Context: an optimization exercise on an open-source flow, tuned for small area and a short achievable clock period. The choices shown serve that exercise and are no tape-out recipe.
Where RTL was checked, it was by simulation tests only, not by an equivalence proof against the original.
The series may have gaps, and a smaller design here may also do less where the tests do not look.
Function not checked in runs 5 to 7, 11, 12 and 14 to 16: the RTL went through the layout flow alone.
Power is estimated from default activity; no workload was simulated.

### Wiring by layer, run 1

Drawn at 2 px/micron. Only two layers are drawn.
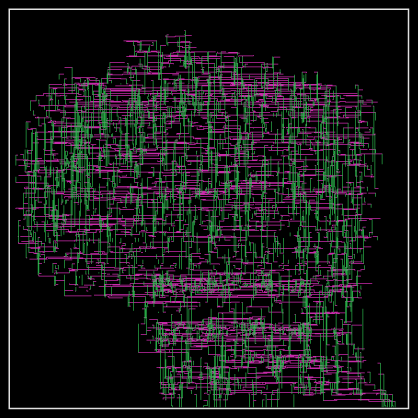
### Routed metal per tile, run 1

Drawn at 2 px/micron. The die is cut into 40 by 40 equal tiles; dark purple is low, yellow is high, scaled to the fullest tile. Values are wire area over tile area, all layers added.
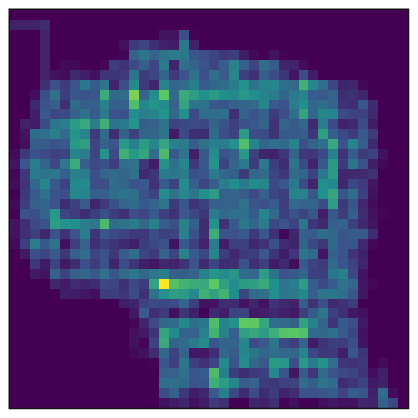
### Metal 4, run 1

Drawn at 2 px/micron. Cells faint in the background.
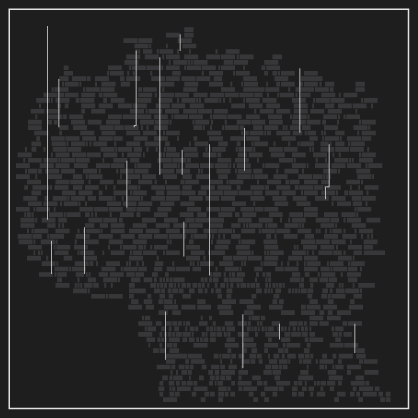
==> config.mk <==
export PLATFORM = sky130hd
export DESIGN_NAME = fir_low_pass_filter
export DESIGN_NICKNAME = fir_low_pass_filter
export VERILOG_FILES = /design/flow/design.v
export SDC_FILE = /design/flow/constraint.sdc
export NUM_CORES = 4
export LEC_CHECK = 0
export CAP_MARGIN = 20
export CORE_MARGIN = 2
export CORE_UTILIZATION = 40
export CTS_BUF_LIST = sky130_fd_sc_hd__clkbuf_2 sky130_fd_sc_hd__clkbuf_4 sky130_fd_sc_hd__clkbuf_8
export CTS_CLUSTER_SIZE = 30
export SLEW_MARGIN = 20
export SYNTH_HIERARCHICAL = 1
==> constraint.sdc <==
create_clock -name core_clock -period 11.0 [get_ports {clk}]
set_input_delay 2.2000 -clock core_clock [delete_from_list [all_inputs] [get_ports {clk}]]
set_output_delay 2.2000 -clock core_clock [all_outputs]
set_load 0.01 [all_outputs]
==> design.v <==
`timescale 1ns/1ps
module fir_low_pass_filter(Data_out, Data_in, clk, rst);
  output [15:0] Data_out;
  input [7:0] Data_in;
  input clk, rst;
  reg [7:0] x1;
  reg [7:0] x2;
  reg [7:0] x3;
  reg [7:0] x4;
  reg [7:0] x5;
  reg [7:0] x6;
  reg [7:0] x7;
  reg [7:0] x8;
  reg [7:0] x9;
  reg [7:0] x10;
  reg [7:0] x11;
  reg [7:0] x12;
  reg [7:0] x13;
  reg [7:0] x14;
  reg [7:0] x15;
  reg [7:0] x16;
  reg [7:0] x17;
  reg [7:0] x18;
  reg [7:0] x19;
  reg [7:0] x20;
  reg [7:0] x21;
  reg [7:0] x22;
  reg [7:0] x23;
  reg [7:0] x24;
  reg [7:0] x25;
  reg [7:0] x26;
  reg [14:0] P2a;
  reg [14:0] P2b;
  reg [15:0] Pa;
  reg [15:0] Pb;
  reg [15:0] Q;
  reg [9:0] V;
  reg [15:0] Y;
  wire hs1, hc1;
  fir_ha u_ha1 (.a(x23[2]), .b(x25[3]), .s(hs1), .co(hc1));
  wire fs2, fc2;
  fir_fa u_fa2 (.a(x14[0]), .b(x23[3]), .c(x25[4]), .s(fs2), .co(fc2));
  wire fs3, fc3;
  fir_fa u_fa3 (.a(x10[0]), .b(x10[2]), .c(x10[3]), .s(fs3), .co(fc3));
  wire fs4, fc4;
  fir_fa u_fa4 (.a(x11[0]), .b(x11[1]), .c(x11[4]), .s(fs4), .co(fc4));
  wire hs5, hc5;
  fir_ha u_ha5 (.a(x25[5]), .b(x9[0]), .s(hs5), .co(hc5));
  wire fs6, fc6;
  fir_fa u_fa6 (.a(x14[1]), .b(x23[4]), .c(x25[5]), .s(fs6), .co(fc6));
  wire fs7, fc7;
  fir_fa u_fa7 (.a(x10[1]), .b(x10[3]), .c(x10[4]), .s(fs7), .co(fc7));
  wire fs8, fc8;
  fir_fa u_fa8 (.a(x11[1]), .b(x11[2]), .c(x11[5]), .s(fs8), .co(fc8));
  wire fs9, fc9;
  fir_fa u_fa9 (.a(x12[1]), .b(x12[2]), .c(x12[5]), .s(fs9), .co(fc9));
  wire fs10, fc10;
  fir_fa u_fa10 (.a(x22[5]), .b(x24[4]), .c(x26[5]), .s(fs10), .co(fc10));
  wire fs11, fc11;
  fir_fa u_fa11 (.a(x14[2]), .b(x23[5]), .c(x25[6]), .s(fs11), .co(fc11));
  wire fs12, fc12;
  fir_fa u_fa12 (.a(x10[2]), .b(x10[4]), .c(x10[5]), .s(fs12), .co(fc12));
  wire fs13, fc13;
  fir_fa u_fa13 (.a(x11[2]), .b(x11[3]), .c(x11[6]), .s(fs13), .co(fc13));
  wire fs14, fc14;
  fir_fa u_fa14 (.a(x12[2]), .b(x12[3]), .c(x12[6]), .s(fs14), .co(fc14));
  wire fs15, fc15;
  fir_fa u_fa15 (.a(x22[6]), .b(x24[5]), .c(x26[6]), .s(fs15), .co(fc15));
  wire hs16, hc16;
  fir_ha u_ha16 (.a(x25[7]), .b(x9[2]), .s(hs16), .co(hc16));
  wire fs17, fc17;
  fir_fa u_fa17 (.a(x14[3]), .b(x23[6]), .c(x25[7]), .s(fs17), .co(fc17));
  wire fs18, fc18;
  fir_fa u_fa18 (.a(x10[3]), .b(x10[5]), .c(x10[6]), .s(fs18), .co(fc18));
  wire fs19, fc19;
  fir_fa u_fa19 (.a(x11[3]), .b(x11[4]), .c(x11[7]), .s(fs19), .co(fc19));
  wire fs20, fc20;
  fir_fa u_fa20 (.a(x12[3]), .b(x12[4]), .c(x12[7]), .s(fs20), .co(fc20));
  wire fs21, fc21;
  fir_fa u_fa21 (.a(x22[7]), .b(x24[6]), .c(x26[7]), .s(fs21), .co(fc21));
  wire fs22, fc22;
  fir_fa u_fa22 (.a(x14[4]), .b(x23[7]), .c(x9[4]), .s(fs22), .co(fc22));
  wire fs23, fc23;
  fir_fa u_fa23 (.a(x10[4]), .b(x10[6]), .c(x10[7]), .s(fs23), .co(fc23));
  wire fs24, fc24;
  fir_fa u_fa24 (.a(x23[0]), .b(x25[1]), .c(x25[2]), .s(fs24), .co(fc24));
  wire fs25, fc25;
  fir_fa u_fa25 (.a(x23[1]), .b(x25[2]), .c(x25[3]), .s(fs25), .co(fc25));
  wire fs26, fc26;
  fir_fa u_fa26 (.a(x10[0]), .b(x10[1]), .c(x11[2]), .s(fs26), .co(fc26));
  wire fs27, fc27;
  fir_fa u_fa27 (.a(x10[1]), .b(x10[2]), .c(x11[0]), .s(fs27), .co(fc27));
  wire fs28, fc28;
  fir_fa u_fa28 (.a(x11[3]), .b(x12[0]), .c(x12[3]), .s(fs28), .co(fc28));
  wire fs29, fc29;
  fir_fa u_fa29 (.a(x22[3]), .b(x24[2]), .c(x26[3]), .s(fs29), .co(fc29));
  wire fs30, fc30;
  fir_fa u_fa30 (.a(x12[0]), .b(x12[1]), .c(x12[4]), .s(fs30), .co(fc30));
  wire fs31, fc31;
  fir_fa u_fa31 (.a(x22[4]), .b(x24[3]), .c(x26[4]), .s(fs31), .co(fc31));
  wire fs32, fc32;
  fir_fa u_fa32 (.a(hc1), .b(hs5), .c(fs2), .s(fs32), .co(fc32));
  wire hs33, hc33;
  fir_ha u_ha33 (.a(~x7[3]), .b(~x7[5]), .s(hs33), .co(hc33));
  wire fs34, fc34;
  fir_fa u_fa34 (.a(x25[6]), .b(x9[1]), .c(hc5), .s(fs34), .co(fc34));
  wire fs35, fc35;
  fir_fa u_fa35 (.a(x7[4]), .b(x7[6]), .c(fc3), .s(fs35), .co(fc35));
  wire fs36, fc36;
  fir_fa u_fa36 (.a(fc4), .b(fs10), .c(fs7), .s(fs36), .co(fc36));
  wire fs37, fc37;
  fir_fa u_fa37 (.a(fc2), .b(fs6), .c(~fs8), .s(fs37), .co(fc37));
  wire fs38, fc38;
  fir_fa u_fa38 (.a(x7[5]), .b(x7[7]), .c(fc10), .s(fs38), .co(fc38));
  wire fs39, fc39;
  fir_fa u_fa39 (.a(fc7), .b(fc8), .c(fc9), .s(fs39), .co(fc39));
  wire fs40, fc40;
  fir_fa u_fa40 (.a(hs16), .b(fc6), .c(fs11), .s(fs40), .co(fc40));
  wire fs41, fc41;
  fir_fa u_fa41 (.a(fs12), .b(fs13), .c(fs14), .s(fs41), .co(fc41));
  wire fs42, fc42;
  fir_fa u_fa42 (.a(x9[3]), .b(hc16), .c(fc11), .s(fs42), .co(fc42));
  wire fs43, fc43;
  fir_fa u_fa43 (.a(x7[6]), .b(fc12), .c(fc13), .s(fs43), .co(fc43));
  wire fs44, fc44;
  fir_fa u_fa44 (.a(fc14), .b(fc15), .c(fs18), .s(fs44), .co(fc44));
  wire fs45, fc45;
  fir_fa u_fa45 (.a(fs19), .b(fs20), .c(fs21), .s(fs45), .co(fc45));
  wire fs46, fc46;
  fir_fa u_fa46 (.a(x11[4]), .b(x11[5]), .c(x12[4]), .s(fs46), .co(fc46));
  wire fs47, fc47;
  fir_fa u_fa47 (.a(x12[5]), .b(x24[7]), .c(x7[7]), .s(fs47), .co(fc47));
  wire fs48, fc48;
  fir_fa u_fa48 (.a(fc18), .b(fc19), .c(fc20), .s(fs48), .co(fc48));
  wire fs49, fc49;
  fir_fa u_fa49 (.a(fc17), .b(~fc21), .c(fs22), .s(fs49), .co(fc49));
  wire fs50, fc50;
  fir_fa u_fa50 (.a(x10[5]), .b(x10[7]), .c(x11[5]), .s(fs50), .co(fc50));
  wire fs51, fc51;
  fir_fa u_fa51 (.a(x11[6]), .b(x12[5]), .c(x12[6]), .s(fs51), .co(fc51));
  wire hs52, hc52;
  fir_ha u_ha52 (.a(x14[5]), .b(x9[5]), .s(hs52), .co(hc52));
  wire hs53, hc53;
  fir_ha u_ha53 (.a(x14[6]), .b(x9[6]), .s(hs53), .co(hc53));
  wire hs54, hc54;
  fir_ha u_ha54 (.a(x25[0]), .b(x25[1]), .s(hs54), .co(hc54));
  wire fs55, fc55;
  fir_fa u_fa55 (.a(x10[0]), .b(x11[1]), .c(x12[1]), .s(fs55), .co(fc55));
  wire fs56, fc56;
  fir_fa u_fa56 (.a(x22[1]), .b(x24[0]), .c(x26[1]), .s(fs56), .co(fc56));
  wire fs57, fc57;
  fir_fa u_fa57 (.a(x12[2]), .b(x22[2]), .c(x24[1]), .s(fs57), .co(fc57));
  wire fs58, fc58;
  fir_fa u_fa58 (.a(x26[2]), .b(x7[1]), .c(x7[3]), .s(fs58), .co(fc58));
  wire hs59, hc59;
  fir_ha u_ha59 (.a(fc24), .b(fs25), .s(hs59), .co(hc59));
  wire fs60, fc60;
  fir_fa u_fa60 (.a(x25[4]), .b(hs1), .c(fc25), .s(fs60), .co(fc60));
  wire fs61, fc61;
  fir_fa u_fa61 (.a(x7[2]), .b(x7[4]), .c(fc26), .s(fs61), .co(fc61));
  wire fs62, fc62;
  fir_fa u_fa62 (.a(fs27), .b(fs28), .c(fs29), .s(fs62), .co(fc62));
  wire fs63, fc63;
  fir_fa u_fa63 (.a(fc27), .b(fc28), .c(fc29), .s(fs63), .co(fc63));
  wire fs64, fc64;
  fir_fa u_fa64 (.a(fs3), .b(fs30), .c(fs31), .s(fs64), .co(fc64));
  wire fs65, fc65;
  fir_fa u_fa65 (.a(hs33), .b(~fs4), .c(fs32), .s(fs65), .co(fc65));
  wire fs66, fc66;
  fir_fa u_fa66 (.a(fc30), .b(fc31), .c(fs9), .s(fs66), .co(fc66));
  wire fs67, fc67;
  fir_fa u_fa67 (.a(hc33), .b(fs34), .c(fc32), .s(fs67), .co(fc67));
  wire fs68, fc68;
  fir_fa u_fa68 (.a(fs35), .b(fs36), .c(~fs37), .s(fs68), .co(fc68));
  wire fs69, fc69;
  fir_fa u_fa69 (.a(fs15), .b(fc35), .c(fc36), .s(fs69), .co(fc69));
  wire fs70, fc70;
  fir_fa u_fa70 (.a(fc34), .b(fc37), .c(fs40), .s(fs70), .co(fc70));
  wire fs71, fc71;
  fir_fa u_fa71 (.a(fs38), .b(fs39), .c(fs41), .s(fs71), .co(fc71));
  wire fs72, fc72;
  fir_fa u_fa72 (.a(fs17), .b(fc40), .c(fs42), .s(fs72), .co(fc72));
  wire fs73, fc73;
  fir_fa u_fa73 (.a(fc38), .b(fc39), .c(fc41), .s(fs73), .co(fc73));
  wire fs74, fc74;
  fir_fa u_fa74 (.a(fs43), .b(fs44), .c(fs45), .s(fs74), .co(fc74));
  wire fs75, fc75;
  fir_fa u_fa75 (.a(fs23), .b(fs46), .c(fs47), .s(fs75), .co(fc75));
  wire fs76, fc76;
  fir_fa u_fa76 (.a(fc43), .b(fc44), .c(fc45), .s(fs76), .co(fc76));
  wire fs77, fc77;
  fir_fa u_fa77 (.a(fc42), .b(~fs48), .c(fs49), .s(fs77), .co(fc77));
  wire fs78, fc78;
  fir_fa u_fa78 (.a(fc23), .b(fc46), .c(fc47), .s(fs78), .co(fc78));
  wire fs79, fc79;
  fir_fa u_fa79 (.a(fs50), .b(fs51), .c(fc48), .s(fs79), .co(fc79));
  wire fs80, fc80;
  fir_fa u_fa80 (.a(hs52), .b(fc22), .c(fc49), .s(fs80), .co(fc80));
  wire fs81, fc81;
  fir_fa u_fa81 (.a(x10[6]), .b(x11[6]), .c(x11[7]), .s(fs81), .co(fc81));
  wire fs82, fc82;
  fir_fa u_fa82 (.a(x12[6]), .b(x12[7]), .c(fc50), .s(fs82), .co(fc82));
  wire fs83, fc83;
  fir_fa u_fa83 (.a(hc52), .b(hs53), .c(~fc51), .s(fs83), .co(fc83));
  wire fs84, fc84;
  fir_fa u_fa84 (.a(x10[7]), .b(x11[7]), .c(x12[7]), .s(fs84), .co(fc84));
  wire hs85, hc85;
  fir_ha u_ha85 (.a(x14[7]), .b(x9[7]), .s(hs85), .co(hc85));
  wire fs86, fc86;
  fir_fa u_fa86 (.a(x11[0]), .b(x12[0]), .c(x22[0]), .s(fs86), .co(fc86));
  wire fs87, fc87;
  fir_fa u_fa87 (.a(x7[0]), .b(x7[2]), .c(fs55), .s(fs87), .co(fc87));
  wire hs88, hc88;
  fir_ha u_ha88 (.a(hc54), .b(fs24), .s(hs88), .co(hc88));
  wire fs89, fc89;
  fir_fa u_fa89 (.a(fc55), .b(fc56), .c(fs26), .s(fs89), .co(fc89));
  wire fs90, fc90;
  fir_fa u_fa90 (.a(fs57), .b(fs58), .c(~hs59), .s(fs90), .co(fc90));
  wire fs91, fc91;
  fir_fa u_fa91 (.a(fc57), .b(fc58), .c(fs61), .s(fs91), .co(fc91));
  wire fs92, fc92;
  fir_fa u_fa92 (.a(hc59), .b(fs60), .c(~fs62), .s(fs92), .co(fc92));
  wire fs93, fc93;
  fir_fa u_fa93 (.a(fc61), .b(fc62), .c(fs63), .s(fs93), .co(fc93));
  wire fs94, fc94;
  fir_fa u_fa94 (.a(fc60), .b(~fs64), .c(fs65), .s(fs94), .co(fc94));
  wire fs95, fc95;
  fir_fa u_fa95 (.a(fc63), .b(fc64), .c(fs66), .s(fs95), .co(fc95));
  wire fs96, fc96;
  fir_fa u_fa96 (.a(fc65), .b(fs67), .c(~fs68), .s(fs96), .co(fc96));
  wire fs97, fc97;
  fir_fa u_fa97 (.a(fc66), .b(fc68), .c(fs69), .s(fs97), .co(fc97));
  wire fs98, fc98;
  fir_fa u_fa98 (.a(fc67), .b(fs70), .c(~fs71), .s(fs98), .co(fc98));
  wire fs99, fc99;
  fir_fa u_fa99 (.a(fc69), .b(fc71), .c(fs73), .s(fs99), .co(fc99));
  wire fs100, fc100;
  fir_fa u_fa100 (.a(fc70), .b(fs72), .c(~fs74), .s(fs100), .co(fc100));
  wire fs101, fc101;
  fir_fa u_fa101 (.a(fs75), .b(fc73), .c(fc74), .s(fs101), .co(fc101));
  wire fs102, fc102;
  fir_fa u_fa102 (.a(fc72), .b(~fs76), .c(fs77), .s(fs102), .co(fc102));
  wire fs103, fc103;
  fir_fa u_fa103 (.a(fc75), .b(fs78), .c(fc76), .s(fs103), .co(fc103));
  wire fs104, fc104;
  fir_fa u_fa104 (.a(~fs79), .b(fc77), .c(fs80), .s(fs104), .co(fc104));
  wire fs105, fc105;
  fir_fa u_fa105 (.a(fs81), .b(fc78), .c(fs82), .s(fs105), .co(fc105));
  wire fs106, fc106;
  fir_fa u_fa106 (.a(fs83), .b(~fc79), .c(fc80), .s(fs106), .co(fc106));
  wire fs107, fc107;
  fir_fa u_fa107 (.a(hc53), .b(hs85), .c(fc83), .s(fs107), .co(fc107));
  wire fs108, fc108;
  fir_fa u_fa108 (.a(fc81), .b(fs84), .c(fc82), .s(fs108), .co(fc108));
  wire hs109, hc109;
  fir_ha u_ha109 (.a(~x26[0]), .b(~x7[1]), .s(hs109), .co(hc109));
  wire fs110, fc110;
  fir_fa u_fa110 (.a(fc86), .b(fs56), .c(fs87), .s(fs110), .co(fc110));
  wire fs111, fc111;
  fir_fa u_fa111 (.a(fc87), .b(fs89), .c(fs90), .s(fs111), .co(fc111));
  wire fs112, fc112;
  fir_fa u_fa112 (.a(fc89), .b(fc90), .c(fs91), .s(fs112), .co(fc112));
  wire fs113, fc113;
  fir_fa u_fa113 (.a(fc91), .b(~fc92), .c(fs93), .s(fs113), .co(fc113));
  wire fs114, fc114;
  fir_fa u_fa114 (.a(fc93), .b(fs95), .c(~fc94), .s(fs114), .co(fc114));
  wire fs115, fc115;
  fir_fa u_fa115 (.a(fc95), .b(~fc96), .c(fs97), .s(fs115), .co(fc115));
  wire fs116, fc116;
  fir_fa u_fa116 (.a(fc97), .b(~fc98), .c(fs99), .s(fs116), .co(fc116));
  wire fs117, fc117;
  fir_fa u_fa117 (.a(fc99), .b(~fc100), .c(fs101), .s(fs117), .co(fc117));
  wire fs118, fc118;
  fir_fa u_fa118 (.a(fs103), .b(fc101), .c(~fc102), .s(fs118), .co(fc118));
  wire fs119, fc119;
  fir_fa u_fa119 (.a(fs105), .b(fc103), .c(~fs106), .s(fs119), .co(fc119));
  wire fs120, fc120;
  fir_fa u_fa120 (.a(fc105), .b(~fs107), .c(fs108), .s(fs120), .co(fc120));
  wire fs121, fc121;
  fir_fa u_fa121 (.a(hc85), .b(~fc84), .c(fc107), .s(fs121), .co(fc121));
  wire hs122, hc122;
  fir_ha u_ha122 (.a(hs109), .b(hs54), .s(hs122), .co(hc122));
  wire fs123, fc123;
  fir_fa u_fa123 (.a(hc109), .b(hs88), .c(~fs110), .s(fs123), .co(fc123));
  wire fs124, fc124;
  fir_fa u_fa124 (.a(~hc88), .b(fc110), .c(fs111), .s(fs124), .co(fc124));
  wire fs125, fc125;
  fir_fa u_fa125 (.a(~fs92), .b(fc111), .c(fs112), .s(fs125), .co(fc125));
  wire fs126, fc126;
  fir_fa u_fa126 (.a(fc112), .b(fs113), .c(~fs94), .s(fs126), .co(fc126));
  wire fs127, fc127;
  fir_fa u_fa127 (.a(fc113), .b(~fs96), .c(fs114), .s(fs127), .co(fc127));
  wire fs128, fc128;
  fir_fa u_fa128 (.a(~fs98), .b(fc114), .c(fs115), .s(fs128), .co(fc128));
  wire fs129, fc129;
  fir_fa u_fa129 (.a(~fs100), .b(fc115), .c(fs116), .s(fs129), .co(fc129));
  wire fs130, fc130;
  fir_fa u_fa130 (.a(~fs102), .b(fc116), .c(fs117), .s(fs130), .co(fc130));
  wire fs131, fc131;
  fir_fa u_fa131 (.a(~fs104), .b(fc117), .c(fs118), .s(fs131), .co(fc131));
  wire fs132, fc132;
  fir_fa u_fa132 (.a(~fc104), .b(fc118), .c(fs119), .s(fs132), .co(fc132));
  wire fs133, fc133;
  fir_fa u_fa133 (.a(~fc106), .b(fs120), .c(fc119), .s(fs133), .co(fc133));
  wire fs134, fc134;
  fir_fa u_fa134 (.a(fc108), .b(fc120), .c(~fs121), .s(fs134), .co(fc134));
  wire fs135, fc135;
  fir_fa u_fa135 (.a(P2a[4]), .b(P2b[4]), .c(x14[1]), .s(fs135), .co(fc135));
  wire fs136, fc136;
  fir_fa u_fa136 (.a(P2a[5]), .b(P2b[5]), .c(x14[0]), .s(fs136), .co(fc136));
  wire fs137, fc137;
  fir_fa u_fa137 (.a(x14[2]), .b(x14[3]), .c(x16[1]), .s(fs137), .co(fc137));
  wire fs138, fc138;
  fir_fa u_fa138 (.a(P2a[6]), .b(P2b[6]), .c(x14[1]), .s(fs138), .co(fc138));
  wire fs139, fc139;
  fir_fa u_fa139 (.a(x14[3]), .b(x14[4]), .c(x16[2]), .s(fs139), .co(fc139));
  wire hs140, hc140;
  fir_ha u_ha140 (.a(x16[5]), .b(x17[4]), .s(hs140), .co(hc140));
  wire fs141, fc141;
  fir_fa u_fa141 (.a(P2a[7]), .b(P2b[7]), .c(x14[2]), .s(fs141), .co(fc141));
  wire fs142, fc142;
  fir_fa u_fa142 (.a(x14[4]), .b(x14[5]), .c(x16[3]), .s(fs142), .co(fc142));
  wire fs143, fc143;
  fir_fa u_fa143 (.a(x16[6]), .b(x17[5]), .c(x17[7]), .s(fs143), .co(fc143));
  wire fs144, fc144;
  fir_fa u_fa144 (.a(P2a[8]), .b(P2b[8]), .c(x14[3]), .s(fs144), .co(fc144));
  wire fs145, fc145;
  fir_fa u_fa145 (.a(x14[5]), .b(x14[6]), .c(x16[4]), .s(fs145), .co(fc145));
  wire hs146, hc146;
  fir_ha u_ha146 (.a(x16[7]), .b(x17[6]), .s(hs146), .co(hc146));
  wire fs147, fc147;
  fir_fa u_fa147 (.a(P2a[9]), .b(P2b[9]), .c(x14[4]), .s(fs147), .co(fc147));
  wire fs148, fc148;
  fir_fa u_fa148 (.a(x14[0]), .b(x16[1]), .c(x17[0]), .s(fs148), .co(fc148));
  wire fs149, fc149;
  fir_fa u_fa149 (.a(P2b[3]), .b(x14[0]), .c(x14[1]), .s(fs149), .co(fc149));
  wire fs150, fc150;
  fir_fa u_fa150 (.a(x16[2]), .b(x17[1]), .c(x17[3]), .s(fs150), .co(fc150));
  wire fs151, fc151;
  fir_fa u_fa151 (.a(x14[2]), .b(x16[0]), .c(x16[3]), .s(fs151), .co(fc151));
  wire fs152, fc152;
  fir_fa u_fa152 (.a(x17[2]), .b(x17[4]), .c(x2[3]), .s(fs152), .co(fc152));
  wire hs153, hc153;
  fir_ha u_ha153 (.a(x9[0]), .b(x9[3]), .s(hs153), .co(hc153));
  wire fs154, fc154;
  fir_fa u_fa154 (.a(x16[4]), .b(x17[3]), .c(x17[5]), .s(fs154), .co(fc154));
  wire fs155, fc155;
  fir_fa u_fa155 (.a(x2[4]), .b(x9[1]), .c(x9[4]), .s(fs155), .co(fc155));
  wire fs156, fc156;
  fir_fa u_fa156 (.a(fc135), .b(fs136), .c(fs137), .s(fs156), .co(fc156));
  wire fs157, fc157;
  fir_fa u_fa157 (.a(x17[6]), .b(x2[5]), .c(x9[2]), .s(fs157), .co(fc157));
  wire fs158, fc158;
  fir_fa u_fa158 (.a(x9[5]), .b(hs140), .c(fc136), .s(fs158), .co(fc158));
  wire fs159, fc159;
  fir_fa u_fa159 (.a(fc137), .b(fs138), .c(fs139), .s(fs159), .co(fc159));
  wire fs160, fc160;
  fir_fa u_fa160 (.a(x2[6]), .b(x9[3]), .c(x9[6]), .s(fs160), .co(fc160));
  wire fs161, fc161;
  fir_fa u_fa161 (.a(hc140), .b(fc138), .c(fc139), .s(fs161), .co(fc161));
  wire fs162, fc162;
  fir_fa u_fa162 (.a(fs141), .b(fs142), .c(fs143), .s(fs162), .co(fc162));
  wire fs163, fc163;
  fir_fa u_fa163 (.a(x2[7]), .b(x9[4]), .c(x9[7]), .s(fs163), .co(fc163));
  wire fs164, fc164;
  fir_fa u_fa164 (.a(hs146), .b(fc141), .c(fc142), .s(fs164), .co(fc164));
  wire fs165, fc165;
  fir_fa u_fa165 (.a(fc143), .b(fs144), .c(fs145), .s(fs165), .co(fc165));
  wire fs166, fc166;
  fir_fa u_fa166 (.a(x14[6]), .b(x14[7]), .c(x16[5]), .s(fs166), .co(fc166));
  wire fs167, fc167;
  fir_fa u_fa167 (.a(x17[7]), .b(x9[5]), .c(hc146), .s(fs167), .co(fc167));
  wire fs168, fc168;
  fir_fa u_fa168 (.a(fc144), .b(fc145), .c(fs147), .s(fs168), .co(fc168));
  wire fs169, fc169;
  fir_fa u_fa169 (.a(P2a[10]), .b(P2b[10]), .c(x14[5]), .s(fs169), .co(fc169));
  wire fs170, fc170;
  fir_fa u_fa170 (.a(x14[7]), .b(x16[6]), .c(x9[6]), .s(fs170), .co(fc170));
  wire hs171, hc171;
  fir_ha u_ha171 (.a(P2a[11]), .b(P2b[11]), .s(hs171), .co(hc171));
  wire fs172, fc172;
  fir_fa u_fa172 (.a(P2a[1]), .b(x16[0]), .c(x17[1]), .s(fs172), .co(fc172));
  wire fs173, fc173;
  fir_fa u_fa173 (.a(x17[2]), .b(x2[1]), .c(x9[1]), .s(fs173), .co(fc173));
  wire hs174, hc174;
  fir_ha u_ha174 (.a(~P2a[2]), .b(~P2b[2]), .s(hs174), .co(hc174));
  wire fs175, fc175;
  fir_fa u_fa175 (.a(x2[2]), .b(x9[2]), .c(fc148), .s(fs175), .co(fc175));
  wire fs176, fc176;
  fir_fa u_fa176 (.a(~P2a[3]), .b(fs149), .c(fs150), .s(fs176), .co(fc176));
  wire fs177, fc177;
  fir_fa u_fa177 (.a(hs153), .b(fc149), .c(fc150), .s(fs177), .co(fc177));
  wire fs178, fc178;
  fir_fa u_fa178 (.a(fs135), .b(fs151), .c(fs152), .s(fs178), .co(fc178));
  wire fs179, fc179;
  fir_fa u_fa179 (.a(hc153), .b(fc151), .c(fc152), .s(fs179), .co(fc179));
  wire fs180, fc180;
  fir_fa u_fa180 (.a(fs154), .b(fs155), .c(fs156), .s(fs180), .co(fc180));
  wire fs181, fc181;
  fir_fa u_fa181 (.a(fc154), .b(fc155), .c(fs157), .s(fs181), .co(fc181));
  wire fs182, fc182;
  fir_fa u_fa182 (.a(fc156), .b(fs158), .c(fs159), .s(fs182), .co(fc182));
  wire fs183, fc183;
  fir_fa u_fa183 (.a(fc157), .b(fs160), .c(fc158), .s(fs183), .co(fc183));
  wire fs184, fc184;
  fir_fa u_fa184 (.a(fc159), .b(fs161), .c(fs162), .s(fs184), .co(fc184));
  wire fs185, fc185;
  fir_fa u_fa185 (.a(fc160), .b(fs163), .c(fc161), .s(fs185), .co(fc185));
  wire fs186, fc186;
  fir_fa u_fa186 (.a(fc162), .b(fs164), .c(fs165), .s(fs186), .co(fc186));
  wire fs187, fc187;
  fir_fa u_fa187 (.a(fc163), .b(fs166), .c(fs167), .s(fs187), .co(fc187));
  wire fs188, fc188;
  fir_fa u_fa188 (.a(fc164), .b(fc165), .c(fs168), .s(fs188), .co(fc188));
  wire fs189, fc189;
  fir_fa u_fa189 (.a(fc147), .b(fc166), .c(fs169), .s(fs189), .co(fc189));
  wire fs190, fc190;
  fir_fa u_fa190 (.a(fs170), .b(fc167), .c(fc168), .s(fs190), .co(fc190));
  wire fs191, fc191;
  fir_fa u_fa191 (.a(x14[6]), .b(x16[7]), .c(x9[7]), .s(fs191), .co(fc191));
  wire fs192, fc192;
  fir_fa u_fa192 (.a(hs171), .b(fc169), .c(fc170), .s(fs192), .co(fc192));
  wire fs193, fc193;
  fir_fa u_fa193 (.a(P2a[12]), .b(P2b[12]), .c(x14[7]), .s(fs193), .co(fc193));
  wire hs194, hc194;
  fir_ha u_ha194 (.a(x2[0]), .b(x9[0]), .s(hs194), .co(hc194));
  wire fs195, fc195;
  fir_fa u_fa195 (.a(hs174), .b(fc172), .c(fs148), .s(fs195), .co(fc195));
  wire fs196, fc196;
  fir_fa u_fa196 (.a(hc174), .b(fc173), .c(fs175), .s(fs196), .co(fc196));
  wire fs197, fc197;
  fir_fa u_fa197 (.a(fc175), .b(fc176), .c(fs177), .s(fs197), .co(fc197));
  wire fs198, fc198;
  fir_fa u_fa198 (.a(fc177), .b(fc178), .c(fs179), .s(fs198), .co(fc198));
  wire fs199, fc199;
  fir_fa u_fa199 (.a(fc179), .b(fs181), .c(fc180), .s(fs199), .co(fc199));
  wire fs200, fc200;
  fir_fa u_fa200 (.a(fc181), .b(fs183), .c(fc182), .s(fs200), .co(fc200));
  wire fs201, fc201;
  fir_fa u_fa201 (.a(fc183), .b(fs185), .c(fc184), .s(fs201), .co(fc201));
  wire fs202, fc202;
  fir_fa u_fa202 (.a(fs187), .b(fc185), .c(fc186), .s(fs202), .co(fc202));
  wire fs203, fc203;
  fir_fa u_fa203 (.a(fs189), .b(fc187), .c(fc188), .s(fs203), .co(fc203));
  wire fs204, fc204;
  fir_fa u_fa204 (.a(fs191), .b(fc189), .c(fs192), .s(fs204), .co(fc204));
  wire fs205, fc205;
  fir_fa u_fa205 (.a(hc171), .b(fc191), .c(fs193), .s(fs205), .co(fc205));
  wire hs206, hc206;
  fir_ha u_ha206 (.a(P2a[13]), .b(P2b[13]), .s(hs206), .co(hc206));
  wire hs207, hc207;
  fir_ha u_ha207 (.a(P2b[0]), .b(x17[0]), .s(hs207), .co(hc207));
  wire fs208, fc208;
  fir_fa u_fa208 (.a(~P2b[1]), .b(hs194), .c(fs172), .s(fs208), .co(fc208));
  wire fs209, fc209;
  fir_fa u_fa209 (.a(hc194), .b(fs173), .c(fs195), .s(fs209), .co(fc209));
  wire fs210, fc210;
  fir_fa u_fa210 (.a(fc195), .b(fs176), .c(fs196), .s(fs210), .co(fc210));
  wire fs211, fc211;
  fir_fa u_fa211 (.a(fs178), .b(fc196), .c(fs197), .s(fs211), .co(fc211));
  wire fs212, fc212;
  fir_fa u_fa212 (.a(fc197), .b(fs198), .c(fs180), .s(fs212), .co(fc212));
  wire fs213, fc213;
  fir_fa u_fa213 (.a(fc198), .b(fs182), .c(fs199), .s(fs213), .co(fc213));
  wire fs214, fc214;
  fir_fa u_fa214 (.a(fs184), .b(fc199), .c(fs200), .s(fs214), .co(fc214));
  wire fs215, fc215;
  fir_fa u_fa215 (.a(fs186), .b(fc200), .c(fs201), .s(fs215), .co(fc215));
  wire fs216, fc216;
  fir_fa u_fa216 (.a(fs188), .b(fc201), .c(fs202), .s(fs216), .co(fc216));
  wire fs217, fc217;
  fir_fa u_fa217 (.a(fs190), .b(fc202), .c(fs203), .s(fs217), .co(fc217));
  wire fs218, fc218;
  fir_fa u_fa218 (.a(fc190), .b(fs204), .c(fc203), .s(fs218), .co(fc218));
  wire fs219, fc219;
  fir_fa u_fa219 (.a(fc192), .b(fs205), .c(fc204), .s(fs219), .co(fc219));
  wire fs220, fc220;
  fir_fa u_fa220 (.a(hs206), .b(fc193), .c(fc205), .s(fs220), .co(fc220));
  wire fs221, fc221;
  fir_fa u_fa221 (.a(~P2a[14]), .b(P2b[14]), .c(hc206), .s(fs221), .co(fc221));
  wire hs222, hc222;
  fir_ha u_ha222 (.a(1'b0), .b(1'b0), .s(hs222), .co(hc222));
  wire hs223, hc223;
  fir_ha u_ha223 (.a(~Pa[2]), .b(~Pb[2]), .s(hs223), .co(hc223));
  wire fs224, fc224;
  fir_fa u_fa224 (.a(Pa[3]), .b(Pb[3]), .c(x1[1]), .s(fs224), .co(fc224));
  wire fs225, fc225;
  fir_fa u_fa225 (.a(Pa[4]), .b(Pb[4]), .c(x1[2]), .s(fs225), .co(fc225));
  wire fs226, fc226;
  fir_fa u_fa226 (.a(Pa[5]), .b(Pb[5]), .c(x1[3]), .s(fs226), .co(fc226));
  wire fs227, fc227;
  fir_fa u_fa227 (.a(Pa[6]), .b(Pb[6]), .c(x1[4]), .s(fs227), .co(fc227));
  wire fs228, fc228;
  fir_fa u_fa228 (.a(Pa[7]), .b(Pb[7]), .c(x1[5]), .s(fs228), .co(fc228));
  wire fs229, fc229;
  fir_fa u_fa229 (.a(Pa[8]), .b(Pb[8]), .c(x1[6]), .s(fs229), .co(fc229));
  wire fs230, fc230;
  fir_fa u_fa230 (.a(Pa[9]), .b(Pb[9]), .c(x1[7]), .s(fs230), .co(fc230));
  wire hs231, hc231;
  fir_ha u_ha231 (.a(x2[0]), .b(hs223), .s(hs231), .co(hc231));
  wire fs232, fc232;
  fir_fa u_fa232 (.a(x2[1]), .b(hc223), .c(~fs224), .s(fs232), .co(fc232));
  wire fs233, fc233;
  fir_fa u_fa233 (.a(~x2[2]), .b(fc224), .c(fs225), .s(fs233), .co(fc233));
  wire fs234, fc234;
  fir_fa u_fa234 (.a(~x2[3]), .b(fc225), .c(fs226), .s(fs234), .co(fc234));
  wire fs235, fc235;
  fir_fa u_fa235 (.a(~x2[4]), .b(fc226), .c(fs227), .s(fs235), .co(fc235));
  wire fs236, fc236;
  fir_fa u_fa236 (.a(~x2[5]), .b(fc227), .c(fs228), .s(fs236), .co(fc236));
  wire fs237, fc237;
  fir_fa u_fa237 (.a(~x2[6]), .b(fc228), .c(fs229), .s(fs237), .co(fc237));
  wire fs238, fc238;
  fir_fa u_fa238 (.a(~x2[7]), .b(fc229), .c(fs230), .s(fs238), .co(fc238));
  wire fs239, fc239;
  fir_fa u_fa239 (.a(Pa[10]), .b(Pb[10]), .c(fc230), .s(fs239), .co(fc239));
  wire hs240, hc240;
  fir_ha u_ha240 (.a(~Pa[11]), .b(~Pb[11]), .s(hs240), .co(hc240));
  wire hs241, hc241;
  fir_ha u_ha241 (.a(~Pa[12]), .b(~Pb[12]), .s(hs241), .co(hc241));
  wire hs242, hc242;
  fir_ha u_ha242 (.a(~Pa[13]), .b(~Pb[13]), .s(hs242), .co(hc242));
  wire hs243, hc243;
  fir_ha u_ha243 (.a(~Pa[14]), .b(~Pb[14]), .s(hs243), .co(hc243));
  wire hs244, hc244;
  fir_ha u_ha244 (.a(~Pa[15]), .b(~Pb[15]), .s(hs244), .co(hc244));
  wire [15:0] Q_sum;
  fir_add16 u_Q_add (.a({hc243, hc242, hc241, hc240, hs240, ~fc238, ~fc237, ~fc236, ~fc235, ~fc234, ~fc233, fc232, hc231, ~x1[0], ~Pa[1], Pa[0]}), .b({hs244, hs243, hs242, hs241, ~fc239, ~fs239, ~fs238, ~fs237, ~fs236, ~fs235, ~fs234, ~fs233, fs232, hs231, ~Pb[1], ~Pb[0]}), .s(Q_sum));
  wire [9:0] V_n;
  fir_mul3 u_v (.d(Data_in), .v(V_n));
  wire [15:0] R;
  fir_add16 u_r_add (.a(Q), .b({6'd0, V}), .s(R));
  wire [15:0] Y_n;
  fir_addy u_y_add (.r(R), .d(Data_in), .y(Y_n));
  wire rst_n;
  fir_inv u_rst_n (.a(rst), .y(rst_n));
  reg rq, rqn;
  always @(posedge clk) begin
    rq <= rst;
    rqn <= ~rst;
  end
  always @(posedge clk) begin
    if (rst) begin
      V[0] <= 1'h0;
      V[1] <= 1'h0;
      V[2] <= 1'h0;
      V[3] <= 1'h0;
      V[4] <= 1'h0;
      V[5] <= 1'h0;
      V[6] <= 1'h0;
      V[7] <= 1'h0;
      V[8] <= 1'h0;
      V[9] <= 1'h0;
      Y[0] <= 1'h0;
      Y[1] <= 1'h0;
      Y[2] <= 1'h0;
      Y[3] <= 1'h0;
      Y[4] <= 1'h0;
      Y[5] <= 1'h0;
      Y[6] <= 1'h0;
      Y[7] <= 1'h0;
      Y[8] <= 1'h0;
      Y[9] <= 1'h0;
      Y[10] <= 1'h0;
      Y[11] <= 1'h0;
      Y[12] <= 1'h0;
      Y[13] <= 1'h0;
      Y[14] <= 1'h0;
      Y[15] <= 1'h0;
    end else begin
      V[0] <= V_n[0];
      V[1] <= V_n[1];
      V[2] <= V_n[2];
      V[3] <= V_n[3];
      V[4] <= V_n[4];
      V[5] <= V_n[5];
      V[6] <= V_n[6];
      V[7] <= V_n[7];
      V[8] <= V_n[8];
      V[9] <= V_n[9];
      Y[0] <= Y_n[0];
      Y[1] <= Y_n[1];
      Y[2] <= Y_n[2];
      Y[3] <= Y_n[3];
      Y[4] <= Y_n[4];
      Y[5] <= Y_n[5];
      Y[6] <= Y_n[6];
      Y[7] <= Y_n[7];
      Y[8] <= Y_n[8];
      Y[9] <= Y_n[9];
      Y[10] <= Y_n[10];
      Y[11] <= Y_n[11];
      Y[12] <= Y_n[12];
      Y[13] <= Y_n[13];
      Y[14] <= Y_n[14];
      Y[15] <= Y_n[15];
    end
  end
  always @(posedge clk) begin
    if (!rst_n) begin
      x1 <= 8'hff;
    end else begin
      x1 <= ~Data_in;
    end
  end
  always @(posedge clk) begin
    if (rst | rq) begin
      Q[0] <= 1'h0;
      Q[1] <= 1'h0;
      Q[2] <= 1'h0;
      Q[3] <= 1'h0;
      Q[4] <= 1'h0;
      Q[5] <= 1'h0;
      Q[6] <= 1'h0;
      Q[7] <= 1'h0;
      Q[8] <= 1'h0;
      Q[9] <= 1'h0;
      Q[10] <= 1'h0;
      Q[11] <= 1'h0;
      Q[12] <= 1'h0;
      Q[13] <= 1'h0;
      Q[14] <= 1'h0;
      Q[15] <= 1'h0;
    end else begin
      Q[0] <= Q_sum[0];
      Q[1] <= Q_sum[1];
      Q[2] <= Q_sum[2];
      Q[3] <= Q_sum[3];
      Q[4] <= Q_sum[4];
      Q[5] <= Q_sum[5];
      Q[6] <= Q_sum[6];
      Q[7] <= Q_sum[7];
      Q[8] <= Q_sum[8];
      Q[9] <= Q_sum[9];
      Q[10] <= Q_sum[10];
      Q[11] <= Q_sum[11];
      Q[12] <= Q_sum[12];
      Q[13] <= Q_sum[13];
      Q[14] <= Q_sum[14];
      Q[15] <= Q_sum[15];
    end
  end
  always @(posedge clk) begin
    if (rq) begin
      x2 <= 8'h0;
      x4 <= 8'h0;
      x6 <= 8'h0;
      x9 <= 8'h0;
      x14 <= 8'h0;
      x16 <= 8'h0;
      x17 <= 8'h0;
      x19 <= 8'h0;
      x21 <= 8'h0;
      x23 <= 8'h0;
      x25 <= 8'h0;
      P2a[1] <= 1'h0;
      P2a[4] <= 1'h0;
      P2a[5] <= 1'h0;
      P2a[6] <= 1'h0;
      P2a[7] <= 1'h0;
      P2a[8] <= 1'h0;
      P2a[9] <= 1'h0;
      P2a[10] <= 1'h0;
      P2a[11] <= 1'h0;
      P2a[12] <= 1'h0;
      P2a[13] <= 1'h0;
      P2b[0] <= 1'h0;
      P2b[3] <= 1'h0;
      P2b[4] <= 1'h0;
      P2b[5] <= 1'h0;
      P2b[6] <= 1'h0;
      P2b[7] <= 1'h0;
      P2b[8] <= 1'h0;
      P2b[9] <= 1'h0;
      P2b[10] <= 1'h0;
      P2b[11] <= 1'h0;
      P2b[12] <= 1'h0;
      P2b[13] <= 1'h0;
      P2b[14] <= 1'h0;
      Pa[0] <= 1'h0;
    end else begin
      x2 <= ~x1;
      x4 <= ~x3;
      x6 <= ~x5;
      x9 <= ~x8;
      x14 <= ~x13;
      x16 <= ~x15;
      x17 <= x16;
      x19 <= ~x18;
      x21 <= ~x20;
      x23 <= ~x22;
      x25 <= ~x24;
      P2a[1] <= ~fs86;
      P2a[4] <= ~fc124;
      P2a[5] <= ~fc125;
      P2a[6] <= ~fc126;
      P2a[7] <= ~fc127;
      P2a[8] <= ~fc128;
      P2a[9] <= ~fc129;
      P2a[10] <= ~fc130;
      P2a[11] <= ~fc131;
      P2a[12] <= ~fc132;
      P2a[13] <= ~fs134;
      P2b[0] <= ~x7[0];
      P2b[3] <= ~fs124;
      P2b[4] <= ~fs125;
      P2b[5] <= ~fs126;
      P2b[6] <= ~fs127;
      P2b[7] <= ~fs128;
      P2b[8] <= ~fs129;
      P2b[9] <= ~fs130;
      P2b[10] <= ~fs131;
      P2b[11] <= ~fs132;
      P2b[12] <= ~fs133;
      P2b[13] <= ~fc133;
      P2b[14] <= ~fc134;
      Pa[0] <= ~P2a[0];
    end
  end
  always @(posedge clk) begin
    if (!rqn) begin
      x3 <= 8'hff;
      x5 <= 8'hff;
      x7 <= 8'hff;
      x8 <= 8'hff;
      x10 <= 8'hff;
      x11 <= 8'hff;
      x12 <= 8'hff;
      x13 <= 8'hff;
      x15 <= 8'hff;
      x18 <= 8'hff;
      x20 <= 8'hff;
      x22 <= 8'hff;
      x24 <= 8'hff;
      x26 <= 8'hff;
      P2a[0] <= 1'h1;
      P2a[2] <= 1'h1;
      P2a[3] <= 1'h1;
      P2a[14] <= 1'h1;
      P2b[1] <= 1'h1;
      P2b[2] <= 1'h1;
      Pa[1] <= 1'h1;
      Pa[2] <= 1'h1;
      Pa[3] <= 1'h1;
      Pa[4] <= 1'h1;
      Pa[5] <= 1'h1;
      Pa[6] <= 1'h1;
      Pa[7] <= 1'h1;
      Pa[8] <= 1'h1;
      Pa[9] <= 1'h1;
      Pa[10] <= 1'h1;
      Pa[11] <= 1'h1;
      Pa[12] <= 1'h1;
      Pa[13] <= 1'h1;
      Pa[14] <= 1'h1;
      Pa[15] <= 1'h1;
      Pb[0] <= 1'h1;
      Pb[1] <= 1'h1;
      Pb[2] <= 1'h1;
      Pb[3] <= 1'h1;
      Pb[4] <= 1'h1;
      Pb[5] <= 1'h1;
      Pb[6] <= 1'h1;
      Pb[7] <= 1'h1;
      Pb[8] <= 1'h1;
      Pb[9] <= 1'h1;
      Pb[10] <= 1'h1;
      Pb[11] <= 1'h1;
      Pb[12] <= 1'h1;
      Pb[13] <= 1'h1;
      Pb[14] <= 1'h1;
      Pb[15] <= 1'h1;
    end else begin
      x3 <= ~x2;
      x5 <= ~x4;
      x7 <= ~x6;
      x8 <= x7;
      x10 <= ~x9;
      x11 <= x10;
      x12 <= x11;
      x13 <= x12;
      x15 <= ~x14;
      x18 <= ~x17;
      x20 <= ~x19;
      x22 <= ~x21;
      x24 <= ~x23;
      x26 <= ~x25;
      P2a[0] <= ~x25[0];
      P2a[2] <= ~hc122;
      P2a[3] <= ~fc123;
      P2a[14] <= ~fc121;
      P2b[1] <= ~hs122;
      P2b[2] <= ~fs123;
      Pa[1] <= ~hc207;
      Pa[2] <= ~fc208;
      Pa[3] <= ~fc209;
      Pa[4] <= ~fc210;
      Pa[5] <= ~fc211;
      Pa[6] <= ~fc212;
      Pa[7] <= ~fc213;
      Pa[8] <= ~fc214;
      Pa[9] <= ~fc215;
      Pa[10] <= ~fc216;
      Pa[11] <= ~fc217;
      Pa[12] <= ~fs219;
      Pa[13] <= ~fs220;
      Pa[14] <= ~fs221;
      Pa[15] <= ~hs222;
      Pb[0] <= ~hs207;
      Pb[1] <= ~fs208;
      Pb[2] <= ~fs209;
      Pb[3] <= ~fs210;
      Pb[4] <= ~fs211;
      Pb[5] <= ~fs212;
      Pb[6] <= ~fs213;
      Pb[7] <= ~fs214;
      Pb[8] <= ~fs215;
      Pb[9] <= ~fs216;
      Pb[10] <= ~fs217;
      Pb[11] <= ~fs218;
      Pb[12] <= ~fc218;
      Pb[13] <= ~fc219;
      Pb[14] <= ~fc220;
      Pb[15] <= ~fc221;
    end
  end
  assign Data_out = Y;
endmodule
module fir_fa(a, b, c, s, co);
  input a, b, c;
  output s, co;
  assign s = a ^ b ^ c;
  assign co = (a & b) | (a & c) | (b & c);
endmodule
module fir_ha(a, b, s, co);
  input a, b;
  output s, co;
  assign s = a ^ b;
  assign co = a & b;
endmodule
module fir_add16(a, b, s);
  input [15:0] a, b;
  output [15:0] s;
  assign s = a + b;
endmodule
module fir_inv(a, y);
  input a;
  output y;
  assign y = ~a;
endmodule
module fir_mul3(d, v);
  input [7:0] d;
  output [9:0] v;
  assign v = {2'd0, d} + {1'd0, d, 1'b0};
endmodule
module fir_addy(r, d, y);
  input [15:0] r;
  input [7:0] d;
  output [15:0] y;
  assign y = r + {7'd0, d, 1'b0};
endmodule
==> flow/run.sh <==
#!/bin/bash
set -euo pipefail
export BUFFER_PORTS_ARGS="-buffer_cell sky130_fd_sc_hd__buf_4"
bash standard.sh finish > layout.log 2>&1
==> standard.sh <==
#!/bin/bash
# synth_recipe.tcl (not shown) runs the flow's synth.tcl, then flattens the netlist and writes it again
# the make line also repeats each setting of config.mk as NAME=value (left out here)
make -C /OpenROAD-flow-scripts/flow DESIGN_CONFIG=/design/flow/config.mk WORK_HOME=/design/flow/orfs CLKGATE_MAP_FILE= SYNTH_SCRIPT=/design/flow/synth_recipe.tcl "${@:-finish}"
==> results by group, run 1 <==
Die
  – Die height: between 150 and 200 microns
  – Initial core utilization: 40.43%
  – Core area: 37580 sq um
  – Placement row count: 71

Layout
  – Layout area overhead: 12.05%
  – Most common cell after layout, fill and taps aside: dfxtp_1

Setup path
  – Critical path arrival: 4190 ps
  – Critical path class: flip-flop to flip-flop
  – Cells along the critical path: fa_1 -> fa_1 -> inv_1 -> fa_1 -> inv_1 -> fa_1 -> inv_1 -> fa_1 -> fa_1 -> nor2_1
  – WP data required: 11460 ps

Power and ir drop
  – Overall Power: ~2.5 mW
  – VDD IR-drop max: 0.07458 mV
  – PwrDens: 149.6 nW/um^2

Timing
  – Setup tns final: 0 ps
  – Fin. max-slew vios: 0
  – Final setup margin: just over 7000 ps
  – Hold Fails Final Rpt: 0
  – Worst Tran Pin Value: 957.6 ps

Yosys
  – Post-Syn Area per Cell: 11.92 sq um
  – Top FF cell, synth: dfxtp_1
  – Sequential fraction of the synthesis area: 41.25%
  – Synth area leaders: dfxtp_1 (41%), fa_1 (29%), ha_1 (6.2%), nand2_1 (3.6%), nor2_1 (2.7%)
  – Flops & latches, synth: 313

Placement
  – Inst Count DP: 1782
  – Pre-CTS WS: slightly below 7000 ps

Route
  – Met3 wire length: 1174 microns
  – Top layer in use: met4
  – M1 WL: 13480 microns

Clocking
  – Clock root cell: clkbuf_8
  – Worst-case clock buffer depth: 3
  – Clk latency of the worst-skew pair: 620 ps
  – CTS Sinks: 313

Min path
  – Hold Path Origin: x6[6]

Global route
  – GR Util met1: 22.10%
  – Total congestion overflow: 0
  – First-pass GRT wire length: approximately 47000 microns

Outcome
  – Outcome: no timing/DRC/antenna violations
About 'Wiring by layer':
color	layer	wire length
green	M2	12800 microns
magenta	M1	13500 microns
final WL: 27950 microns
vias: 8644
drt wl/cell: 14.88 microns
global router's overall resource usage: 15.40%

About 'Routed metal per tile':
nearly empty tiles	30%
fullest tile	0.57
tiles over half the peak	5.8%
emptiest ninth of the die	south-west
mean over tiles	0.11

About 'Metal 4':
share of all routed wire	1.9%
longest straight run	96.6 microns
wire length on this layer	537 microns
main direction	vertical
nets with wire on the layer	7

==> run 1: state kept, by name, indices dropped and copies added, names as in the netlist, 10 cells and up <==
register  cells
Pb           16
Pa           16
Q            16
P2b          15
Y            16
V            10
P2a          14
==> run 1: path summary, 6_finish.rpt <==
kind | endpoint | slack, ps | depth (start not counted)
max | P2b[7] | 7270 | 10
min | x7[6] | 360 | 1
max reg2reg | P2b[7] | 7270 | 10
min reg2reg | x7[6] | 360 | 1
==> run 1: synth_stat cells (2+ instances only) <==
cell type and n:
buf_6 8, inv_1 92, a21oi_1 40, nor3b_1 14, nor3_1 8, o211ai_1 7, o22ai_1 2, a21o_2 2
nor3b_2 6, a21o_1 12, a31oi_1 3, xnor2_1 30, nor2b_1 38, ha_1 75, o21ai_0 17, a311oi_2 2
and3_1 4, buf_8 4, a211oi_2 2, nand2b_1 32, a211o_1 2, nand2_1 146, a211oi_1 4, clkbuf_1 2
xor2_1 18, buf_4 4, fa_1 220, a311oi_1 2, a221o_1 2, dfxtp_1 313, or2_2 2, nand4_1 2
mux2i_1 2, o41ai_2 2, nor2_1 111, nand3_1 8, o21bai_1 7, buf_2 18
==> run 1: kinds of logic (layout without fill, tap and decap cells) <==
family	count (synthesis)	count (layout)	synth area share (%)
flip-flops	313	313	41.25
XOR/XNOR	48	48	2.767
AO/OA/AOI/OAI	111	111	4.958
AND/OR/NAND/NOR	375	375	11.47
buffers and inverters	129	215	4.233
multiplexers	2	2	0.1318
adder cells (fa/ha/maj)	295	295	35.17
other	1	8	0.02468
==> run 1: per-module statistics from Yosys (local to each module, per instance) <==
module | flops+latches | area [sq um]
fir_ha | 0 | 12.51
fir_addy | 0 | 457.9
fir_inv | 0 | 3.754
fir_fa | 0 | 20.02
fir_mul3 | 0 | 325.3
fir_add16 | 0 | 724.4
fir_low_pass_filter | 313 | 8282
==> run 1: power by group <==
group | switching (mW) | internal [mW]
clock | 0.456 | 0.723
sequential | 0.0160 | 1.16
combinational | 0.107 | 0.0872
total | 0.579 | 1.97
==> run 1: cell type report <==
type | instances | area, sq um
fill | 3428 | 20550
multi-input combinational | 839 | 8309
sequential | 313 | 6274
clock inverter | 9 | 155.1
timing repair buffer | 27 | 202.7
clock buffer | 87 | 1097
inverter | 92 | 345.3
tap | 511 | 639.4
==> run 1 -> run 2 <==
--- a/config.mk
+++ b/config.mk
@@ -8,7 +8,6 @@
 export CAP_MARGIN = 20
 export CORE_MARGIN = 2
 export CORE_UTILIZATION = 40
-export CTS_BUF_LIST = sky130_fd_sc_hd__clkbuf_2 sky130_fd_sc_hd__clkbuf_4 sky130_fd_sc_hd__clkbuf_8
-export CTS_CLUSTER_SIZE = 30
+export CTS_BUF_LIST = sky130_fd_sc_hd__clkbuf_4 sky130_fd_sc_hd__clkbuf_8
 export SLEW_MARGIN = 20
 export SYNTH_HIERARCHICAL = 1
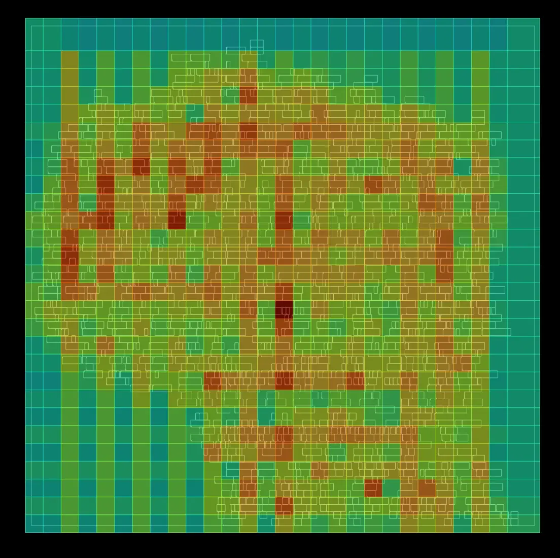
*Track usage over the die, run 2*
GR Util met1: 22.10%
Top Usage Layer GRT: met2
M2 GR Usage: 23.19%
Layout Utilization: 45.30%
met3 Use GR: 3.713%

==> results by group, run 2 <==
Route
  – Vias: 8644 (unchanged)
  – Drt wl/cell: 14.88 microns (unchanged)
  – Final WL: 27950 microns (unchanged)

Timing
  – Setup tns final: 0 ps (unchanged)
  – Fin. max-slew vios: 0 (unchanged)
  – Worst Tran Pin Value: 957.6 ps (unchanged)
  – Hold Fails Final Rpt: 0 (unchanged)
  – Shortest period the worst path allows: 3735 ps
  – Final Cycle Share: between 30% and 40%

Setup path
  – Critical path class: flip-flop to flip-flop
  – Cells along the critical path: fa_1 -> fa_1 -> inv_1 -> fa_1 -> inv_1 -> fa_1 -> inv_1 -> fa_1 -> fa_1 -> nor2_1
  – R2r setup slk: 7270 ps (about the same)
  – Worst reg2reg endpoint: P2b[7]
  – Worst-case reg-to-reg path depth: 10 (unchanged)
  – WP data required: 11460 ps (about the same)
  – Critical path arrival: 4190 ps (about the same)
  – Crit path max fanout: 5
  – Slowest stage delay, CP: 600 ps
  – Reg-to-Reg Start: x14[1]

Yosys
  – Top FF cell, synth: dfxtp_1
  – Synth area leaders: dfxtp_1 (41%), fa_1 (29%), ha_1 (6.2%), nand2_1 (3.6%), nor2_1 (2.7%)
  – Top-count cell post-synth: dfxtp_1
  – Sequential fraction of the synthesis area: 41.25% (unchanged)
  – Flops & latches, synth: 313 (unchanged)
  – Post-Syn Area per Cell: 11.92 sq um (unchanged)
  – Most instantiated cells after synthesis: dfxtp_1 (313), fa_1 (220), nand2_1 (146)

Die
  – Placement row count: 71 (unchanged)
  – Initial core utilization: 40.43% (unchanged)

Power and ir drop
  – PwrDens: 149.6 nW/um^2 (unchanged)
  – VDD IR-drop max: 0.07458 mV (unchanged)
  – Overall Power: 2.547 mW (unchanged)

Clocking
  – Clk latency of the worst-skew pair: 620 ps (about the same)
  – Clock root cell: clkbuf_8
  – CTS Sinks: 313 (unchanged)
  – Worst-case clock buffer depth: 3 (unchanged)

Global route
  – Global router's overall resource usage: 15.40% (unchanged)
  – Total congestion overflow: 0 (unchanged)
  – First-pass GRT wire length: 46670 microns (unchanged)

Outcome
  – Outcome: no timing/DRC/antenna violations

Layout
  – Final nets: about 1600
  – Most common cell after layout, fill and taps aside: dfxtp_1
  – Layout area overhead: 12.05% (unchanged)

Min path
  – Hold Path End: x7[6]
  – Hold depth: 1 (unchanged)
  – Hold Path Origin: x6[6]
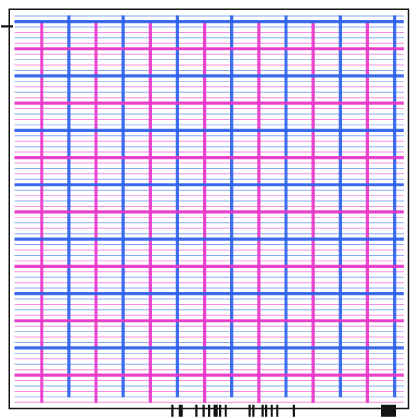
*Supply network, run 2*
Drawn at 2 px/micron. Pins as bars on the die edge.
color	net
magenta	VSS
blue	VDD
signal pins	26
met1 rails	72
met5 straps	14
rows	71
core area: 37580 sq um
Die Wd: 198.9 microns

## run 2: cell counts after synthesis
No cell type changed its count.
## run 2: cell type report
type	count	area (sq um)
Timing Repair Buffer	27	202.7
Fill cell	3428	20550
Clock inverter	9	155.1
Sequential cell	313	6274
Clock buffer	87	1097
Inverter	92	345.3
Multi-Input combinational cell	839	8309
Tap cell	511	639.4
## run 2: Yosys stat by module, one instance, submodules excluded
module	cells	area, sq um	times used
fir_fa	1	20.02	216
fir_low_pass_filter	743	8282	1
fir_mul3	35	325.3	1
fir_inv	1	3.754	1
fir_addy	55	457.9	1
fir_add16	98	724.4	2
fir_ha	1	12.51	28
## run 2: worst max-delay path by stage
stage	startpoint	end	slack (ps)	cells after the start
2_1_floorplan	Data_in[0]	Y[13]	7150	8
3_3_place_gp	Data_in[0]	Y[13]	6780	9
3_5_place_dp	Data_in[0]	Y[15]	6740	9
4_1_cts	x14[1]	P2b[7]	7240	10
5_1_grt	x14[1]	P2b[7]	7120	10
6_report	x14[1]	P2b[7]	7270	10
## run 2: cells by family after synthesis
family	count (synthesis)	synth area share, %
DFF	313	41.25
other	1	0.02468
buffers and inverters	129	4.233
muxes	2	0.1318
xor gates and xnor gates	48	2.767
and+or+nand+nor	375	11.47
AOI/OAI and AO/OA	111	4.958
adders and majority gates	295	35.17
## run 2: report_power, final
part | internal [mW] | switching, mW
registers | 1.16 | 0.0160
clock network | 0.723 | 0.456
logic | 0.0872 | 0.107
## run 2: critical path, delay by kind of cell (launching register included)
kind	cells	cell delay (ps)
flip-flops	1	600
AND/OR/NAND/NOR	1	50
adder cells (fa/ha/maj)	6	2760
buffers and inverters	3	180
## run 2: per-layer routing
layer / share of wire, % / up-vias / GRT usage [%]
met5: 0 / - / 0
met4: 1.9 / 0 / 4.339
met3: 4.2 / 45 / 3.713
met2: 46 / 113 / 23.19
met1: 48 / 4358 / 22.10
li1: - / 4128 / -
## run 2: per-stage QoR
stage          instances  util [%]  worst slack (ps)  instance area [sq um]
2_1_floorplan       1281         -              7149                  15220
3_3_place_gp        1782     41.97              6782                  15770
3_5_place_dp        1782     41.97              6742                  15770
4_1_cts             1878     45.30              7238                  17020
5_1_grt             1878     45.30              7121                  17020
6_report            1878     45.30              7265                  17020
==> run 2 -> run 3 <==
--- a/config.mk
+++ b/config.mk
@@ -8,6 +8,8 @@
 export CAP_MARGIN = 20
 export CORE_MARGIN = 2
 export CORE_UTILIZATION = 40
-export CTS_BUF_LIST = sky130_fd_sc_hd__clkbuf_4 sky130_fd_sc_hd__clkbuf_8
+export CTS_BUF_LIST = sky130_fd_sc_hd__clkbuf_8 sky130_fd_sc_hd__clkbuf_16
+export CTS_CLUSTER_DIAMETER = 80
+export CTS_CLUSTER_SIZE = 40
 export SLEW_MARGIN = 20
 export SYNTH_HIERARCHICAL = 1
==> results by group, run 3 <==
Clocking
  – CTS Sinks: 313 (unchanged)
  – Clock root cell: clkbuf_16
  – Clk latency of the worst-skew pair: 540 ps (-80 ps)

Timing
  – Hold Fails Final Rpt: 0 (unchanged)
  – Worst Tran Pin Value: 943.3 ps (-14.37 ps)
  – Final Cycle Share: 33.93% (about the same)
  – Shortest period the worst path allows: 3732 ps (-2.860 ps)
  – Setup tns final: 0 ps (unchanged)

Yosys
  – Sequential fraction of the synthesis area: 41.25% (unchanged)
  – Most instantiated cells after synthesis: dfxtp_1 (313), fa_1 (220), nand2_1 (146)
  – Flops & latches, synth: 313 (unchanged)
  – Top-count cell post-synth: dfxtp_1

Layout
  – Final nets: 1596 (-2.1%)
  – Multi-input combinational cell area: 8309 sq um (unchanged)
  – Filler instances: 3463 (+1.0%)
  – FF/Latch Area: 6274 sq um (unchanged)
  – Layout area overhead: 8.582%

Die
  – Core area: 37580 sq um (unchanged)
  – Die Wd: 198.9 microns (unchanged)

Setup path
  – WP data required: 11410 ps (-50 ps)
  – Critical path class: flip-flop to flip-flop
  – Critical path arrival: 4140 ps (-50 ps)
  – Cells along the critical path: fa_1 -> fa_1 -> inv_1 -> fa_1 -> inv_1 -> fa_1 -> inv_1 -> fa_1 -> fa_1 -> nor2_1
  – Worst reg2reg endpoint: P2b[7]
  – Reg-to-Reg Start: x14[1]
  – Slowest stage delay, CP: 620 ps (+20 ps)

Min path
  – Hold depth: 1 (unchanged)

Global route
  – First-pass GRT wire length: 45310 microns (-2.9%)

Placement
  – Inst Count DP: 1782 (unchanged)

Outcome
  – Outcome: no timing/DRC/antenna violations

Power and ir drop
  – VDD IR-drop max: 0.09875 mV (+32%)
  – PwrDens: 132.9 nW/um^2 (-11%)
-- run 3: cell counts after synthesis --
Identical to the previous run, type by type.
-- run 3: power by group --
group / total (mW) / switching, mW / internal (mW)
Clock: 0.828 / 0.462 / 0.366
Sequential: 1.17 / 0.0159 / 1.16
Combinational: 0.194 / 0.107 / 0.0872
-- run 3: logic make-up after synthesis --
logic type | synth area share, %
buffers and inverters | 4.233
other | 0.02468
xor gates and xnor gates | 2.767
DFF | 41.25
muxes | 0.1318
adders and majority gates | 35.17
and+or+nand+nor | 11.47
AOI/OAI and AO/OA | 4.958
-- run 3: per-layer routing --
| metal | vias up | track usage, % | part of all wire, % |
|---|---|---|---|
| met1 | 4265 | 22.09 | 49 |
| met3 | 29 | 1.848 | 2.8 |
| met2 | 86 | 22.92 | 46 |
| met5 | - | 0 | 0 |
| met4 | 0 | 3.317 | 1.9 |
| li1 | 4032 | - | - |
-- run 3: modules after synthesis, one instance, submodules excluded --
module	cells inside	flip-flops and latches	cell area [sq um]
fir_inv	1	0	3.754
fir_add16	98	0	724.4
fir_addy	55	0	457.9
fir_low_pass_filter	743	313	8282
fir_mul3	35	0	325.3
fir_fa	1	0	20.02
fir_ha	1	0	12.51
-- run 3: how the worst max path moves through the flow --
stage | cells after the start | endpoint | slack (ps) | startpoint
global placement | 9 | Y[13] | 6780 | Data_in[0]
detailed placement | 9 | Y[15] | 6740 | Data_in[0]
global route | 9 | Y[15] | 7110 | Data_in[0]
floorplan | 8 | Y[13] | 7150 | Data_in[0]
CTS | 10 | P2b[7] | 7240 | x14[1]
finish | 10 | P2b[7] | 7270 | x14[1]
-- run 3: layout make-up --
class	instances	share of cell area, %
clock inverters	13	1.517
clock buffers	19	2.882
well taps	511	3.876
repair buffers	27	1.229
multi-input cells	839	50.37
inverters	92	2.093
flip-flops and latches	313	38.03
-- run 3: critical path: cells and delay by family (launching register included) --
family	cells	cell delay, ps
buf+inv	3	180
simple gates	1	40
flops	1	620
fa+ha+maj	6	2770
-- run 3: metrics by stage --
step / worst slack, ps / hold slack, ps / cell area, sq um / util (%)
2_1_floorplan: 7149 / 343.4 / 15220 / -
3_3_place_gp: 6782 / 345.5 / 15770 / 41.97
3_5_place_dp: 6742 / 349.3 / 15770 / 41.97
4_1_cts: 7238 / 359.4 / 16500 / 43.90
5_1_grt: 7109 / 363.8 / 16500 / 43.90
6_report: 7268 / 358.5 / 16500 / 43.90
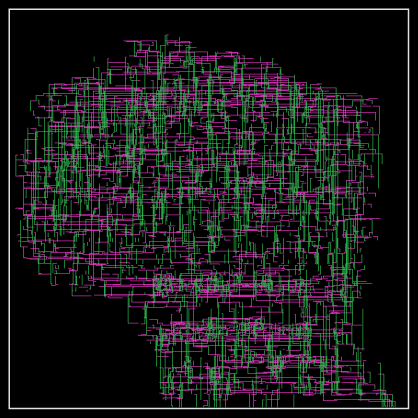
*Wiring by layer, run 3*
Drawn at 2 px/micron. Only two layers are drawn.
color	layer	wire length
green	M2	12500 microns
magenta	M1	13400 microns
vias: 8412
global router's overall resource usage: 14.78%
drt wl/cell: 14.97 microns

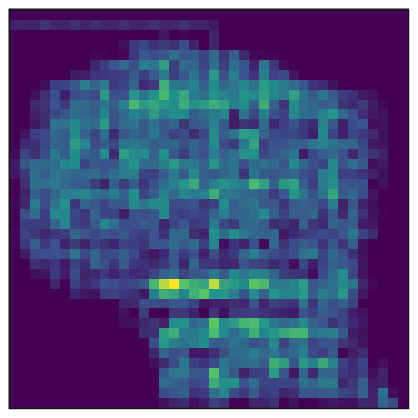
*Routed metal per tile, run 3*
Drawn at 2 px/micron. The die is cut into 40 by 40 equal tiles; dark purple is low, yellow is high, scaled to the fullest tile. Values are wire area over tile area, all layers added.
mean over tiles	0.11
fullest tile	0.54
tiles over half the peak	5.6%
emptiest ninth of the die	south-west
nearly empty tiles	30%
final WL: 27160 microns

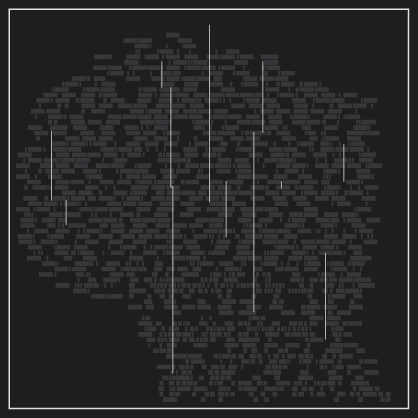
*Metal 4, run 3*
Drawn at 2 px/micron. Cells faint in the background.
main direction	vertical
longest straight run	93.1 microns

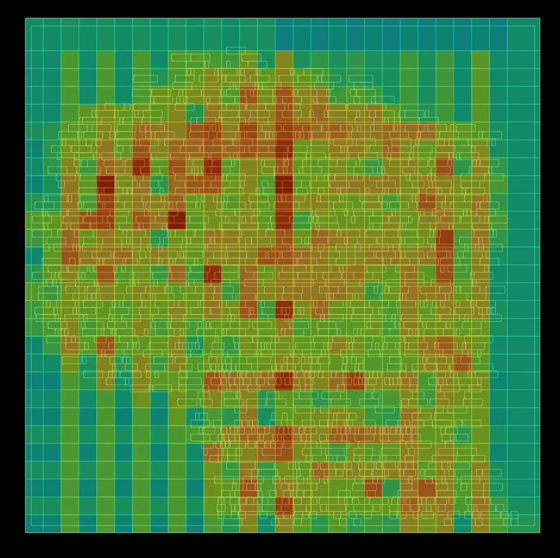
*Track usage over the die, run 3*
GR Util met1: 22.09%
met3 Use GR: 1.848%
Layout Utilization: 43.90%

==> run 3 -> run 4 <==
--- a/design.v
+++ b/design.v
@@ -35,7 +35,9 @@
   reg [15:0] Pb;
   reg [15:0] Q;
   reg [9:0] V;
-  reg [15:0] Y;
+  reg [8:0] Y;
+  reg [6:0] YH;
+  reg [6:0] T;
   wire hs1, hc1;
   fir_ha u_ha1 (.a(x23[2]), .b(x25[3]), .s(hs1), .co(hc1));
   wire fs2, fc2;
@@ -530,8 +532,10 @@
   fir_mul3 u_v (.d(Data_in), .v(V_n));
   wire [15:0] R;
   fir_add16 u_r_add (.a(Q), .b({6'd0, V}), .s(R));
-  wire [15:0] Y_n;
-  fir_addy u_y_add (.r(R), .d(Data_in), .y(Y_n));
+  wire [9:0] L_n;
+  fir_addlo u_lo_add (.r(R[8:0]), .d(Data_in), .y(L_n));
+  wire [6:0] K;
+  fir_ones7 u_ones (.a(R[15:9]), .k(K));
   wire rst_n;
   fir_inv u_rst_n (.a(rst), .y(rst_n));
   reg rq, rqn;
@@ -560,13 +564,20 @@
       Y[6] <= 1'h0;
       Y[7] <= 1'h0;
       Y[8] <= 1'h0;
-      Y[9] <= 1'h0;
-      Y[10] <= 1'h0;
-      Y[11] <= 1'h0;
-      Y[12] <= 1'h0;
-      Y[13] <= 1'h0;
-      Y[14] <= 1'h0;
-      Y[15] <= 1'h0;
+      YH[0] <= 1'h0;
+      YH[1] <= 1'h0;
+      YH[2] <= 1'h0;
+      YH[3] <= 1'h0;
+      YH[4] <= 1'h0;
+      YH[5] <= 1'h0;
+      YH[6] <= 1'h0;
+      T[0] <= 1'h0;
+      T[1] <= 1'h0;
+      T[2] <= 1'h0;
+      T[3] <= 1'h0;
+      T[4] <= 1'h0;
+      T[5] <= 1'h0;
+      T[6] <= 1'h0;
     end else begin
       V[0] <= V_n[0];
       V[1] <= V_n[1];
@@ -578,22 +589,29 @@
       V[7] <= V_n[7];
       V[8] <= V_n[8];
       V[9] <= V_n[9];
-      Y[0] <= Y_n[0];
-      Y[1] <= Y_n[1];
-      Y[2] <= Y_n[2];
-      Y[3] <= Y_n[3];
-      Y[4] <= Y_n[4];
-      Y[5] <= Y_n[5];
-      Y[6] <= Y_n[6];
-      Y[7] <= Y_n[7];
-      Y[8] <= Y_n[8];
-      Y[9] <= Y_n[9];
-      Y[10] <= Y_n[10];
-      Y[11] <= Y_n[11];
-      Y[12] <= Y_n[12];
-      Y[13] <= Y_n[13];
-      Y[14] <= Y_n[14];
-      Y[15] <= Y_n[15];
+      Y[0] <= L_n[0];
+      Y[1] <= L_n[1];
+      Y[2] <= L_n[2];
+      Y[3] <= L_n[3];
+      Y[4] <= L_n[4];
+      Y[5] <= L_n[5];
+      Y[6] <= L_n[6];
+      Y[7] <= L_n[7];
+      Y[8] <= L_n[8];
+      YH[0] <= R[9];
+      YH[1] <= R[10];
+      YH[2] <= R[11];
+      YH[3] <= R[12];
+      YH[4] <= R[13];
+      YH[5] <= R[14];
+      YH[6] <= R[15];
+      T[0] <= (L_n[9] & K[0]);
+      T[1] <= (L_n[9] & K[1]);
+      T[2] <= (L_n[9] & K[2]);
+      T[3] <= (L_n[9] & K[3]);
+      T[4] <= (L_n[9] & K[4]);
+      T[5] <= (L_n[9] & K[5]);
+      T[6] <= (L_n[9] & K[6]);
     end
   end
   always @(posedge clk) begin
@@ -824,7 +842,7 @@
       Pb[15] <= ~fc221;
     end
   end
-  assign Data_out = Y;
+  assign Data_out = {YH ^ T, Y};
 endmodule
 module fir_fa(a, b, c, s, co);
   input a, b, c;
@@ -853,9 +871,19 @@
   output [9:0] v;
   assign v = {2'd0, d} + {1'd0, d, 1'b0};
 endmodule
-module fir_addy(r, d, y);
-  input [15:0] r;
+module fir_addlo(r, d, y);
+  input [8:0] r;
   input [7:0] d;
-  output [15:0] y;
-  assign y = r + {7'd0, d, 1'b0};
+  output [9:0] y;
+  assign y = {1'b0, r} + {1'b0, d, 1'b0};
+endmodule
+module fir_ones7(a, k);
+  input [6:0] a;
+  output [6:0] k;
+  assign k = {&a[5:0], &a[4:0], &a[3:0], &a[2:0], &a[1:0], a[0], 1'b1};
+endmodule
+module fir_inc7(a, y);
+  input [6:0] a;
+  output [6:0] y;
+  assign y = a + 7'd1;
 endmodule
--- a/config.mk
+++ b/config.mk
@@ -10,6 +10,6 @@
 export CORE_UTILIZATION = 40
 export CTS_BUF_LIST = sky130_fd_sc_hd__clkbuf_8 sky130_fd_sc_hd__clkbuf_16
 export CTS_CLUSTER_DIAMETER = 80
-export CTS_CLUSTER_SIZE = 40
+export CTS_CLUSTER_SIZE = 32
 export SLEW_MARGIN = 20
 export SYNTH_HIERARCHICAL = 1
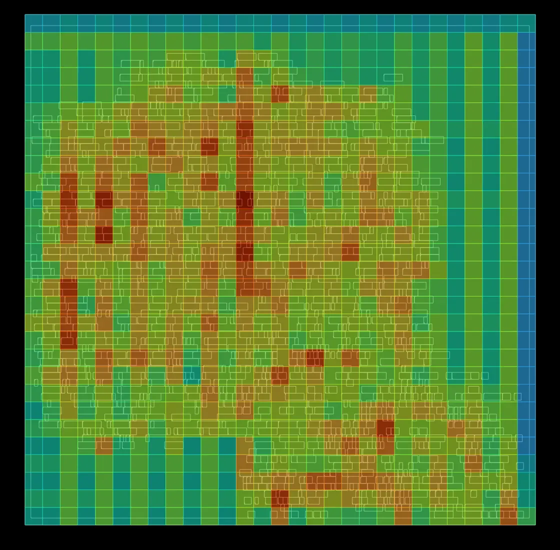
*Track usage over the die, run 4*
GR Util met1: 21.37%
drt wl/cell: 15.57 microns
M2 GR Usage: 23.87%
Layout Utilization: 44.03%

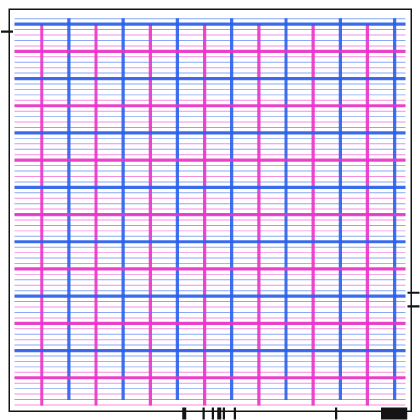
*Supply network, run 4*
Drawn at 2 px/micron. Pins as bars on the die edge.
color	net
magenta	VSS
blue	VDD
signal pins	26
met4 straps	14
rows	71
met1 rails	72
met5 straps	14
VDD IR-drop max: 0.1292 mV
Die Wd: 200.2 microns
die height: 200.2 microns

==> results by group, run 4 <==
Outcome
  – Outcome: no timing/DRC/antenna violations

Placement
  – Pre-CTS WS: 6922 ps (+180.8 ps)
  – Placer Congestion: 0.8180
  – Inst Count DP: 1800 (+1.0%)
  – DP Area: 15950 sq um (+1.2%)

Setup path
  – Critical path arrival: 4060 ps (-80 ps)
  – Critical path class: flip-flop to flip-flop
  – Cells along the critical path: fa_1 -> fa_1 -> fa_1 -> inv_1 -> fa_1 -> inv_1 -> fa_1 -> fa_1 -> nor2_1
  – CP Capture Type: flip-flop
  – Slowest stage delay, CP: 540 ps (-80 ps)
  – WP data required: 11410 ps (about the same)

Die
  – Core area: 37760 sq um (+0.47%)

Global route
  – Met3 Use GR: 2.180% (+0.33 points)
  – Top Usage Layer GRT: met2
  – Initial antenna violation count: 0
  – First-pass GRT wire length: 47700 microns (+5.3%)

Clocking
  – CTS Sinks: 320 (+2.2%)
  – Clk latency of the worst-skew pair: 550 ps (about the same)
  – Clock root cell: clkbuf_16

Timing
  – Setup tns final: 0 ps (unchanged)
  – Final Cycle Share: 33.22% (-0.71 points)
  – Hold Slack: 369.5 ps (+10.94 ps)
  – Worst Tran Pin Value: 990.5 ps (+47.24 ps)
  – Final setup violation count: 0
  – Shortest period the worst path allows: 3654 ps (-78.02 ps)
  – Hold Fails Final Rpt: 0 (unchanged)
  – Final setup margin: 7346 ps (+78.02 ps)
  – RSZ-0062 raised after global routing: false

Layout
  – Finished Cell Area: 16620 sq um (+0.77%)
  – FF/Latch Area: 6414 sq um (+2.2%)
  – Final nets: 1615 (+1.2%)
  – Filler instances: 3497 (+0.98%)
  – Layout area overhead: 7.972%
  – Highest-count cells in the layout ignoring fill and taps: dfxtp_1 (318), fa_1 (220), nand2_1 (146)
  – Multi-input combinational cell area: 8346 sq um (+0.44%)

Yosys
  – Sequential fraction of the synthesis area: 41.61% (+0.36 points)
  – Most instantiated cells after synthesis: dfxtp_1 (320), fa_1 (220), nand2_1 (146)
  – Syn. warnings: 7
  – Flops & latches, synth: 320 (+2.2%)
  – Top-count cell post-synth: dfxtp_1

Power and ir drop
  – PwrDens: 131.7 nW/um^2 (-0.94%)
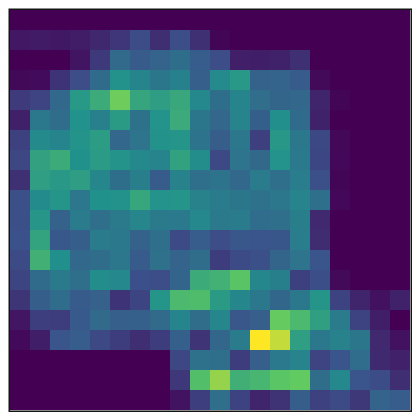
*Routed metal per tile, run 4*
Drawn at 2 px/micron. The die is cut into 20 by 20 equal tiles; dark purple is low, yellow is high, scaled to the fullest tile. Values are wire area over tile area, all layers added.
mean over tiles	0.11
emptiest ninth of the die	north-east
densest ninth of the die	west
vias: 8487
global router's overall resource usage: 14.92%
final WL: 28550 microns

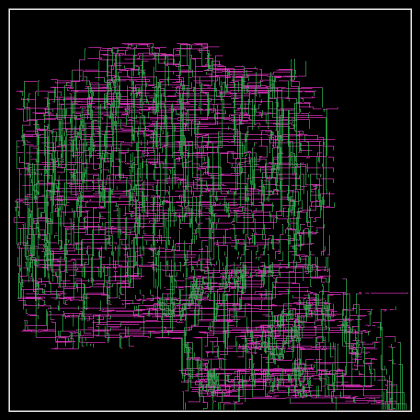
*Wiring by layer, run 4*
Drawn at 2 px/micron. Only two layers are drawn.
color	layer	wire length
magenta	M1	13600 microns
green	M2	13400 microns

[run 4: cell types whose count changed after synthesis, moves of 2 or more]
cell	previous run	this run
a211oi_2	2	0
nor2b_1	38	40
dfxtp_1	313	320
xor2_1	18	20
a21oi_1	40	42
buf_4	4	6
xnor2_1	30	26
a21o_1	12	9
a311o_1	0	2
and3b_1	0	7
nand4_1	2	0
nand3_1	8	12
nor2_1	111	113
[run 4: final cells by class]
cell class | count | share of cell area, %
clock inverter | 15 | 1.167
tap | 511 | 3.846
timing repair buffer | 27 | 1.219
clock buffer | 19 | 2.860
sequential | 320 | 38.58
multi-input combinational | 848 | 50.20
inverter | 94 | 2.123
[run 4: per-layer routing]
| layer | vias to the layer above | share of wire, % | wire length, microns |
|---|---|---|---|
| met3 | 34 | 3.3 | 933 |
| li1 | 4104 | - | - |
| met5 | - | 0 | 0 |
| met1 | 4257 | 48 | 13640 |
| met4 | 0 | 2.1 | 605 |
| met2 | 92 | 47 | 13380 |
[run 4: final timing paths]
path	slack, ps	from	end	cells past startpoint
hold reg to reg	370	x6[6]	x7[6]	1
setup reg to reg	7350	x10[4]	P2b[8]	9
setup / recovery	7350	x10[4]	P2b[8]	9
hold / removal	370	x6[6]	x7[6]	1
[run 4: cells by family after synthesis]
kind of cell / count (synthesis) / share of synthesized area, %
other: 2 / 0.04878
AOI/OAI and AO/OA: 106 / 4.510
DFF: 320 / 41.61
xor gates and xnor gates: 46 / 2.617
and+or+nand+nor: 389 / 11.96
buffers and inverters: 134 / 4.356
adders and majority gates: 295 / 34.70
muxes: 3 / 0.1951
[run 4: report_power, final]
group / internal, mW / switching (mW) / total (mW)
clock network: 0.354 / 0.447 / 0.801
registers: 1.18 / 0.0168 / 1.20
logic: 0.0836 / 0.107 / 0.191
total: 1.62 / 0.571 / 2.19
[run 4: Yosys stat by module, one instance, submodules excluded]
module	area, sq um	cells	flops+latches
fir_addlo	331.6	43	0
fir_inv	3.754	1	0
fir_add16	724.4	98	0
fir_fa	20.02	1	0
fir_ones7	62.56	11	0
fir_mul3	325.3	35	0
fir_ha	12.51	1	0
fir_low_pass_filter	8549	765	320
[run 4: worst max-delay path: cells and delay by family, from the launching register on]
| family | cells | cell delay, ps |
|---|---|---|
| fa+ha+maj | 6 | 2790 |
| flops | 1 | 540 |
| buf+inv | 2 | 140 |
| simple gates | 1 | 40 |
==> run 4 -> run 5 <==
--- a/design.v
+++ b/design.v
@@ -103,7 +103,7 @@
   wire fs32, fc32;
   fir_fa u_fa32 (.a(hc1), .b(hs5), .c(fs2), .s(fs32), .co(fc32));
   wire hs33, hc33;
-  fir_ha u_ha33 (.a(~x7[3]), .b(~x7[5]), .s(hs33), .co(hc33));
+  fir_han u_ha33 (.a(x7[3]), .b(x7[5]), .s(hs33), .co(hc33));
   wire fs34, fc34;
   fir_fa u_fa34 (.a(x25[6]), .b(x9[1]), .c(hc5), .s(fs34), .co(fc34));
   wire fs35, fc35;
@@ -255,7 +255,7 @@
   wire fs108, fc108;
   fir_fa u_fa108 (.a(fc81), .b(fs84), .c(fc82), .s(fs108), .co(fc108));
   wire hs109, hc109;
-  fir_ha u_ha109 (.a(~x26[0]), .b(~x7[1]), .s(hs109), .co(hc109));
+  fir_han u_ha109 (.a(x26[0]), .b(x7[1]), .s(hs109), .co(hc109));
   wire fs110, fc110;
   fir_fa u_fa110 (.a(fc86), .b(fs56), .c(fs87), .s(fs110), .co(fc110));
   wire fs111, fc111;
@@ -385,7 +385,7 @@
   wire fs173, fc173;
   fir_fa u_fa173 (.a(x17[2]), .b(x2[1]), .c(x9[1]), .s(fs173), .co(fc173));
   wire hs174, hc174;
-  fir_ha u_ha174 (.a(~P2a[2]), .b(~P2b[2]), .s(hs174), .co(hc174));
+  fir_han u_ha174 (.a(P2a[2]), .b(P2b[2]), .s(hs174), .co(hc174));
   wire fs175, fc175;
   fir_fa u_fa175 (.a(x2[2]), .b(x9[2]), .c(fc148), .s(fs175), .co(fc175));
   wire fs176, fc176;
@@ -483,7 +483,7 @@
   wire hs222, hc222;
   fir_ha u_ha222 (.a(1'b0), .b(1'b0), .s(hs222), .co(hc222));
   wire hs223, hc223;
-  fir_ha u_ha223 (.a(~Pa[2]), .b(~Pb[2]), .s(hs223), .co(hc223));
+  fir_han u_ha223 (.a(Pa[2]), .b(Pb[2]), .s(hs223), .co(hc223));
   wire fs224, fc224;
   fir_fa u_fa224 (.a(Pa[3]), .b(Pb[3]), .c(x1[1]), .s(fs224), .co(fc224));
   wire fs225, fc225;
@@ -517,15 +517,15 @@
   wire fs239, fc239;
   fir_fa u_fa239 (.a(Pa[10]), .b(Pb[10]), .c(fc230), .s(fs239), .co(fc239));
   wire hs240, hc240;
-  fir_ha u_ha240 (.a(~Pa[11]), .b(~Pb[11]), .s(hs240), .co(hc240));
+  fir_han u_ha240 (.a(Pa[11]), .b(Pb[11]), .s(hs240), .co(hc240));
   wire hs241, hc241;
-  fir_ha u_ha241 (.a(~Pa[12]), .b(~Pb[12]), .s(hs241), .co(hc241));
+  fir_han u_ha241 (.a(Pa[12]), .b(Pb[12]), .s(hs241), .co(hc241));
   wire hs242, hc242;
-  fir_ha u_ha242 (.a(~Pa[13]), .b(~Pb[13]), .s(hs242), .co(hc242));
+  fir_han u_ha242 (.a(Pa[13]), .b(Pb[13]), .s(hs242), .co(hc242));
   wire hs243, hc243;
-  fir_ha u_ha243 (.a(~Pa[14]), .b(~Pb[14]), .s(hs243), .co(hc243));
+  fir_han u_ha243 (.a(Pa[14]), .b(Pb[14]), .s(hs243), .co(hc243));
   wire hs244, hc244;
-  fir_ha u_ha244 (.a(~Pa[15]), .b(~Pb[15]), .s(hs244), .co(hc244));
+  fir_han u_ha244 (.a(Pa[15]), .b(Pb[15]), .s(hs244), .co(hc244));
   wire [15:0] Q_sum;
   fir_add16 u_Q_add (.a({hc243, hc242, hc241, hc240, hs240, ~fc238, ~fc237, ~fc236, ~fc235, ~fc234, ~fc233, fc232, hc231, ~x1[0], ~Pa[1], Pa[0]}), .b({hs244, hs243, hs242, hs241, ~fc239, ~fs239, ~fs238, ~fs237, ~fs236, ~fs235, ~fs234, ~fs233, fs232, hs231, ~Pb[1], ~Pb[0]}), .s(Q_sum));
   wire [9:0] V_n;
@@ -533,9 +533,9 @@
   wire [15:0] R;
   fir_add16 u_r_add (.a(Q), .b({6'd0, V}), .s(R));
   wire [9:0] L_n;
-  fir_addlo u_lo_add (.r(R[8:0]), .d(Data_in), .y(L_n));
   wire [6:0] K;
   fir_ones7 u_ones (.a(R[15:9]), .k(K));
+  fir_addlo u_lo_add (.r(R[8:0]), .d(Data_in), .y(L_n));
   wire rst_n;
   fir_inv u_rst_n (.a(rst), .y(rst_n));
   reg rq, rqn;
@@ -856,6 +856,12 @@
   assign s = a ^ b;
   assign co = a & b;
 endmodule
+module fir_han(a, b, s, co);
+  input a, b;
+  output s, co;
+  assign s = a ^ b;
+  assign co = ~(a | b);
+endmodule
 module fir_add16(a, b, s);
   input [15:0] a, b;
   output [15:0] s;
@@ -877,6 +883,15 @@
   output [9:0] y;
   assign y = {1'b0, r} + {1'b0, d, 1'b0};
 endmodule
+module fir_addlot(r, d, k, y, t);
+  input [8:0] r;
+  input [7:0] d;
+  input [6:0] k;
+  output [9:0] y;
+  output [6:0] t;
+  assign y = {1'b0, r} + {1'b0, d, 1'b0};
+  assign t = {7{y[9]}} & k;
+endmodule
 module fir_ones7(a, k);
   input [6:0] a;
   output [6:0] k;
==> results by group, run 5 <==
Power and ir drop
  – Seq pwr share: 55.6% (+0.9 points)
  – Sw frac: 25.67% (-0.40 points)
  – Proportion of power drawn by the clock network: 35.6% (-1.0 points)

Layout
  – Final nets: 1613 (-0.12%)
  – Highest-count cells in the layout ignoring fill and taps: dfxtp_1 (318), fa_1 (220), nand2_1 (146)
  – Layout area overhead: 7.721%

Yosys
  – Top-count cell post-synth: dfxtp_1
  – Syn. warnings: 7 (unchanged)

Outcome
  – Outcome: no timing/DRC/antenna violations

Setup path
  – CP Capture Type: flip-flop
  – WP buf/inv: 3 (+1)
  – Slowest stage delay, CP: 560 ps (+20 ps)
  – Cells along the critical path: fa_1 -> fa_1 -> inv_1 -> fa_1 -> inv_1 -> fa_1 -> inv_1 -> fa_1 -> fa_1 -> nor2_1
  – WP data required: 11390 ps (-20 ps)
  – R2r setup slk: 7340 ps (about the same)

Global route
  – First-pass GRT wire length: 48560 microns (+1.8%)

Timing
  – Hold Fails Final Rpt: 0 (unchanged)
  – Hold Slack: 369.0 ps (-0.5030 ps)
  – Shortest period the worst path allows: 3662 ps (+8.200 ps)
  – RSZ-0062 raised after global routing: false

Placement
  – Pre-CTS WS: 6937 ps (+14.86 ps)
  – Placer Congestion: 0.8386 (+2.5%)

Clocking
  – CTS Sinks: 320 (unchanged)
  – Clk latency of the worst-skew pair: 530 ps (-20 ps)

Die
  – Die height: 200.2 microns (unchanged)
## run 5: worst paths after layout
path                            startpoint      to  depth (start not counted)
worst max-delay path                x14[1]  P2b[7]                         10
worst min-delay path                x15[4]  x16[4]                          1
worst max register to register      x14[1]  P2b[7]                         10
worst min register to register      x15[4]  x16[4]                          1
## run 5: metal layers
layer / track usage, % / vias to the layer above / routed length [microns]
met4: 3.785 / 0 / 600
li1: - / 4080 / -
met5: 0 / - / 0
met1: 21.53 / 4328 / 13500
met3: 2.050 / 38 / 880
met2: 24.63 / 88 / 13720
## run 5: layout make-up
cell class              instances  area, sq um
clock buffers                  17        425.4
clock inverters                13        205.2
fillers                      3574        21170
inverters                      94        352.8
multi-input cells             848         8346
flip-flops and latches        320         6414
well taps                     511        639.4
repair buffers                 27        202.7
## run 5: kinds of logic after synthesis
logic type | after synthesis | synth area share, %
simple gates | 389 | 11.96
flops | 320 | 41.61
fa+ha+maj | 295 | 34.70
buf+inv | 134 | 4.356
compound gates | 106 | 4.510
xor+xnor | 46 | 2.617
mux | 3 | 0.1951
other cells | 2 | 0.04878
## run 5: per-stage QoR
step                power [mW]  utilization [%]  cells  instance area, sq um
finish                   2.157            43.93   1830                 16580
global route             2.257            43.93   1830                 16580
CTS                      2.186            43.93   1830                 16580
detailed placement       1.415            42.26   1800                 15950
global placement         1.412            42.26   1800                 15950
floorplan                1.365                -   1302                 15420
## run 5: Yosys stat by module (local to each module, per instance)
module,flops+latches,times used,area [sq um]
fir_mul3,0,1,325.3
fir_low_pass_filter,320,1,8482
fir_add16,0,2,724.4
fir_ones7,0,1,62.56
fir_han,0,9,20.02
fir_inv,0,1,3.754
fir_fa,0,216,20.02
fir_ha,0,19,12.51
fir_addlo,0,1,331.6
## run 5: worst register-to-register path, stage by stage (launching register included)
cell     delay, ps
dfxtp_1        560
fa_1           480
fa_1           510
inv_1           50
fa_1           470
inv_1           50
fa_1           350
inv_1           80
fa_1           440
fa_1           490
nor2_1          40
## run 5: power by group through the flow
stage	clock network, mW	registers [mW]	logic (mW)
after CTS	0.796	1.20	0.190
after global routing	0.840	1.20	0.215
after global placement	0	1.23	0.186
after detailed placement	0	1.23	0.189
final	0.768	1.20	0.190
after floorplan	0	1.22	0.146
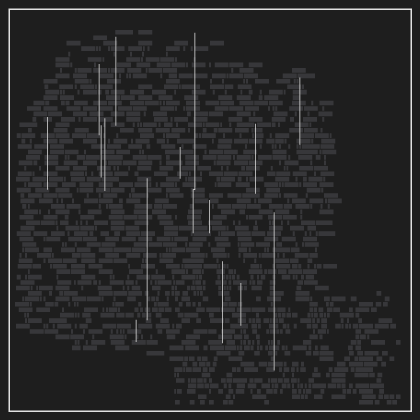
*Metal 4, run 5*
Drawn at 2 px/micron. Cells faint in the background.
nets with wire on the layer	8
wire length on this layer	601 microns
main direction	vertical
share of all routed wire	2.1%
vias: 8534
final WL: 28700 microns

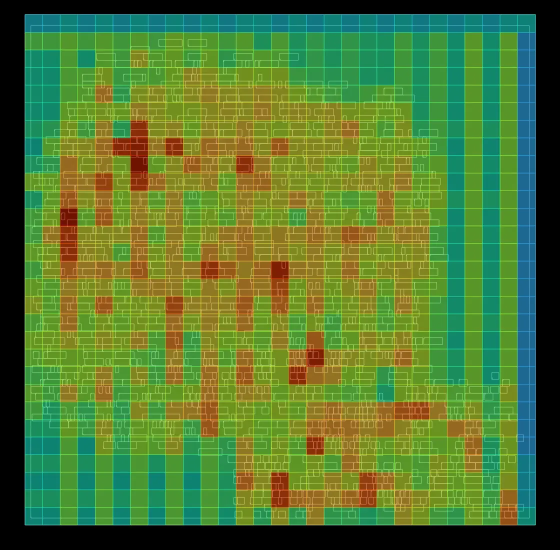
*Track usage over the die, run 5*
global router's overall resource usage: 15.18%
M2 GR Usage: 24.63%
GR Util met1: 21.53%

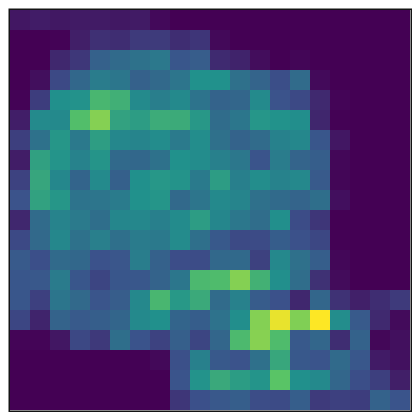
*Routed metal per tile, run 5*
Drawn at 2 px/micron. The die is cut into 20 by 20 equal tiles; dark purple is low, yellow is high, scaled to the fullest tile. Values are wire area over tile area, all layers added.
emptiest ninth of the die	north-east
tiles over half the peak	12%
mean over tiles	0.11
nearly empty tiles	26%
drt wl/cell: 15.68 microns

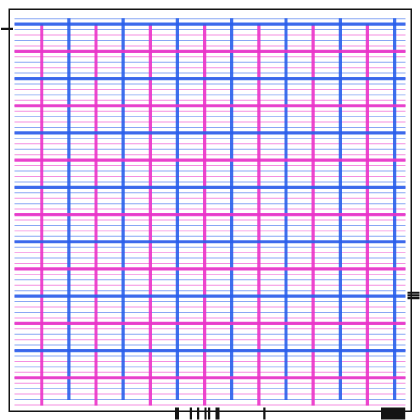
*Supply network, run 5*
Drawn at 2 px/micron. Pins as bars on the die edge.
color	net
blue	VDD
magenta	VSS
met1 rails	72
met4 straps	14
met5 straps	14
VDD IR-drop max: 0.1577 mV
core area: 37760 sq um

==> run 6: a larger rewrite; changed files in full <==
==> design.v <==
`timescale 1ns/1ps
module fir_low_pass_filter(Data_out, Data_in, clk, rst);
  output [15:0] Data_out;
  input [7:0] Data_in;
  input clk, rst;
  reg [7:0] x1;
  reg [7:0] x2;
  reg [7:0] x3;
  reg [7:0] x4;
  reg [7:0] x5;
  reg [7:0] x6;
  reg [7:0] x7;
  reg [7:0] x8;
  reg [7:0] x9;
  reg [7:0] x10;
  reg [7:0] x11;
  reg [7:0] x12;
  reg [7:0] x13;
  reg [7:0] x14;
  reg [7:0] x15;
  reg [7:0] x16;
  reg [7:0] x17;
  reg [7:0] x18;
  reg [7:0] x19;
  reg [7:0] x20;
  reg [7:0] x21;
  reg [7:0] x22;
  reg [7:0] x23;
  reg [7:0] x24;
  reg [7:0] x25;
  reg [7:0] x26;
  reg [14:0] P2a;
  reg [13:0] P2b;
  reg [12:0] P2c;
  reg [15:0] Pa;
  reg [15:0] Pb;
  reg [15:0] Q;
  reg [9:0] V;
  reg [8:0] Y;
  reg [6:0] YH;
  reg [6:0] T;
  wire hs1, hc1;
  fir_ha u_ha1 (.a(x12[0]), .b(x12[3]), .s(hs1), .co(hc1));
  wire fs2, fc2;
  fir_fa u_fa2 (.a(x12[0]), .b(x12[1]), .c(x12[4]), .s(fs2), .co(fc2));
  wire fs3, fc3;
  fir_fa u_fa3 (.a(x14[0]), .b(x23[3]), .c(x25[4]), .s(fs3), .co(fc3));
  wire fs4, fc4;
  fir_fa u_fa4 (.a(x10[0]), .b(x10[2]), .c(x10[3]), .s(fs4), .co(fc4));
  wire hs5, hc5;
  fir_ha u_ha5 (.a(x25[5]), .b(x9[0]), .s(hs5), .co(hc5));
  wire fs6, fc6;
  fir_fa u_fa6 (.a(x12[1]), .b(x12[2]), .c(x12[5]), .s(fs6), .co(fc6));
  wire fs7, fc7;
  fir_fa u_fa7 (.a(x14[1]), .b(x23[4]), .c(x25[5]), .s(fs7), .co(fc7));
  wire fs8, fc8;
  fir_fa u_fa8 (.a(x10[1]), .b(x10[3]), .c(x10[4]), .s(fs8), .co(fc8));
  wire fs9, fc9;
  fir_fa u_fa9 (.a(x11[1]), .b(x11[2]), .c(x11[5]), .s(fs9), .co(fc9));
  wire fs10, fc10;
  fir_fa u_fa10 (.a(x22[5]), .b(x24[4]), .c(x26[5]), .s(fs10), .co(fc10));
  wire fs11, fc11;
  fir_fa u_fa11 (.a(x12[2]), .b(x12[3]), .c(x12[6]), .s(fs11), .co(fc11));
  wire fs12, fc12;
  fir_fa u_fa12 (.a(x14[2]), .b(x23[5]), .c(x25[6]), .s(fs12), .co(fc12));
  wire fs13, fc13;
  fir_fa u_fa13 (.a(x10[2]), .b(x10[4]), .c(x10[5]), .s(fs13), .co(fc13));
  wire fs14, fc14;
  fir_fa u_fa14 (.a(x11[2]), .b(x11[3]), .c(x11[6]), .s(fs14), .co(fc14));
  wire fs15, fc15;
  fir_fa u_fa15 (.a(x22[6]), .b(x24[5]), .c(x26[6]), .s(fs15), .co(fc15));
  wire hs16, hc16;
  fir_ha u_ha16 (.a(x25[7]), .b(x9[2]), .s(hs16), .co(hc16));
  wire fs17, fc17;
  fir_fa u_fa17 (.a(x12[3]), .b(x12[4]), .c(x12[7]), .s(fs17), .co(fc17));
  wire fs18, fc18;
  fir_fa u_fa18 (.a(x14[3]), .b(x23[6]), .c(x25[7]), .s(fs18), .co(fc18));
  wire fs19, fc19;
  fir_fa u_fa19 (.a(x10[3]), .b(x10[5]), .c(x10[6]), .s(fs19), .co(fc19));
  wire fs20, fc20;
  fir_fa u_fa20 (.a(x11[3]), .b(x11[4]), .c(x11[7]), .s(fs20), .co(fc20));
  wire fs21, fc21;
  fir_fa u_fa21 (.a(x22[7]), .b(x24[6]), .c(x26[7]), .s(fs21), .co(fc21));
  wire fs22, fc22;
  fir_fa u_fa22 (.a(x12[4]), .b(x12[5]), .c(x14[4]), .s(fs22), .co(fc22));
  wire fs23, fc23;
  fir_fa u_fa23 (.a(x10[4]), .b(x10[6]), .c(x10[7]), .s(fs23), .co(fc23));
  wire fs24, fc24;
  fir_fa u_fa24 (.a(x12[1]), .b(x23[0]), .c(x25[1]), .s(fs24), .co(fc24));
  wire fs25, fc25;
  fir_fa u_fa25 (.a(x12[2]), .b(x23[1]), .c(x25[2]), .s(fs25), .co(fc25));
  wire fs26, fc26;
  fir_fa u_fa26 (.a(x10[0]), .b(x10[1]), .c(x11[2]), .s(fs26), .co(fc26));
  wire fs27, fc27;
  fir_fa u_fa27 (.a(x23[2]), .b(x25[3]), .c(x25[4]), .s(fs27), .co(fc27));
  wire fs28, fc28;
  fir_fa u_fa28 (.a(x10[1]), .b(x10[2]), .c(x11[0]), .s(fs28), .co(fc28));
  wire fs29, fc29;
  fir_fa u_fa29 (.a(x11[3]), .b(x22[3]), .c(x24[2]), .s(fs29), .co(fc29));
  wire fs30, fc30;
  fir_fa u_fa30 (.a(x11[0]), .b(x11[1]), .c(x11[4]), .s(fs30), .co(fc30));
  wire fs31, fc31;
  fir_fa u_fa31 (.a(x22[4]), .b(x24[3]), .c(x26[4]), .s(fs31), .co(fc31));
  wire fs32, fc32;
  fir_fa u_fa32 (.a(hc1), .b(hs5), .c(fs2), .s(fs32), .co(fc32));
  wire hs33, hc33;
  fir_han u_ha33 (.a(x7[3]), .b(x7[5]), .s(hs33), .co(hc33));
  wire fs34, fc34;
  fir_fa u_fa34 (.a(x25[6]), .b(x9[1]), .c(hc5), .s(fs34), .co(fc34));
  wire fs35, fc35;
  fir_fa u_fa35 (.a(x7[4]), .b(x7[6]), .c(fc4), .s(fs35), .co(fc35));
  wire fs36, fc36;
  fir_fa u_fa36 (.a(fc2), .b(fc3), .c(fs6), .s(fs36), .co(fc36));
  wire fs37, fc37;
  fir_fa u_fa37 (.a(fs10), .b(fs8), .c(fs9), .s(fs37), .co(fc37));
  wire fs38, fc38;
  fir_fa u_fa38 (.a(hs16), .b(fc6), .c(fc7), .s(fs38), .co(fc38));
  wire fs39, fc39;
  fir_fa u_fa39 (.a(x7[5]), .b(x7[7]), .c(fc10), .s(fs39), .co(fc39));
  wire fs40, fc40;
  fir_fa u_fa40 (.a(fc8), .b(fc9), .c(fs13), .s(fs40), .co(fc40));
  wire fs41, fc41;
  fir_fa u_fa41 (.a(fs11), .b(fs12), .c(~fs14), .s(fs41), .co(fc41));
  wire fs42, fc42;
  fir_fa u_fa42 (.a(x9[3]), .b(hc16), .c(fc11), .s(fs42), .co(fc42));
  wire fs43, fc43;
  fir_fa u_fa43 (.a(x7[6]), .b(fc13), .c(fc14), .s(fs43), .co(fc43));
  wire fs44, fc44;
  fir_fa u_fa44 (.a(fc12), .b(fs17), .c(fs18), .s(fs44), .co(fc44));
  wire fs45, fc45;
  fir_fa u_fa45 (.a(fc15), .b(fs19), .c(fs20), .s(fs45), .co(fc45));
  wire fs46, fc46;
  fir_fa u_fa46 (.a(x11[4]), .b(x11[5]), .c(x24[7]), .s(fs46), .co(fc46));
  wire fs47, fc47;
  fir_fa u_fa47 (.a(x23[7]), .b(x9[4]), .c(fc17), .s(fs47), .co(fc47));
  wire fs48, fc48;
  fir_fa u_fa48 (.a(x7[7]), .b(fc19), .c(fc20), .s(fs48), .co(fc48));
  wire fs49, fc49;
  fir_fa u_fa49 (.a(fc18), .b(~fc21), .c(fs22), .s(fs49), .co(fc49));
  wire fs50, fc50;
  fir_fa u_fa50 (.a(x12[5]), .b(x12[6]), .c(x14[5]), .s(fs50), .co(fc50));
  wire fs51, fc51;
  fir_fa u_fa51 (.a(x10[5]), .b(x10[7]), .c(x11[5]), .s(fs51), .co(fc51));
  wire hs52, hc52;
  fir_ha u_ha52 (.a(x9[5]), .b(fc22), .s(hs52), .co(hc52));
  wire hs53, hc53;
  fir_ha u_ha53 (.a(x12[6]), .b(x12[7]), .s(hs53), .co(hc53));
  wire hs54, hc54;
  fir_ha u_ha54 (.a(x12[0]), .b(x25[0]), .s(hs54), .co(hc54));
  wire fs55, fc55;
  fir_fa u_fa55 (.a(x10[0]), .b(x11[1]), .c(x22[1]), .s(fs55), .co(fc55));
  wire fs56, fc56;
  fir_fa u_fa56 (.a(x24[0]), .b(x26[1]), .c(x7[0]), .s(fs56), .co(fc56));
  wire fs57, fc57;
  fir_fa u_fa57 (.a(x22[2]), .b(x24[1]), .c(x26[2]), .s(fs57), .co(fc57));
  wire fs58, fc58;
  fir_fa u_fa58 (.a(x25[3]), .b(fc24), .c(fs25), .s(fs58), .co(fc58));
  wire hs59, hc59;
  fir_han u_ha59 (.a(x7[1]), .b(x7[3]), .s(hs59), .co(hc59));
  wire fs60, fc60;
  fir_fa u_fa60 (.a(x26[3]), .b(x7[2]), .c(x7[4]), .s(fs60), .co(fc60));
  wire fs61, fc61;
  fir_fa u_fa61 (.a(hs1), .b(fc25), .c(fs27), .s(fs61), .co(fc61));
  wire fs62, fc62;
  fir_fa u_fa62 (.a(fc26), .b(fs28), .c(fs29), .s(fs62), .co(fc62));
  wire fs63, fc63;
  fir_fa u_fa63 (.a(hs33), .b(fc27), .c(fs3), .s(fs63), .co(fc63));
  wire fs64, fc64;
  fir_fa u_fa64 (.a(fc28), .b(fc29), .c(fs30), .s(fs64), .co(fc64));
  wire fs65, fc65;
  fir_fa u_fa65 (.a(fs31), .b(fs4), .c(~fs32), .s(fs65), .co(fc65));
  wire fs66, fc66;
  fir_fa u_fa66 (.a(hc33), .b(fs7), .c(fs34), .s(fs66), .co(fc66));
  wire fs67, fc67;
  fir_fa u_fa67 (.a(fc30), .b(fc31), .c(fs35), .s(fs67), .co(fc67));
  wire fs68, fc68;
  fir_fa u_fa68 (.a(fc32), .b(fs36), .c(~fs37), .s(fs68), .co(fc68));
  wire fs69, fc69;
  fir_fa u_fa69 (.a(fc34), .b(fc36), .c(fs38), .s(fs69), .co(fc69));
  wire fs70, fc70;
  fir_fa u_fa70 (.a(fs15), .b(fc35), .c(fc37), .s(fs70), .co(fc70));
  wire fs71, fc71;
  fir_fa u_fa71 (.a(fs39), .b(fs40), .c(~fs41), .s(fs71), .co(fc71));
  wire fs72, fc72;
  fir_fa u_fa72 (.a(fc38), .b(fc41), .c(fs42), .s(fs72), .co(fc72));
  wire fs73, fc73;
  fir_fa u_fa73 (.a(fs21), .b(fc39), .c(fc40), .s(fs73), .co(fc73));
  wire fs74, fc74;
  fir_fa u_fa74 (.a(fs43), .b(~fs44), .c(fs45), .s(fs74), .co(fc74));
  wire fs75, fc75;
  fir_fa u_fa75 (.a(fs23), .b(fs46), .c(fc43), .s(fs75), .co(fc75));
  wire fs76, fc76;
  fir_fa u_fa76 (.a(fc42), .b(fc44), .c(fs47), .s(fs76), .co(fc76));
  wire fs77, fc77;
  fir_fa u_fa77 (.a(fc45), .b(fs48), .c(~fs49), .s(fs77), .co(fc77));
  wire fs78, fc78;
  fir_fa u_fa78 (.a(x11[6]), .b(fc23), .c(fc46), .s(fs78), .co(fc78));
  wire fs79, fc79;
  fir_fa u_fa79 (.a(fs50), .b(hs52), .c(fc47), .s(fs79), .co(fc79));
  wire fs80, fc80;
  fir_fa u_fa80 (.a(fs51), .b(fc48), .c(~fc49), .s(fs80), .co(fc80));
  wire fs81, fc81;
  fir_fa u_fa81 (.a(x10[6]), .b(x11[6]), .c(x11[7]), .s(fs81), .co(fc81));
  wire fs82, fc82;
  fir_fa u_fa82 (.a(x14[6]), .b(x9[6]), .c(hs53), .s(fs82), .co(fc82));
  wire fs83, fc83;
  fir_fa u_fa83 (.a(fc50), .b(~fc51), .c(hc52), .s(fs83), .co(fc83));
  wire fs84, fc84;
  fir_fa u_fa84 (.a(x12[7]), .b(x14[7]), .c(x9[7]), .s(fs84), .co(fc84));
  wire hs85, hc85;
  fir_han u_ha85 (.a(x10[7]), .b(x11[7]), .s(hs85), .co(hc85));
  wire fs86, fc86;
  fir_fa u_fa86 (.a(x11[0]), .b(x22[0]), .c(x26[0]), .s(fs86), .co(fc86));
  wire fs87, fc87;
  fir_fa u_fa87 (.a(x25[2]), .b(hc54), .c(fs24), .s(fs87), .co(fc87));
  wire hs88, hc88;
  fir_han u_ha88 (.a(x7[2]), .b(fs55), .s(hs88), .co(hc88));
  wire fs89, fc89;
  fir_fa u_fa89 (.a(fc55), .b(fc56), .c(fs26), .s(fs89), .co(fc89));
  wire fs90, fc90;
  fir_fa u_fa90 (.a(hs59), .b(~fs57), .c(fs58), .s(fs90), .co(fc90));
  wire fs91, fc91;
  fir_fa u_fa91 (.a(hc59), .b(fc58), .c(fs61), .s(fs91), .co(fc91));
  wire fs92, fc92;
  fir_fa u_fa92 (.a(fc57), .b(fs60), .c(fs62), .s(fs92), .co(fc92));
  wire fs93, fc93;
  fir_fa u_fa93 (.a(fc60), .b(fc62), .c(fs64), .s(fs93), .co(fc93));
  wire fs94, fc94;
  fir_fa u_fa94 (.a(fc61), .b(fs63), .c(~fs65), .s(fs94), .co(fc94));
  wire fs95, fc95;
  fir_fa u_fa95 (.a(fc64), .b(fc65), .c(fs67), .s(fs95), .co(fc95));
  wire fs96, fc96;
  fir_fa u_fa96 (.a(fc63), .b(fs66), .c(fs68), .s(fs96), .co(fc96));
  wire fs97, fc97;
  fir_fa u_fa97 (.a(fc66), .b(fc68), .c(fs69), .s(fs97), .co(fc97));
  wire fs98, fc98;
  fir_fa u_fa98 (.a(fc67), .b(fs70), .c(fs71), .s(fs98), .co(fc98));
  wire fs99, fc99;
  fir_fa u_fa99 (.a(fc70), .b(fc71), .c(fs73), .s(fs99), .co(fc99));
  wire fs100, fc100;
  fir_fa u_fa100 (.a(fc69), .b(fs72), .c(~fs74), .s(fs100), .co(fc100));
  wire fs101, fc101;
  fir_fa u_fa101 (.a(fc73), .b(fs75), .c(fc74), .s(fs101), .co(fc101));
  wire fs102, fc102;
  fir_fa u_fa102 (.a(fc72), .b(fs76), .c(~fs77), .s(fs102), .co(fc102));
  wire fs103, fc103;
  fir_fa u_fa103 (.a(fs78), .b(fc75), .c(fc77), .s(fs103), .co(fc103));
  wire fs104, fc104;
  fir_fa u_fa104 (.a(fc76), .b(fs79), .c(~fs80), .s(fs104), .co(fc104));
  wire fs105, fc105;
  fir_fa u_fa105 (.a(fs82), .b(fs83), .c(fc79), .s(fs105), .co(fc105));
  wire fs106, fc106;
  fir_fa u_fa106 (.a(fs81), .b(fc78), .c(fc80), .s(fs106), .co(fc106));
  wire fs107, fc107;
  fir_fa u_fa107 (.a(hc53), .b(hs85), .c(fs84), .s(fs107), .co(fc107));
  wire fs108, fc108;
  fir_fa u_fa108 (.a(~fc81), .b(fc82), .c(fc83), .s(fs108), .co(fc108));
  wire hs109, hc109;
  fir_ha u_ha109 (.a(x25[1]), .b(hs54), .s(hs109), .co(hc109));
  wire fs110, fc110;
  fir_fa u_fa110 (.a(fc86), .b(fs56), .c(~hs88), .s(fs110), .co(fc110));
  wire fs111, fc111;
  fir_fa u_fa111 (.a(hc88), .b(fc87), .c(fs90), .s(fs111), .co(fc111));
  wire fs112, fc112;
  fir_fa u_fa112 (.a(~fc89), .b(fc90), .c(fs91), .s(fs112), .co(fc112));
  wire fs113, fc113;
  fir_fa u_fa113 (.a(~fc91), .b(fc92), .c(fs93), .s(fs113), .co(fc113));
  wire fs114, fc114;
  fir_fa u_fa114 (.a(fc93), .b(~fc94), .c(fs95), .s(fs114), .co(fc114));
  wire fs115, fc115;
  fir_fa u_fa115 (.a(~fc95), .b(fc96), .c(fs97), .s(fs115), .co(fc115));
  wire fs116, fc116;
  fir_fa u_fa116 (.a(~fc97), .b(fc98), .c(fs99), .s(fs116), .co(fc116));
  wire fs117, fc117;
  fir_fa u_fa117 (.a(fc99), .b(~fc100), .c(fs101), .s(fs117), .co(fc117));
  wire fs118, fc118;
  fir_fa u_fa118 (.a(fc101), .b(~fc102), .c(fs103), .s(fs118), .co(fc118));
  wire fs119, fc119;
  fir_fa u_fa119 (.a(~fs105), .b(fs106), .c(fc103), .s(fs119), .co(fc119));
  wire fs120, fc120;
  fir_fa u_fa120 (.a(fs107), .b(fs108), .c(fc105), .s(fs120), .co(fc120));
  wire fs121, fc121;
  fir_fa u_fa121 (.a(hc85), .b(fc84), .c(fc107), .s(fs121), .co(fc121));
  wire hs122, hc122;
  fir_ha u_ha122 (.a(P2a[3]), .b(P2b[3]), .s(hs122), .co(hc122));
  wire fs123, fc123;
  fir_fa u_fa123 (.a(P2a[4]), .b(x14[1]), .c(x14[2]), .s(fs123), .co(fc123));
  wire fs124, fc124;
  fir_fa u_fa124 (.a(x16[0]), .b(x16[3]), .c(x17[2]), .s(fs124), .co(fc124));
  wire fs125, fc125;
  fir_fa u_fa125 (.a(P2b[5]), .b(x14[0]), .c(x14[2]), .s(fs125), .co(fc125));
  wire fs126, fc126;
  fir_fa u_fa126 (.a(x14[3]), .b(x16[1]), .c(x16[4]), .s(fs126), .co(fc126));
  wire fs127, fc127;
  fir_fa u_fa127 (.a(x17[3]), .b(x17[5]), .c(x2[4]), .s(fs127), .co(fc127));
  wire fs128, fc128;
  fir_fa u_fa128 (.a(P2a[6]), .b(P2c[5]), .c(x14[1]), .s(fs128), .co(fc128));
  wire fs129, fc129;
  fir_fa u_fa129 (.a(x14[3]), .b(x14[4]), .c(x16[2]), .s(fs129), .co(fc129));
  wire fs130, fc130;
  fir_fa u_fa130 (.a(x16[5]), .b(x17[4]), .c(x17[6]), .s(fs130), .co(fc130));
  wire hs131, hc131;
  fir_ha u_ha131 (.a(x2[5]), .b(x9[2]), .s(hs131), .co(hc131));
  wire fs132, fc132;
  fir_fa u_fa132 (.a(P2a[7]), .b(P2b[7]), .c(x14[2]), .s(fs132), .co(fc132));
  wire fs133, fc133;
  fir_fa u_fa133 (.a(x14[4]), .b(x14[5]), .c(x16[3]), .s(fs133), .co(fc133));
  wire fs134, fc134;
  fir_fa u_fa134 (.a(x16[6]), .b(x17[5]), .c(x17[7]), .s(fs134), .co(fc134));
  wire fs135, fc135;
  fir_fa u_fa135 (.a(x2[6]), .b(x9[3]), .c(x9[6]), .s(fs135), .co(fc135));
  wire fs136, fc136;
  fir_fa u_fa136 (.a(P2c[7]), .b(x14[3]), .c(x14[5]), .s(fs136), .co(fc136));
  wire fs137, fc137;
  fir_fa u_fa137 (.a(x14[6]), .b(x16[4]), .c(x16[7]), .s(fs137), .co(fc137));
  wire fs138, fc138;
  fir_fa u_fa138 (.a(x17[6]), .b(x2[7]), .c(x9[4]), .s(fs138), .co(fc138));
  wire hs139, hc139;
  fir_han u_ha139 (.a(P2a[8]), .b(P2b[8]), .s(hs139), .co(hc139));
  wire fs140, fc140;
  fir_fa u_fa140 (.a(P2b[9]), .b(P2c[8]), .c(x14[4]), .s(fs140), .co(fc140));
  wire fs141, fc141;
  fir_fa u_fa141 (.a(x14[6]), .b(x14[7]), .c(x16[5]), .s(fs141), .co(fc141));
  wire hs142, hc142;
  fir_ha u_ha142 (.a(P2a[1]), .b(P2b[1]), .s(hs142), .co(hc142));
  wire fs143, fc143;
  fir_fa u_fa143 (.a(P2c[1]), .b(x14[0]), .c(x16[1]), .s(fs143), .co(fc143));
  wire fs144, fc144;
  fir_fa u_fa144 (.a(x17[0]), .b(x17[2]), .c(x2[1]), .s(fs144), .co(fc144));
  wire fs145, fc145;
  fir_fa u_fa145 (.a(x14[0]), .b(x14[1]), .c(x16[2]), .s(fs145), .co(fc145));
  wire fs146, fc146;
  fir_fa u_fa146 (.a(x17[1]), .b(x17[3]), .c(x2[2]), .s(fs146), .co(fc146));
  wire hs147, hc147;
  fir_ha u_ha147 (.a(x9[2]), .b(hs122), .s(hs147), .co(hc147));
  wire fs148, fc148;
  fir_fa u_fa148 (.a(x17[4]), .b(x2[3]), .c(x9[0]), .s(fs148), .co(fc148));
  wire fs149, fc149;
  fir_fa u_fa149 (.a(x9[3]), .b(hc122), .c(fs123), .s(fs149), .co(fc149));
  wire fs150, fc150;
  fir_fa u_fa150 (.a(P2b[4]), .b(P2c[3]), .c(~fs124), .s(fs150), .co(fc150));
  wire fs151, fc151;
  fir_fa u_fa151 (.a(x9[1]), .b(x9[4]), .c(fc123), .s(fs151), .co(fc151));
  wire fs152, fc152;
  fir_fa u_fa152 (.a(fc124), .b(fs125), .c(fs126), .s(fs152), .co(fc152));
  wire fs153, fc153;
  fir_fa u_fa153 (.a(P2a[5]), .b(P2c[4]), .c(~fs127), .s(fs153), .co(fc153));
  wire fs154, fc154;
  fir_fa u_fa154 (.a(x9[5]), .b(hs131), .c(fc125), .s(fs154), .co(fc154));
  wire fs155, fc155;
  fir_fa u_fa155 (.a(fc126), .b(fc127), .c(fs128), .s(fs155), .co(fc155));
  wire fs156, fc156;
  fir_fa u_fa156 (.a(~P2b[6]), .b(fs129), .c(fs130), .s(fs156), .co(fc156));
  wire fs157, fc157;
  fir_fa u_fa157 (.a(hc131), .b(fc128), .c(fc129), .s(fs157), .co(fc157));
  wire fs158, fc158;
  fir_fa u_fa158 (.a(fc130), .b(fs132), .c(fs133), .s(fs158), .co(fc158));
  wire fs159, fc159;
  fir_fa u_fa159 (.a(~P2c[6]), .b(fs134), .c(fs135), .s(fs159), .co(fc159));
  wire fs160, fc160;
  fir_fa u_fa160 (.a(x9[7]), .b(hs139), .c(fc132), .s(fs160), .co(fc160));
  wire fs161, fc161;
  fir_fa u_fa161 (.a(fc133), .b(fc134), .c(fc135), .s(fs161), .co(fc161));
  wire fs162, fc162;
  fir_fa u_fa162 (.a(fs136), .b(fs137), .c(fs138), .s(fs162), .co(fc162));
  wire fs163, fc163;
  fir_fa u_fa163 (.a(x17[7]), .b(x9[5]), .c(hc139), .s(fs163), .co(fc163));
  wire fs164, fc164;
  fir_fa u_fa164 (.a(fc136), .b(fc137), .c(fc138), .s(fs164), .co(fc164));
  wire fs165, fc165;
  fir_fa u_fa165 (.a(~P2a[9]), .b(fs140), .c(fs141), .s(fs165), .co(fc165));
  wire fs166, fc166;
  fir_fa u_fa166 (.a(P2b[10]), .b(P2c[9]), .c(x14[5]), .s(fs166), .co(fc166));
  wire fs167, fc167;
  fir_fa u_fa167 (.a(x14[7]), .b(x16[6]), .c(x9[6]), .s(fs167), .co(fc167));
  wire fs168, fc168;
  fir_fa u_fa168 (.a(~P2a[10]), .b(fc140), .c(fc141), .s(fs168), .co(fc168));
  wire fs169, fc169;
  fir_fa u_fa169 (.a(P2b[11]), .b(P2c[10]), .c(x14[6]), .s(fs169), .co(fc169));
  wire hs170, hc170;
  fir_ha u_ha170 (.a(x16[7]), .b(x9[7]), .s(hs170), .co(hc170));
  wire fs171, fc171;
  fir_fa u_fa171 (.a(x16[0]), .b(x17[1]), .c(x2[0]), .s(fs171), .co(fc171));
  wire fs172, fc172;
  fir_fa u_fa172 (.a(x9[1]), .b(hc142), .c(fs143), .s(fs172), .co(fc172));
  wire hs173, hc173;
  fir_han u_ha173 (.a(P2a[2]), .b(P2b[2]), .s(hs173), .co(hc173));
  wire fs174, fc174;
  fir_fa u_fa174 (.a(fc143), .b(fc144), .c(fs145), .s(fs174), .co(fc174));
  wire fs175, fc175;
  fir_fa u_fa175 (.a(~P2c[2]), .b(fs146), .c(hs147), .s(fs175), .co(fc175));
  wire fs176, fc176;
  fir_fa u_fa176 (.a(fc145), .b(fc146), .c(fs148), .s(fs176), .co(fc176));
  wire fs177, fc177;
  fir_fa u_fa177 (.a(hc147), .b(fs149), .c(~fs150), .s(fs177), .co(fc177));
  wire fs178, fc178;
  fir_fa u_fa178 (.a(fc148), .b(fc149), .c(fs151), .s(fs178), .co(fc178));
  wire fs179, fc179;
  fir_fa u_fa179 (.a(fc150), .b(~fs152), .c(fs153), .s(fs179), .co(fc179));
  wire fs180, fc180;
  fir_fa u_fa180 (.a(fc151), .b(fc152), .c(fs154), .s(fs180), .co(fc180));
  wire fs181, fc181;
  fir_fa u_fa181 (.a(~fc153), .b(fs155), .c(fs156), .s(fs181), .co(fc181));
  wire fs182, fc182;
  fir_fa u_fa182 (.a(fc154), .b(fc155), .c(fc156), .s(fs182), .co(fc182));
  wire fs183, fc183;
  fir_fa u_fa183 (.a(fs157), .b(fs158), .c(fs159), .s(fs183), .co(fc183));
  wire fs184, fc184;
  fir_fa u_fa184 (.a(fc157), .b(fc158), .c(fc159), .s(fs184), .co(fc184));
  wire fs185, fc185;
  fir_fa u_fa185 (.a(fs160), .b(fs161), .c(fs162), .s(fs185), .co(fc185));
  wire fs186, fc186;
  fir_fa u_fa186 (.a(fs163), .b(fc160), .c(fc161), .s(fs186), .co(fc186));
  wire fs187, fc187;
  fir_fa u_fa187 (.a(fc162), .b(fs164), .c(fs165), .s(fs187), .co(fc187));
  wire fs188, fc188;
  fir_fa u_fa188 (.a(fs166), .b(fs167), .c(fc163), .s(fs188), .co(fc188));
  wire fs189, fc189;
  fir_fa u_fa189 (.a(fc164), .b(fc165), .c(fs168), .s(fs189), .co(fc189));
  wire fs190, fc190;
  fir_fa u_fa190 (.a(hs170), .b(fc166), .c(fc167), .s(fs190), .co(fc190));
  wire fs191, fc191;
  fir_fa u_fa191 (.a(~P2a[11]), .b(fs169), .c(fc168), .s(fs191), .co(fc191));
  wire fs192, fc192;
  fir_fa u_fa192 (.a(P2a[12]), .b(P2c[11]), .c(x14[7]), .s(fs192), .co(fc192));
  wire fs193, fc193;
  fir_fa u_fa193 (.a(~P2b[12]), .b(hc170), .c(fc169), .s(fs193), .co(fc193));
  wire hs194, hc194;
  fir_han u_ha194 (.a(P2a[13]), .b(P2b[13]), .s(hs194), .co(hc194));
  wire hs195, hc195;
  fir_ha u_ha195 (.a(1'b0), .b(P2b[0]), .s(hs195), .co(hc195));
  wire fs196, fc196;
  fir_fa u_fa196 (.a(x9[0]), .b(hs142), .c(fs171), .s(fs196), .co(fc196));
  wire fs197, fc197;
  fir_fa u_fa197 (.a(hs173), .b(fc171), .c(fs144), .s(fs197), .co(fc197));
  wire fs198, fc198;
  fir_fa u_fa198 (.a(hc173), .b(fc172), .c(fs174), .s(fs198), .co(fc198));
  wire fs199, fc199;
  fir_fa u_fa199 (.a(fc174), .b(fs176), .c(fc175), .s(fs199), .co(fc199));
  wire fs200, fc200;
  fir_fa u_fa200 (.a(fc176), .b(fc177), .c(fs178), .s(fs200), .co(fc200));
  wire fs201, fc201;
  fir_fa u_fa201 (.a(fc178), .b(fs180), .c(fs181), .s(fs201), .co(fc201));
  wire fs202, fc202;
  fir_fa u_fa202 (.a(fc180), .b(fc181), .c(fs182), .s(fs202), .co(fc202));
  wire fs203, fc203;
  fir_fa u_fa203 (.a(fc182), .b(fc183), .c(fs184), .s(fs203), .co(fc203));
  wire fs204, fc204;
  fir_fa u_fa204 (.a(fc184), .b(fs186), .c(fc185), .s(fs204), .co(fc204));
  wire fs205, fc205;
  fir_fa u_fa205 (.a(fs188), .b(fc186), .c(fc187), .s(fs205), .co(fc205));
  wire fs206, fc206;
  fir_fa u_fa206 (.a(fs190), .b(fc188), .c(fc189), .s(fs206), .co(fc206));
  wire fs207, fc207;
  fir_fa u_fa207 (.a(fs192), .b(fc190), .c(fs193), .s(fs207), .co(fc207));
  wire fs208, fc208;
  fir_fa u_fa208 (.a(hs194), .b(fc192), .c(fc193), .s(fs208), .co(fc208));
  wire fs209, fc209;
  fir_fa u_fa209 (.a(1'b0), .b(1'b0), .c(hc194), .s(fs209), .co(fc209));
  wire hs210, hc210;
  fir_ha u_ha210 (.a(1'b0), .b(1'b0), .s(hs210), .co(hc210));
  wire hs211, hc211;
  fir_ha u_ha211 (.a(x17[0]), .b(hs195), .s(hs211), .co(hc211));
  wire fs212, fc212;
  fir_fa u_fa212 (.a(~P2c[0]), .b(hc195), .c(fs196), .s(fs212), .co(fc212));
  wire fs213, fc213;
  fir_fa u_fa213 (.a(fc196), .b(fs172), .c(fs197), .s(fs213), .co(fc213));
  wire fs214, fc214;
  fir_fa u_fa214 (.a(fc197), .b(fs175), .c(fs198), .s(fs214), .co(fc214));
  wire fs215, fc215;
  fir_fa u_fa215 (.a(fc198), .b(fs177), .c(fs199), .s(fs215), .co(fc215));
  wire fs216, fc216;
  fir_fa u_fa216 (.a(~fs179), .b(fc199), .c(fs200), .s(fs216), .co(fc216));
  wire fs217, fc217;
  fir_fa u_fa217 (.a(~fc179), .b(fc200), .c(fs201), .s(fs217), .co(fc217));
  wire fs218, fc218;
  fir_fa u_fa218 (.a(fs183), .b(fc201), .c(fs202), .s(fs218), .co(fc218));
  wire fs219, fc219;
  fir_fa u_fa219 (.a(fs185), .b(fc202), .c(fs203), .s(fs219), .co(fc219));
  wire fs220, fc220;
  fir_fa u_fa220 (.a(fs187), .b(fc203), .c(fs204), .s(fs220), .co(fc220));
  wire fs221, fc221;
  fir_fa u_fa221 (.a(fs189), .b(fc204), .c(fs205), .s(fs221), .co(fc221));
  wire fs222, fc222;
  fir_fa u_fa222 (.a(fs191), .b(fs206), .c(fc205), .s(fs222), .co(fc222));
  wire fs223, fc223;
  fir_fa u_fa223 (.a(fc191), .b(fs207), .c(fc206), .s(fs223), .co(fc223));
  wire fs224, fc224;
  fir_fa u_fa224 (.a(~P2c[12]), .b(fc207), .c(fs208), .s(fs224), .co(fc224));
  wire fs225, fc225;
  fir_fa u_fa225 (.a(~P2a[14]), .b(fs209), .c(fc208), .s(fs225), .co(fc225));
  wire fs226, fc226;
  fir_fa u_fa226 (.a(1'b0), .b(hs210), .c(fc209), .s(fs226), .co(fc226));
  wire hs227, hc227;
  fir_han u_ha227 (.a(Pa[2]), .b(Pb[2]), .s(hs227), .co(hc227));
  wire fs228, fc228;
  fir_fa u_fa228 (.a(Pa[3]), .b(Pb[3]), .c(x1[1]), .s(fs228), .co(fc228));
  wire fs229, fc229;
  fir_fa u_fa229 (.a(Pa[4]), .b(Pb[4]), .c(x1[2]), .s(fs229), .co(fc229));
  wire fs230, fc230;
  fir_fa u_fa230 (.a(Pa[5]), .b(Pb[5]), .c(x1[3]), .s(fs230), .co(fc230));
  wire fs231, fc231;
  fir_fa u_fa231 (.a(Pa[6]), .b(Pb[6]), .c(x1[4]), .s(fs231), .co(fc231));
  wire fs232, fc232;
  fir_fa u_fa232 (.a(Pa[7]), .b(Pb[7]), .c(x1[5]), .s(fs232), .co(fc232));
  wire fs233, fc233;
  fir_fa u_fa233 (.a(Pa[8]), .b(Pb[8]), .c(x1[6]), .s(fs233), .co(fc233));
  wire fs234, fc234;
  fir_fa u_fa234 (.a(Pa[9]), .b(Pb[9]), .c(x1[7]), .s(fs234), .co(fc234));
  wire hs235, hc235;
  fir_ha u_ha235 (.a(x2[0]), .b(hs227), .s(hs235), .co(hc235));
  wire fs236, fc236;
  fir_fa u_fa236 (.a(x2[1]), .b(hc227), .c(~fs228), .s(fs236), .co(fc236));
  wire fs237, fc237;
  fir_fa u_fa237 (.a(~x2[2]), .b(fc228), .c(fs229), .s(fs237), .co(fc237));
  wire fs238, fc238;
  fir_fa u_fa238 (.a(~x2[3]), .b(fc229), .c(fs230), .s(fs238), .co(fc238));
  wire fs239, fc239;
  fir_fa u_fa239 (.a(~x2[4]), .b(fc230), .c(fs231), .s(fs239), .co(fc239));
  wire fs240, fc240;
  fir_fa u_fa240 (.a(~x2[5]), .b(fc231), .c(fs232), .s(fs240), .co(fc240));
  wire fs241, fc241;
  fir_fa u_fa241 (.a(~x2[6]), .b(fc232), .c(fs233), .s(fs241), .co(fc241));
  wire fs242, fc242;
  fir_fa u_fa242 (.a(~x2[7]), .b(fc233), .c(fs234), .s(fs242), .co(fc242));
  wire fs243, fc243;
  fir_fa u_fa243 (.a(Pa[10]), .b(Pb[10]), .c(fc234), .s(fs243), .co(fc243));
  wire hs244, hc244;
  fir_han u_ha244 (.a(Pa[11]), .b(Pb[11]), .s(hs244), .co(hc244));
  wire hs245, hc245;
  fir_han u_ha245 (.a(Pa[12]), .b(Pb[12]), .s(hs245), .co(hc245));
  wire hs246, hc246;
  fir_han u_ha246 (.a(Pa[13]), .b(Pb[13]), .s(hs246), .co(hc246));
  wire hs247, hc247;
  fir_han u_ha247 (.a(Pa[14]), .b(Pb[14]), .s(hs247), .co(hc247));
  wire hs248, hc248;
  fir_han u_ha248 (.a(Pa[15]), .b(Pb[15]), .s(hs248), .co(hc248));
  wire [15:0] Q_sum;
  fir_add16 u_Q_add (.a({hc247, hc246, hc245, hc244, hs244, ~fc242, ~fc241, ~fc240, ~fc239, ~fc238, ~fc237, fc236, hc235, ~x1[0], ~Pa[1], Pa[0]}), .b({hs248, hs247, hs246, hs245, ~fc243, ~fs243, ~fs242, ~fs241, ~fs240, ~fs239, ~fs238, ~fs237, fs236, hs235, ~Pb[1], ~Pb[0]}), .s(Q_sum));
  wire [9:0] V_n;
  fir_mul3 u_v (.d(Data_in), .v(V_n));
  wire [15:0] R;
  fir_add16 u_r_add (.a(Q), .b({6'd0, V}), .s(R));
  wire [9:0] L_n;
  wire [6:0] K;
  fir_ones7 u_ones (.a(R[15:9]), .k(K));
  fir_addlo u_lo_add (.r(R[8:0]), .d(Data_in), .y(L_n));
  wire rst_n;
  fir_inv u_rst_n (.a(rst), .y(rst_n));
  reg rq, rqn;
  always @(posedge clk) begin
    rq <= rst;
    rqn <= ~rst;
  end
  always @(posedge clk) begin
    if (rst) begin
      V[0] <= 1'h0;
      V[1] <= 1'h0;
      V[2] <= 1'h0;
      V[3] <= 1'h0;
      V[4] <= 1'h0;
      V[5] <= 1'h0;
      V[6] <= 1'h0;
      V[7] <= 1'h0;
      V[8] <= 1'h0;
      V[9] <= 1'h0;
      Y[0] <= 1'h0;
      Y[1] <= 1'h0;
      Y[2] <= 1'h0;
      Y[3] <= 1'h0;
      Y[4] <= 1'h0;
      Y[5] <= 1'h0;
      Y[6] <= 1'h0;
      Y[7] <= 1'h0;
      Y[8] <= 1'h0;
      YH[0] <= 1'h0;
      YH[1] <= 1'h0;
      YH[2] <= 1'h0;
      YH[3] <= 1'h0;
      YH[4] <= 1'h0;
      YH[5] <= 1'h0;
      YH[6] <= 1'h0;
      T[0] <= 1'h0;
      T[1] <= 1'h0;
      T[2] <= 1'h0;
      T[3] <= 1'h0;
      T[4] <= 1'h0;
      T[5] <= 1'h0;
      T[6] <= 1'h0;
    end else begin
      V[0] <= V_n[0];
      V[1] <= V_n[1];
      V[2] <= V_n[2];
      V[3] <= V_n[3];
      V[4] <= V_n[4];
      V[5] <= V_n[5];
      V[6] <= V_n[6];
      V[7] <= V_n[7];
      V[8] <= V_n[8];
      V[9] <= V_n[9];
      Y[0] <= L_n[0];
      Y[1] <= L_n[1];
      Y[2] <= L_n[2];
      Y[3] <= L_n[3];
      Y[4] <= L_n[4];
      Y[5] <= L_n[5];
      Y[6] <= L_n[6];
      Y[7] <= L_n[7];
      Y[8] <= L_n[8];
      YH[0] <= R[9];
      YH[1] <= R[10];
      YH[2] <= R[11];
      YH[3] <= R[12];
      YH[4] <= R[13];
      YH[5] <= R[14];
      YH[6] <= R[15];
      T[0] <= (L_n[9] & K[0]);
      T[1] <= (L_n[9] & K[1]);
      T[2] <= (L_n[9] & K[2]);
      T[3] <= (L_n[9] & K[3]);
      T[4] <= (L_n[9] & K[4]);
      T[5] <= (L_n[9] & K[5]);
      T[6] <= (L_n[9] & K[6]);
    end
  end
  always @(posedge clk) begin
    if (!rst_n) begin
      x1 <= 8'hff;
    end else begin
      x1 <= ~Data_in;
    end
  end
  always @(posedge clk) begin
    if (rst | rq) begin
      Q[0] <= 1'h0;
      Q[1] <= 1'h0;
      Q[2] <= 1'h0;
      Q[3] <= 1'h0;
      Q[4] <= 1'h0;
      Q[5] <= 1'h0;
      Q[6] <= 1'h0;
      Q[7] <= 1'h0;
      Q[8] <= 1'h0;
      Q[9] <= 1'h0;
      Q[10] <= 1'h0;
      Q[11] <= 1'h0;
      Q[12] <= 1'h0;
      Q[13] <= 1'h0;
      Q[14] <= 1'h0;
      Q[15] <= 1'h0;
    end else begin
      Q[0] <= Q_sum[0];
      Q[1] <= Q_sum[1];
      Q[2] <= Q_sum[2];
      Q[3] <= Q_sum[3];
      Q[4] <= Q_sum[4];
      Q[5] <= Q_sum[5];
      Q[6] <= Q_sum[6];
      Q[7] <= Q_sum[7];
      Q[8] <= Q_sum[8];
      Q[9] <= Q_sum[9];
      Q[10] <= Q_sum[10];
      Q[11] <= Q_sum[11];
      Q[12] <= Q_sum[12];
      Q[13] <= Q_sum[13];
      Q[14] <= Q_sum[14];
      Q[15] <= Q_sum[15];
    end
  end
  always @(posedge clk) begin
    if (rq) begin
      x2 <= 8'h0;
      x4 <= 8'h0;
      x6 <= 8'h0;
      x9 <= 8'h0;
      x12 <= 8'h0;
      x14 <= 8'h0;
      x16 <= 8'h0;
      x17 <= 8'h0;
      x19 <= 8'h0;
      x21 <= 8'h0;
      x23 <= 8'h0;
      x25 <= 8'h0;
      P2a[1] <= 1'h0;
      P2a[3] <= 1'h0;
      P2a[4] <= 1'h0;
      P2a[6] <= 1'h0;
      P2a[7] <= 1'h0;
      P2a[12] <= 1'h0;
      P2b[0] <= 1'h0;
      P2b[1] <= 1'h0;
      P2b[3] <= 1'h0;
      P2b[5] <= 1'h0;
      P2b[7] <= 1'h0;
      P2b[9] <= 1'h0;
      P2b[10] <= 1'h0;
      P2b[11] <= 1'h0;
      P2c[1] <= 1'h0;
      P2c[5] <= 1'h0;
      P2c[7] <= 1'h0;
      P2c[8] <= 1'h0;
      P2c[9] <= 1'h0;
      P2c[10] <= 1'h0;
      P2c[11] <= 1'h0;
      Pa[0] <= 1'h0;
    end else begin
      x2 <= ~x1;
      x4 <= ~x3;
      x6 <= ~x5;
      x9 <= ~x8;
      x12 <= ~x11;
      x14 <= ~x13;
      x16 <= ~x15;
      x17 <= x16;
      x19 <= ~x18;
      x21 <= ~x20;
      x23 <= ~x22;
      x25 <= ~x24;
      P2a[1] <= ~x7[1];
      P2a[3] <= ~fs89;
      P2a[4] <= ~fs92;
      P2a[6] <= ~fc113;
      P2a[7] <= ~fs98;
      P2a[12] <= ~fc106;
      P2b[0] <= ~x7[0];
      P2b[1] <= ~fs86;
      P2b[3] <= ~fc110;
      P2b[5] <= ~fs113;
      P2b[7] <= ~fc114;
      P2b[9] <= ~fc116;
      P2b[10] <= ~fc117;
      P2b[11] <= ~fc118;
      P2c[1] <= ~fs110;
      P2c[5] <= ~fs114;
      P2c[7] <= ~fs116;
      P2c[8] <= ~fs117;
      P2c[9] <= ~fs118;
      P2c[10] <= ~fs119;
      P2c[11] <= ~fc119;
      Pa[0] <= ~P2a[0];
    end
  end
  always @(posedge clk) begin
    if (!rqn) begin
      x3 <= 8'hff;
      x5 <= 8'hff;
      x7 <= 8'hff;
      x8 <= 8'hff;
      x10 <= 8'hff;
      x11 <= 8'hff;
      x13 <= 8'hff;
      x15 <= 8'hff;
      x18 <= 8'hff;
      x20 <= 8'hff;
      x22 <= 8'hff;
      x24 <= 8'hff;
      x26 <= 8'hff;
      P2a[0] <= 1'h1;
      P2a[2] <= 1'h1;
      P2a[5] <= 1'h1;
      P2a[8] <= 1'h1;
      P2a[9] <= 1'h1;
      P2a[10] <= 1'h1;
      P2a[11] <= 1'h1;
      P2a[13] <= 1'h1;
      P2a[14] <= 1'h1;
      P2b[2] <= 1'h1;
      P2b[4] <= 1'h1;
      P2b[6] <= 1'h1;
      P2b[8] <= 1'h1;
      P2b[12] <= 1'h1;
      P2b[13] <= 1'h1;
      P2c[0] <= 1'h1;
      P2c[2] <= 1'h1;
      P2c[3] <= 1'h1;
      P2c[4] <= 1'h1;
      P2c[6] <= 1'h1;
      P2c[12] <= 1'h1;
      Pa[1] <= 1'h1;
      Pa[2] <= 1'h1;
      Pa[3] <= 1'h1;
      Pa[4] <= 1'h1;
      Pa[5] <= 1'h1;
      Pa[6] <= 1'h1;
      Pa[7] <= 1'h1;
      Pa[8] <= 1'h1;
      Pa[9] <= 1'h1;
      Pa[10] <= 1'h1;
      Pa[11] <= 1'h1;
      Pa[12] <= 1'h1;
      Pa[13] <= 1'h1;
      Pa[14] <= 1'h1;
      Pa[15] <= 1'h1;
      Pb[0] <= 1'h1;
      Pb[1] <= 1'h1;
      Pb[2] <= 1'h1;
      Pb[3] <= 1'h1;
      Pb[4] <= 1'h1;
      Pb[5] <= 1'h1;
      Pb[6] <= 1'h1;
      Pb[7] <= 1'h1;
      Pb[8] <= 1'h1;
      Pb[9] <= 1'h1;
      Pb[10] <= 1'h1;
      Pb[11] <= 1'h1;
      Pb[12] <= 1'h1;
      Pb[13] <= 1'h1;
      Pb[14] <= 1'h1;
      Pb[15] <= 1'h1;
    end else begin
      x3 <= ~x2;
      x5 <= ~x4;
      x7 <= ~x6;
      x8 <= x7;
      x10 <= ~x9;
      x11 <= x10;
      x13 <= ~x12;
      x15 <= ~x14;
      x18 <= ~x17;
      x20 <= ~x19;
      x22 <= ~x21;
      x24 <= ~x23;
      x26 <= ~x25;
      P2a[0] <= ~x25[0];
      P2a[2] <= ~hc109;
      P2a[5] <= ~fc112;
      P2a[8] <= ~fs100;
      P2a[9] <= ~fs102;
      P2a[10] <= ~fs104;
      P2a[11] <= ~fc104;
      P2a[13] <= ~fs121;
      P2a[14] <= ~fc121;
      P2b[2] <= ~fs87;
      P2b[4] <= ~fc111;
      P2b[6] <= ~fs96;
      P2b[8] <= ~fc115;
      P2b[12] <= ~fs120;
      P2b[13] <= ~fc108;
      P2c[0] <= ~hs109;
      P2c[2] <= ~fs111;
      P2c[3] <= ~fs112;
      P2c[4] <= ~fs94;
      P2c[6] <= ~fs115;
      P2c[12] <= ~fc120;
      Pa[1] <= ~hc211;
      Pa[2] <= ~fc212;
      Pa[3] <= ~fc213;
      Pa[4] <= ~fc214;
      Pa[5] <= ~fc215;
      Pa[6] <= ~fc216;
      Pa[7] <= ~fc217;
      Pa[8] <= ~fc218;
      Pa[9] <= ~fc219;
      Pa[10] <= ~fc220;
      Pa[11] <= ~fc221;
      Pa[12] <= ~fc222;
      Pa[13] <= ~fs224;
      Pa[14] <= ~fc224;
      Pa[15] <= ~fs226;
      Pb[0] <= ~hs211;
      Pb[1] <= ~fs212;
      Pb[2] <= ~fs213;
      Pb[3] <= ~fs214;
      Pb[4] <= ~fs215;
      Pb[5] <= ~fs216;
      Pb[6] <= ~fs217;
      Pb[7] <= ~fs218;
      Pb[8] <= ~fs219;
      Pb[9] <= ~fs220;
      Pb[10] <= ~fs221;
      Pb[11] <= ~fs222;
      Pb[12] <= ~fs223;
      Pb[13] <= ~fc223;
      Pb[14] <= ~fs225;
      Pb[15] <= ~fc225;
    end
  end
  assign Data_out = {YH ^ T, Y};
endmodule
module fir_fa(a, b, c, s, co);
  input a, b, c;
  output s, co;
  assign s = a ^ b ^ c;
  assign co = (a & b) | (a & c) | (b & c);
endmodule
module fir_ha(a, b, s, co);
  input a, b;
  output s, co;
  assign s = a ^ b;
  assign co = a & b;
endmodule
module fir_han(a, b, s, co);
  input a, b;
  output s, co;
  assign s = a ^ b;
  assign co = ~(a | b);
endmodule
module fir_add16(a, b, s);
  input [15:0] a, b;
  output [15:0] s;
  assign s = a + b;
endmodule
module fir_inv(a, y);
  input a;
  output y;
  assign y = ~a;
endmodule
module fir_mul3(d, v);
  input [7:0] d;
  output [9:0] v;
  assign v = {2'd0, d} + {1'd0, d, 1'b0};
endmodule
module fir_addlo(r, d, y);
  input [8:0] r;
  input [7:0] d;
  output [9:0] y;
  assign y = {1'b0, r} + {1'b0, d, 1'b0};
endmodule
module fir_addlot(r, d, k, y, t);
  input [8:0] r;
  input [7:0] d;
  input [6:0] k;
  output [9:0] y;
  output [6:0] t;
  assign y = {1'b0, r} + {1'b0, d, 1'b0};
  assign t = {7{y[9]}} & k;
endmodule
module fir_ones7(a, k);
  input [6:0] a;
  output [6:0] k;
  assign k = {&a[5:0], &a[4:0], &a[3:0], &a[2:0], &a[1:0], a[0], 1'b1};
endmodule
module fir_inc7(a, y);
  input [6:0] a;
  output [6:0] y;
  assign y = a + 7'd1;
endmodule
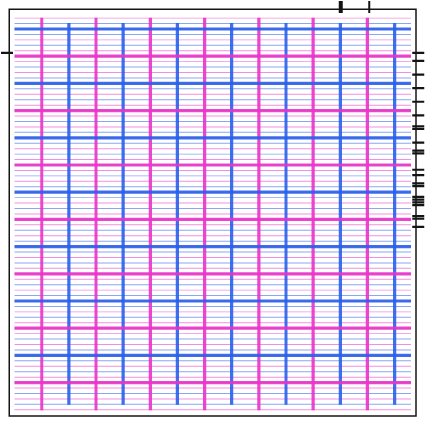
*Supply network, run 6*
Drawn at 2 px/micron. Pins as bars on the die edge.
color	net
blue	VDD
magenta	VSS
signal pins	26
met1 rails	73
Die Wd: 202.6 microns
die height: 202.6 microns

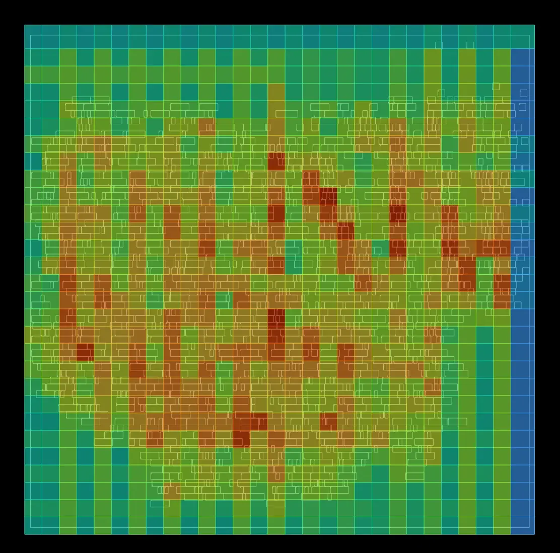
*Track usage over the die, run 6*
GR Util met1: 20.43%
global router's overall resource usage: 15.31%
Layout Utilization: 43.51%
drt wl/cell: 15.60 microns
met3 Use GR: 2.103%

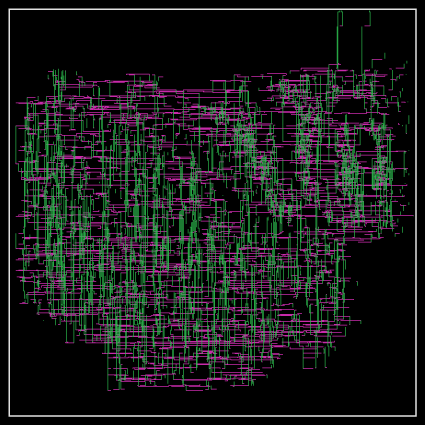
*Wiring by layer, run 6*
Drawn at 2 px/micron. Only two layers are drawn.
color	layer	wire length
green	M2	14400 microns
magenta	M1	13500 microns
final WL: 29350 microns
vias: 8771

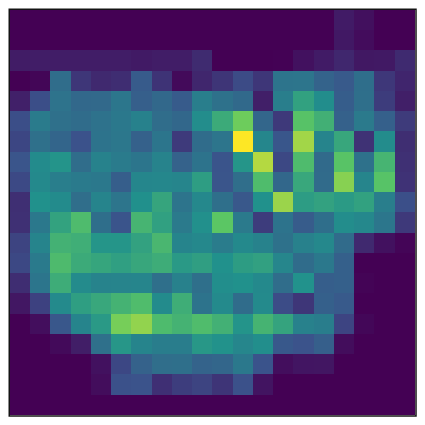
*Routed metal per tile, run 6*
Drawn at 2 px/micron. The die is cut into 20 by 20 equal tiles; dark purple is low, yellow is high, scaled to the fullest tile. Values are wire area over tile area, all layers added.
nearly empty tiles	25%
mean over tiles	0.11
emptiest ninth of the die	south-east
fullest tile	0.39
tiles over half the peak	17%

==> results by group, run 6 <==
Outcome
  – Outcome: no timing/DRC/antenna violations

Placement
  – Inst Count DP: 1857 (+3.2%)
  – Placer Congestion: 0.8054 (-4.0%)
  – DP Area: 16340 sq um (+2.4%)

Yosys
  – Count of cell types in the netlist: 47
  – Largest family of logic cells by synthesized area: adder cells
  – Top-count cell post-synth: dfxtp_1
  – Most instantiated cells after synthesis: dfxtp_1 (332), fa_1 (223), nand2_1 (170)
  – Post-synthesis adder-cell area fraction: 34.32% (-0.38 points)
  – Cell Area, Synth: between 15000 and 20000 sq um
  – Post-synthesis compound-gate area fraction: 4.536% (+0.025 points)
  – Syn. warnings: 7 (unchanged)
  – Xor and xnor area share after synthesis: 2.498% (-0.12 points)
  – Mux contribution to synthesized area: 0.1903% (-0.0047 points)
  – Flops & latches, synth: 332
  – Post-Synth Simple-Gate Area: 11.55% (-0.42 points)

Timing
  – RSZ-0062 raised after global routing: false
  – Max Fclk: 283.7 MHz
  – Hold Fails Final Rpt: 0 (unchanged)
  – Shortest period the worst path allows: 3524 ps (-137.8 ps)

Route
  – Vias per inst: ~4.7
  – Met2 Routed Length: 14450 microns (+5.3%)
  – Final ANT Viol Nets: 0
  – Pre-antenna DRT Iters: 5
  – M1 WL: 13520 microns (+0.13%)
  – Top layer in use: met4
  – DRC Markers: 0
  – Met3 wire length: 911 microns (+3.5%)

Layout
  – Highest-count cells in the layout ignoring fill and taps: dfxtp_1 (330), fa_1 (223), nand2_1 (170)
  – Final nets: 1666 (+3.3%)
  – Layout area overhead: 7.058%
  – Fin cells: 1882 (+2.8%)
  – Finished Cell Area: 16890 sq um (+1.9%)

Min path
  – Worst Hold Class: flip-flop to flip-flop
  – Hold depth: 1 (unchanged)

Setup path
  – WP data required: 11420 ps (+30 ps)
  – CP Capture Type: flip-flop
  – Worst-case reg-to-reg path depth: 10 (unchanged)
  – Crit start category: input port
  – Cells along the critical path: buf_4 -> ha_1 -> fa_1 -> a21oi_1 -> nor2_1 -> nor2_1 -> o21ai_0 -> and3b_1
  – Slowest CP cell: fa_1
  – Slowest stage delay, CP: 410 ps (-150 ps)

Global route
  – First-pass GRT wire length: 49830 microns (+2.6%)
  – Total congestion overflow: 0
  – Initial antenna violation count: 0
  – Largest net degree at the start of global routing: between 80 and 90

Clocking
  – Clk latency of the worst-skew pair: 520 ps (about the same)
  – CTS Sinks: 332 (+3.8%)
  – Clock root cell: clkbuf_16
  – CTS Hold Buffers Added: 0
  – CTS clk-pin slew, worst paths: about 100 ps

Power and ir drop
  – VDD IR-drop max: 0.1040 mV (-34%)
  – PwrDens: between 100 and 150 nW/um^2

Die
  – Core area: 38830 sq um (+2.8%)
  – Initial core utilization: 40.64%
[run 6: metrics by stage]
| stage | power, mW | worst slack, ps | hold WS [ps] |
|---|---|---|---|
| after CTS | 2.201 | 7479 | 373.5 |
| final | 2.176 | 7476 | 370.7 |
| after detailed placement | 1.464 | 6919 | 348.2 |
| after global routing | 2.267 | 7267 | 383.4 |
| after floorplan | 1.417 | 7349 | 343.4 |
| after global placement | 1.459 | 6968 | 344.8 |
[run 6: Yosys stat by module (local to each module, per instance)]
module / cells inside / flip-flops and latches
fir_addlo: 43 / 0
fir_ha: 1 / 0
fir_inv: 1 / 0
fir_ones7: 11 / 0
fir_mul3: 43 / 0
fir_fa: 1 / 0
fir_add16: 98 / 0
fir_low_pass_filter: 775 / 332
fir_han: 3 / 0
[run 6: cell type report]
cell class,instances,area (sq um)
fillers,3653,21930
flip-flops and latches,332,6654
repair buffers,27,202.7
clock buffers,19,464.2
inverters,108,405.4
clock inverters,6,92.59
multi-input cells,872,8426
well taps,518,648.1
[run 6: critical path, delay by kind of cell]
kind	cells	cell delay, ps
compound gates	2	490
fa+ha+maj	2	630
buf+inv	1	120
simple gates	3	510
[run 6: power by group]
part           internal (mW)  leakage [nW]  total (mW)  switching [mW]
clock                  0.324         0.271       0.739           0.415
sequential              1.23          2.70        1.24          0.0187
combinational         0.0857          4.60       0.193           0.107
[run 6: kinds of logic (layout without fill, tap and decap cells)]
group	Yosys count	in the layout
adders and majority gates	299	299
DFF	332	332
AOI/OAI and AO/OA	109	109
and+or+nand+nor	403	403
other	2	13
buffers and inverters	150	160
xor gates and xnor gates	45	45
muxes	3	3
[run 6: final timing paths]
path / slack [ps] / from / to
setup reg to reg: 7700 / Pa[4] / Q[10]
hold / removal: 370 / x21[7] / x22[7]
hold reg to reg: 370 / x21[7] / x22[7]
setup / recovery: 7480 / Data_in[0] / T[4]
[run 6: per-layer routing]
| metal | vias up | global-route usage [%] |
|---|---|---|
| li1 | 4217 | - |
| met5 | - | 0 |
| met1 | 4422 | 20.43 |
| met3 | 33 | 2.103 |
| met2 | 99 | 26.88 |
| met4 | 0 | 2.763 |
==> run 6 -> run 7 <==
==> flow/run.sh (replaced) <==
#!/bin/bash
set -euo pipefail
export BUFFER_PORTS_ARGS="-buffer_cell sky130_fd_sc_hd__buf_4"
export CTS_ARGS="-sink_clustering_enable -repair_clock_nets -sink_clustering_size 32 -sink_clustering_max_diameter 80 -buf_list {sky130_fd_sc_hd__clkbuf_8 sky130_fd_sc_hd__clkbuf_16} -dont_use_dummy_load"
bash standard.sh finish > layout.log 2>&1
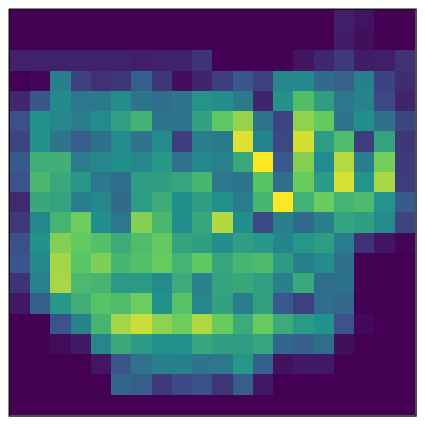
*Routed metal per tile, run 7*
Drawn at 2 px/micron. The die is cut into 20 by 20 equal tiles; dark purple is low, yellow is high, scaled to the fullest tile. Values are wire area over tile area, all layers added.
mean over tiles	0.11
tiles over half the peak	31%
fullest tile	0.33
global router's overall resource usage: 15.28%
vias: 8736
drt wl/cell: 15.63 microns
final WL: 29280 microns

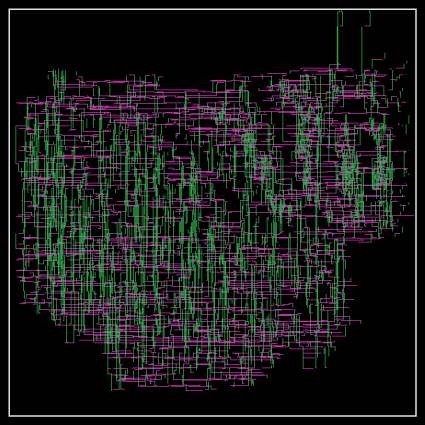
*Wiring by layer, run 7*
Drawn at 2 px/micron. Only two layers are drawn.
color	layer	wire length
green	M2	14400 microns
magenta	M1	13500 microns

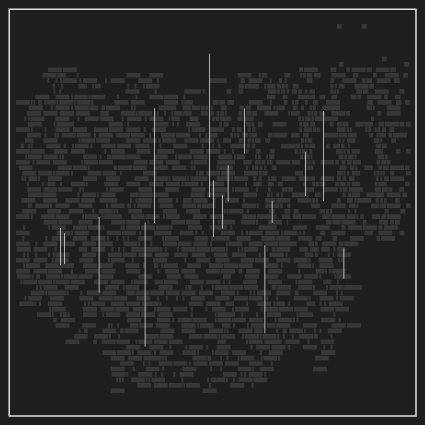
*Metal 4, run 7*
Drawn at 2 px/micron. Cells faint in the background.
main direction	vertical
wire length on this layer	481 microns
longest straight run	71.4 microns

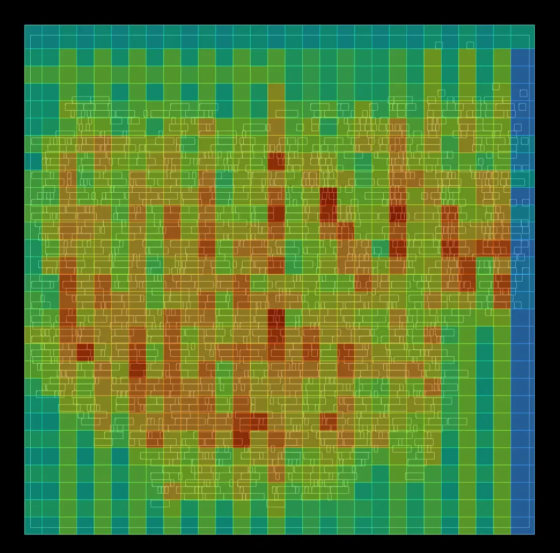
*Track usage over the die, run 7*
met3 Use GR: 2.055%
M2 GR Usage: 26.90%
Layout Utilization: 43.10%
GR Util met1: 20.33%

==> results by group, run 7 <==
Timing
  – Shortest period the worst path allows: 3552 ps (+27.42 ps)
  – Hold Fails Final Rpt: 0 (unchanged)
  – Worst Tran Pin Value: approximately 900 ps
  – Final setup margin: 7448 ps (-27.42 ps)
  – RSZ-0062 raised after global routing: false
  – Hold Slack: 341.0 ps (-29.75 ps)
  – Final Cycle Share: roughly a third
  – Max Fclk: 281.6 MHz (-0.77%)

Global route
  – Initial antenna violation count: 0 (unchanged)
  – Total congestion overflow: 0 (unchanged)
  – Top Usage Layer GRT: met2
  – Largest net degree at the start of global routing: 89 (unchanged)
  – First-pass GRT wire length: 49750 microns (-0.16%)

Clocking
  – CTS Hold Buffers Added: 0 (unchanged)
  – Clk latency of the worst-skew pair: 520 ps (about the same)
  – Clock root cell: clkbuf_16
  – H-tree lvl count: 1
  – CTS Sinks: 332 (unchanged)
  – CTS clk-pin slew, worst paths: 110 ps (about the same)
  – CTS Buf Count: 16
  – Worst-case clock buffer depth: 3

Die
  – Initial core utilization: 40.64% (unchanged)
  – Core area: 38830 sq um (unchanged)
  – Die height: 202.6 microns (unchanged)
  – Die Wd: 202.6 microns (unchanged)
  – Placement row count: 72

Yosys
  – Post-synthesis compound-gate area fraction: 4.536% (unchanged)
  – Post-Synth Simple-Gate Area: 11.55% (unchanged)
  – Flops & latches, synth: 332 (unchanged)
  – Cell Area, Synth: 15780 sq um (unchanged)
  – Synth area leaders: dfxtp_1 (42%), fa_1 (28%), ha_1 (6.0%), nand2_1 (4.0%), nor2_1 (2.8%)
  – Top cell type by total area after synthesis: dfxtp_1
  – Top FF cell, synth: dfxtp_1
  – Post-synthesis adder-cell area fraction: 34.32% (unchanged)
  – Post-synth EDFFs: 0
  – Top-count cell post-synth: dfxtp_1
  – Most instantiated cells after synthesis: dfxtp_1 (332), fa_1 (223), nand2_1 (170)
  – Mux contribution to synthesized area: 0.1903% (unchanged)
  – Xor and xnor area share after synthesis: 2.498% (unchanged)
  – Count of cell types in the netlist: 47 (unchanged)
  – Largest family of logic cells by synthesized area: adder cells
  – Syn. warnings: 7 (unchanged)

Route
  – DRC Markers: 0 (unchanged)
  – Final ANT Viol Nets: 0 (unchanged)
  – Vias per inst: 4.664 (about the same)
  – Pre-antenna DRT Iters: 5 (unchanged)

Layout
  – Final nets: 1666 (unchanged)
  – Highest-count cells in the layout ignoring fill and taps: dfxtp_1 (330), fa_1 (223), nand2_1 (170)
  – Layout area overhead: 6.066%

Power and ir drop
  – PwrDens: 123.2 nW/um^2 (-4.3%)
  – VDD IR-drop max: 0.1017 mV (-2.3%)

Setup path
  – CP Capture Type: flip-flop
  – WP data required: 11400 ps (-20 ps)
  – Crit start category: input port
  – Critical path class: input port to flip-flop

Placement
  – Pre-CTS WS: 6919 ps (unchanged)
  – Placer Congestion: 0.8054 (unchanged)

Outcome
  – Outcome: no timing/DRC/antenna violations

Min path
  – Worst Hold Class: flip-flop to flip-flop
-- run 7: cell counts after synthesis --
No cell type changed its count.
-- run 7: modules after synthesis, one instance, submodules excluded --
module	area, sq um	copies in the design	flip-flops and latches
fir_low_pass_filter	8735	1	332
fir_add16	724.4	2	0
fir_mul3	352.8	1	0
fir_addlo	331.6	1	0
fir_ones7	62.56	1	0
fir_fa	20.02	219	0
fir_han	20.02	13	0
fir_ha	12.51	16	0
fir_inv	3.754	1	0
-- run 7: cell type report --
type | instances | area (sq um)
Clock buffer | 16 | 400.4
Fill cell | 3668 | 22090
Inverter | 108 | 405.4
Multi-Input combinational cell | 872 | 8426
Sequential cell | 332 | 6654
Tap cell | 518 | 648.1
Timing Repair Buffer | 27 | 202.7
-- run 7: path summary, 6_finish.rpt --
path,start,cells after the start,to,slack (ps)
max,Data_in[0],8,T[4],7450
min,x8[4],1,x9[4],340
max reg2reg,Pa[4],10,Q[10],7680
min reg2reg,x8[4],1,x9[4],340
-- run 7: per-layer routing --
metal  share of wire [%]  up-vias
met4                 1.6        0
met1                  46     4407
met5                   0        -
met2                  49       94
li1                    -     4202
met3                 3.0       33
-- run 7: kinds of logic after synthesis --
| kind of cell | after synthesis |
|---|---|
| simple gates | 403 |
| flops | 332 |
| fa+ha+maj | 299 |
| buf+inv | 150 |
| compound gates | 109 |
| xor+xnor | 45 |
| mux | 3 |
| other cells | 2 |
-- run 7: report_power, final --
part / switching (mW) / leakage [nW] / total [mW] / internal, mW
Clock: 0.363 / 0.197 / 0.626 / 0.263
Sequential: 0.0188 / 2.70 / 1.24 / 1.23
Combinational: 0.107 / 4.60 / 0.193 / 0.0856
Total: 0.489 / 7.49 / 2.06 / 1.57
-- run 7: critical path, stage by stage --
cell and delay (ps):
buf_4 120, ha_1 220, fa_1 410, a21oi_1 220
nor2_1 80, nor2_1 160, o21ai_0 270, and3b_1 270
-- run 7: per-stage QoR --
| stage | cells | cell area, sq um | total power [mW] |
|---|---|---|---|
| after global placement | 1857 | 16340 | 1.459 |
| after global routing | 1873 | 16740 | 2.153 |
| after detailed placement | 1857 | 16340 | 1.464 |
| final | 1873 | 16740 | 2.062 |
| after CTS | 1873 | 16740 | 2.089 |
| after floorplan | 1354 | 15820 | 1.417 |
==> run 7 -> run 8 <==
--- a/design.v
+++ b/design.v
@@ -545,6 +545,8 @@
   wire [6:0] K;
   fir_ones7 u_ones (.a(R[15:9]), .k(K));
   fir_addlo u_lo_add (.r(R[8:0]), .d(Data_in), .y(L_n));
+  wire C9;
+  fir_gt8 u_c9 (.a(Data_in), .b(~R[8:1]), .gt(C9));
   wire rst_n;
   fir_inv u_rst_n (.a(rst), .y(rst_n));
   reg rq, rqn;
@@ -614,13 +616,13 @@
       YH[4] <= R[13];
       YH[5] <= R[14];
       YH[6] <= R[15];
-      T[0] <= (L_n[9] & K[0]);
-      T[1] <= (L_n[9] & K[1]);
-      T[2] <= (L_n[9] & K[2]);
-      T[3] <= (L_n[9] & K[3]);
-      T[4] <= (L_n[9] & K[4]);
-      T[5] <= (L_n[9] & K[5]);
-      T[6] <= (L_n[9] & K[6]);
+      T[0] <= (C9 & K[0]);
+      T[1] <= (C9 & K[1]);
+      T[2] <= (C9 & K[2]);
+      T[3] <= (C9 & K[3]);
+      T[4] <= (C9 & K[4]);
+      T[5] <= (C9 & K[5]);
+      T[6] <= (C9 & K[6]);
     end
   end
   always @(posedge clk) begin
@@ -896,9 +898,64 @@
   assign co = ~(a | b);
 endmodule
 module fir_add16(a, b, s);
-  input [15:0] a, b;
+  input [15:0] a;
+  input [15:0] b;
   output [15:0] s;
-  assign s = a + b;
+ wire [15:0] g0 = a & b;
+ wire [15:0] p0 = a ^ b;
+ wire G1 = g0[1] | (p0[1] & g0[0]);
+ wire P1 = p0[1] & p0[0];
+ wire G2 = g0[3] | (p0[3] & g0[2]);
+ wire P2 = p0[3] & p0[2];
+ wire G3 = g0[5] | (p0[5] & g0[4]);
+ wire P3 = p0[5] & p0[4];
+ wire G4 = g0[7] | (p0[7] & g0[6]);
+ wire P4 = p0[7] & p0[6];
+ wire G5 = g0[9] | (p0[9] & g0[8]);
+ wire P5 = p0[9] & p0[8];
+ wire G6 = g0[11] | (p0[11] & g0[10]);
+ wire P6 = p0[11] & p0[10];
+ wire G7 = g0[13] | (p0[13] & g0[12]);
+ wire P7 = p0[13] & p0[12];
+ wire G8 = g0[15] | (p0[15] & g0[14]);
+ wire P8 = p0[15] & p0[14];
+ wire G9 = G2 | (P2 & G1);
+ wire P9 = P2 & P1;
+ wire G10 = G4 | (P4 & G3);
+ wire P10 = P4 & P3;
+ wire G11 = G6 | (P6 & G5);
+ wire P11 = P6 & P5;
+ wire G12 = G8 | (P8 & G7);
+ wire P12 = P8 & P7;
+ wire G13 = G10 | (P10 & G9);
+ wire P13 = P10 & P9;
+ wire G14 = G12 | (P12 & G11);
+ wire P14 = P12 & P11;
+ wire G15 = G14 | (P14 & G13);
+ wire P15 = P14 & P13;
+ wire G16 = g0[2] | (p0[2] & G1);
+ wire P16 = p0[2] & P1;
+ wire G17 = g0[4] | (p0[4] & G9);
+ wire P17 = p0[4] & P9;
+ wire G18 = G3 | (P3 & G9);
+ wire P18 = P3 & P9;
+ wire G19 = g0[6] | (p0[6] & G18);
+ wire P19 = p0[6] & P18;
+ wire G20 = g0[8] | (p0[8] & G13);
+ wire P20 = p0[8] & P13;
+ wire G21 = G5 | (P5 & G13);
+ wire P21 = P5 & P13;
+ wire G22 = g0[10] | (p0[10] & G21);
+ wire P22 = p0[10] & P21;
+ wire G23 = G11 | (P11 & G13);
+ wire P23 = P11 & P13;
+ wire G24 = g0[12] | (p0[12] & G23);
+ wire P24 = p0[12] & P23;
+ wire G25 = G7 | (P7 & G23);
+ wire P25 = P7 & P23;
+ wire G26 = g0[14] | (p0[14] & G25);
+ wire P26 = p0[14] & P25;
+  assign s = {(p0[15] ^ G26), (p0[14] ^ G25), (p0[13] ^ G24), (p0[12] ^ G23), (p0[11] ^ G22), (p0[10] ^ G21), (p0[9] ^ G20), (p0[8] ^ G13), (p0[7] ^ G19), (p0[6] ^ G18), (p0[5] ^ G17), (p0[4] ^ G9), (p0[3] ^ G16), (p0[2] ^ G1), (p0[1] ^ g0[0]), p0[0]};
 endmodule
 module fir_inv(a, y);
   input a;
@@ -925,6 +982,11 @@
   assign y = {1'b0, r} + {1'b0, d, 1'b0};
   assign t = {7{y[9]}} & k;
 endmodule
+module fir_gt8(a, b, gt);
+  input [7:0] a, b;
+  output gt;
+  assign gt = a > b;
+endmodule
 module fir_ones7(a, k);
   input [6:0] a;
   output [6:0] k;
--- a/config.mk
+++ b/config.mk
@@ -7,9 +7,10 @@
 export LEC_CHECK = 0
 export CAP_MARGIN = 20
 export CORE_MARGIN = 2
-export CORE_UTILIZATION = 40
+export CORE_UTILIZATION = 55
 export CTS_BUF_LIST = sky130_fd_sc_hd__clkbuf_8 sky130_fd_sc_hd__clkbuf_16
 export CTS_CLUSTER_DIAMETER = 80
 export CTS_CLUSTER_SIZE = 32
+export PLACE_DENSITY = 0.75
 export SLEW_MARGIN = 20
 export SYNTH_HIERARCHICAL = 1
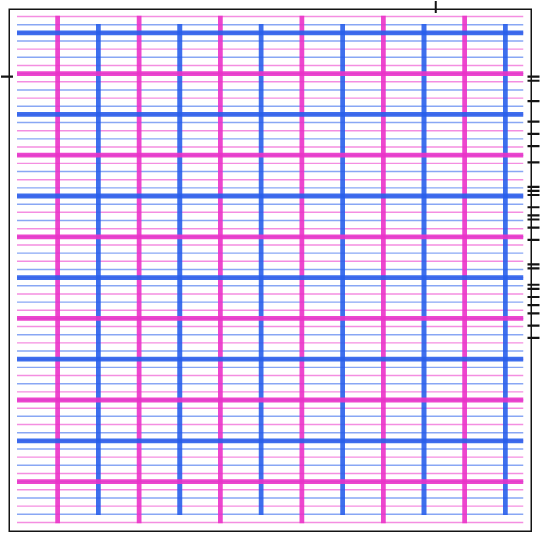
*Supply network, run 8*
Drawn at 3 px/micron. Pins as bars on the die edge.
color	net
magenta	VSS
blue	VDD
rows	62
met5 straps	12
met1 rails	63
signal pins	26
met4 straps	12
die height: 173.5 microns
Die Wd: 173.5 microns
VDD IR-drop max: 0.1645 mV
core area: 28470 sq um

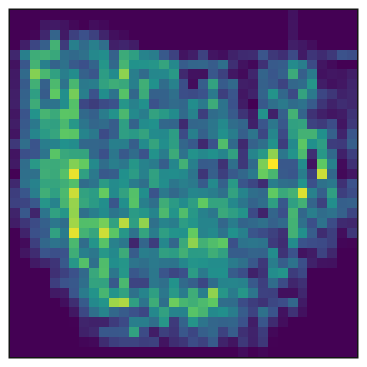
*Routed metal per tile, run 8*
Drawn at 2 px/micron. The die is cut into 35 by 35 equal tiles; dark purple is low, yellow is high, scaled to the fullest tile. Values are wire area over tile area, all layers added.
tiles over half the peak	20%
mean over tiles	0.14
emptiest ninth of the die	south-east
drt wl/cell: 15.85 microns
vias: 8415
global router's overall resource usage: 19.36%
final WL: 27250 microns

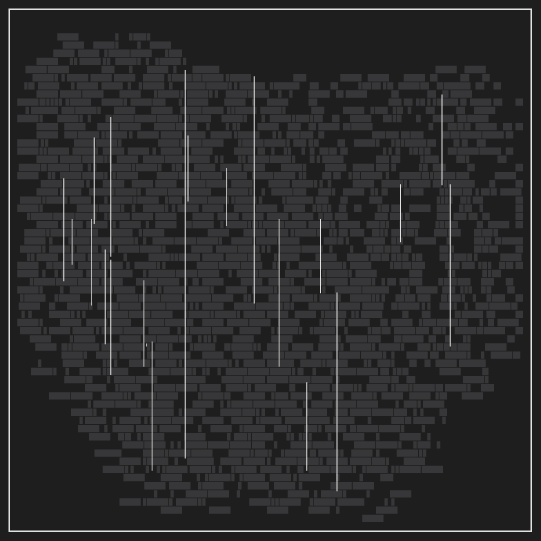
*Metal 4, run 8*
Drawn at 3 px/micron. Cells faint in the background.
wire length on this layer	811 microns
longest straight run	129 microns
nets with wire on the layer	17
main direction	vertical
share of all routed wire	3.0%

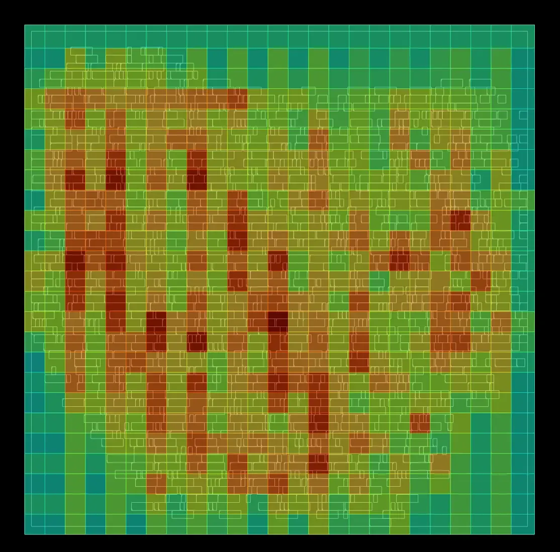
*Track usage over the die, run 8*
Layout Utilization: 58.32%
M2 GR Usage: 34.32%
met3 Use GR: 2.632%
GR Util met1: 24.91%

==> results by group, run 8 <==
Timing
  – Hold Slack: 307.9 ps (-33.06 ps)
  – Worst Tran Pin Value: 998.0 ps (+98.51 ps)
  – Max Fclk: 289.1 MHz (+2.7%)
  – Final setup margin: 7541 ps (+92.70 ps)
  – Shortest period the worst path allows: 3459 ps (-92.70 ps)

Outcome
  – Outcome: no timing/DRC/antenna violations

Power and ir drop
  – Sw frac: 23.30% (-0.40 points)
  – Power Internal: 1.578 mW (+0.28%)
  – Overall Power: 2.057 mW (-0.24%)
  – Seq pwr share: 60.4% (about the same)
  – Comb pwr share: 9.6% (+0.2 points)
  – NetSw: 479.4 uW (-1.9%)
  – PwrDens: 123.9 nW/um^2 (+0.56%)

Min path
  – Worst Hold Class: flip-flop to flip-flop
  – Hold Path Origin: x19[2]
  – Hold Path End: x20[2]

Setup path
  – Most used cell, CP: inv_1
  – Slowest CP cell: fa_1
  – CP Capture Type: flip-flop
  – Worst reg2reg endpoint: T[4]
  – R2r setup slk: 7540 ps (-140 ps)
  – Slowest stage delay, CP: 480 ps (+70 ps)
  – Critical path class: flip-flop to flip-flop
  – Worst-case reg-to-reg path depth: 16 (+6)
  – Reg-to-Reg Start: V[0]
  – Cells along the critical path: ha_1 -> inv_1 -> fa_1 -> nand2b_1 -> a21oi_2 -> nand2b_4 -> a21boi_1 -> fa_1 -> inv_1 -> inv_1 -> inv_1 -> ha_1 -> a21oi_1 -> o21ai_0 -> o22a_1 -> and3b_1

Global route
  – Total congestion overflow: 0 (unchanged)
  – Top Usage Layer GRT: met2
  – Largest net degree at the start of global routing: 100 (+12%)

Placement
  – Placer Congestion: 0.8612 (+6.9%)
  – Pre-CTS WS: 7236 ps (+316.6 ps)

Route
  – Pre-antenna DRT Iters: 4 (-1)
  – Vias per inst: 4.895 (+5.0%)
  – Final ANT Viol Nets: 0 (unchanged)
  – DRC Markers: 0 (unchanged)

Layout
  – Highest-count cells in the layout ignoring fill and taps: dfxtp_1 (330), fa_1 (237), nand2_1 (160)
  – Multi-input combinational cell area: 8318 sq um (-1.3%)
  – Filler instances: 2280 (-38%)
  – Final nets: 1664 (-0.12%)
  – Layout area overhead: 5.042%

Clocking
  – Worst-case clock buffer depth: 3 (unchanged)
  – H-tree lvl count: 1 (unchanged)
  – CTS Sinks: 332 (unchanged)
  – Clock root cell: clkbuf_16

Die
  – Placement row count: 62 (-14%)
[run 8: worst max path at each step]
stage,endpoint,slack (ps),cells after the start
finish,T[4],7540,16
global route,T[3],7280,16
CTS,T[4],7490,16
detailed placement,V[9],7240,7
global placement,V[9],7260,7
floorplan,V[9],7530,6
[run 8: critical path: cells and delay by family, from the launching register on]
kind                     cells  cell delay [ps]
flip-flops                   1              320
buffers and inverters        4              180
AND/OR/NAND/NOR              3              610
AO/OA/AOI/OAI                5              930
adder cells (fa/ha/maj)      4             1340
[run 8: area by class of cell]
type	instances	share of cell area [%]
flip-flops and latches	332	40.08
repair buffers	27	1.221
multi-input cells	814	50.10
inverters	146	3.301
clock buffers	16	2.411
well taps	384	2.894
[run 8: metal layers]
metal	up-vias	share of wire, %	wire, microns
met2	107	50	13700
met4	0	3.0	810
li1	4023	-	-
met5	-	0	0
met1	4233	44	11950
met3	52	2.9	794
[run 8: power groups by stage]
stage	Sequential, mW	Combinational, mW	Clock [mW]
finish	1.24	0.198	0.616
CTS	1.24	0.200	0.636
floorplan	1.27	0.159	0
global route	1.25	0.227	0.679
detailed placement	1.27	0.199	0
global placement	1.27	0.192	0
[run 8: stage by stage]
stage	std cells	instance area, sq um
6_report	1719	16600
3_3_place_gp	1703	16200
4_1_cts	1719	16600
2_1_floorplan	1334	15860
5_1_grt	1719	16600
3_5_place_dp	1703	16200
==> run 8 -> run 9 <==
--- a/config.mk
+++ b/config.mk
@@ -7,10 +7,10 @@
 export LEC_CHECK = 0
 export CAP_MARGIN = 20
 export CORE_MARGIN = 2
-export CORE_UTILIZATION = 55
+export CORE_UTILIZATION = 65
 export CTS_BUF_LIST = sky130_fd_sc_hd__clkbuf_8 sky130_fd_sc_hd__clkbuf_16
 export CTS_CLUSTER_DIAMETER = 80
 export CTS_CLUSTER_SIZE = 32
-export PLACE_DENSITY = 0.75
+export PLACE_DENSITY = 0.85
 export SLEW_MARGIN = 20
 export SYNTH_HIERARCHICAL = 1
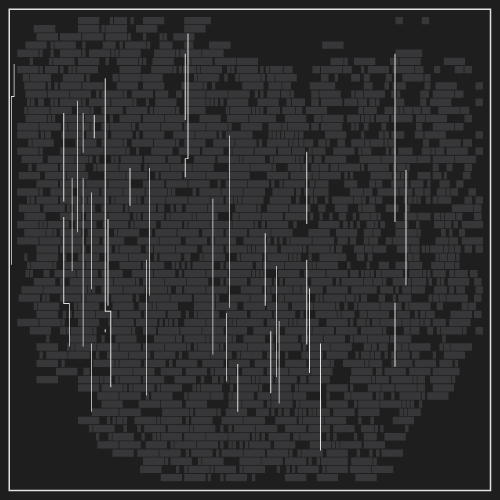
*Metal 4, run 9*
Drawn at 3 px/micron. Cells faint in the background.
main direction	vertical
nets with wire on the layer	27
longest straight run	77.5 microns
share of all routed wire	4.0%
wire length on this layer	1130 microns
final WL: 28520 microns
vias: 8598

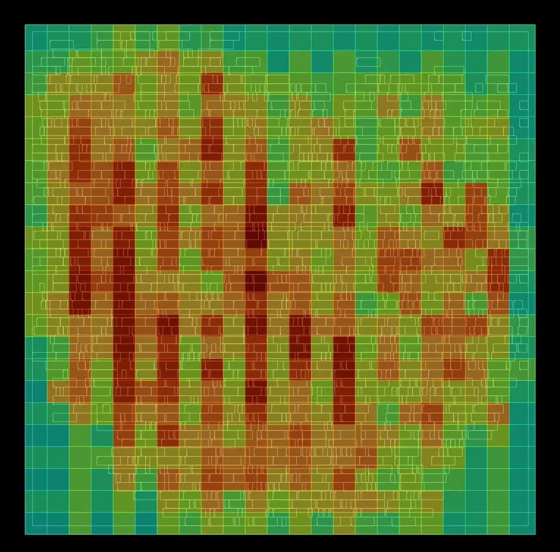
*Track usage over the die, run 9*
GR Util met1: 28.68%
Layout Utilization: 68.57%
drt wl/cell: 17.19 microns
global router's overall resource usage: 24.12%

==> results by group, run 9 <==
Timing
  – Max Fclk: 297.7 MHz (+3.0%)
  – Shortest period the worst path allows: 3359 ps (-99.57 ps)
  – Worst Tran Pin Value: 938.1 ps (-59.88 ps)
  – Final setup violation count: 0
  – Final Cycle Share: 30.54%
  – Final setup margin: 7641 ps (+99.57 ps)

Layout
  – Most common cell after layout, fill and taps aside: dfxtp_1
  – Fin cells: 1659 (-3.5%)
  – Final nets: 1664 (unchanged)
  – Filler instances: 1699 (-25%)
  – Layout area overhead: 4.568%
  – Highest-count cells in the layout ignoring fill and taps: dfxtp_1 (330), fa_1 (237), nand2_1 (160)
  – Layout cells sized above 1: about 5%
  – Multi-input combinational cell area: 8318 sq um (unchanged)

Power and ir drop
  – Power Internal: 1.579 mW (about the same)
  – Proportion of power drawn by the clock network: around 30%
  – Comb pwr share: 9.7% (about the same)
  – PwrDens: 124.5 nW/um^2 (+0.48%)
  – Seq pwr share: 60.4% (about the same)
  – Sw frac: 23.29% (about the same)

Setup path
  – Reg-to-Reg Start: Q[0]
  – R2r setup slk: 7640 ps (+100 ps)
  – Critical path class: flip-flop to flip-flop
  – CP Capture Type: flip-flop
  – Worst-case reg-to-reg path depth: 16 (unchanged)
  – Crit path max fanout: 7
  – Worst reg2reg endpoint: T[5]

Clocking
  – CTS Sinks: 332 (unchanged)
  – Worst-case clock buffer depth: 3 (unchanged)
  – Clock root cell: clkbuf_16
  – H-tree lvl count: 1 (unchanged)

Die
  – Placement row count: 57 (-8.1%)

Global route
  – Initial antenna violation count: 1
  – Largest net degree at the start of global routing: 88 (-12%)
  – Total congestion overflow: 0 (unchanged)
  – Via count of the first global-routing pass: 9724
  – First-pass GRT wire length: 48110 microns

Min path
  – Worst Hold Class: flip-flop to flip-flop
  – Hold Path Origin: x20[4]
  – Hold Path End: x21[4]

Route
  – Pre-antenna DRT Iters: 4 (unchanged)
  – DRC Markers: 0 (unchanged)
  – Vias per inst: 5.183 (+5.9%)
  – Final ANT Viol Nets: 0 (unchanged)

Placement
  – Inst Count DP: 1643 (-3.5%)
  – Placer Congestion: 0.9096 (+5.6%)

Outcome
  – Outcome: no timing/DRC/antenna violations
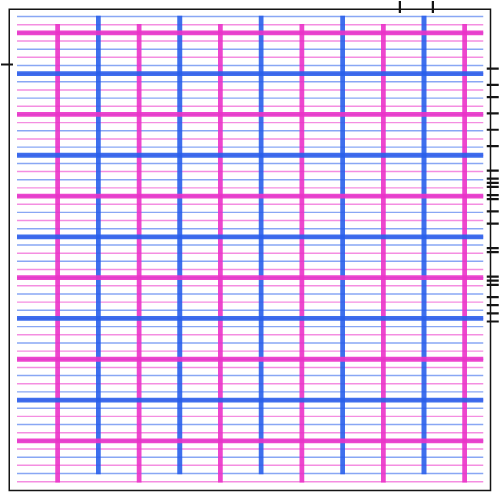
*Supply network, run 9*
Drawn at 3 px/micron. Pins as bars on the die edge.
color	net
blue	VDD
magenta	VSS
met4 straps	11
signal pins	26
met5 straps	11
die height: 159.9 microns
core area: 24110 sq um
Die Wd: 159.9 microns
VDD IR-drop max: 0.1442 mV

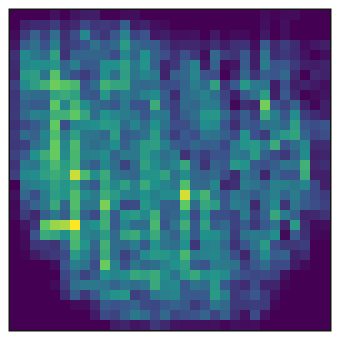
*Routed metal per tile, run 9*
Drawn at 2 px/micron. The die is cut into 32 by 32 equal tiles; dark purple is low, yellow is high, scaled to the fullest tile. Values are wire area over tile area, all layers added.
tiles over half the peak	15%
mean over tiles	0.18
fullest tile	0.62
nearly empty tiles	14%

[run 9: cell type report]
class,count,area share (%)
well taps,324,2.453
multi-input cells,814,50.33
repair buffers,27,1.226
inverters,146,3.316
flip-flops and latches,332,40.26
clock buffers,16,2.422
[run 9: how the worst max path moves through the flow]
stage                from  cells after the start   end
6_report             Q[0]                     16  T[5]
5_1_grt              Q[0]                     16  T[5]
2_1_floorplan  Data_in[0]                      6  V[9]
3_3_place_gp   Data_in[1]                      7  V[9]
3_5_place_dp   Data_in[1]                      7  V[9]
4_1_cts              Q[0]                     16  T[5]
[run 9: metrics by stage]
step	hold WS [ps]	power [mW]	instance area, sq um
finish	331.1	2.058	16530
CTS	336.8	2.077	16530
global route	348.7	2.144	16530
detailed placement	349.3	1.471	16130
global placement	344.6	1.461	16130
floorplan	343.4	1.424	15860
[run 9: power by group through the flow]
stage          registers (mW)  logic [mW]  clock network [mW]
2_1_floorplan            1.27       0.159                   0
3_3_place_gp             1.27       0.191                   0
3_5_place_dp             1.27       0.200                   0
4_1_cts                  1.24       0.201               0.632
5_1_grt                  1.25       0.229               0.669
6_report                 1.24       0.200               0.615
[run 9: worst max-delay path, cell delays in order, from the launching register on]
cell and delay [ps]:
dfxtp_1 320, ha_1 130, inv_1 40, fa_1 400, nand2b_1 190, a21oi_2 250, nand2b_4 190, a21boi_1 70
fa_1 490, inv_1 60, inv_1 50, inv_1 30, ha_1 310, a21oi_1 150, o21ai_0 100, o22a_1 260
and3b_1 210
[run 9: metal layers]
metal	wire length [microns]	track usage (%)
met1	11370	28.68
met4	1134	8.559
met2	15130	44.96
met3	878	3.169
met5	13	0
==> run 9 -> run 10 <==
--- a/config.mk
+++ b/config.mk
@@ -7,10 +7,9 @@
 export LEC_CHECK = 0
 export CAP_MARGIN = 20
 export CORE_MARGIN = 2
-export CORE_UTILIZATION = 65
+export CORE_UTILIZATION = 40
 export CTS_BUF_LIST = sky130_fd_sc_hd__clkbuf_8 sky130_fd_sc_hd__clkbuf_16
 export CTS_CLUSTER_DIAMETER = 80
 export CTS_CLUSTER_SIZE = 32
-export PLACE_DENSITY = 0.85
 export SLEW_MARGIN = 20
 export SYNTH_HIERARCHICAL = 1
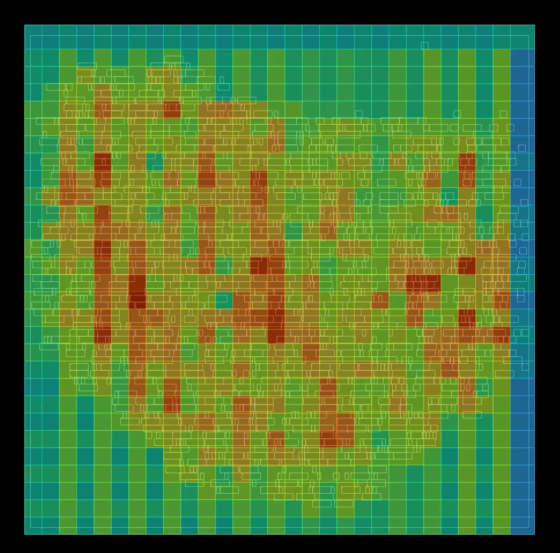
*Track usage over the die, run 10*
GR Util met1: 19.66%
met3 Use GR: 2.071%

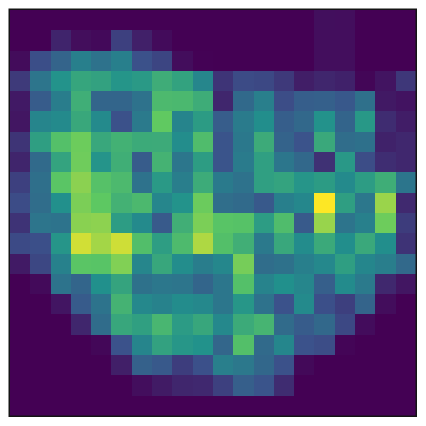
*Routed metal per tile, run 10*
Drawn at 2 px/micron. The die is cut into 20 by 20 equal tiles; dark purple is low, yellow is high, scaled to the fullest tile. Values are wire area over tile area, all layers added.
fullest tile	0.34
tiles over half the peak	25%
mean over tiles	0.10
nearly empty tiles	25%
global router's overall resource usage: 14.45%
drt wl/cell: 14.85 microns
vias: 8320

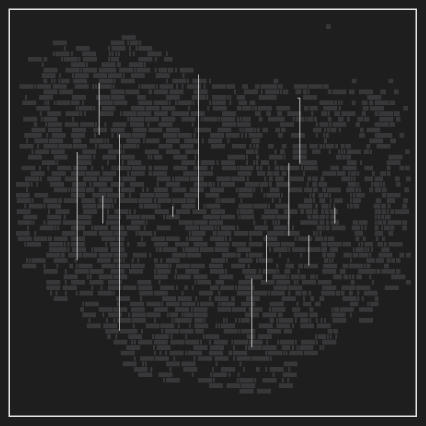
*Metal 4, run 10*
Drawn at 2 px/micron. Cells faint in the background.
longest straight run	97.9 microns
wire length on this layer	412 microns
nets with wire on the layer	7
final WL: 27570 microns

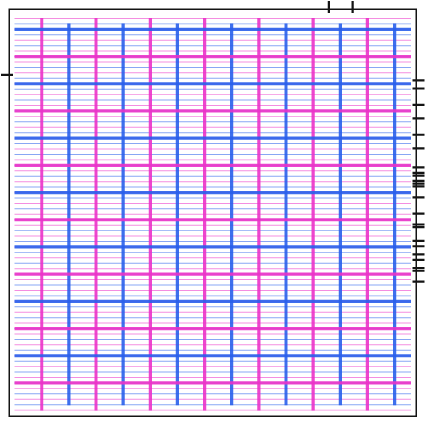
*Supply network, run 10*
Drawn at 2 px/micron. Pins as bars on the die edge.
color	net
magenta	VSS
blue	VDD
met4 straps	14
met5 straps	14
signal pins	26
rows	72
core area: 38830 sq um
VDD IR-drop max: 0.1455 mV
die height: 202.8 microns
Die Wd: 202.8 microns

==> results by group, run 10 <==
Outcome
  – Outcome: no timing/DRC/antenna violations

Setup path
  – Setup crit start: Q[0]
  – Slowest CP cell: fa_1
  – Cells along the critical path: ha_1 -> inv_1 -> fa_1 -> nand2b_1 -> a21oi_2 -> nand2b_4 -> a21boi_1 -> fa_1 -> inv_1 -> inv_1 -> inv_1 -> ha_1 -> a21oi_1 -> o21ai_0 -> o22a_1 -> and3b_1
  – Reg-to-Reg Start: Q[0]
  – Critical path arrival: 3760 ps
  – Top Family by Delay on Critical Path: adder cells
  – Crit path max fanout: 7 (unchanged)
  – CP Capture Type: flip-flop
  – Slowest stage delay, CP: 480 ps (about the same)
  – Critical path class: flip-flop to flip-flop
  – WP buf/inv: 4 (unchanged)
  – Most used cell, CP: inv_1

Min path
  – Worst Hold Class: flip-flop to flip-flop
  – Hold Path Origin: x6[2]

Power and ir drop
  – Proportion of power drawn by the clock network: 31.5% (+1.6 points)
  – Power Internal: 1.609 mW (+1.9%)
  – Comb pwr share: 9.5% (-0.2 points)
  – Pleak: 7.655 nW
  – Seq pwr share: 59.0% (-1.4 points)
  – NetSw: just under 500 uW
  – PwrDens: 125.0 nW/um^2 (+0.40%)
  – Sw frac: 23.52% (+0.23 points)

Layout
  – Layout cells sized above 1: 5.232% (+0.21 points)
  – Most common cell after layout, fill and taps aside: dfxtp_1
  – Fin cells: 1856 (+12%)
  – Layout area overhead: 6.467%
  – Final nets: 1667 (+0.18%)
  – Highest-count cells in the layout ignoring fill and taps: dfxtp_1 (330), fa_1 (237), nand2_1 (160)
  – Filler instances: 3621 (+110%)
  – FF/Latch Area: 6654 sq um
  – Multi-input combinational cell area: 8318 sq um (unchanged)

Clocking
  – H-tree lvl count: 1 (unchanged)
  – CTS Sinks: 332 (unchanged)
  – CTS clk-pin slew, worst paths: 110 ps
  – Clock root cell: clkbuf_16
  – Worst-case clock buffer depth: 3 (unchanged)

Route
  – Final ANT Viol Nets: 0 (unchanged)
  – Vias per inst: 4.483 (-14%)
  – Pre-antenna DRT Iters: 6 (+2)
  – DRC Markers: 0 (unchanged)

Timing
  – Final setup violation count: 0 (unchanged)
  – Max Fclk: 297.0 MHz (-0.24%)
  – Worst Tran Pin Value: 1019 ps (+80.95 ps)
  – Final Cycle Share: 30.61% (+0.073 points)
  – Shortest period the worst path allows: 3367 ps (+8.060 ps)
  – Fin. max-slew vios: 0
  – Hold Fails Final Rpt: 0

Placement
  – Inst Count DP: 1838 (+12%)
  – Placer Congestion: 0.8285 (-8.9%)

Yosys
  – Syn. warnings: 7

Global route
  – Largest net degree at the start of global routing: 95 (+8.0%)
  – Via count of the first global-routing pass: 9140 (-6.0%)
  – First-pass GRT wire length: 47020 microns (-2.3%)
  – Total congestion overflow: 0 (unchanged)
  – Initial antenna violation count: 0 (-1)

Die
  – Placement row count: 72 (+26%)
## run 10: final timing paths
kind           end  slack, ps  cells past startpoint
max           T[6]       7630                     16
min          x7[2]        340                      1
max reg2reg   T[6]       7630                     16
min reg2reg  x7[2]        340                      1
## run 10: routing by layer
metal  GRT usage [%]  vias up  part of all wire [%]
met2           25.00       93                    48
met5               0        -                     0
met1           19.66     4169                    47
met4           2.346        0                   1.5
li1                -     4029                     -
met3           2.071       29                   3.3
## run 10: power by group through the flow
| stage | sequential [mW] | clock, mW | combinational (mW) |
|---|---|---|---|
| detailed placement | 1.27 | 0 | 0.203 |
| finish | 1.24 | 0.662 | 0.201 |
| global placement | 1.27 | 0 | 0.197 |
| global route | 1.24 | 0.729 | 0.230 |
| floorplan | 1.27 | 0 | 0.159 |
| CTS | 1.24 | 0.688 | 0.204 |
## run 10: final cells by class
| cell class | instances | share of cell area, % |
|---|---|---|
| multi-input combinational | 814 | 49.43 |
| inverter | 146 | 3.257 |
| sequential | 332 | 39.54 |
| tap | 518 | 3.851 |
| timing repair buffer | 28 | 1.249 |
| clock buffer | 18 | 2.677 |
## run 10: metrics by stage
step | power (mW) | utilization [%] | worst slack (ps) | area [sq um] | hold slack (ps)
global route | 2.204 | 43.34 | 7362 | 16830 | 355.3
CTS | 2.134 | 43.34 | 7562 | 16830 | 346.3
global placement | 1.467 | 42.18 | 7250 | 16380 | 344.6
detailed placement | 1.473 | 42.18 | 7225 | 16380 | 349.1
finish | 2.104 | 43.34 | 7633 | 16830 | 342.8
floorplan | 1.424 | - | 7532 | 15860 | 343.4
==> run 10 -> run 11 <==
--- a/design.v
+++ b/design.v
@@ -537,16 +537,16 @@
   fir_han u_ha248 (.a(Pa[15]), .b(Pb[15]), .s(hs248), .co(hc248));
   wire [15:0] Q_sum;
   fir_add16 u_Q_add (.a({hc247, hc246, hc245, hc244, hs244, ~fc242, ~fc241, ~fc240, ~fc239, ~fc238, ~fc237, fc236, hc235, ~x1[0], ~Pa[1], Pa[0]}), .b({hs248, hs247, hs246, hs245, ~fc243, ~fs243, ~fs242, ~fs241, ~fs240, ~fs239, ~fs238, ~fs237, fs236, hs235, ~Pb[1], ~Pb[0]}), .s(Q_sum));
+  wire [15:0] R;
   wire [9:0] V_n;
   fir_mul3 u_v (.d(Data_in), .v(V_n));
-  wire [15:0] R;
   fir_add16 u_r_add (.a(Q), .b({6'd0, V}), .s(R));
   wire [9:0] L_n;
   wire [6:0] K;
   fir_ones7 u_ones (.a(R[15:9]), .k(K));
   fir_addlo u_lo_add (.r(R[8:0]), .d(Data_in), .y(L_n));
   wire C9;
-  fir_gt8 u_c9 (.a(Data_in), .b(~R[8:1]), .gt(C9));
+  fir_gt8 u_c9 (.a(Data_in), .r(R[8:1]), .gt(C9));
   wire rst_n;
   fir_inv u_rst_n (.a(rst), .y(rst_n));
   reg rq, rqn;
@@ -982,10 +982,10 @@
   assign y = {1'b0, r} + {1'b0, d, 1'b0};
   assign t = {7{y[9]}} & k;
 endmodule
-module fir_gt8(a, b, gt);
-  input [7:0] a, b;
+module fir_gt8(a, r, gt);
+  input [7:0] a, r;
   output gt;
-  assign gt = a > b;
+  assign gt = a > ~r;
 endmodule
 module fir_ones7(a, k);
   input [6:0] a;
==> results by group, run 11 <==
Setup path
  – Worst reg2reg endpoint: T[3]
  – Crit path max fanout: 7 (unchanged)
  – R2r setup slk: 7600 ps (-30 ps)
  – Critical path arrival: 3770 ps (about the same)
  – CP Capture Type: flip-flop
  – Cells along the critical path: ha_1 -> inv_1 -> fa_1 -> nand2b_1 -> a21oi_2 -> nand2b_4 -> a21boi_1 -> fa_1 -> inv_1 -> ha_1 -> and4_1 -> a21boi_1 -> o31a_1 -> and3b_1
  – Slowest stage delay, CP: 480 ps (about the same)
  – Slowest CP cell: fa_1

Power and ir drop
  – Comb pwr share: 9.1% (-0.4 points)
  – Proportion of power drawn by the clock network: 32.1% (+0.6 points)
  – VDD IR-drop max: 0.1116 mV (-23%)
  – NetSw: 492.3 uW (-0.50%)
  – Power Internal: 1.621 mW (+0.76%)
  – Overall Power: 2.114 mW (+0.46%)
  – PwrDens: 125.9 nW/um^2 (+0.72%)

Global route
  – First-pass GRT wire length: 47420 microns (+0.84%)

Clocking
  – CTS clk-pin slew, worst paths: 100 ps (about the same)
  – Clock root cell: clkbuf_16

Timing
  – Max Fclk: 294.2 MHz (-0.93%)
  – Shortest period the worst path allows: 3399 ps (+31.77 ps)
  – Fin. max-slew vios: 0 (unchanged)

Placement
  – Placer Congestion: 0.8353 (+0.82%)
  – Inst Count DP: 1823 (-0.82%)

Outcome
  – Outcome: no timing/DRC/antenna violations

Route
  – DRC Markers: 0 (unchanged)
  – Pre-antenna DRT Iters: 4 (-2)

Die
  – Die height: 202.4 microns (-0.18%)

Min path
  – Hold depth: 1 (unchanged)

Layout
  – Layout area overhead: 6.603%
  – Filler instances: 3623 (+0.055%)
  – Most common cell after layout, fill and taps aside: dfxtp_1
[run 11: worst max-delay path by stage]
stage	start	to	slack [ps]	cells past startpoint
floorplan	Data_in[0]	V[9]	7530	6
global placement	Data_in[1]	V[9]	7260	7
detailed placement	Data_in[1]	V[9]	7220	7
CTS	Q[0]	T[4]	7540	14
global route	Q[0]	T[6]	7350	14
finish	Q[0]	T[3]	7600	14
[run 11: per-layer routing]
layer / track usage, % / vias up / wire length [microns]
met5: 0 / - / 0
met4: 2.868 / 0 / 529
met3: 1.741 / 37 / 750
met2: 25.29 / 83 / 13480
met1: 19.43 / 4148 / 13030
li1: - / 4004 / -
[run 11: power groups by stage]
stage	combinational, mW	sequential [mW]	clock, mW
after floorplan	0.152	1.27	0
after global placement	0.187	1.27	0
after detailed placement	0.193	1.27	0
after CTS	0.194	1.24	0.705
after global routing	0.219	1.25	0.745
final	0.192	1.24	0.679
[run 11: cell type report]
cell class | count | area (sq um) | area share (%)
multi-input cells | 814 | 8310 | 49.51
flip-flops and latches | 332 | 6654 | 39.64
well taps | 518 | 648.1 | 3.861
inverters | 132 | 495.5 | 2.952
clock buffers | 19 | 475.5 | 2.832
repair buffers | 27 | 202.7 | 1.208
[run 11: through the flow]
stage / setup WS (ps) / cell area (sq um)
6_report: 7601 / 16790
5_1_grt: 7351 / 16790
4_1_cts: 7541 / 16790
3_5_place_dp: 7221 / 16310
3_3_place_gp: 7256 / 16310
2_1_floorplan: 7532 / 15800
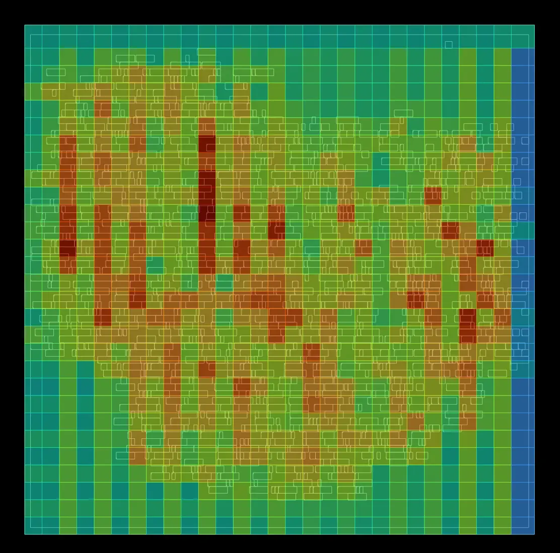
*Track usage over the die, run 11*
drt wl/cell: 15.09 microns
GR Util met1: 19.43%

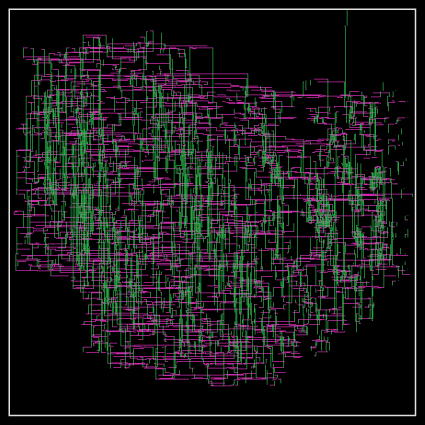
*Wiring by layer, run 11*
Drawn at 2 px/micron. Only two layers are drawn.
color	layer	wire length
magenta	M1	13000 microns
green	M2	13500 microns
final WL: 27790 microns
vias: 8272
global router's overall resource usage: 14.47%

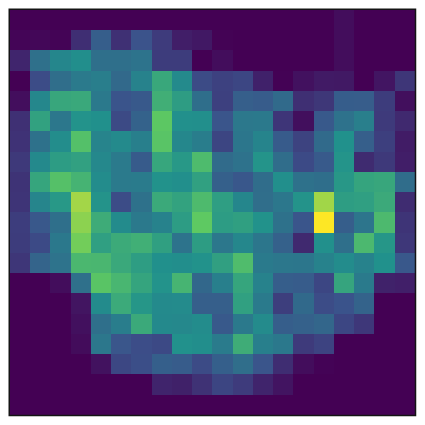
*Routed metal per tile, run 11*
Drawn at 2 px/micron. The die is cut into 20 by 20 equal tiles; dark purple is low, yellow is high, scaled to the fullest tile. Values are wire area over tile area, all layers added.
fullest tile	0.38
densest ninth of the die	center
tiles over half the peak	19%
mean over tiles	0.10
nearly empty tiles	26%

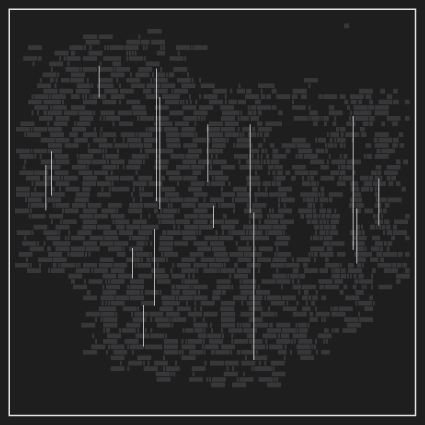
*Metal 4, run 11*
Drawn at 2 px/micron. Cells faint in the background.
nets with wire on the layer	10
longest straight run	73.4 microns
main direction	vertical

==> run 11 -> run 12 <==
--- a/design.v
+++ b/design.v
@@ -965,7 +965,37 @@
 module fir_mul3(d, v);
   input [7:0] d;
   output [9:0] v;
-  assign v = {2'd0, d} + {1'd0, d, 1'b0};
+ wire [9:0] g0 = {2'd0, d} & {1'd0, d, 1'b0};
+ wire [9:0] p0 = {2'd0, d} ^ {1'd0, d, 1'b0};
+ wire G1 = g0[1] | (p0[1] & g0[0]);
+ wire P1 = p0[1] & p0[0];
+ wire G2 = g0[3] | (p0[3] & g0[2]);
+ wire P2 = p0[3] & p0[2];
+ wire G3 = g0[5] | (p0[5] & g0[4]);
+ wire P3 = p0[5] & p0[4];
+ wire G4 = g0[7] | (p0[7] & g0[6]);
+ wire P4 = p0[7] & p0[6];
+ wire G5 = g0[9] | (p0[9] & g0[8]);
+ wire P5 = p0[9] & p0[8];
+ wire G6 = G2 | (P2 & G1);
+ wire P6 = P2 & P1;
+ wire G7 = G4 | (P4 & G3);
+ wire P7 = P4 & P3;
+ wire G8 = G7 | (P7 & G6);
+ wire P8 = P7 & P6;
+ wire G9 = g0[2] | (p0[2] & G1);
+ wire P9 = p0[2] & P1;
+ wire G10 = g0[4] | (p0[4] & G6);
+ wire P10 = p0[4] & P6;
+ wire G11 = G3 | (P3 & G6);
+ wire P11 = P3 & P6;
+ wire G12 = g0[6] | (p0[6] & G11);
+ wire P12 = p0[6] & P11;
+ wire G13 = g0[8] | (p0[8] & G8);
+ wire P13 = p0[8] & P8;
+ wire G14 = G5 | (P5 & G8);
+ wire P14 = P5 & P8;
+  assign v = {(p0[9] ^ G13), (p0[8] ^ G8), (p0[7] ^ G12), (p0[6] ^ G11), (p0[5] ^ G10), (p0[4] ^ G6), (p0[3] ^ G9), (p0[2] ^ G1), (p0[1] ^ g0[0]), p0[0]};
 endmodule
 module fir_addlo(r, d, y);
   input [8:0] r;
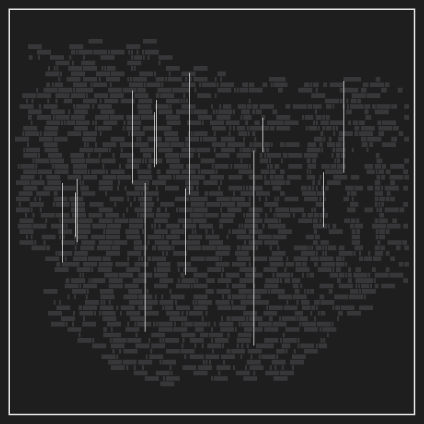
*Metal 4, run 12*
Drawn at 2 px/micron. Cells faint in the background.
longest straight run	97.2 microns
wire length on this layer	562 microns
share of all routed wire	2.1%
final WL: 27240 microns
vias: 8109

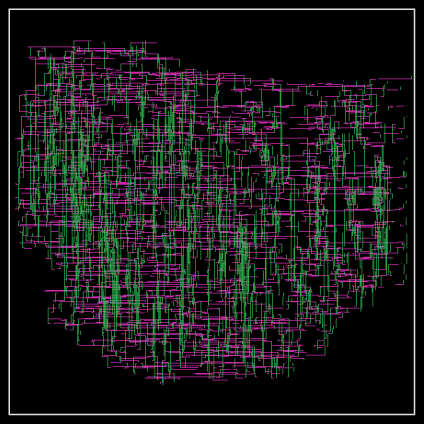
*Wiring by layer, run 12*
Drawn at 2 px/micron. Only two layers are drawn.
color	layer	wire length
green	M2	13000 microns
magenta	M1	13000 microns
drt wl/cell: 14.91 microns
global router's overall resource usage: 14.25%

==> results by group, run 12 <==
Placement
  – Pre-CTS WS: 7194 ps (-27.78 ps)

Route
  – Vias per inst: between 4 and 5
  – DRC Markers: 0 (unchanged)
  – Pre-antenna DRT Iters: 4 (unchanged)

Die
  – Initial core utilization: 40.54%
  – Placement row count: just over 70
  – # IOs: 26

Setup path
  – Critical path arrival: 3790 ps (+20 ps)
  – Critical path class: flip-flop to flip-flop
  – Setup crit start: V[0]
  – Crit path max fanout: 5 (-2)
  – Crit start category: flip-flop

Layout
  – Filler instances: 3632 (+0.25%)
  – Highest-count cells in the layout ignoring fill and taps: dfxtp_1 (330), fa_1 (239), nand2_1 (159)
  – Most common cell after layout, fill and taps aside: dfxtp_1

Outcome
  – Outcome: no timing/DRC/antenna violations

Timing
  – Max Fclk: 292.0 MHz (-0.75%)
  – Shortest period the worst path allows: 3425 ps (+25.61 ps)
  – Final setup margin: 7575 ps (-25.61 ps)
  – Fin. max-slew vios: 0 (unchanged)

Clocking
  – CTS resizes: 0
  – CTS clk-pin slew, worst paths: 110 ps (about the same)
  – Clock root cell: clkbuf_16

Power and ir drop
  – PwrDens: 124.1 nW/um^2 (-1.4%)
  – Overall Power: 2.067 mW (-2.2%)
  – Pleak: 7.529 nW

Global route
  – First-pass GRT wire length: 46520 microns (-1.9%)
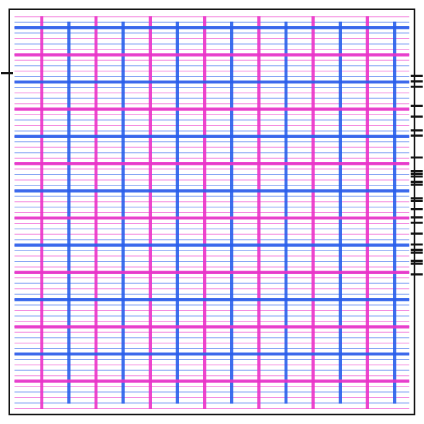
*Supply network, run 12*
Drawn at 2 px/micron. Pins as bars on the die edge.
color	net
blue	VDD
magenta	VSS
signal pins	26
met1 rails	73
rows	72
met4 straps	14
met5 straps	14
die height: 201.9 microns
VDD IR-drop max: 0.1008 mV

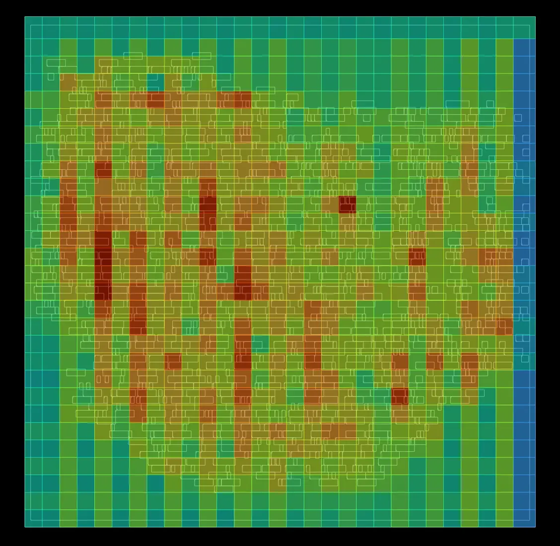
*Track usage over the die, run 12*
M2 GR Usage: 24.64%
GR Util met1: 19.18%

## run 12: through the flow
step / hold WS, ps / instance area [sq um] / std cells
global placement: 345.0 / 16230 / 1810
detailed placement: 348.2 / 16230 / 1810
CTS: 351.3 / 16650 / 1827
floorplan: 343.4 / 15720 / 1308
finish: 349.2 / 16650 / 1827
global route: 363.3 / 16650 / 1827
## run 12: final cells by class
class | instances | area, sq um | share of cell area [%]
inverter | 134 | 503.0 | 3.021
timing repair buffer | 27 | 202.7 | 1.217
tap | 518 | 648.1 | 3.892
clock buffer | 17 | 425.4 | 2.555
multi-input combinational | 799 | 8218 | 49.35
sequential | 332 | 6654 | 39.96
## run 12: metal layers
metal | track usage [%] | vias up | part of all wire (%)
met5 | 0 | - | 0
met4 | 2.941 | 0 | 2.1
met3 | 1.967 | 30 | 2.6
met2 | 24.64 | 74 | 48
met1 | 19.18 | 4081 | 48
li1 | - | 3924 | -
## run 12: final timing paths
check,end,slack (ps),depth (start not counted)
max,Y[8],7580,13
min,x21[6],350,1
max reg2reg,Y[8],7580,13
min reg2reg,x21[6],350,1
## run 12: power breakdown
group | total (mW) | leakage [nW] | switching, mW | internal, mW
Sequential | 1.24 | 2.70 | 0.0180 | 1.23
Clock | 0.641 | 0.209 | 0.362 | 0.278
Combinational | 0.183 | 4.62 | 0.0973 | 0.0856
## run 12: worst max-delay path, cell delays in order (launching register included)
cell      delay [ps]
dfxtp_1          320
ha_1             140
inv_1             40
fa_1             390
nand2b_1         190
a21oi_2          250
nand2b_4         190
fa_1             450
ha_1             370
a21oi_2          150
nand2_1          110
a221o_1          320
a211o_1          260
nor2b_1          120
==> run 12 -> run 13 <==
--- a/design.v
+++ b/design.v
@@ -1015,7 +1015,20 @@
 module fir_gt8(a, r, gt);
   input [7:0] a, r;
   output gt;
-  assign gt = a > ~r;
+  wire [7:0] g = a & r;
+  wire [7:0] t = a | r;
+  wire G10 = g[1] | (t[1] & g[0]);
+  wire T10 = t[1] & t[0];
+  wire G32 = g[3] | (t[3] & g[2]);
+  wire T32 = t[3] & t[2];
+  wire G54 = g[5] | (t[5] & g[4]);
+  wire T54 = t[5] & t[4];
+  wire G76 = g[7] | (t[7] & g[6]);
+  wire T76 = t[7] & t[6];
+  wire G30 = G32 | (T32 & G10);
+  wire G74 = G76 | (T76 & G54);
+  wire T74 = T76 & T54;
+  assign gt = G74 | (T74 & G30);
 endmodule
 module fir_ones7(a, k);
   input [6:0] a;
==> results by group, run 13 <==
Clocking
  – Clock root cell: clkbuf_16
  – Setup Buffers After CTS: 0
  – CTS resizes: 0 (unchanged)
  – CTS clk-pin slew, worst paths: 110 ps (about the same)

Layout
  – Most common cell after layout, fill and taps aside: dfxtp_1
  – Filler instances: 3665 (+0.91%)
  – Highest-count cells in the layout ignoring fill and taps: dfxtp_1 (330), fa_1 (239), nand2_1 (161)

Global route
  – First-pass GRT wire length: 47240 microns (+1.6%)
  – Total congestion overflow: 0

Timing
  – Shortest period the worst path allows: 3311 ps (-113.5 ps)
  – Max Fclk: 302.0 MHz (+3.4%)
  – Hold Slack: 340.9 ps (-8.280 ps)
  – Final setup margin: 7689 ps (+113.5 ps)
  – Fin. max-slew vios: 0 (unchanged)

Min path
  – Worst Hold Class: flip-flop to flip-flop
  – Hold Path End: x7[2]
  – Hold depth: 1 (unchanged)

Setup path
  – Worst reg2reg endpoint: Q[15]
  – R2r setup slk: 7700 ps (+120 ps)
  – Critical path arrival: 1110 ps (-2680 ps)
  – Worst-case reg-to-reg path depth: 12 (-1)
  – CP Capture Type: primary output
  – Crit start category: flip-flop
  – Critical path class: flip-flop to primary output
  – Crit path max fanout: 1 (-4)
  – Setup crit start: T[5]

Power and ir drop
  – PwrDens: 125.4 nW/um^2 (+1.0%)
  – Pleak: 7.498 nW (-0.40%)

Route
  – Pre-antenna DRT Iters: 4 (unchanged)
  – DRC Markers: 0 (unchanged)

Placement
  – Pre-CTS WS: 7189 ps (-4.440 ps)

Yosys
  – Post-Syn Area per Cell: 12.06 sq um

Die
  – Placement row count: 72 (unchanged)

Outcome
  – Outcome: no timing/DRC/antenna violations
run 13: critical path, cell delays in order (launching register included):
cell,delay [ps]
dfxtp_1,330
xor2_1,140
buf_4,140
run 13: cell type report:
cell class / instances / area (sq um) / share of cell area, %
sequential: 332 / 6654 / 40.02
timing repair buffer: 27 / 202.7 / 1.219
multi-input combinational: 794 / 8148 / 49.01
inverter: 139 / 521.8 / 3.138
tap: 518 / 648.1 / 3.899
clock buffer: 18 / 450.4 / 2.709
run 13: how the worst max path moves through the flow:
stage / endpoint / slack (ps) / depth (start not counted)
2_1_floorplan: Y[7] / 7440 / 9
3_3_place_gp: Y[7] / 7180 / 10
3_5_place_dp: Y[7] / 7190 / 10
4_1_cts: Q[15] / 7620 / 12
5_1_grt: Q[15] / 7310 / 12
6_report: Data_out[14] / 7690 / 2
run 13: power by group:
group,internal (mW),leakage (nW),switching [mW],total (mW)
Sequential,1.23,2.70,0.0180,1.24
Clock,0.293,0.222,0.370,0.663
Combinational,0.0830,4.58,0.0947,0.178
run 13: per-layer routing:
layer  global-route usage, %  part of all wire [%]  up-vias
li1                        -                     -     3918
met1                   20.03                    48     3995
met2                   24.72                    47       82
met3                   2.332                   2.9       35
met4                   3.099                   2.2        0
met5                       0                     0        -
run 13: stage by stage:
step | instances | total power, mW | cell area, sq um | util [%]
2_1_floorplan | 1308 | 1.409 | 15670 | -
3_3_place_gp | 1810 | 1.448 | 16170 | 41.95
3_5_place_dp | 1810 | 1.452 | 16170 | 41.95
4_1_cts | 1828 | 2.119 | 16620 | 43.12
5_1_grt | 1828 | 2.188 | 16620 | 43.12
6_report | 1828 | 2.084 | 16620 | 43.12
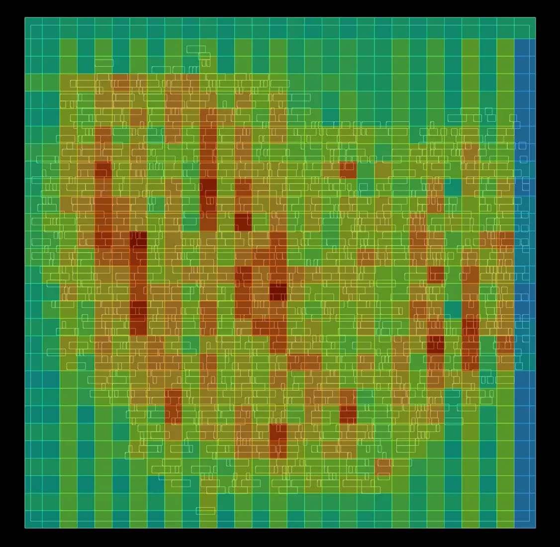
*Track usage over the die, run 13*
Layout Utilization: 43.12%
M2 GR Usage: 24.72%
met3 Use GR: 2.332%

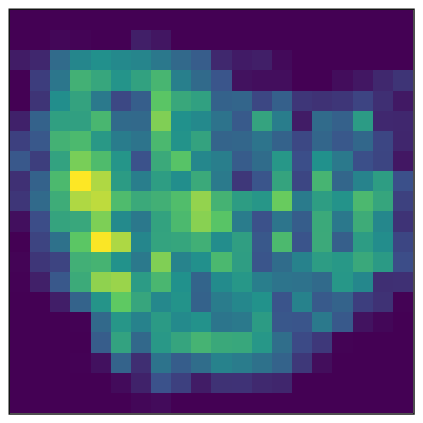
*Routed metal per tile, run 13*
Drawn at 2 px/micron. The die is cut into 20 by 20 equal tiles; dark purple is low, yellow is high, scaled to the fullest tile. Values are wire area over tile area, all layers added.
emptiest ninth of the die	north-east
mean over tiles	0.10
fullest tile	0.35
tiles over half the peak	27%
nearly empty tiles	27%
vias: 8030
drt wl/cell: 14.98 microns
final WL: 27380 microns
global router's overall resource usage: 14.65%

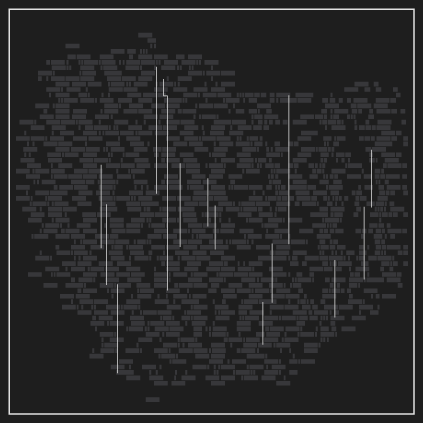
*Metal 4, run 13*
Drawn at 2 px/micron. Cells faint in the background.
longest straight run	97.2 microns
nets with wire on the layer	8
main direction	vertical
share of all routed wire	2.2%

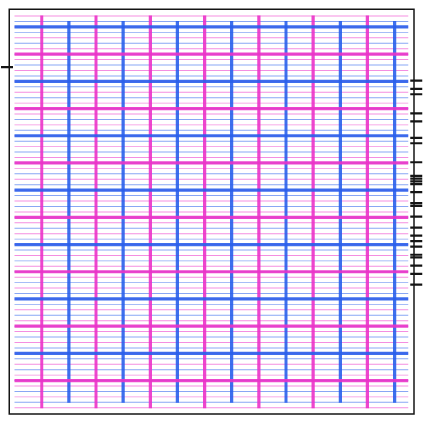
*Supply network, run 13*
Drawn at 2 px/micron. Pins as bars on the die edge.
color	net
magenta	VSS
blue	VDD
met5 straps	14
met1 rails	73
rows	72
signal pins	26
met4 straps	14
die height: 201.6 microns
VDD IR-drop max: 0.08843 mV
Die Wd: 201.6 microns
core area: 38560 sq um

==> run 13 -> run 14 <==
--- a/design.v
+++ b/design.v
@@ -536,11 +536,11 @@
   wire hs248, hc248;
   fir_han u_ha248 (.a(Pa[15]), .b(Pb[15]), .s(hs248), .co(hc248));
   wire [15:0] Q_sum;
-  fir_add16 u_Q_add (.a({hc247, hc246, hc245, hc244, hs244, ~fc242, ~fc241, ~fc240, ~fc239, ~fc238, ~fc237, fc236, hc235, ~x1[0], ~Pa[1], Pa[0]}), .b({hs248, hs247, hs246, hs245, ~fc243, ~fs243, ~fs242, ~fs241, ~fs240, ~fs239, ~fs238, ~fs237, fs236, hs235, ~Pb[1], ~Pb[0]}), .s(Q_sum));
+  fir_cpa_Q u_Q_add (.a({hc247, hc246, hc245, hc244, hs244, ~fc242, ~fc241, ~fc240, ~fc239, ~fc238, ~fc237, fc236, hc235, ~x1[0], ~Pa[1], Pa[0]}), .b({hs248, hs247, hs246, hs245, ~fc243, ~fs243, ~fs242, ~fs241, ~fs240, ~fs239, ~fs238, ~fs237, fs236, hs235, ~Pb[1], ~Pb[0]}), .s(Q_sum));
   wire [15:0] R;
   wire [9:0] V_n;
   fir_mul3 u_v (.d(Data_in), .v(V_n));
-  fir_add16 u_r_add (.a(Q), .b({6'd0, V}), .s(R));
+  fir_addr u_r_add (.a(Q), .v(V), .s(R));
   wire [9:0] L_n;
   wire [6:0] K;
   fir_ones7 u_ones (.a(R[15:9]), .k(K));
@@ -897,12 +897,72 @@
   assign s = a ^ b;
   assign co = ~(a | b);
 endmodule
-module fir_add16(a, b, s);
+module fir_cpa_Q(a, b, s);
   input [15:0] a;
   input [15:0] b;
   output [15:0] s;
- wire [15:0] g0 = a & b;
- wire [15:0] p0 = a ^ b;
+ wire [15:0] g0 = {a[15], a[14], a[13], a[12], a[11], a[10], a[9], a[8], a[7], a[6], a[5], a[4], a[3], a[2], a[1], a[0]} & {b[15], b[14], b[13], b[12], b[11], b[10], b[9], b[8], b[7], b[6], b[5], b[4], b[3], b[2], b[1], b[0]};
+ wire [15:0] p0 = {a[15], a[14], a[13], a[12], a[11], a[10], a[9], a[8], a[7], a[6], a[5], a[4], a[3], a[2], a[1], a[0]} ^ {b[15], b[14], b[13], b[12], b[11], b[10], b[9], b[8], b[7], b[6], b[5], b[4], b[3], b[2], b[1], b[0]};
+ wire G1 = g0[1] | (p0[1] & g0[0]);
+ wire P1 = p0[1] & p0[0];
+ wire G2 = g0[3] | (p0[3] & g0[2]);
+ wire P2 = p0[3] & p0[2];
+ wire G3 = g0[5] | (p0[5] & g0[4]);
+ wire P3 = p0[5] & p0[4];
+ wire G4 = g0[7] | (p0[7] & g0[6]);
+ wire P4 = p0[7] & p0[6];
+ wire G5 = g0[9] | (p0[9] & g0[8]);
+ wire P5 = p0[9] & p0[8];
+ wire G6 = g0[11] | (p0[11] & g0[10]);
+ wire P6 = p0[11] & p0[10];
+ wire G7 = g0[13] | (p0[13] & g0[12]);
+ wire P7 = p0[13] & p0[12];
+ wire G8 = g0[15] | (p0[15] & g0[14]);
+ wire P8 = p0[15] & p0[14];
+ wire G9 = G2 | (P2 & G1);
+ wire P9 = P2 & P1;
+ wire G10 = G4 | (P4 & G3);
+ wire P10 = P4 & P3;
+ wire G11 = G6 | (P6 & G5);
+ wire P11 = P6 & P5;
+ wire G12 = G8 | (P8 & G7);
+ wire P12 = P8 & P7;
+ wire G13 = G10 | (P10 & G9);
+ wire P13 = P10 & P9;
+ wire G14 = G12 | (P12 & G11);
+ wire P14 = P12 & P11;
+ wire G15 = G14 | (P14 & G13);
+ wire P15 = P14 & P13;
+ wire G16 = g0[2] | (p0[2] & G1);
+ wire P16 = p0[2] & P1;
+ wire G17 = g0[4] | (p0[4] & G9);
+ wire P17 = p0[4] & P9;
+ wire G18 = G3 | (P3 & G9);
+ wire P18 = P3 & P9;
+ wire G19 = g0[6] | (p0[6] & G18);
+ wire P19 = p0[6] & P18;
+ wire G20 = g0[8] | (p0[8] & G13);
+ wire P20 = p0[8] & P13;
+ wire G21 = G5 | (P5 & G13);
+ wire P21 = P5 & P13;
+ wire G22 = g0[10] | (p0[10] & G21);
+ wire P22 = p0[10] & P21;
+ wire G23 = G11 | (P11 & G13);
+ wire P23 = P11 & P13;
+ wire G24 = g0[12] | (p0[12] & G23);
+ wire P24 = p0[12] & P23;
+ wire G25 = G7 | (P7 & G23);
+ wire P25 = P7 & P23;
+ wire G26 = g0[14] | (p0[14] & G25);
+ wire P26 = p0[14] & P25;
+  assign s = {(p0[15] ^ G26), (p0[14] ^ G25), (p0[13] ^ G24), (p0[12] ^ G23), (p0[11] ^ G22), (p0[10] ^ G21), (p0[9] ^ G20), (p0[8] ^ G13), (p0[7] ^ G19), (p0[6] ^ G18), (p0[5] ^ G17), (p0[4] ^ G9), (p0[3] ^ G16), (p0[2] ^ G1), (p0[1] ^ g0[0]), p0[0]};
+endmodule
+module fir_addr(a, v, s);
+  input [15:0] a;
+  input [9:0] v;
+  output [15:0] s;
+ wire [15:0] g0 = a & {6'd0, v};
+ wire [15:0] p0 = a ^ {6'd0, v};
  wire G1 = g0[1] | (p0[1] & g0[0]);
  wire P1 = p0[1] & p0[0];
  wire G2 = g0[3] | (p0[3] & g0[2]);
==> results by group, run 14 <==
Setup path
  – Setup crit start: Pa[4]
  – R2r setup slk: 7630 ps (-70 ps)
  – Crit path max fanout: 3 (+2)
  – Critical path arrival: 3770 ps (+2660 ps)
  – Worst reg2reg endpoint: Q[15]
  – Crit start category: flip-flop
  – Worst-case reg-to-reg path depth: 12 (unchanged)
  – CP Capture Type: flip-flop
  – Critical path class: flip-flop to flip-flop
  – Reg-to-Reg Start: Pa[4]

Die
  – Initial core utilization: 40.31%
  – Die height: 200.9 microns (-0.35%)
  – Placement row count: 72 (unchanged)
  – Die Wd: 200.9 microns (-0.35%)
  – Core area: 38470 sq um (-0.23%)

Timing
  – Shortest period the worst path allows: 3371 ps (+59.72 ps)
  – Hold Fails Final Rpt: 0
  – Max Fclk: 296.6 MHz (-1.8%)
  – Fin. max-slew vios: 0 (unchanged)
  – Final setup margin: 7629 ps (-59.72 ps)

Layout
  – Most common cell after layout, fill and taps aside: dfxtp_1
  – Highest-count cells in the layout ignoring fill and taps: dfxtp_1 (330), fa_1 (236), nand2_1 (158)

Yosys
  – Synth Instances: 1282
  – Syn. warnings: 7
  – Post-Syn Area per Cell: 12.10 sq um (+0.29%)

Global route
  – Total congestion overflow: 0 (unchanged)
  – Initial antenna violation count: 0
  – First-pass GRT wire length: 45130 microns (-4.5%)

Min path
  – Worst Hold Class: flip-flop to flip-flop
  – Hold depth: 1 (unchanged)
  – Hold Path End: x22[5]
  – Hold Path Origin: x21[5]

Route
  – Pre-antenna DRT Iters: 4 (unchanged)
  – DRC Markers: 0 (unchanged)
  – Iteration-0 DRC Markers: approximately 360

Placement
  – Pre-CTS WS: 7221 ps (+31.97 ps)

Clocking
  – Clock root cell: clkbuf_16
  – Setup Buffers After CTS: 0 (unchanged)
  – CTS resizes: 0 (unchanged)
  – CTS clk-pin slew, worst paths: 110 ps (about the same)

Outcome
  – Outcome: no timing/DRC/antenna violations

Power and ir drop
  – Pleak: 7.442 nW (-0.75%)
  – PwrDens: 124.6 nW/um^2 (-0.60%)
  – VDD IR-drop max: 0.09687 mV (+9.5%)
## run 14: cell type report
cell class,instances,area (sq um)
tap,518,648.1
inverter,135,506.7
clock buffer,17,425.4
fill,3623,22010
sequential,332,6654
multi-input combinational,777,8021
timing repair buffer,27,202.7
## run 14: worst max path at each step
stage,to,slack [ps],cells after the start
global route,Q[15],7380,12
global placement,V[6],7220,7
finish,Q[15],7630,12
detailed placement,V[7],7220,7
CTS,Q[15],7560,12
floorplan,V[6],7480,6
## run 14: critical path: stages, from the launching register on
cell and delay [ps]:
dfxtp_1 330, fa_1 450, fa_1 510, inv_1 40
ha_1 320, a21oi_2 270, nand2_1 110, o21ai_1 220
a21oi_2 90, fa_1 380, xnor2_1 170, xnor2_1 130
nor3b_1 220
## run 14: where the power goes
group	internal [mW]	switching (mW)
Clock	0.278	0.359
Combinational	0.0795	0.0928
Sequential	1.22	0.0183
Total	1.58	0.470
## run 14: routing by layer
metal  global-route usage (%)  vias to the layer above  wire [microns]
li1                         -                     3876               -
met1                    18.89                     4000           12750
met2                    24.37                       64           12980
met3                    1.786                       26             633
met4                    2.249                        0             405
met5                        0                        -               0
## run 14: stage by stage
step	cell area, sq um	cells	power, mW	utilization (%)	hold WS, ps
finish	16460	1806	2.051	42.79	324.4
global placement	16030	1789	1.439	41.68	345.1
global route	16460	1806	2.143	42.79	345.4
CTS	16460	1806	2.081	42.79	327.0
floorplan	15520	1287	1.403	-	343.4
detailed placement	16030	1789	1.444	41.68	347.8
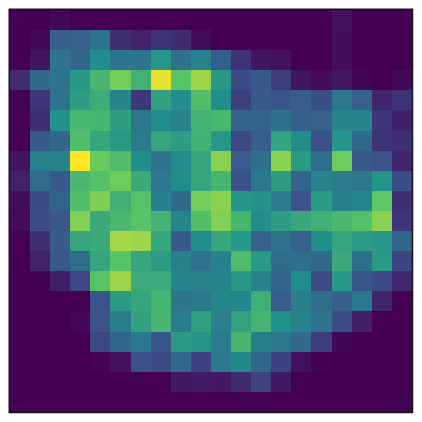
*Routed metal per tile, run 14*
Drawn at 2 px/micron. The die is cut into 20 by 20 equal tiles; dark purple is low, yellow is high, scaled to the fullest tile. Values are wire area over tile area, all layers added.
emptiest ninth of the die	south-west
fullest tile	0.33
mean over tiles	0.10
densest ninth of the die	center
nearly empty tiles	26%
tiles over half the peak	26%
global router's overall resource usage: 13.95%
final WL: 26760 microns
vias: 7966

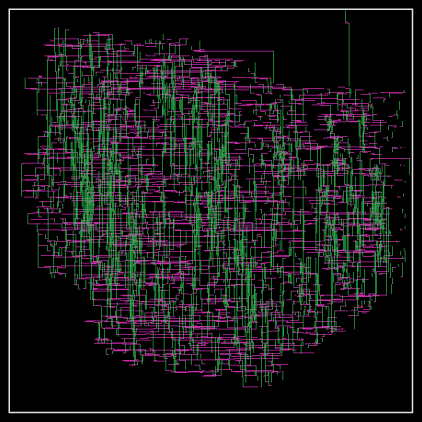
*Wiring by layer, run 14*
Drawn at 2 px/micron. Only two layers are drawn.
color	layer	wire length
magenta	M1	12800 microns
green	M2	13000 microns
drt wl/cell: 14.82 microns

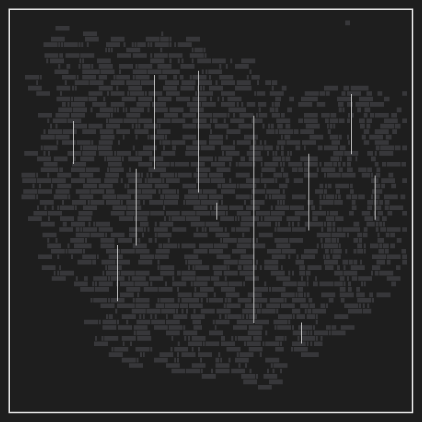
*Metal 4, run 14*
Drawn at 2 px/micron. Cells faint in the background.
longest straight run	103 microns
nets with wire on the layer	6
share of all routed wire	1.5%
wire length on this layer	406 microns

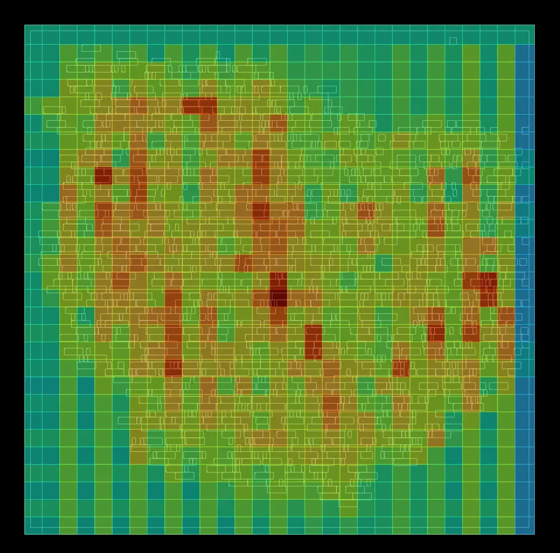
*Track usage over the die, run 14*
met3 Use GR: 1.786%
GR Util met1: 18.89%
Layout Utilization: 42.79%
M2 GR Usage: 24.37%

### Supply network, run 14

Drawn at 2 px/micron. Pins as bars on the die edge.
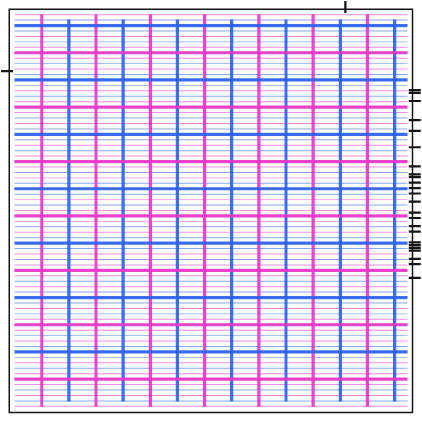

==> run 14 -> run 15 <==
--- a/design.v
+++ b/design.v
@@ -35,7 +35,6 @@
   reg [15:0] Pa;
   reg [15:0] Pb;
   reg [15:0] Q;
-  reg [9:0] V;
   reg [8:0] Y;
   reg [6:0] YH;
   reg [6:0] T;
@@ -536,17 +535,31 @@
   wire hs248, hc248;
   fir_han u_ha248 (.a(Pa[15]), .b(Pb[15]), .s(hs248), .co(hc248));
   wire [15:0] Q_sum;
-  fir_cpa_Q u_Q_add (.a({hc247, hc246, hc245, hc244, hs244, ~fc242, ~fc241, ~fc240, ~fc239, ~fc238, ~fc237, fc236, hc235, ~x1[0], ~Pa[1], Pa[0]}), .b({hs248, hs247, hs246, hs245, ~fc243, ~fs243, ~fs242, ~fs241, ~fs240, ~fs239, ~fs238, ~fs237, fs236, hs235, ~Pb[1], ~Pb[0]}), .s(Q_sum));
+  fir_add16 u_Q_add (.a({hc247, hc246, hc245, hc244, hs244, ~fc242, ~fc241, ~fc240, ~fc239, ~fc238, ~fc237, fc236, hc235, ~x1[0], ~Pa[1], Pa[0]}), .b({hs248, hs247, hs246, hs245, ~fc243, ~fs243, ~fs242, ~fs241, ~fs240, ~fs239, ~fs238, ~fs237, fs236, hs235, ~Pb[1], ~Pb[0]}), .s(Q_sum));
   wire [15:0] R;
-  wire [9:0] V_n;
-  fir_mul3 u_v (.d(Data_in), .v(V_n));
-  fir_addr u_r_add (.a(Q), .v(V), .s(R));
+  wire hs249, hc249;
+  fir_han u_ha249 (.a(x1[0]), .b(x1[1]), .s(hs249), .co(hc249));
+  wire fs250, fc250;
+  fir_fa u_fa250 (.a(~Q[2]), .b(x1[1]), .c(x1[2]), .s(fs250), .co(fc250));
+  wire fs251, fc251;
+  fir_fa u_fa251 (.a(~Q[3]), .b(x1[2]), .c(x1[3]), .s(fs251), .co(fc251));
+  wire fs252, fc252;
+  fir_fa u_fa252 (.a(~Q[4]), .b(x1[3]), .c(x1[4]), .s(fs252), .co(fc252));
+  wire fs253, fc253;
+  fir_fa u_fa253 (.a(~Q[5]), .b(x1[4]), .c(x1[5]), .s(fs253), .co(fc253));
+  wire fs254, fc254;
+  fir_fa u_fa254 (.a(~Q[6]), .b(x1[5]), .c(x1[6]), .s(fs254), .co(fc254));
+  wire fs255, fc255;
+  fir_fa u_fa255 (.a(~Q[7]), .b(x1[6]), .c(x1[7]), .s(fs255), .co(fc255));
+  wire hs256, hc256;
+  fir_ha u_ha256 (.a(Q[8]), .b(~x1[7]), .s(hs256), .co(hc256));
+  fir_add16 u_r_add (.a({Q[15], Q[14], Q[13], Q[12], Q[11], Q[10], Q[9], hs256, ~fc254, ~fc253, ~fc252, ~fc251, ~fc250, hc249, Q[1], Q[0]}), .b({1'b0, 1'b0, 1'b0, 1'b0, 1'b0, 1'b0, hc256, ~fc255, ~fs255, ~fs254, ~fs253, ~fs252, ~fs251, ~fs250, hs249, ~x1[0]}), .s(R));
   wire [9:0] L_n;
   wire [6:0] K;
   fir_ones7 u_ones (.a(R[15:9]), .k(K));
   fir_addlo u_lo_add (.r(R[8:0]), .d(Data_in), .y(L_n));
   wire C9;
-  fir_gt8 u_c9 (.a(Data_in), .r(R[8:1]), .gt(C9));
+  fir_gt8 u_c9 (.a(Data_in), .b(~R[8:1]), .gt(C9));
   wire rst_n;
   fir_inv u_rst_n (.a(rst), .y(rst_n));
   reg rq, rqn;
@@ -556,16 +569,6 @@
   end
   always @(posedge clk) begin
     if (rst) begin
-      V[0] <= 1'h0;
-      V[1] <= 1'h0;
-      V[2] <= 1'h0;
-      V[3] <= 1'h0;
-      V[4] <= 1'h0;
-      V[5] <= 1'h0;
-      V[6] <= 1'h0;
-      V[7] <= 1'h0;
-      V[8] <= 1'h0;
-      V[9] <= 1'h0;
       Y[0] <= 1'h0;
       Y[1] <= 1'h0;
       Y[2] <= 1'h0;
@@ -590,16 +593,6 @@
       T[5] <= 1'h0;
       T[6] <= 1'h0;
     end else begin
-      V[0] <= V_n[0];
-      V[1] <= V_n[1];
-      V[2] <= V_n[2];
-      V[3] <= V_n[3];
-      V[4] <= V_n[4];
-      V[5] <= V_n[5];
-      V[6] <= V_n[6];
-      V[7] <= V_n[7];
-      V[8] <= V_n[8];
-      V[9] <= V_n[9];
       Y[0] <= L_n[0];
       Y[1] <= L_n[1];
       Y[2] <= L_n[2];
@@ -897,72 +890,12 @@
   assign s = a ^ b;
   assign co = ~(a | b);
 endmodule
-module fir_cpa_Q(a, b, s);
+module fir_add16(a, b, s);
   input [15:0] a;
   input [15:0] b;
   output [15:0] s;
- wire [15:0] g0 = {a[15], a[14], a[13], a[12], a[11], a[10], a[9], a[8], a[7], a[6], a[5], a[4], a[3], a[2], a[1], a[0]} & {b[15], b[14], b[13], b[12], b[11], b[10], b[9], b[8], b[7], b[6], b[5], b[4], b[3], b[2], b[1], b[0]};
- wire [15:0] p0 = {a[15], a[14], a[13], a[12], a[11], a[10], a[9], a[8], a[7], a[6], a[5], a[4], a[3], a[2], a[1], a[0]} ^ {b[15], b[14], b[13], b[12], b[11], b[10], b[9], b[8], b[7], b[6], b[5], b[4], b[3], b[2], b[1], b[0]};
- wire G1 = g0[1] | (p0[1] & g0[0]);
- wire P1 = p0[1] & p0[0];
- wire G2 = g0[3] | (p0[3] & g0[2]);
- wire P2 = p0[3] & p0[2];
- wire G3 = g0[5] | (p0[5] & g0[4]);
- wire P3 = p0[5] & p0[4];
- wire G4 = g0[7] | (p0[7] & g0[6]);
- wire P4 = p0[7] & p0[6];
- wire G5 = g0[9] | (p0[9] & g0[8]);
- wire P5 = p0[9] & p0[8];
- wire G6 = g0[11] | (p0[11] & g0[10]);
- wire P6 = p0[11] & p0[10];
- wire G7 = g0[13] | (p0[13] & g0[12]);
- wire P7 = p0[13] & p0[12];
- wire G8 = g0[15] | (p0[15] & g0[14]);
- wire P8 = p0[15] & p0[14];
- wire G9 = G2 | (P2 & G1);
- wire P9 = P2 & P1;
- wire G10 = G4 | (P4 & G3);
- wire P10 = P4 & P3;
- wire G11 = G6 | (P6 & G5);
- wire P11 = P6 & P5;
- wire G12 = G8 | (P8 & G7);
- wire P12 = P8 & P7;
- wire G13 = G10 | (P10 & G9);
- wire P13 = P10 & P9;
- wire G14 = G12 | (P12 & G11);
- wire P14 = P12 & P11;
- wire G15 = G14 | (P14 & G13);
- wire P15 = P14 & P13;
- wire G16 = g0[2] | (p0[2] & G1);
- wire P16 = p0[2] & P1;
- wire G17 = g0[4] | (p0[4] & G9);
- wire P17 = p0[4] & P9;
- wire G18 = G3 | (P3 & G9);
- wire P18 = P3 & P9;
- wire G19 = g0[6] | (p0[6] & G18);
- wire P19 = p0[6] & P18;
- wire G20 = g0[8] | (p0[8] & G13);
- wire P20 = p0[8] & P13;
- wire G21 = G5 | (P5 & G13);
- wire P21 = P5 & P13;
- wire G22 = g0[10] | (p0[10] & G21);
- wire P22 = p0[10] & P21;
- wire G23 = G11 | (P11 & G13);
- wire P23 = P11 & P13;
- wire G24 = g0[12] | (p0[12] & G23);
- wire P24 = p0[12] & P23;
- wire G25 = G7 | (P7 & G23);
- wire P25 = P7 & P23;
- wire G26 = g0[14] | (p0[14] & G25);
- wire P26 = p0[14] & P25;
-  assign s = {(p0[15] ^ G26), (p0[14] ^ G25), (p0[13] ^ G24), (p0[12] ^ G23), (p0[11] ^ G22), (p0[10] ^ G21), (p0[9] ^ G20), (p0[8] ^ G13), (p0[7] ^ G19), (p0[6] ^ G18), (p0[5] ^ G17), (p0[4] ^ G9), (p0[3] ^ G16), (p0[2] ^ G1), (p0[1] ^ g0[0]), p0[0]};
-endmodule
-module fir_addr(a, v, s);
-  input [15:0] a;
-  input [9:0] v;
-  output [15:0] s;
- wire [15:0] g0 = a & {6'd0, v};
- wire [15:0] p0 = a ^ {6'd0, v};
+ wire [15:0] g0 = a & b;
+ wire [15:0] p0 = a ^ b;
  wire G1 = g0[1] | (p0[1] & g0[0]);
  wire P1 = p0[1] & p0[0];
  wire G2 = g0[3] | (p0[3] & g0[2]);
@@ -1022,41 +955,6 @@
   output y;
   assign y = ~a;
 endmodule
-module fir_mul3(d, v);
-  input [7:0] d;
-  output [9:0] v;
- wire [9:0] g0 = {2'd0, d} & {1'd0, d, 1'b0};
- wire [9:0] p0 = {2'd0, d} ^ {1'd0, d, 1'b0};
- wire G1 = g0[1] | (p0[1] & g0[0]);
- wire P1 = p0[1] & p0[0];
- wire G2 = g0[3] | (p0[3] & g0[2]);
- wire P2 = p0[3] & p0[2];
- wire G3 = g0[5] | (p0[5] & g0[4]);
- wire P3 = p0[5] & p0[4];
- wire G4 = g0[7] | (p0[7] & g0[6]);
- wire P4 = p0[7] & p0[6];
- wire G5 = g0[9] | (p0[9] & g0[8]);
- wire P5 = p0[9] & p0[8];
- wire G6 = G2 | (P2 & G1);
- wire P6 = P2 & P1;
- wire G7 = G4 | (P4 & G3);
- wire P7 = P4 & P3;
- wire G8 = G7 | (P7 & G6);
- wire P8 = P7 & P6;
- wire G9 = g0[2] | (p0[2] & G1);
- wire P9 = p0[2] & P1;
- wire G10 = g0[4] | (p0[4] & G6);
- wire P10 = p0[4] & P6;
- wire G11 = G3 | (P3 & G6);
- wire P11 = P3 & P6;
- wire G12 = g0[6] | (p0[6] & G11);
- wire P12 = p0[6] & P11;
- wire G13 = g0[8] | (p0[8] & G8);
- wire P13 = p0[8] & P8;
- wire G14 = G5 | (P5 & G8);
- wire P14 = P5 & P8;
-  assign v = {(p0[9] ^ G13), (p0[8] ^ G8), (p0[7] ^ G12), (p0[6] ^ G11), (p0[5] ^ G10), (p0[4] ^ G6), (p0[3] ^ G9), (p0[2] ^ G1), (p0[1] ^ g0[0]), p0[0]};
-endmodule
 module fir_addlo(r, d, y);
   input [8:0] r;
   input [7:0] d;
@@ -1072,23 +970,10 @@
   assign y = {1'b0, r} + {1'b0, d, 1'b0};
   assign t = {7{y[9]}} & k;
 endmodule
-module fir_gt8(a, r, gt);
-  input [7:0] a, r;
+module fir_gt8(a, b, gt);
+  input [7:0] a, b;
   output gt;
-  wire [7:0] g = a & r;
-  wire [7:0] t = a | r;
-  wire G10 = g[1] | (t[1] & g[0]);
-  wire T10 = t[1] & t[0];
-  wire G32 = g[3] | (t[3] & g[2]);
-  wire T32 = t[3] & t[2];
-  wire G54 = g[5] | (t[5] & g[4]);
-  wire T54 = t[5] & t[4];
-  wire G76 = g[7] | (t[7] & g[6]);
-  wire T76 = t[7] & t[6];
-  wire G30 = G32 | (T32 & G10);
-  wire G74 = G76 | (T76 & G54);
-  wire T74 = T76 & T54;
-  assign gt = G74 | (T74 & G30);
+  assign gt = a > b;
 endmodule
 module fir_ones7(a, k);
   input [6:0] a;
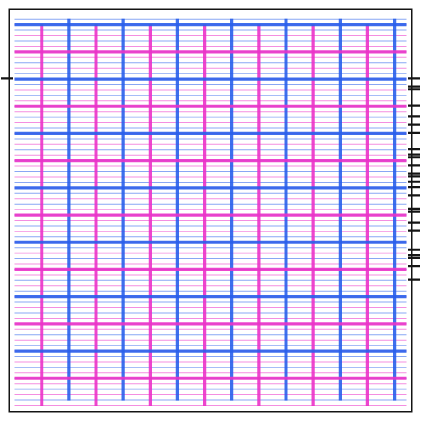
*Supply network, run 15*
Drawn at 2 px/micron. Pins as bars on the die edge.
color	net
blue	VDD
magenta	VSS
rows	71
signal pins	26
met1 rails	72
met5 straps	14
met4 straps	14
core area: 37840 sq um
die height: 200.5 microns
VDD IR-drop max: 0.09054 mV

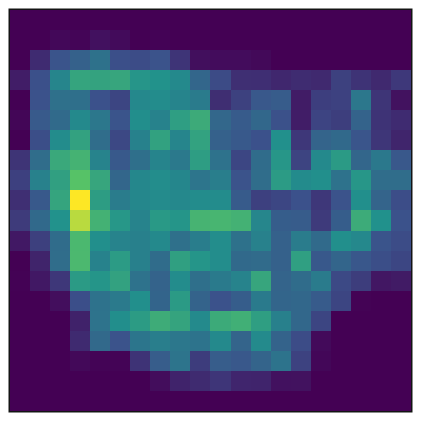
*Routed metal per tile, run 15*
Drawn at 2 px/micron. The die is cut into 20 by 20 equal tiles; dark purple is low, yellow is high, scaled to the fullest tile. Values are wire area over tile area, all layers added.
tiles over half the peak	13%
emptiest ninth of the die	south-east
mean over tiles	0.10
vias: 7891
final WL: 26710 microns

==> results by group, run 15 <==
Layout
  – Layout cells sized above 1: a little over 6%
  – Layout area overhead: 6.379%
  – Most common cell after layout, fill and taps aside: dfxtp_1
  – Final nets: around 1600
  – Highest-count cells in the layout ignoring fill and taps: dfxtp_1 (320), fa_1 (242), inv_1 (164)
  – ANT cells: 0

Setup path
  – Crit start category: flip-flop
  – Critical path arrival: 3960 ps (+190 ps)
  – CP Capture Type: flip-flop
  – Slowest CP cell: fa_1
  – Top Family by Delay on Critical Path: adder cells
  – Slowest stage delay, CP: 480 ps (-30 ps)
  – Cells along the critical path: inv_1 -> ha_1 -> inv_1 -> fa_1 -> nand2b_1 -> a21oi_2 -> nand2b_4 -> a21boi_1 -> fa_1 -> inv_1 -> inv_1 -> inv_1 -> ha_1 -> a21oi_1 -> o21ai_0 -> o22a_1 -> and3b_1
  – Crit path max fanout: 7 (+4)
  – WP buf/inv: 5 (+4)
  – Critical path class: flip-flop to flip-flop
  – R2r setup slk: 7420 ps (-210 ps)
  – WP data required: around 11000 ps
  – Most used cell, CP: inv_1

Yosys
  – Post-Syn Area per Cell: 12.04 sq um (-0.44%)
  – Syn. warnings: 7 (unchanged)
  – Synth Instances: 1282 (unchanged)

Global route
  – Largest net degree at the start of global routing: 77
  – Initial antenna violation count: 0 (unchanged)
  – First-pass GRT wire length: 46490 microns (+3.0%)
  – Total congestion overflow: 0 (unchanged)

Job
  – Max cap viols: 0

Die
  – Die Wd: 200.5 microns (-0.22%)
  – Placement row count: 71 (-1.4%)
  – Area of the die: roughly 40000 sq um
  – Initial core utilization: 40.79% (+0.48 points)

Timing
  – Max Fclk: 279.5 MHz (-5.8%)
  – Slew HR: 44.57%
  – Fin. max-slew vios: 0 (unchanged)
  – RSZ-0062 raised after global routing: false
  – Post-route clock skew: 40.73 ps
  – Setup tns final: 0 ps
  – Shortest period the worst path allows: 3577 ps (+206.3 ps)
  – Final setup margin: 7423 ps (-206.3 ps)
  – Hold Fails Final Rpt: 0 (unchanged)

Clocking
  – CTS tree: done
  – Clock root cell: clkbuf_16
  – CTS clk-pin slew, worst paths: 110 ps (about the same)
  – CTS resizes: 0 (unchanged)
  – CTS Sinks: 322
  – CTS Buf Count: 17
  – Setup Buffers After CTS: 0 (unchanged)

Route
  – Iteration-0 DRC Markers: 354 (-2.2%)
  – Final ANT Viol Nets: 0
  – Pre-antenna DRT Iters: 4 (unchanged)
  – DRC Markers: 0 (unchanged)

Power and ir drop
  – Pleak: 7.537 nW (+1.3%)
  – PwrDens: 123.7 nW/um^2 (-0.72%)
  – Overall Power: 2.031 mW (-0.94%)

Placement
  – Placer Congestion: slightly above 0.8
  – Pre-CTS WS: 7261 ps (+39.79 ps)
  – I/O Buffers: 25

Min path
  – Worst Hold Class: flip-flop to flip-flop

Outcome
  – Outcome: no timing/DRC/antenna violations
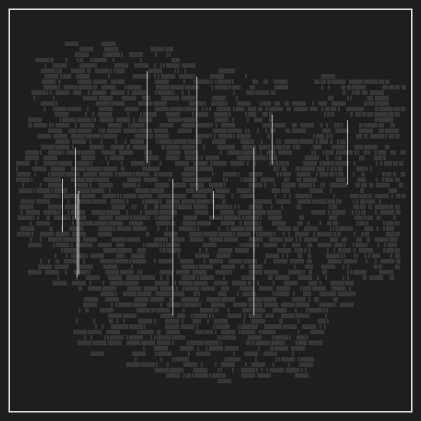
*Metal 4, run 15*
Drawn at 2 px/micron. Cells faint in the background.
main direction	vertical
nets with wire on the layer	8

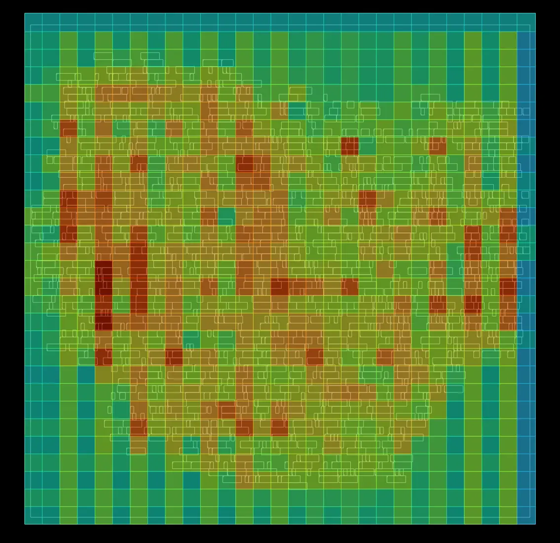
*Track usage over the die, run 15*
drt wl/cell: 14.75 microns
global router's overall resource usage: 14.36%
GR Util met1: 19.22%
Layout Utilization: 43.39%

## run 15: changes by cell type in the layout (fill, tap and decap cells not counted), moves of 4 or more
cell,delta
dfxtp_1,-10
fa_1,+6
inv_1,+29
o211ai_1,-4
a21o_1,-4
nor2b_1,-11
conb_1,+8
nand2_1,-9
nand2_2,+10
## run 15: path summary, 6_finish.rpt
path	cells past startpoint	start	to
worst max-delay path	17	x1[1]	T[6]
worst min-delay path	1	x19[2]	x20[2]
worst max register to register	17	x1[1]	T[6]
worst min register to register	1	x19[2]	x20[2]
## run 15: final cells by class
type | count | area, sq um
tap | 511 | 639.4
sequential | 322 | 6454
timing repair buffer | 28 | 210.2
inverter | 164 | 615.6
multi-input combinational | 769 | 8078
clock buffer | 17 | 425.4
fill | 3606 | 21420
## run 15: where the power goes
group / leakage [nW] / switching (mW) / total, mW / internal (mW)
Clock: 0.209 / 0.350 / 0.628 / 0.278
Combinational: 4.71 / 0.107 / 0.200 / 0.0932
Sequential: 2.61 / 0.0172 / 1.20 / 1.19
Total: 7.54 / 0.474 / 2.03 / 1.56
## run 15: per-stage QoR
step	utilization, %	hold WS (ps)	cells	area [sq um]
after detailed placement	42.27	346.7	1794	16000
after floorplan	-	343.4	1295	15490
after global placement	42.27	345.5	1794	16000
after CTS	43.39	338.9	1811	16420
after global routing	43.39	353.4	1811	16420
final	43.39	338.5	1811	16420
## run 15: per-layer routing
metal / GRT usage, % / wire [microns] / vias up
li1: - / - / 3841
met1: 19.22 / 12560 / 3948
met2: 25.16 / 12950 / 73
met3: 1.981 / 732 / 29
met4: 2.593 / 468 / 0
met5: 0 / 0 / -
### Wiring by layer, run 15

Drawn at 2 px/micron. Only two layers are drawn.
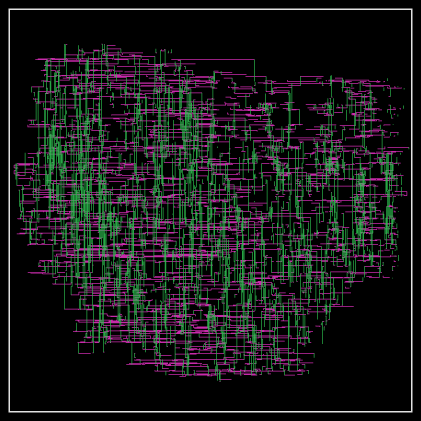

## Run 16: large edit since run 15, in outline
design.v: 987 -> 1109 lines; modules unchanged: 7
  fir_low_pass_filter: edited, 873 -> 893 lines
  fir_cpa_Q: new, 60 lines
  fir_addr: new, 60 lines
  fir_mul3: new, 35 lines
  fir_gt8: edited, 5 -> 18 lines
  removed: fir_han, fir_add16
==> module fir_mul3 as of run 16 <==
module fir_mul3(d, v);
  input [7:0] d;
  output [9:0] v;
 wire [9:0] g0 = {2'd0, d} & {1'd0, d, 1'b0};
 wire [9:0] p0 = {2'd0, d} ^ {1'd0, d, 1'b0};
 wire G1 = g0[1] | (p0[1] & g0[0]);
 wire P1 = p0[1] & p0[0];
 wire G2 = g0[3] | (p0[3] & g0[2]);
 wire P2 = p0[3] & p0[2];
 wire G3 = g0[5] | (p0[5] & g0[4]);
 wire P3 = p0[5] & p0[4];
 wire G4 = g0[7] | (p0[7] & g0[6]);
 wire P4 = p0[7] & p0[6];
 wire G5 = g0[9] | (p0[9] & g0[8]);
 wire P5 = p0[9] & p0[8];
 wire G6 = G2 | (P2 & G1);
 wire P6 = P2 & P1;
 wire G7 = G4 | (P4 & G3);
 wire P7 = P4 & P3;
 wire G8 = G7 | (P7 & G6);
 wire P8 = P7 & P6;
 wire G9 = g0[2] | (p0[2] & G1);
 wire P9 = p0[2] & P1;
 wire G10 = g0[4] | (p0[4] & G6);
 wire P10 = p0[4] & P6;
 wire G11 = G3 | (P3 & G6);
 wire P11 = P3 & P6;
 wire G12 = g0[6] | (p0[6] & G11);
 wire P12 = p0[6] & P11;
 wire G13 = g0[8] | (p0[8] & G8);
 wire P13 = p0[8] & P8;
 wire G14 = G5 | (P5 & G8);
 wire P14 = P5 & P8;
  assign v = {(p0[9] ^ G13), (p0[8] ^ G8), (p0[7] ^ G12), (p0[6] ^ G11), (p0[5] ^ G10), (p0[4] ^ G6), (p0[3] ^ G9), (p0[2] ^ G1), (p0[1] ^ g0[0]), p0[0]};
endmodule
==> module fir_gt8 as of run 16 <==
module fir_gt8(a, r, gt);
  input [7:0] a, r;
  output gt;
  wire [7:0] g = a & r;
  wire [7:0] t = a | r;
  wire G10 = g[1] | (t[1] & g[0]);
  wire T10 = t[1] & t[0];
  wire G32 = g[3] | (t[3] & g[2]);
  wire T32 = t[3] & t[2];
  wire G54 = g[5] | (t[5] & g[4]);
  wire T54 = t[5] & t[4];
  wire G76 = g[7] | (t[7] & g[6]);
  wire T76 = t[7] & t[6];
  wire G30 = G32 | (T32 & G10);
  wire G74 = G76 | (T76 & G54);
  wire T74 = T76 & T54;
  assign gt = G74 | (T74 & G30);
endmodule
==> module fir_addr as of run 16 <==
module fir_addr(a, v, s);
  input [15:0] a;
  input [9:0] v;
  output [15:0] s;
 wire [15:0] g0 = a & {6'd0, v};
 wire [15:0] p0 = a ^ {6'd0, v};
 wire G1 = g0[1] | (p0[1] & g0[0]);
 wire P1 = p0[1] & p0[0];
 wire G2 = g0[3] | (p0[3] & g0[2]);
 wire P2 = p0[3] & p0[2];
 wire G3 = g0[5] | (p0[5] & g0[4]);
 wire P3 = p0[5] & p0[4];
 wire G4 = g0[7] | (p0[7] & g0[6]);
 wire P4 = p0[7] & p0[6];
 wire G5 = g0[9] | (p0[9] & g0[8]);
 wire P5 = p0[9] & p0[8];
 wire G6 = g0[11] | (p0[11] & g0[10]);
 wire P6 = p0[11] & p0[10];
 wire G7 = g0[13] | (p0[13] & g0[12]);
 wire P7 = p0[13] & p0[12];
 wire G8 = g0[15] | (p0[15] & g0[14]);
 wire P8 = p0[15] & p0[14];
 wire G9 = G2 | (P2 & G1);
 wire P9 = P2 & P1;
 wire G10 = G4 | (P4 & G3);
 wire P10 = P4 & P3;
 wire G11 = G6 | (P6 & G5);
 wire P11 = P6 & P5;
 wire G12 = G8 | (P8 & G7);
 wire P12 = P8 & P7;
 wire G13 = G10 | (P10 & G9);
 wire P13 = P10 & P9;
 wire G14 = G12 | (P12 & G11);
 wire P14 = P12 & P11;
 wire G15 = G14 | (P14 & G13);
 wire P15 = P14 & P13;
 wire G16 = g0[2] | (p0[2] & G1);
 wire P16 = p0[2] & P1;
 wire G17 = g0[4] | (p0[4] & G9);
 wire P17 = p0[4] & P9;
 wire G18 = G3 | (P3 & G9);
 wire P18 = P3 & P9;
 wire G19 = g0[6] | (p0[6] & G18);
 wire P19 = p0[6] & P18;
 wire G20 = g0[8] | (p0[8] & G13);
 wire P20 = p0[8] & P13;
 wire G21 = G5 | (P5 & G13);
 wire P21 = P5 & P13;
 wire G22 = g0[10] | (p0[10] & G21);
 wire P22 = p0[10] & P21;
 wire G23 = G11 | (P11 & G13);
 wire P23 = P11 & P13;
 wire G24 = g0[12] | (p0[12] & G23);
 wire P24 = p0[12] & P23;
 wire G25 = G7 | (P7 & G23);
 wire P25 = P7 & P23;
 wire G26 = g0[14] | (p0[14] & G25);
 wire P26 = p0[14] & P25;
  assign s = {(p0[15] ^ G26), (p0[14] ^ G25), (p0[13] ^ G24), (p0[12] ^ G23), (p0[11] ^ G22), (p0[10] ^ G21), (p0[9] ^ G20), (p0[8] ^ G13), (p0[7] ^ G19), (p0[6] ^ G18), (p0[5] ^ G17), (p0[4] ^ G9), (p0[3] ^ G16), (p0[2] ^ G1), (p0[1] ^ g0[0]), p0[0]};
endmodule
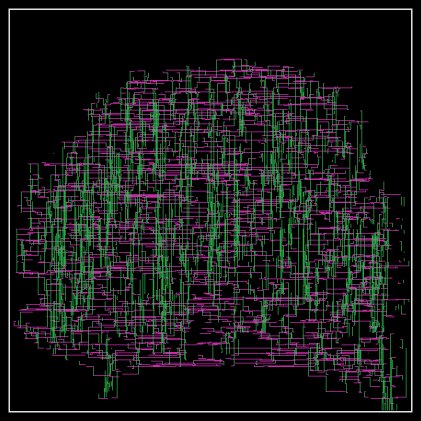
*Wiring by layer, run 16*
Drawn at 2 px/micron. Only two layers are drawn.
color	layer	wire length
magenta	M1	12700 microns
green	M2	13000 microns
drt wl/cell: 15.14 microns
vias: 8029
final WL: 27010 microns
global router's overall resource usage: 14.05%

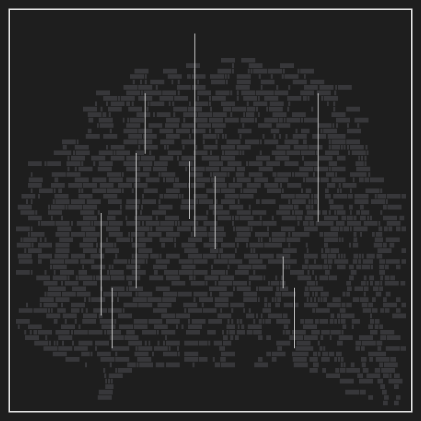
*Metal 4, run 16*
Drawn at 2 px/micron. Cells faint in the background.
main direction	vertical
longest straight run	101 microns
wire length on this layer	454 microns
nets with wire on the layer	5

==> results by group, run 16 <==
Power and ir drop
  – PwrDens: 124.8 nW/um^2 (+0.87%)

Clocking
  – CTS resizes: 0 (unchanged)
  – CTS tree: done
  – Setup Buffers After CTS: 0 (unchanged)
  – CTS Sinks: 332 (+3.1%)

Layout
  – Layout cells sized above 1: 4.949% (-1.1 points)
  – Most common cell after layout, fill and taps aside: dfxtp_1
  – Layout area overhead: 5.943%

Die
  – Initial core utilization: 40.84% (+0.043 points)
  – Area of the die: 40220 sq um (+0.10%)

Setup path
  – Worst-case reg-to-reg path depth: 12 (-5)
  – WP data required: 11390 ps (about the same)
  – CP Capture Type: flip-flop
  – Slowest stage delay, CP: 510 ps (+30 ps)
  – Critical path class: flip-flop to flip-flop
  – Slowest CP cell: fa_1
  – Most used cell, CP: fa_1
  – Worst reg2reg endpoint: Q[15]
  – Critical path arrival: 3760 ps (-200 ps)

Outcome
  – Outcome: no timing/DRC/antenna violations

Job
  – Max cap viols: 0 (unchanged)

Timing
  – Hold Slack: 339.4 ps (+0.8480 ps)
  – Hold Fails Final Rpt: 0 (unchanged)
  – RSZ-0062 raised after global routing: false
  – Slew HR: 36.43% (-8.1 points)
  – Fin. max-slew vios: 0 (unchanged)
  – Max Fclk: 297.0 MHz (+6.3%)

Route
  – Final ANT Viol Nets: 0 (unchanged)
  – Iteration-0 DRC Markers: 313 (-12%)

Min path
  – Hold Path End: x5[6]
  – Worst Hold Class: flip-flop to flip-flop

Global route
  – Initial antenna violation count: 0 (unchanged)

Yosys
  – Post-Syn Area per Cell: 12.19 sq um (+1.2%)
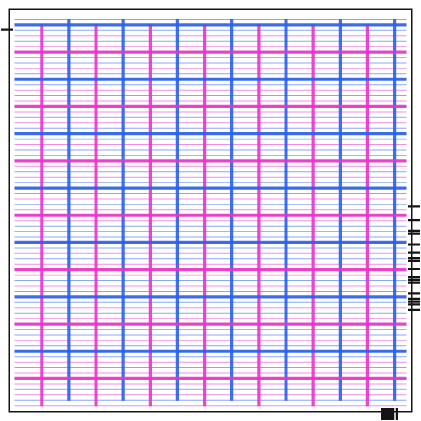
*Supply network, run 16*
Drawn at 2 px/micron. Pins as bars on the die edge.
color	net
magenta	VSS
blue	VDD
met5 straps	14
signal pins	26
met1 rails	72
met4 straps	14
rows	71
Die Wd: 200.6 microns
VDD IR-drop max: 0.09532 mV
die height: 200.6 microns

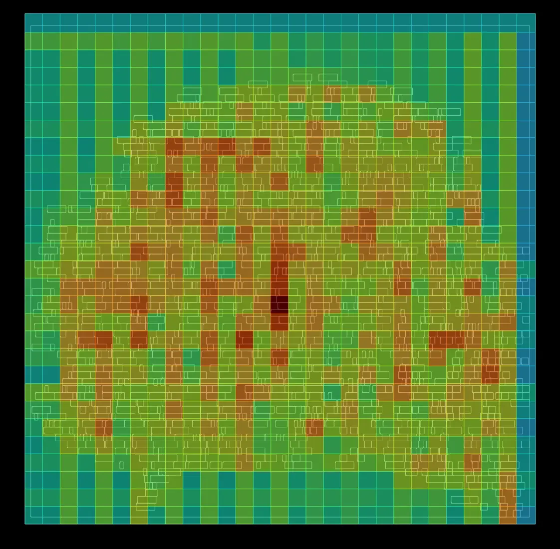
*Track usage over the die, run 16*
Layout Utilization: 43.26%
met3 Use GR: 2.208%
M2 GR Usage: 23.64%
GR Util met1: 19.33%

-- run 16: changes by cell type in the layout (fill, tap and decap cells not counted), moves of 6 or more --
| cell | before | now |
|---|---|---|
| dfxtp_1 | 320 | 330 |
| nor2b_1 | 24 | 35 |
| nand2_1 | 149 | 158 |
| fa_1 | 242 | 236 |
| conb_1 | 15 | 7 |
| inv_1 | 164 | 109 |
| nand2_2 | 10 | 0 |
| nor2_1 | 117 | 128 |
-- run 16: report_power, final --
part	internal, mW	switching, mW
Clock	0.263	0.360
Combinational	0.0819	0.0969
Sequential	1.22	0.0175
-- run 16: area by class of cell --
cell class / instances / area (sq um)
multi-input cells: 789 / 8066
well taps: 511 / 639.4
repair buffers: 27 / 202.7
fillers: 3553 / 21470
clock buffers: 16 / 400.4
flip-flops and latches: 332 / 6654
inverters: 109 / 409.1
-- run 16: metrics by stage --
| step | std cells | worst slack, ps | utilization (%) | instance area [sq um] | total power [mW] |
|---|---|---|---|---|---|
| after floorplan | 1273 | 7472 | - | 15470 | 1.407 |
| after global placement | 1768 | 7222 | 42.20 | 15970 | 1.446 |
| after detailed placement | 1768 | 7210 | 42.20 | 15970 | 1.450 |
| after CTS | 1784 | 7568 | 43.26 | 16370 | 2.072 |
| after global routing | 1784 | 7425 | 43.26 | 16370 | 2.141 |
| final | 1784 | 7633 | 43.26 | 16370 | 2.043 |
-- run 16: worst max-delay path, delay by kind of cell (launching register included) --
family                   cells  cell delay, ps
flip-flops                   1             330
XOR/XNOR                     2             310
buffers and inverters        1              40
AO/OA/AOI/OAI                3             610
adder cells (fa/ha/maj)      4            1670
AND/OR/NAND/NOR              2             280
-- run 16: per-layer routing --
layer  global-route usage [%]  wire length [microns]
met2                    23.64                  12990
met4                    2.778                    453
met1                    19.33                  12690
met3                    2.208                    881
met5                        0                      0
-- run 16: worst max path at each step --
stage / from / cells after the start / to
4_1_cts: Pa[4] / 12 / Q[15]
2_1_floorplan: Data_in[2] / 6 / V[6]
5_1_grt: Pa[4] / 12 / Q[15]
3_3_place_gp: Data_in[2] / 7 / V[6]
6_report: Pa[4] / 12 / Q[15]
3_5_place_dp: Data_in[0] / 7 / Y[5]
### Routed metal per tile, run 16

Drawn at 2 px/micron. The die is cut into 20 by 20 equal tiles; dark purple is low, yellow is high, scaled to the fullest tile. Values are wire area over tile area, all layers added.
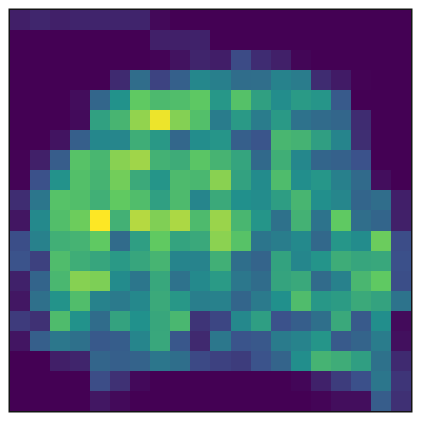

## Run 17: large edit since run 16, in outline
design.v: 1109 -> 940 lines; modules unchanged: 0
  fir_low_pass_filter: edited, 893 -> 939 lines
  removed: fir_fa, fir_ha, fir_cpa_Q, fir_addr, fir_inv, fir_mul3, fir_addlo, fir_addlot, fir_gt8, fir_ones7, fir_inc7
==> run.sh (new file) <==
#!/bin/bash
# synth_recipe.tcl (not shown) runs the flow's synth.tcl, then flattens the netlist and writes it again
# the make line also repeats each setting of config.mk as NAME=value (left out here)
make -C /OpenROAD-flow-scripts/flow DESIGN_CONFIG=/design/flow/config.mk WORK_HOME=/design/flow/orfs CLKGATE_MAP_FILE= SYNTH_SCRIPT=/design/flow/synth_recipe.tcl finish
--- a/config.mk
+++ b/config.mk
@@ -9,7 +9,3 @@
 export CORE_MARGIN = 2
 export CORE_UTILIZATION = 40
-export CTS_BUF_LIST = sky130_fd_sc_hd__clkbuf_8 sky130_fd_sc_hd__clkbuf_16
-export CTS_CLUSTER_DIAMETER = 80
-export CTS_CLUSTER_SIZE = 32
 export SLEW_MARGIN = 20
-export SYNTH_HIERARCHICAL = 1
removed: flow/run.sh
removed: standard.sh
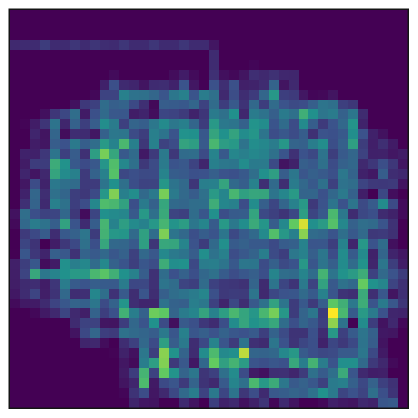
*Routed metal per tile, run 17*
Drawn at 2 px/micron. The die is cut into 40 by 40 equal tiles; dark purple is low, yellow is high, scaled to the fullest tile. Values are wire area over tile area, all layers added.
nearly empty tiles	27%
densest ninth of the die	center
fullest tile	0.46
tiles over half the peak	8.7%
mean over tiles	0.10
global router's overall resource usage: 14.27%
drt wl/cell: 13.49 microns
final WL: 25670 microns
vias: 8344

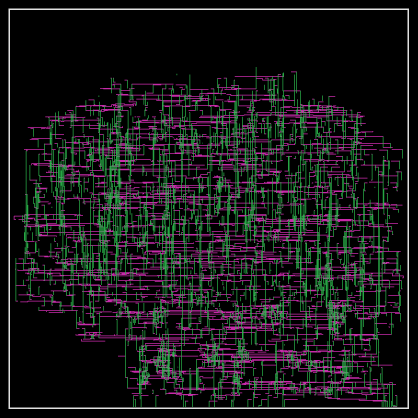
*Wiring by layer, run 17*
Drawn at 2 px/micron. Only two layers are drawn.
color	layer	wire length
magenta	M1	12200 microns
green	M2	12000 microns

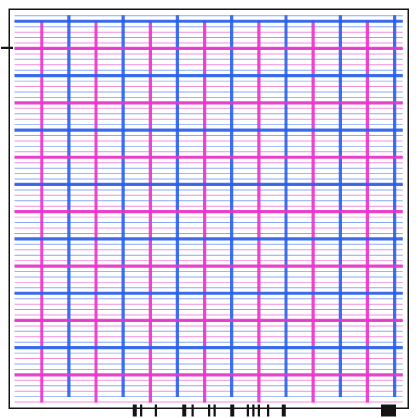
*Supply network, run 17*
Drawn at 2 px/micron. Pins as bars on the die edge.
color	net
blue	VDD
magenta	VSS
met5 straps	14
met4 straps	14
rows	71
signal pins	26
met1 rails	72
core area: 37490 sq um
die height: 198.8 microns

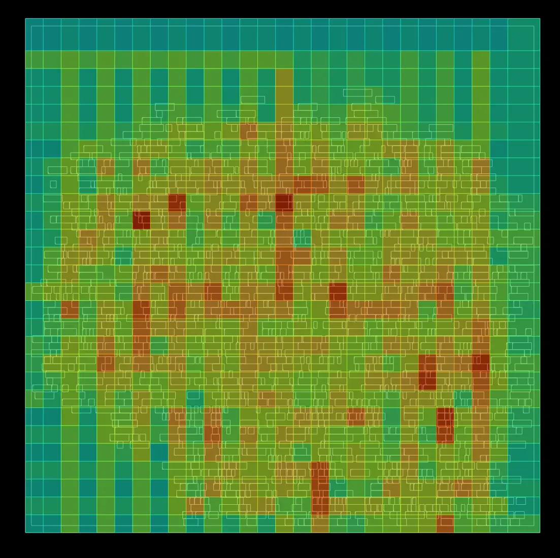
*Track usage over the die, run 17*
Layout Utilization: 45.57%
M2 GR Usage: 22.95%

==> results by group, run 17 <==
Layout
  – Fin cells: 1903 (+6.7%)
  – Layout cells sized above 1: 4.310% (-0.64 points)
  – Regs by FF count: P2a x16, Q x16, Y x16
  – Most common cell after layout, fill and taps aside: dfxtp_1
  – Layout area overhead: 12.59%

Timing
  – RSZ-0062 raised after global routing: false
  – Max Fclk: 202.9 MHz (-32%)
  – Hold Slack: 432.2 ps (+92.78 ps)
  – Slew HR: 30.56% (-5.9 points)
  – Hold Fails Final Rpt: 0 (unchanged)
  – Fin. max-slew vios: 0 (unchanged)
  – Final setup margin: 6071 ps (-1562 ps)
  – Post-route clock skew: between 7 and 8 ps

Placement
  – Inst Count DP: 1848 (+4.5%)
  – Pre-CTS WS: 5962 ps (-1248 ps)
  – Detailed Place HPWL: 19620 microns

Clocking
  – Setup Buffers After CTS: 0 (unchanged)
  – Clk latency of the worst-skew pair: 570 ps
  – CTS resizes: 0 (unchanged)
  – H-tree lvl count: 1
  – CTS Sinks: 297 (-11%)
  – CTS tree: done

Setup path
  – Critical path arrival: 5380 ps (+1620 ps)
  – WP data required: 11450 ps (+60 ps)
  – Crit start category: flip-flop
  – Critical path class: flip-flop to flip-flop
  – CP Capture Type: flip-flop

Die
  – Die Wd: 198.8 microns (-0.90%)
  – Initial core utilization: 40.47% (-0.36 points)
  – Placement row count: 71
  – Area of the die: 39500 sq um (-1.8%)

Min path
  – Worst Hold Class: flip-flop to flip-flop

Global route
  – Largest net degree at the start of global routing: ~130
  – Via count of the first global-routing pass: just under 9000
  – Initial antenna violation count: 1 (+1)

Route
  – Iteration-0 DRC Markers: 262 (-16%)
  – Pre-antenna DRT Iters: 4
  – Met3 wire length: 971 microns (+10%)
  – Met2 Routed Length: 11950 microns (-8.0%)
  – Final ANT Viol Nets: 0 (unchanged)
  – Top layer in use: met4
  – M1 WL: 12160 microns (-4.2%)

Power and ir drop
  – PwrDens: 144.2 nW/um^2 (+16%)
  – VDD IR-drop max: 0.1106 mV (+16%)
  – Overall Power: 2.464 mW (+21%)

Outcome
  – Outcome: no timing/DRC/antenna violations

Job
  – Max cap viols: 0 (unchanged)

Yosys
  – Post-synth top area share: between 30 and 40%
  – Ys async rst share: 0%
  – Synth area leaders: dfxtp_1 (39%), fa_1 (30%), nor2b_1 (9.2%), inv_1 (6.1%), ha_1 (5.4%)
  – Post-Syn Area per Cell: 11.28 sq um (-7.4%)
  – Sequential fraction of the synthesis area: 39.19%
run 17: final timing paths:
path | to | from | slack (ps) | cells past startpoint
max | Q[14] | x9[1] | 6070 | 14
min reg2reg | x14[6] | x13[6] | 430 | 1
min | x14[6] | x13[6] | 430 | 1
max reg2reg | Q[14] | x9[1] | 6070 | 14
run 17: critical path, stage by stage, from the launching register on:
cell and delay (ps):
dfxtp_1 650, ha_1 350, fa_1 510, inv_1 60, fa_1 500, fa_1 540, inv_1 40, ha_1 340
o21ai_0 240, o21bai_1 140, a31oi_1 260, o21ai_0 220, o41ai_1 490, o21ai_0 180, mux2_2 290
run 17: cell type report:
type	count	area (sq um)
clock inverters	16	286.5
repair buffers	27	270.3
multi-input cells	766	8168
inverters	247	927.1
well taps	511	639.4
fillers	3515	20410
clock buffers	39	845.8
flip-flops and latches	297	5946
run 17: logic make-up after synthesis:
group,after synthesis,synth area share [%]
AO/OA/AOI/OAI,76,3.299
XOR/XNOR,26,1.501
adder cells (fa/ha/maj),293,35.40
buffers and inverters,282,6.977
flip-flops,297,39.19
multiplexers,3,0.2144
AND/OR/NAND/NOR,368,13.43
run 17: per-layer routing:
| layer | global-route usage (%) | up-vias |
|---|---|---|
| met3 | 2.628 | 41 |
| met1 | 20.02 | 4154 |
| met4 | 3.400 | 0 |
| met2 | 22.95 | 83 |
| li1 | - | 4066 |
| met5 | 0 | - |
run 17: power by group:
part / switching, mW / internal, mW / leakage [nW] / total [mW]
Sequential: 0.00984 / 1.10 / 2.40 / 1.11
Combinational: 0.112 / 0.0928 / 3.79 / 0.205
Clock: 0.427 / 0.727 / 0.557 / 1.15
run 17: through the flow:
stage / cell area [sq um] / utilization [%]
floorplan: 15170 / -
global placement: 15950 / 42.55
detailed placement: 15950 / 42.55
CTS: 17080 / 45.57
global route: 17080 / 45.57
finish: 17080 / 45.57

[what the ideal ports hide]
How much do the figures lean on ideal ports? The routed layouts below were timed once more, with nothing changed but the port constraints.
Step 1 (the two cells are an assumption about what drives the block):
set clk [get_ports {clk}]
set_driving_cell -lib_cell sky130_fd_sc_hd__clkbuf_16 $clk
set_driving_cell -lib_cell sky130_fd_sc_hd__buf_2 [delete_from_list [all_inputs] $clk]
Step 2, shift: input delay + t, output delay - t, t = (earliest + latest rising clock arrival at the registers) / 2. This alone moves slack from input paths to output paths.
Slacks: ideal / step 1 / step 2; pairs: ideal / step 1.
run | shift t [ns] | setup WS [ns] | hold WS [ns] | latest minus earliest clock arrival (ns)
run 1 | 0.651 | 7.265 / 7.265 / 6.708 | 0.359 / 0.359 / 0.359 | 0.030 / 0.031
run 2 | 0.651 | 7.265 / 7.265 / 6.708 | 0.359 / 0.359 / 0.359 | 0.030 / 0.031
run 3 | 0.577 | 7.268 / 7.268 / 6.725 | 0.359 / 0.359 / 0.359 | 0.040 / 0.040
run 4 | 0.585 | 7.346 / 7.346 / 6.902 | 0.369 / 0.369 / 0.369 | 0.034 / 0.034
run 5 | 0.577 | 7.338 / 7.338 / 6.923 | 0.369 / 0.369 / 0.369 | 0.024 / 0.024
run 6 | 0.565 | 7.476 / 7.495 / 6.931 | 0.371 / 0.371 / 0.371 | 0.015 / 0.015
run 7 | 0.547 | 7.448 / 7.468 / 6.921 | 0.341 / 0.341 / 0.341 | 0.042 / 0.041
run 8 | 0.541 | 7.541 / 7.541 / 7.224 | 0.308 / 0.308 / 0.308 | 0.060 / 0.060
run 9 | 0.536 | 7.641 / 7.641 / 7.214 | 0.331 / 0.331 / 0.331 | 0.053 / 0.052
run 10 | 0.562 | 7.633 / 7.602 / 7.205 | 0.343 / 0.343 / 0.343 | 0.036 / 0.036
run 11 | 0.552 | 7.601 / 7.590 / 7.181 | 0.340 / 0.340 / 0.340 | 0.055 / 0.054
run 12 | 0.545 | 7.575 / 7.575 / 7.174 | 0.349 / 0.349 / 0.349 | 0.046 / 0.046
run 13 | 0.566 | 7.689 / 7.638 / 7.159 | 0.341 / 0.341 / 0.341 | 0.049 / 0.050
run 14 | 0.549 | 7.629 / 7.611 / 7.211 | 0.324 / 0.324 / 0.324 | 0.042 / 0.042
run 15 | 0.538 | 7.423 / 7.423 / 7.213 | 0.339 / 0.339 / 0.339 | 0.053 / 0.054
run 16 | 0.544 | 7.633 / 7.592 / 7.210 | 0.339 / 0.339 / 0.339 | 0.045 / 0.045
run 17 | 0.615 | 6.071 / 6.071 / 5.959 | 0.432 / 0.432 / 0.432 | 0.008 / 0.008
After both steps setup and hold are still met in every run listed.
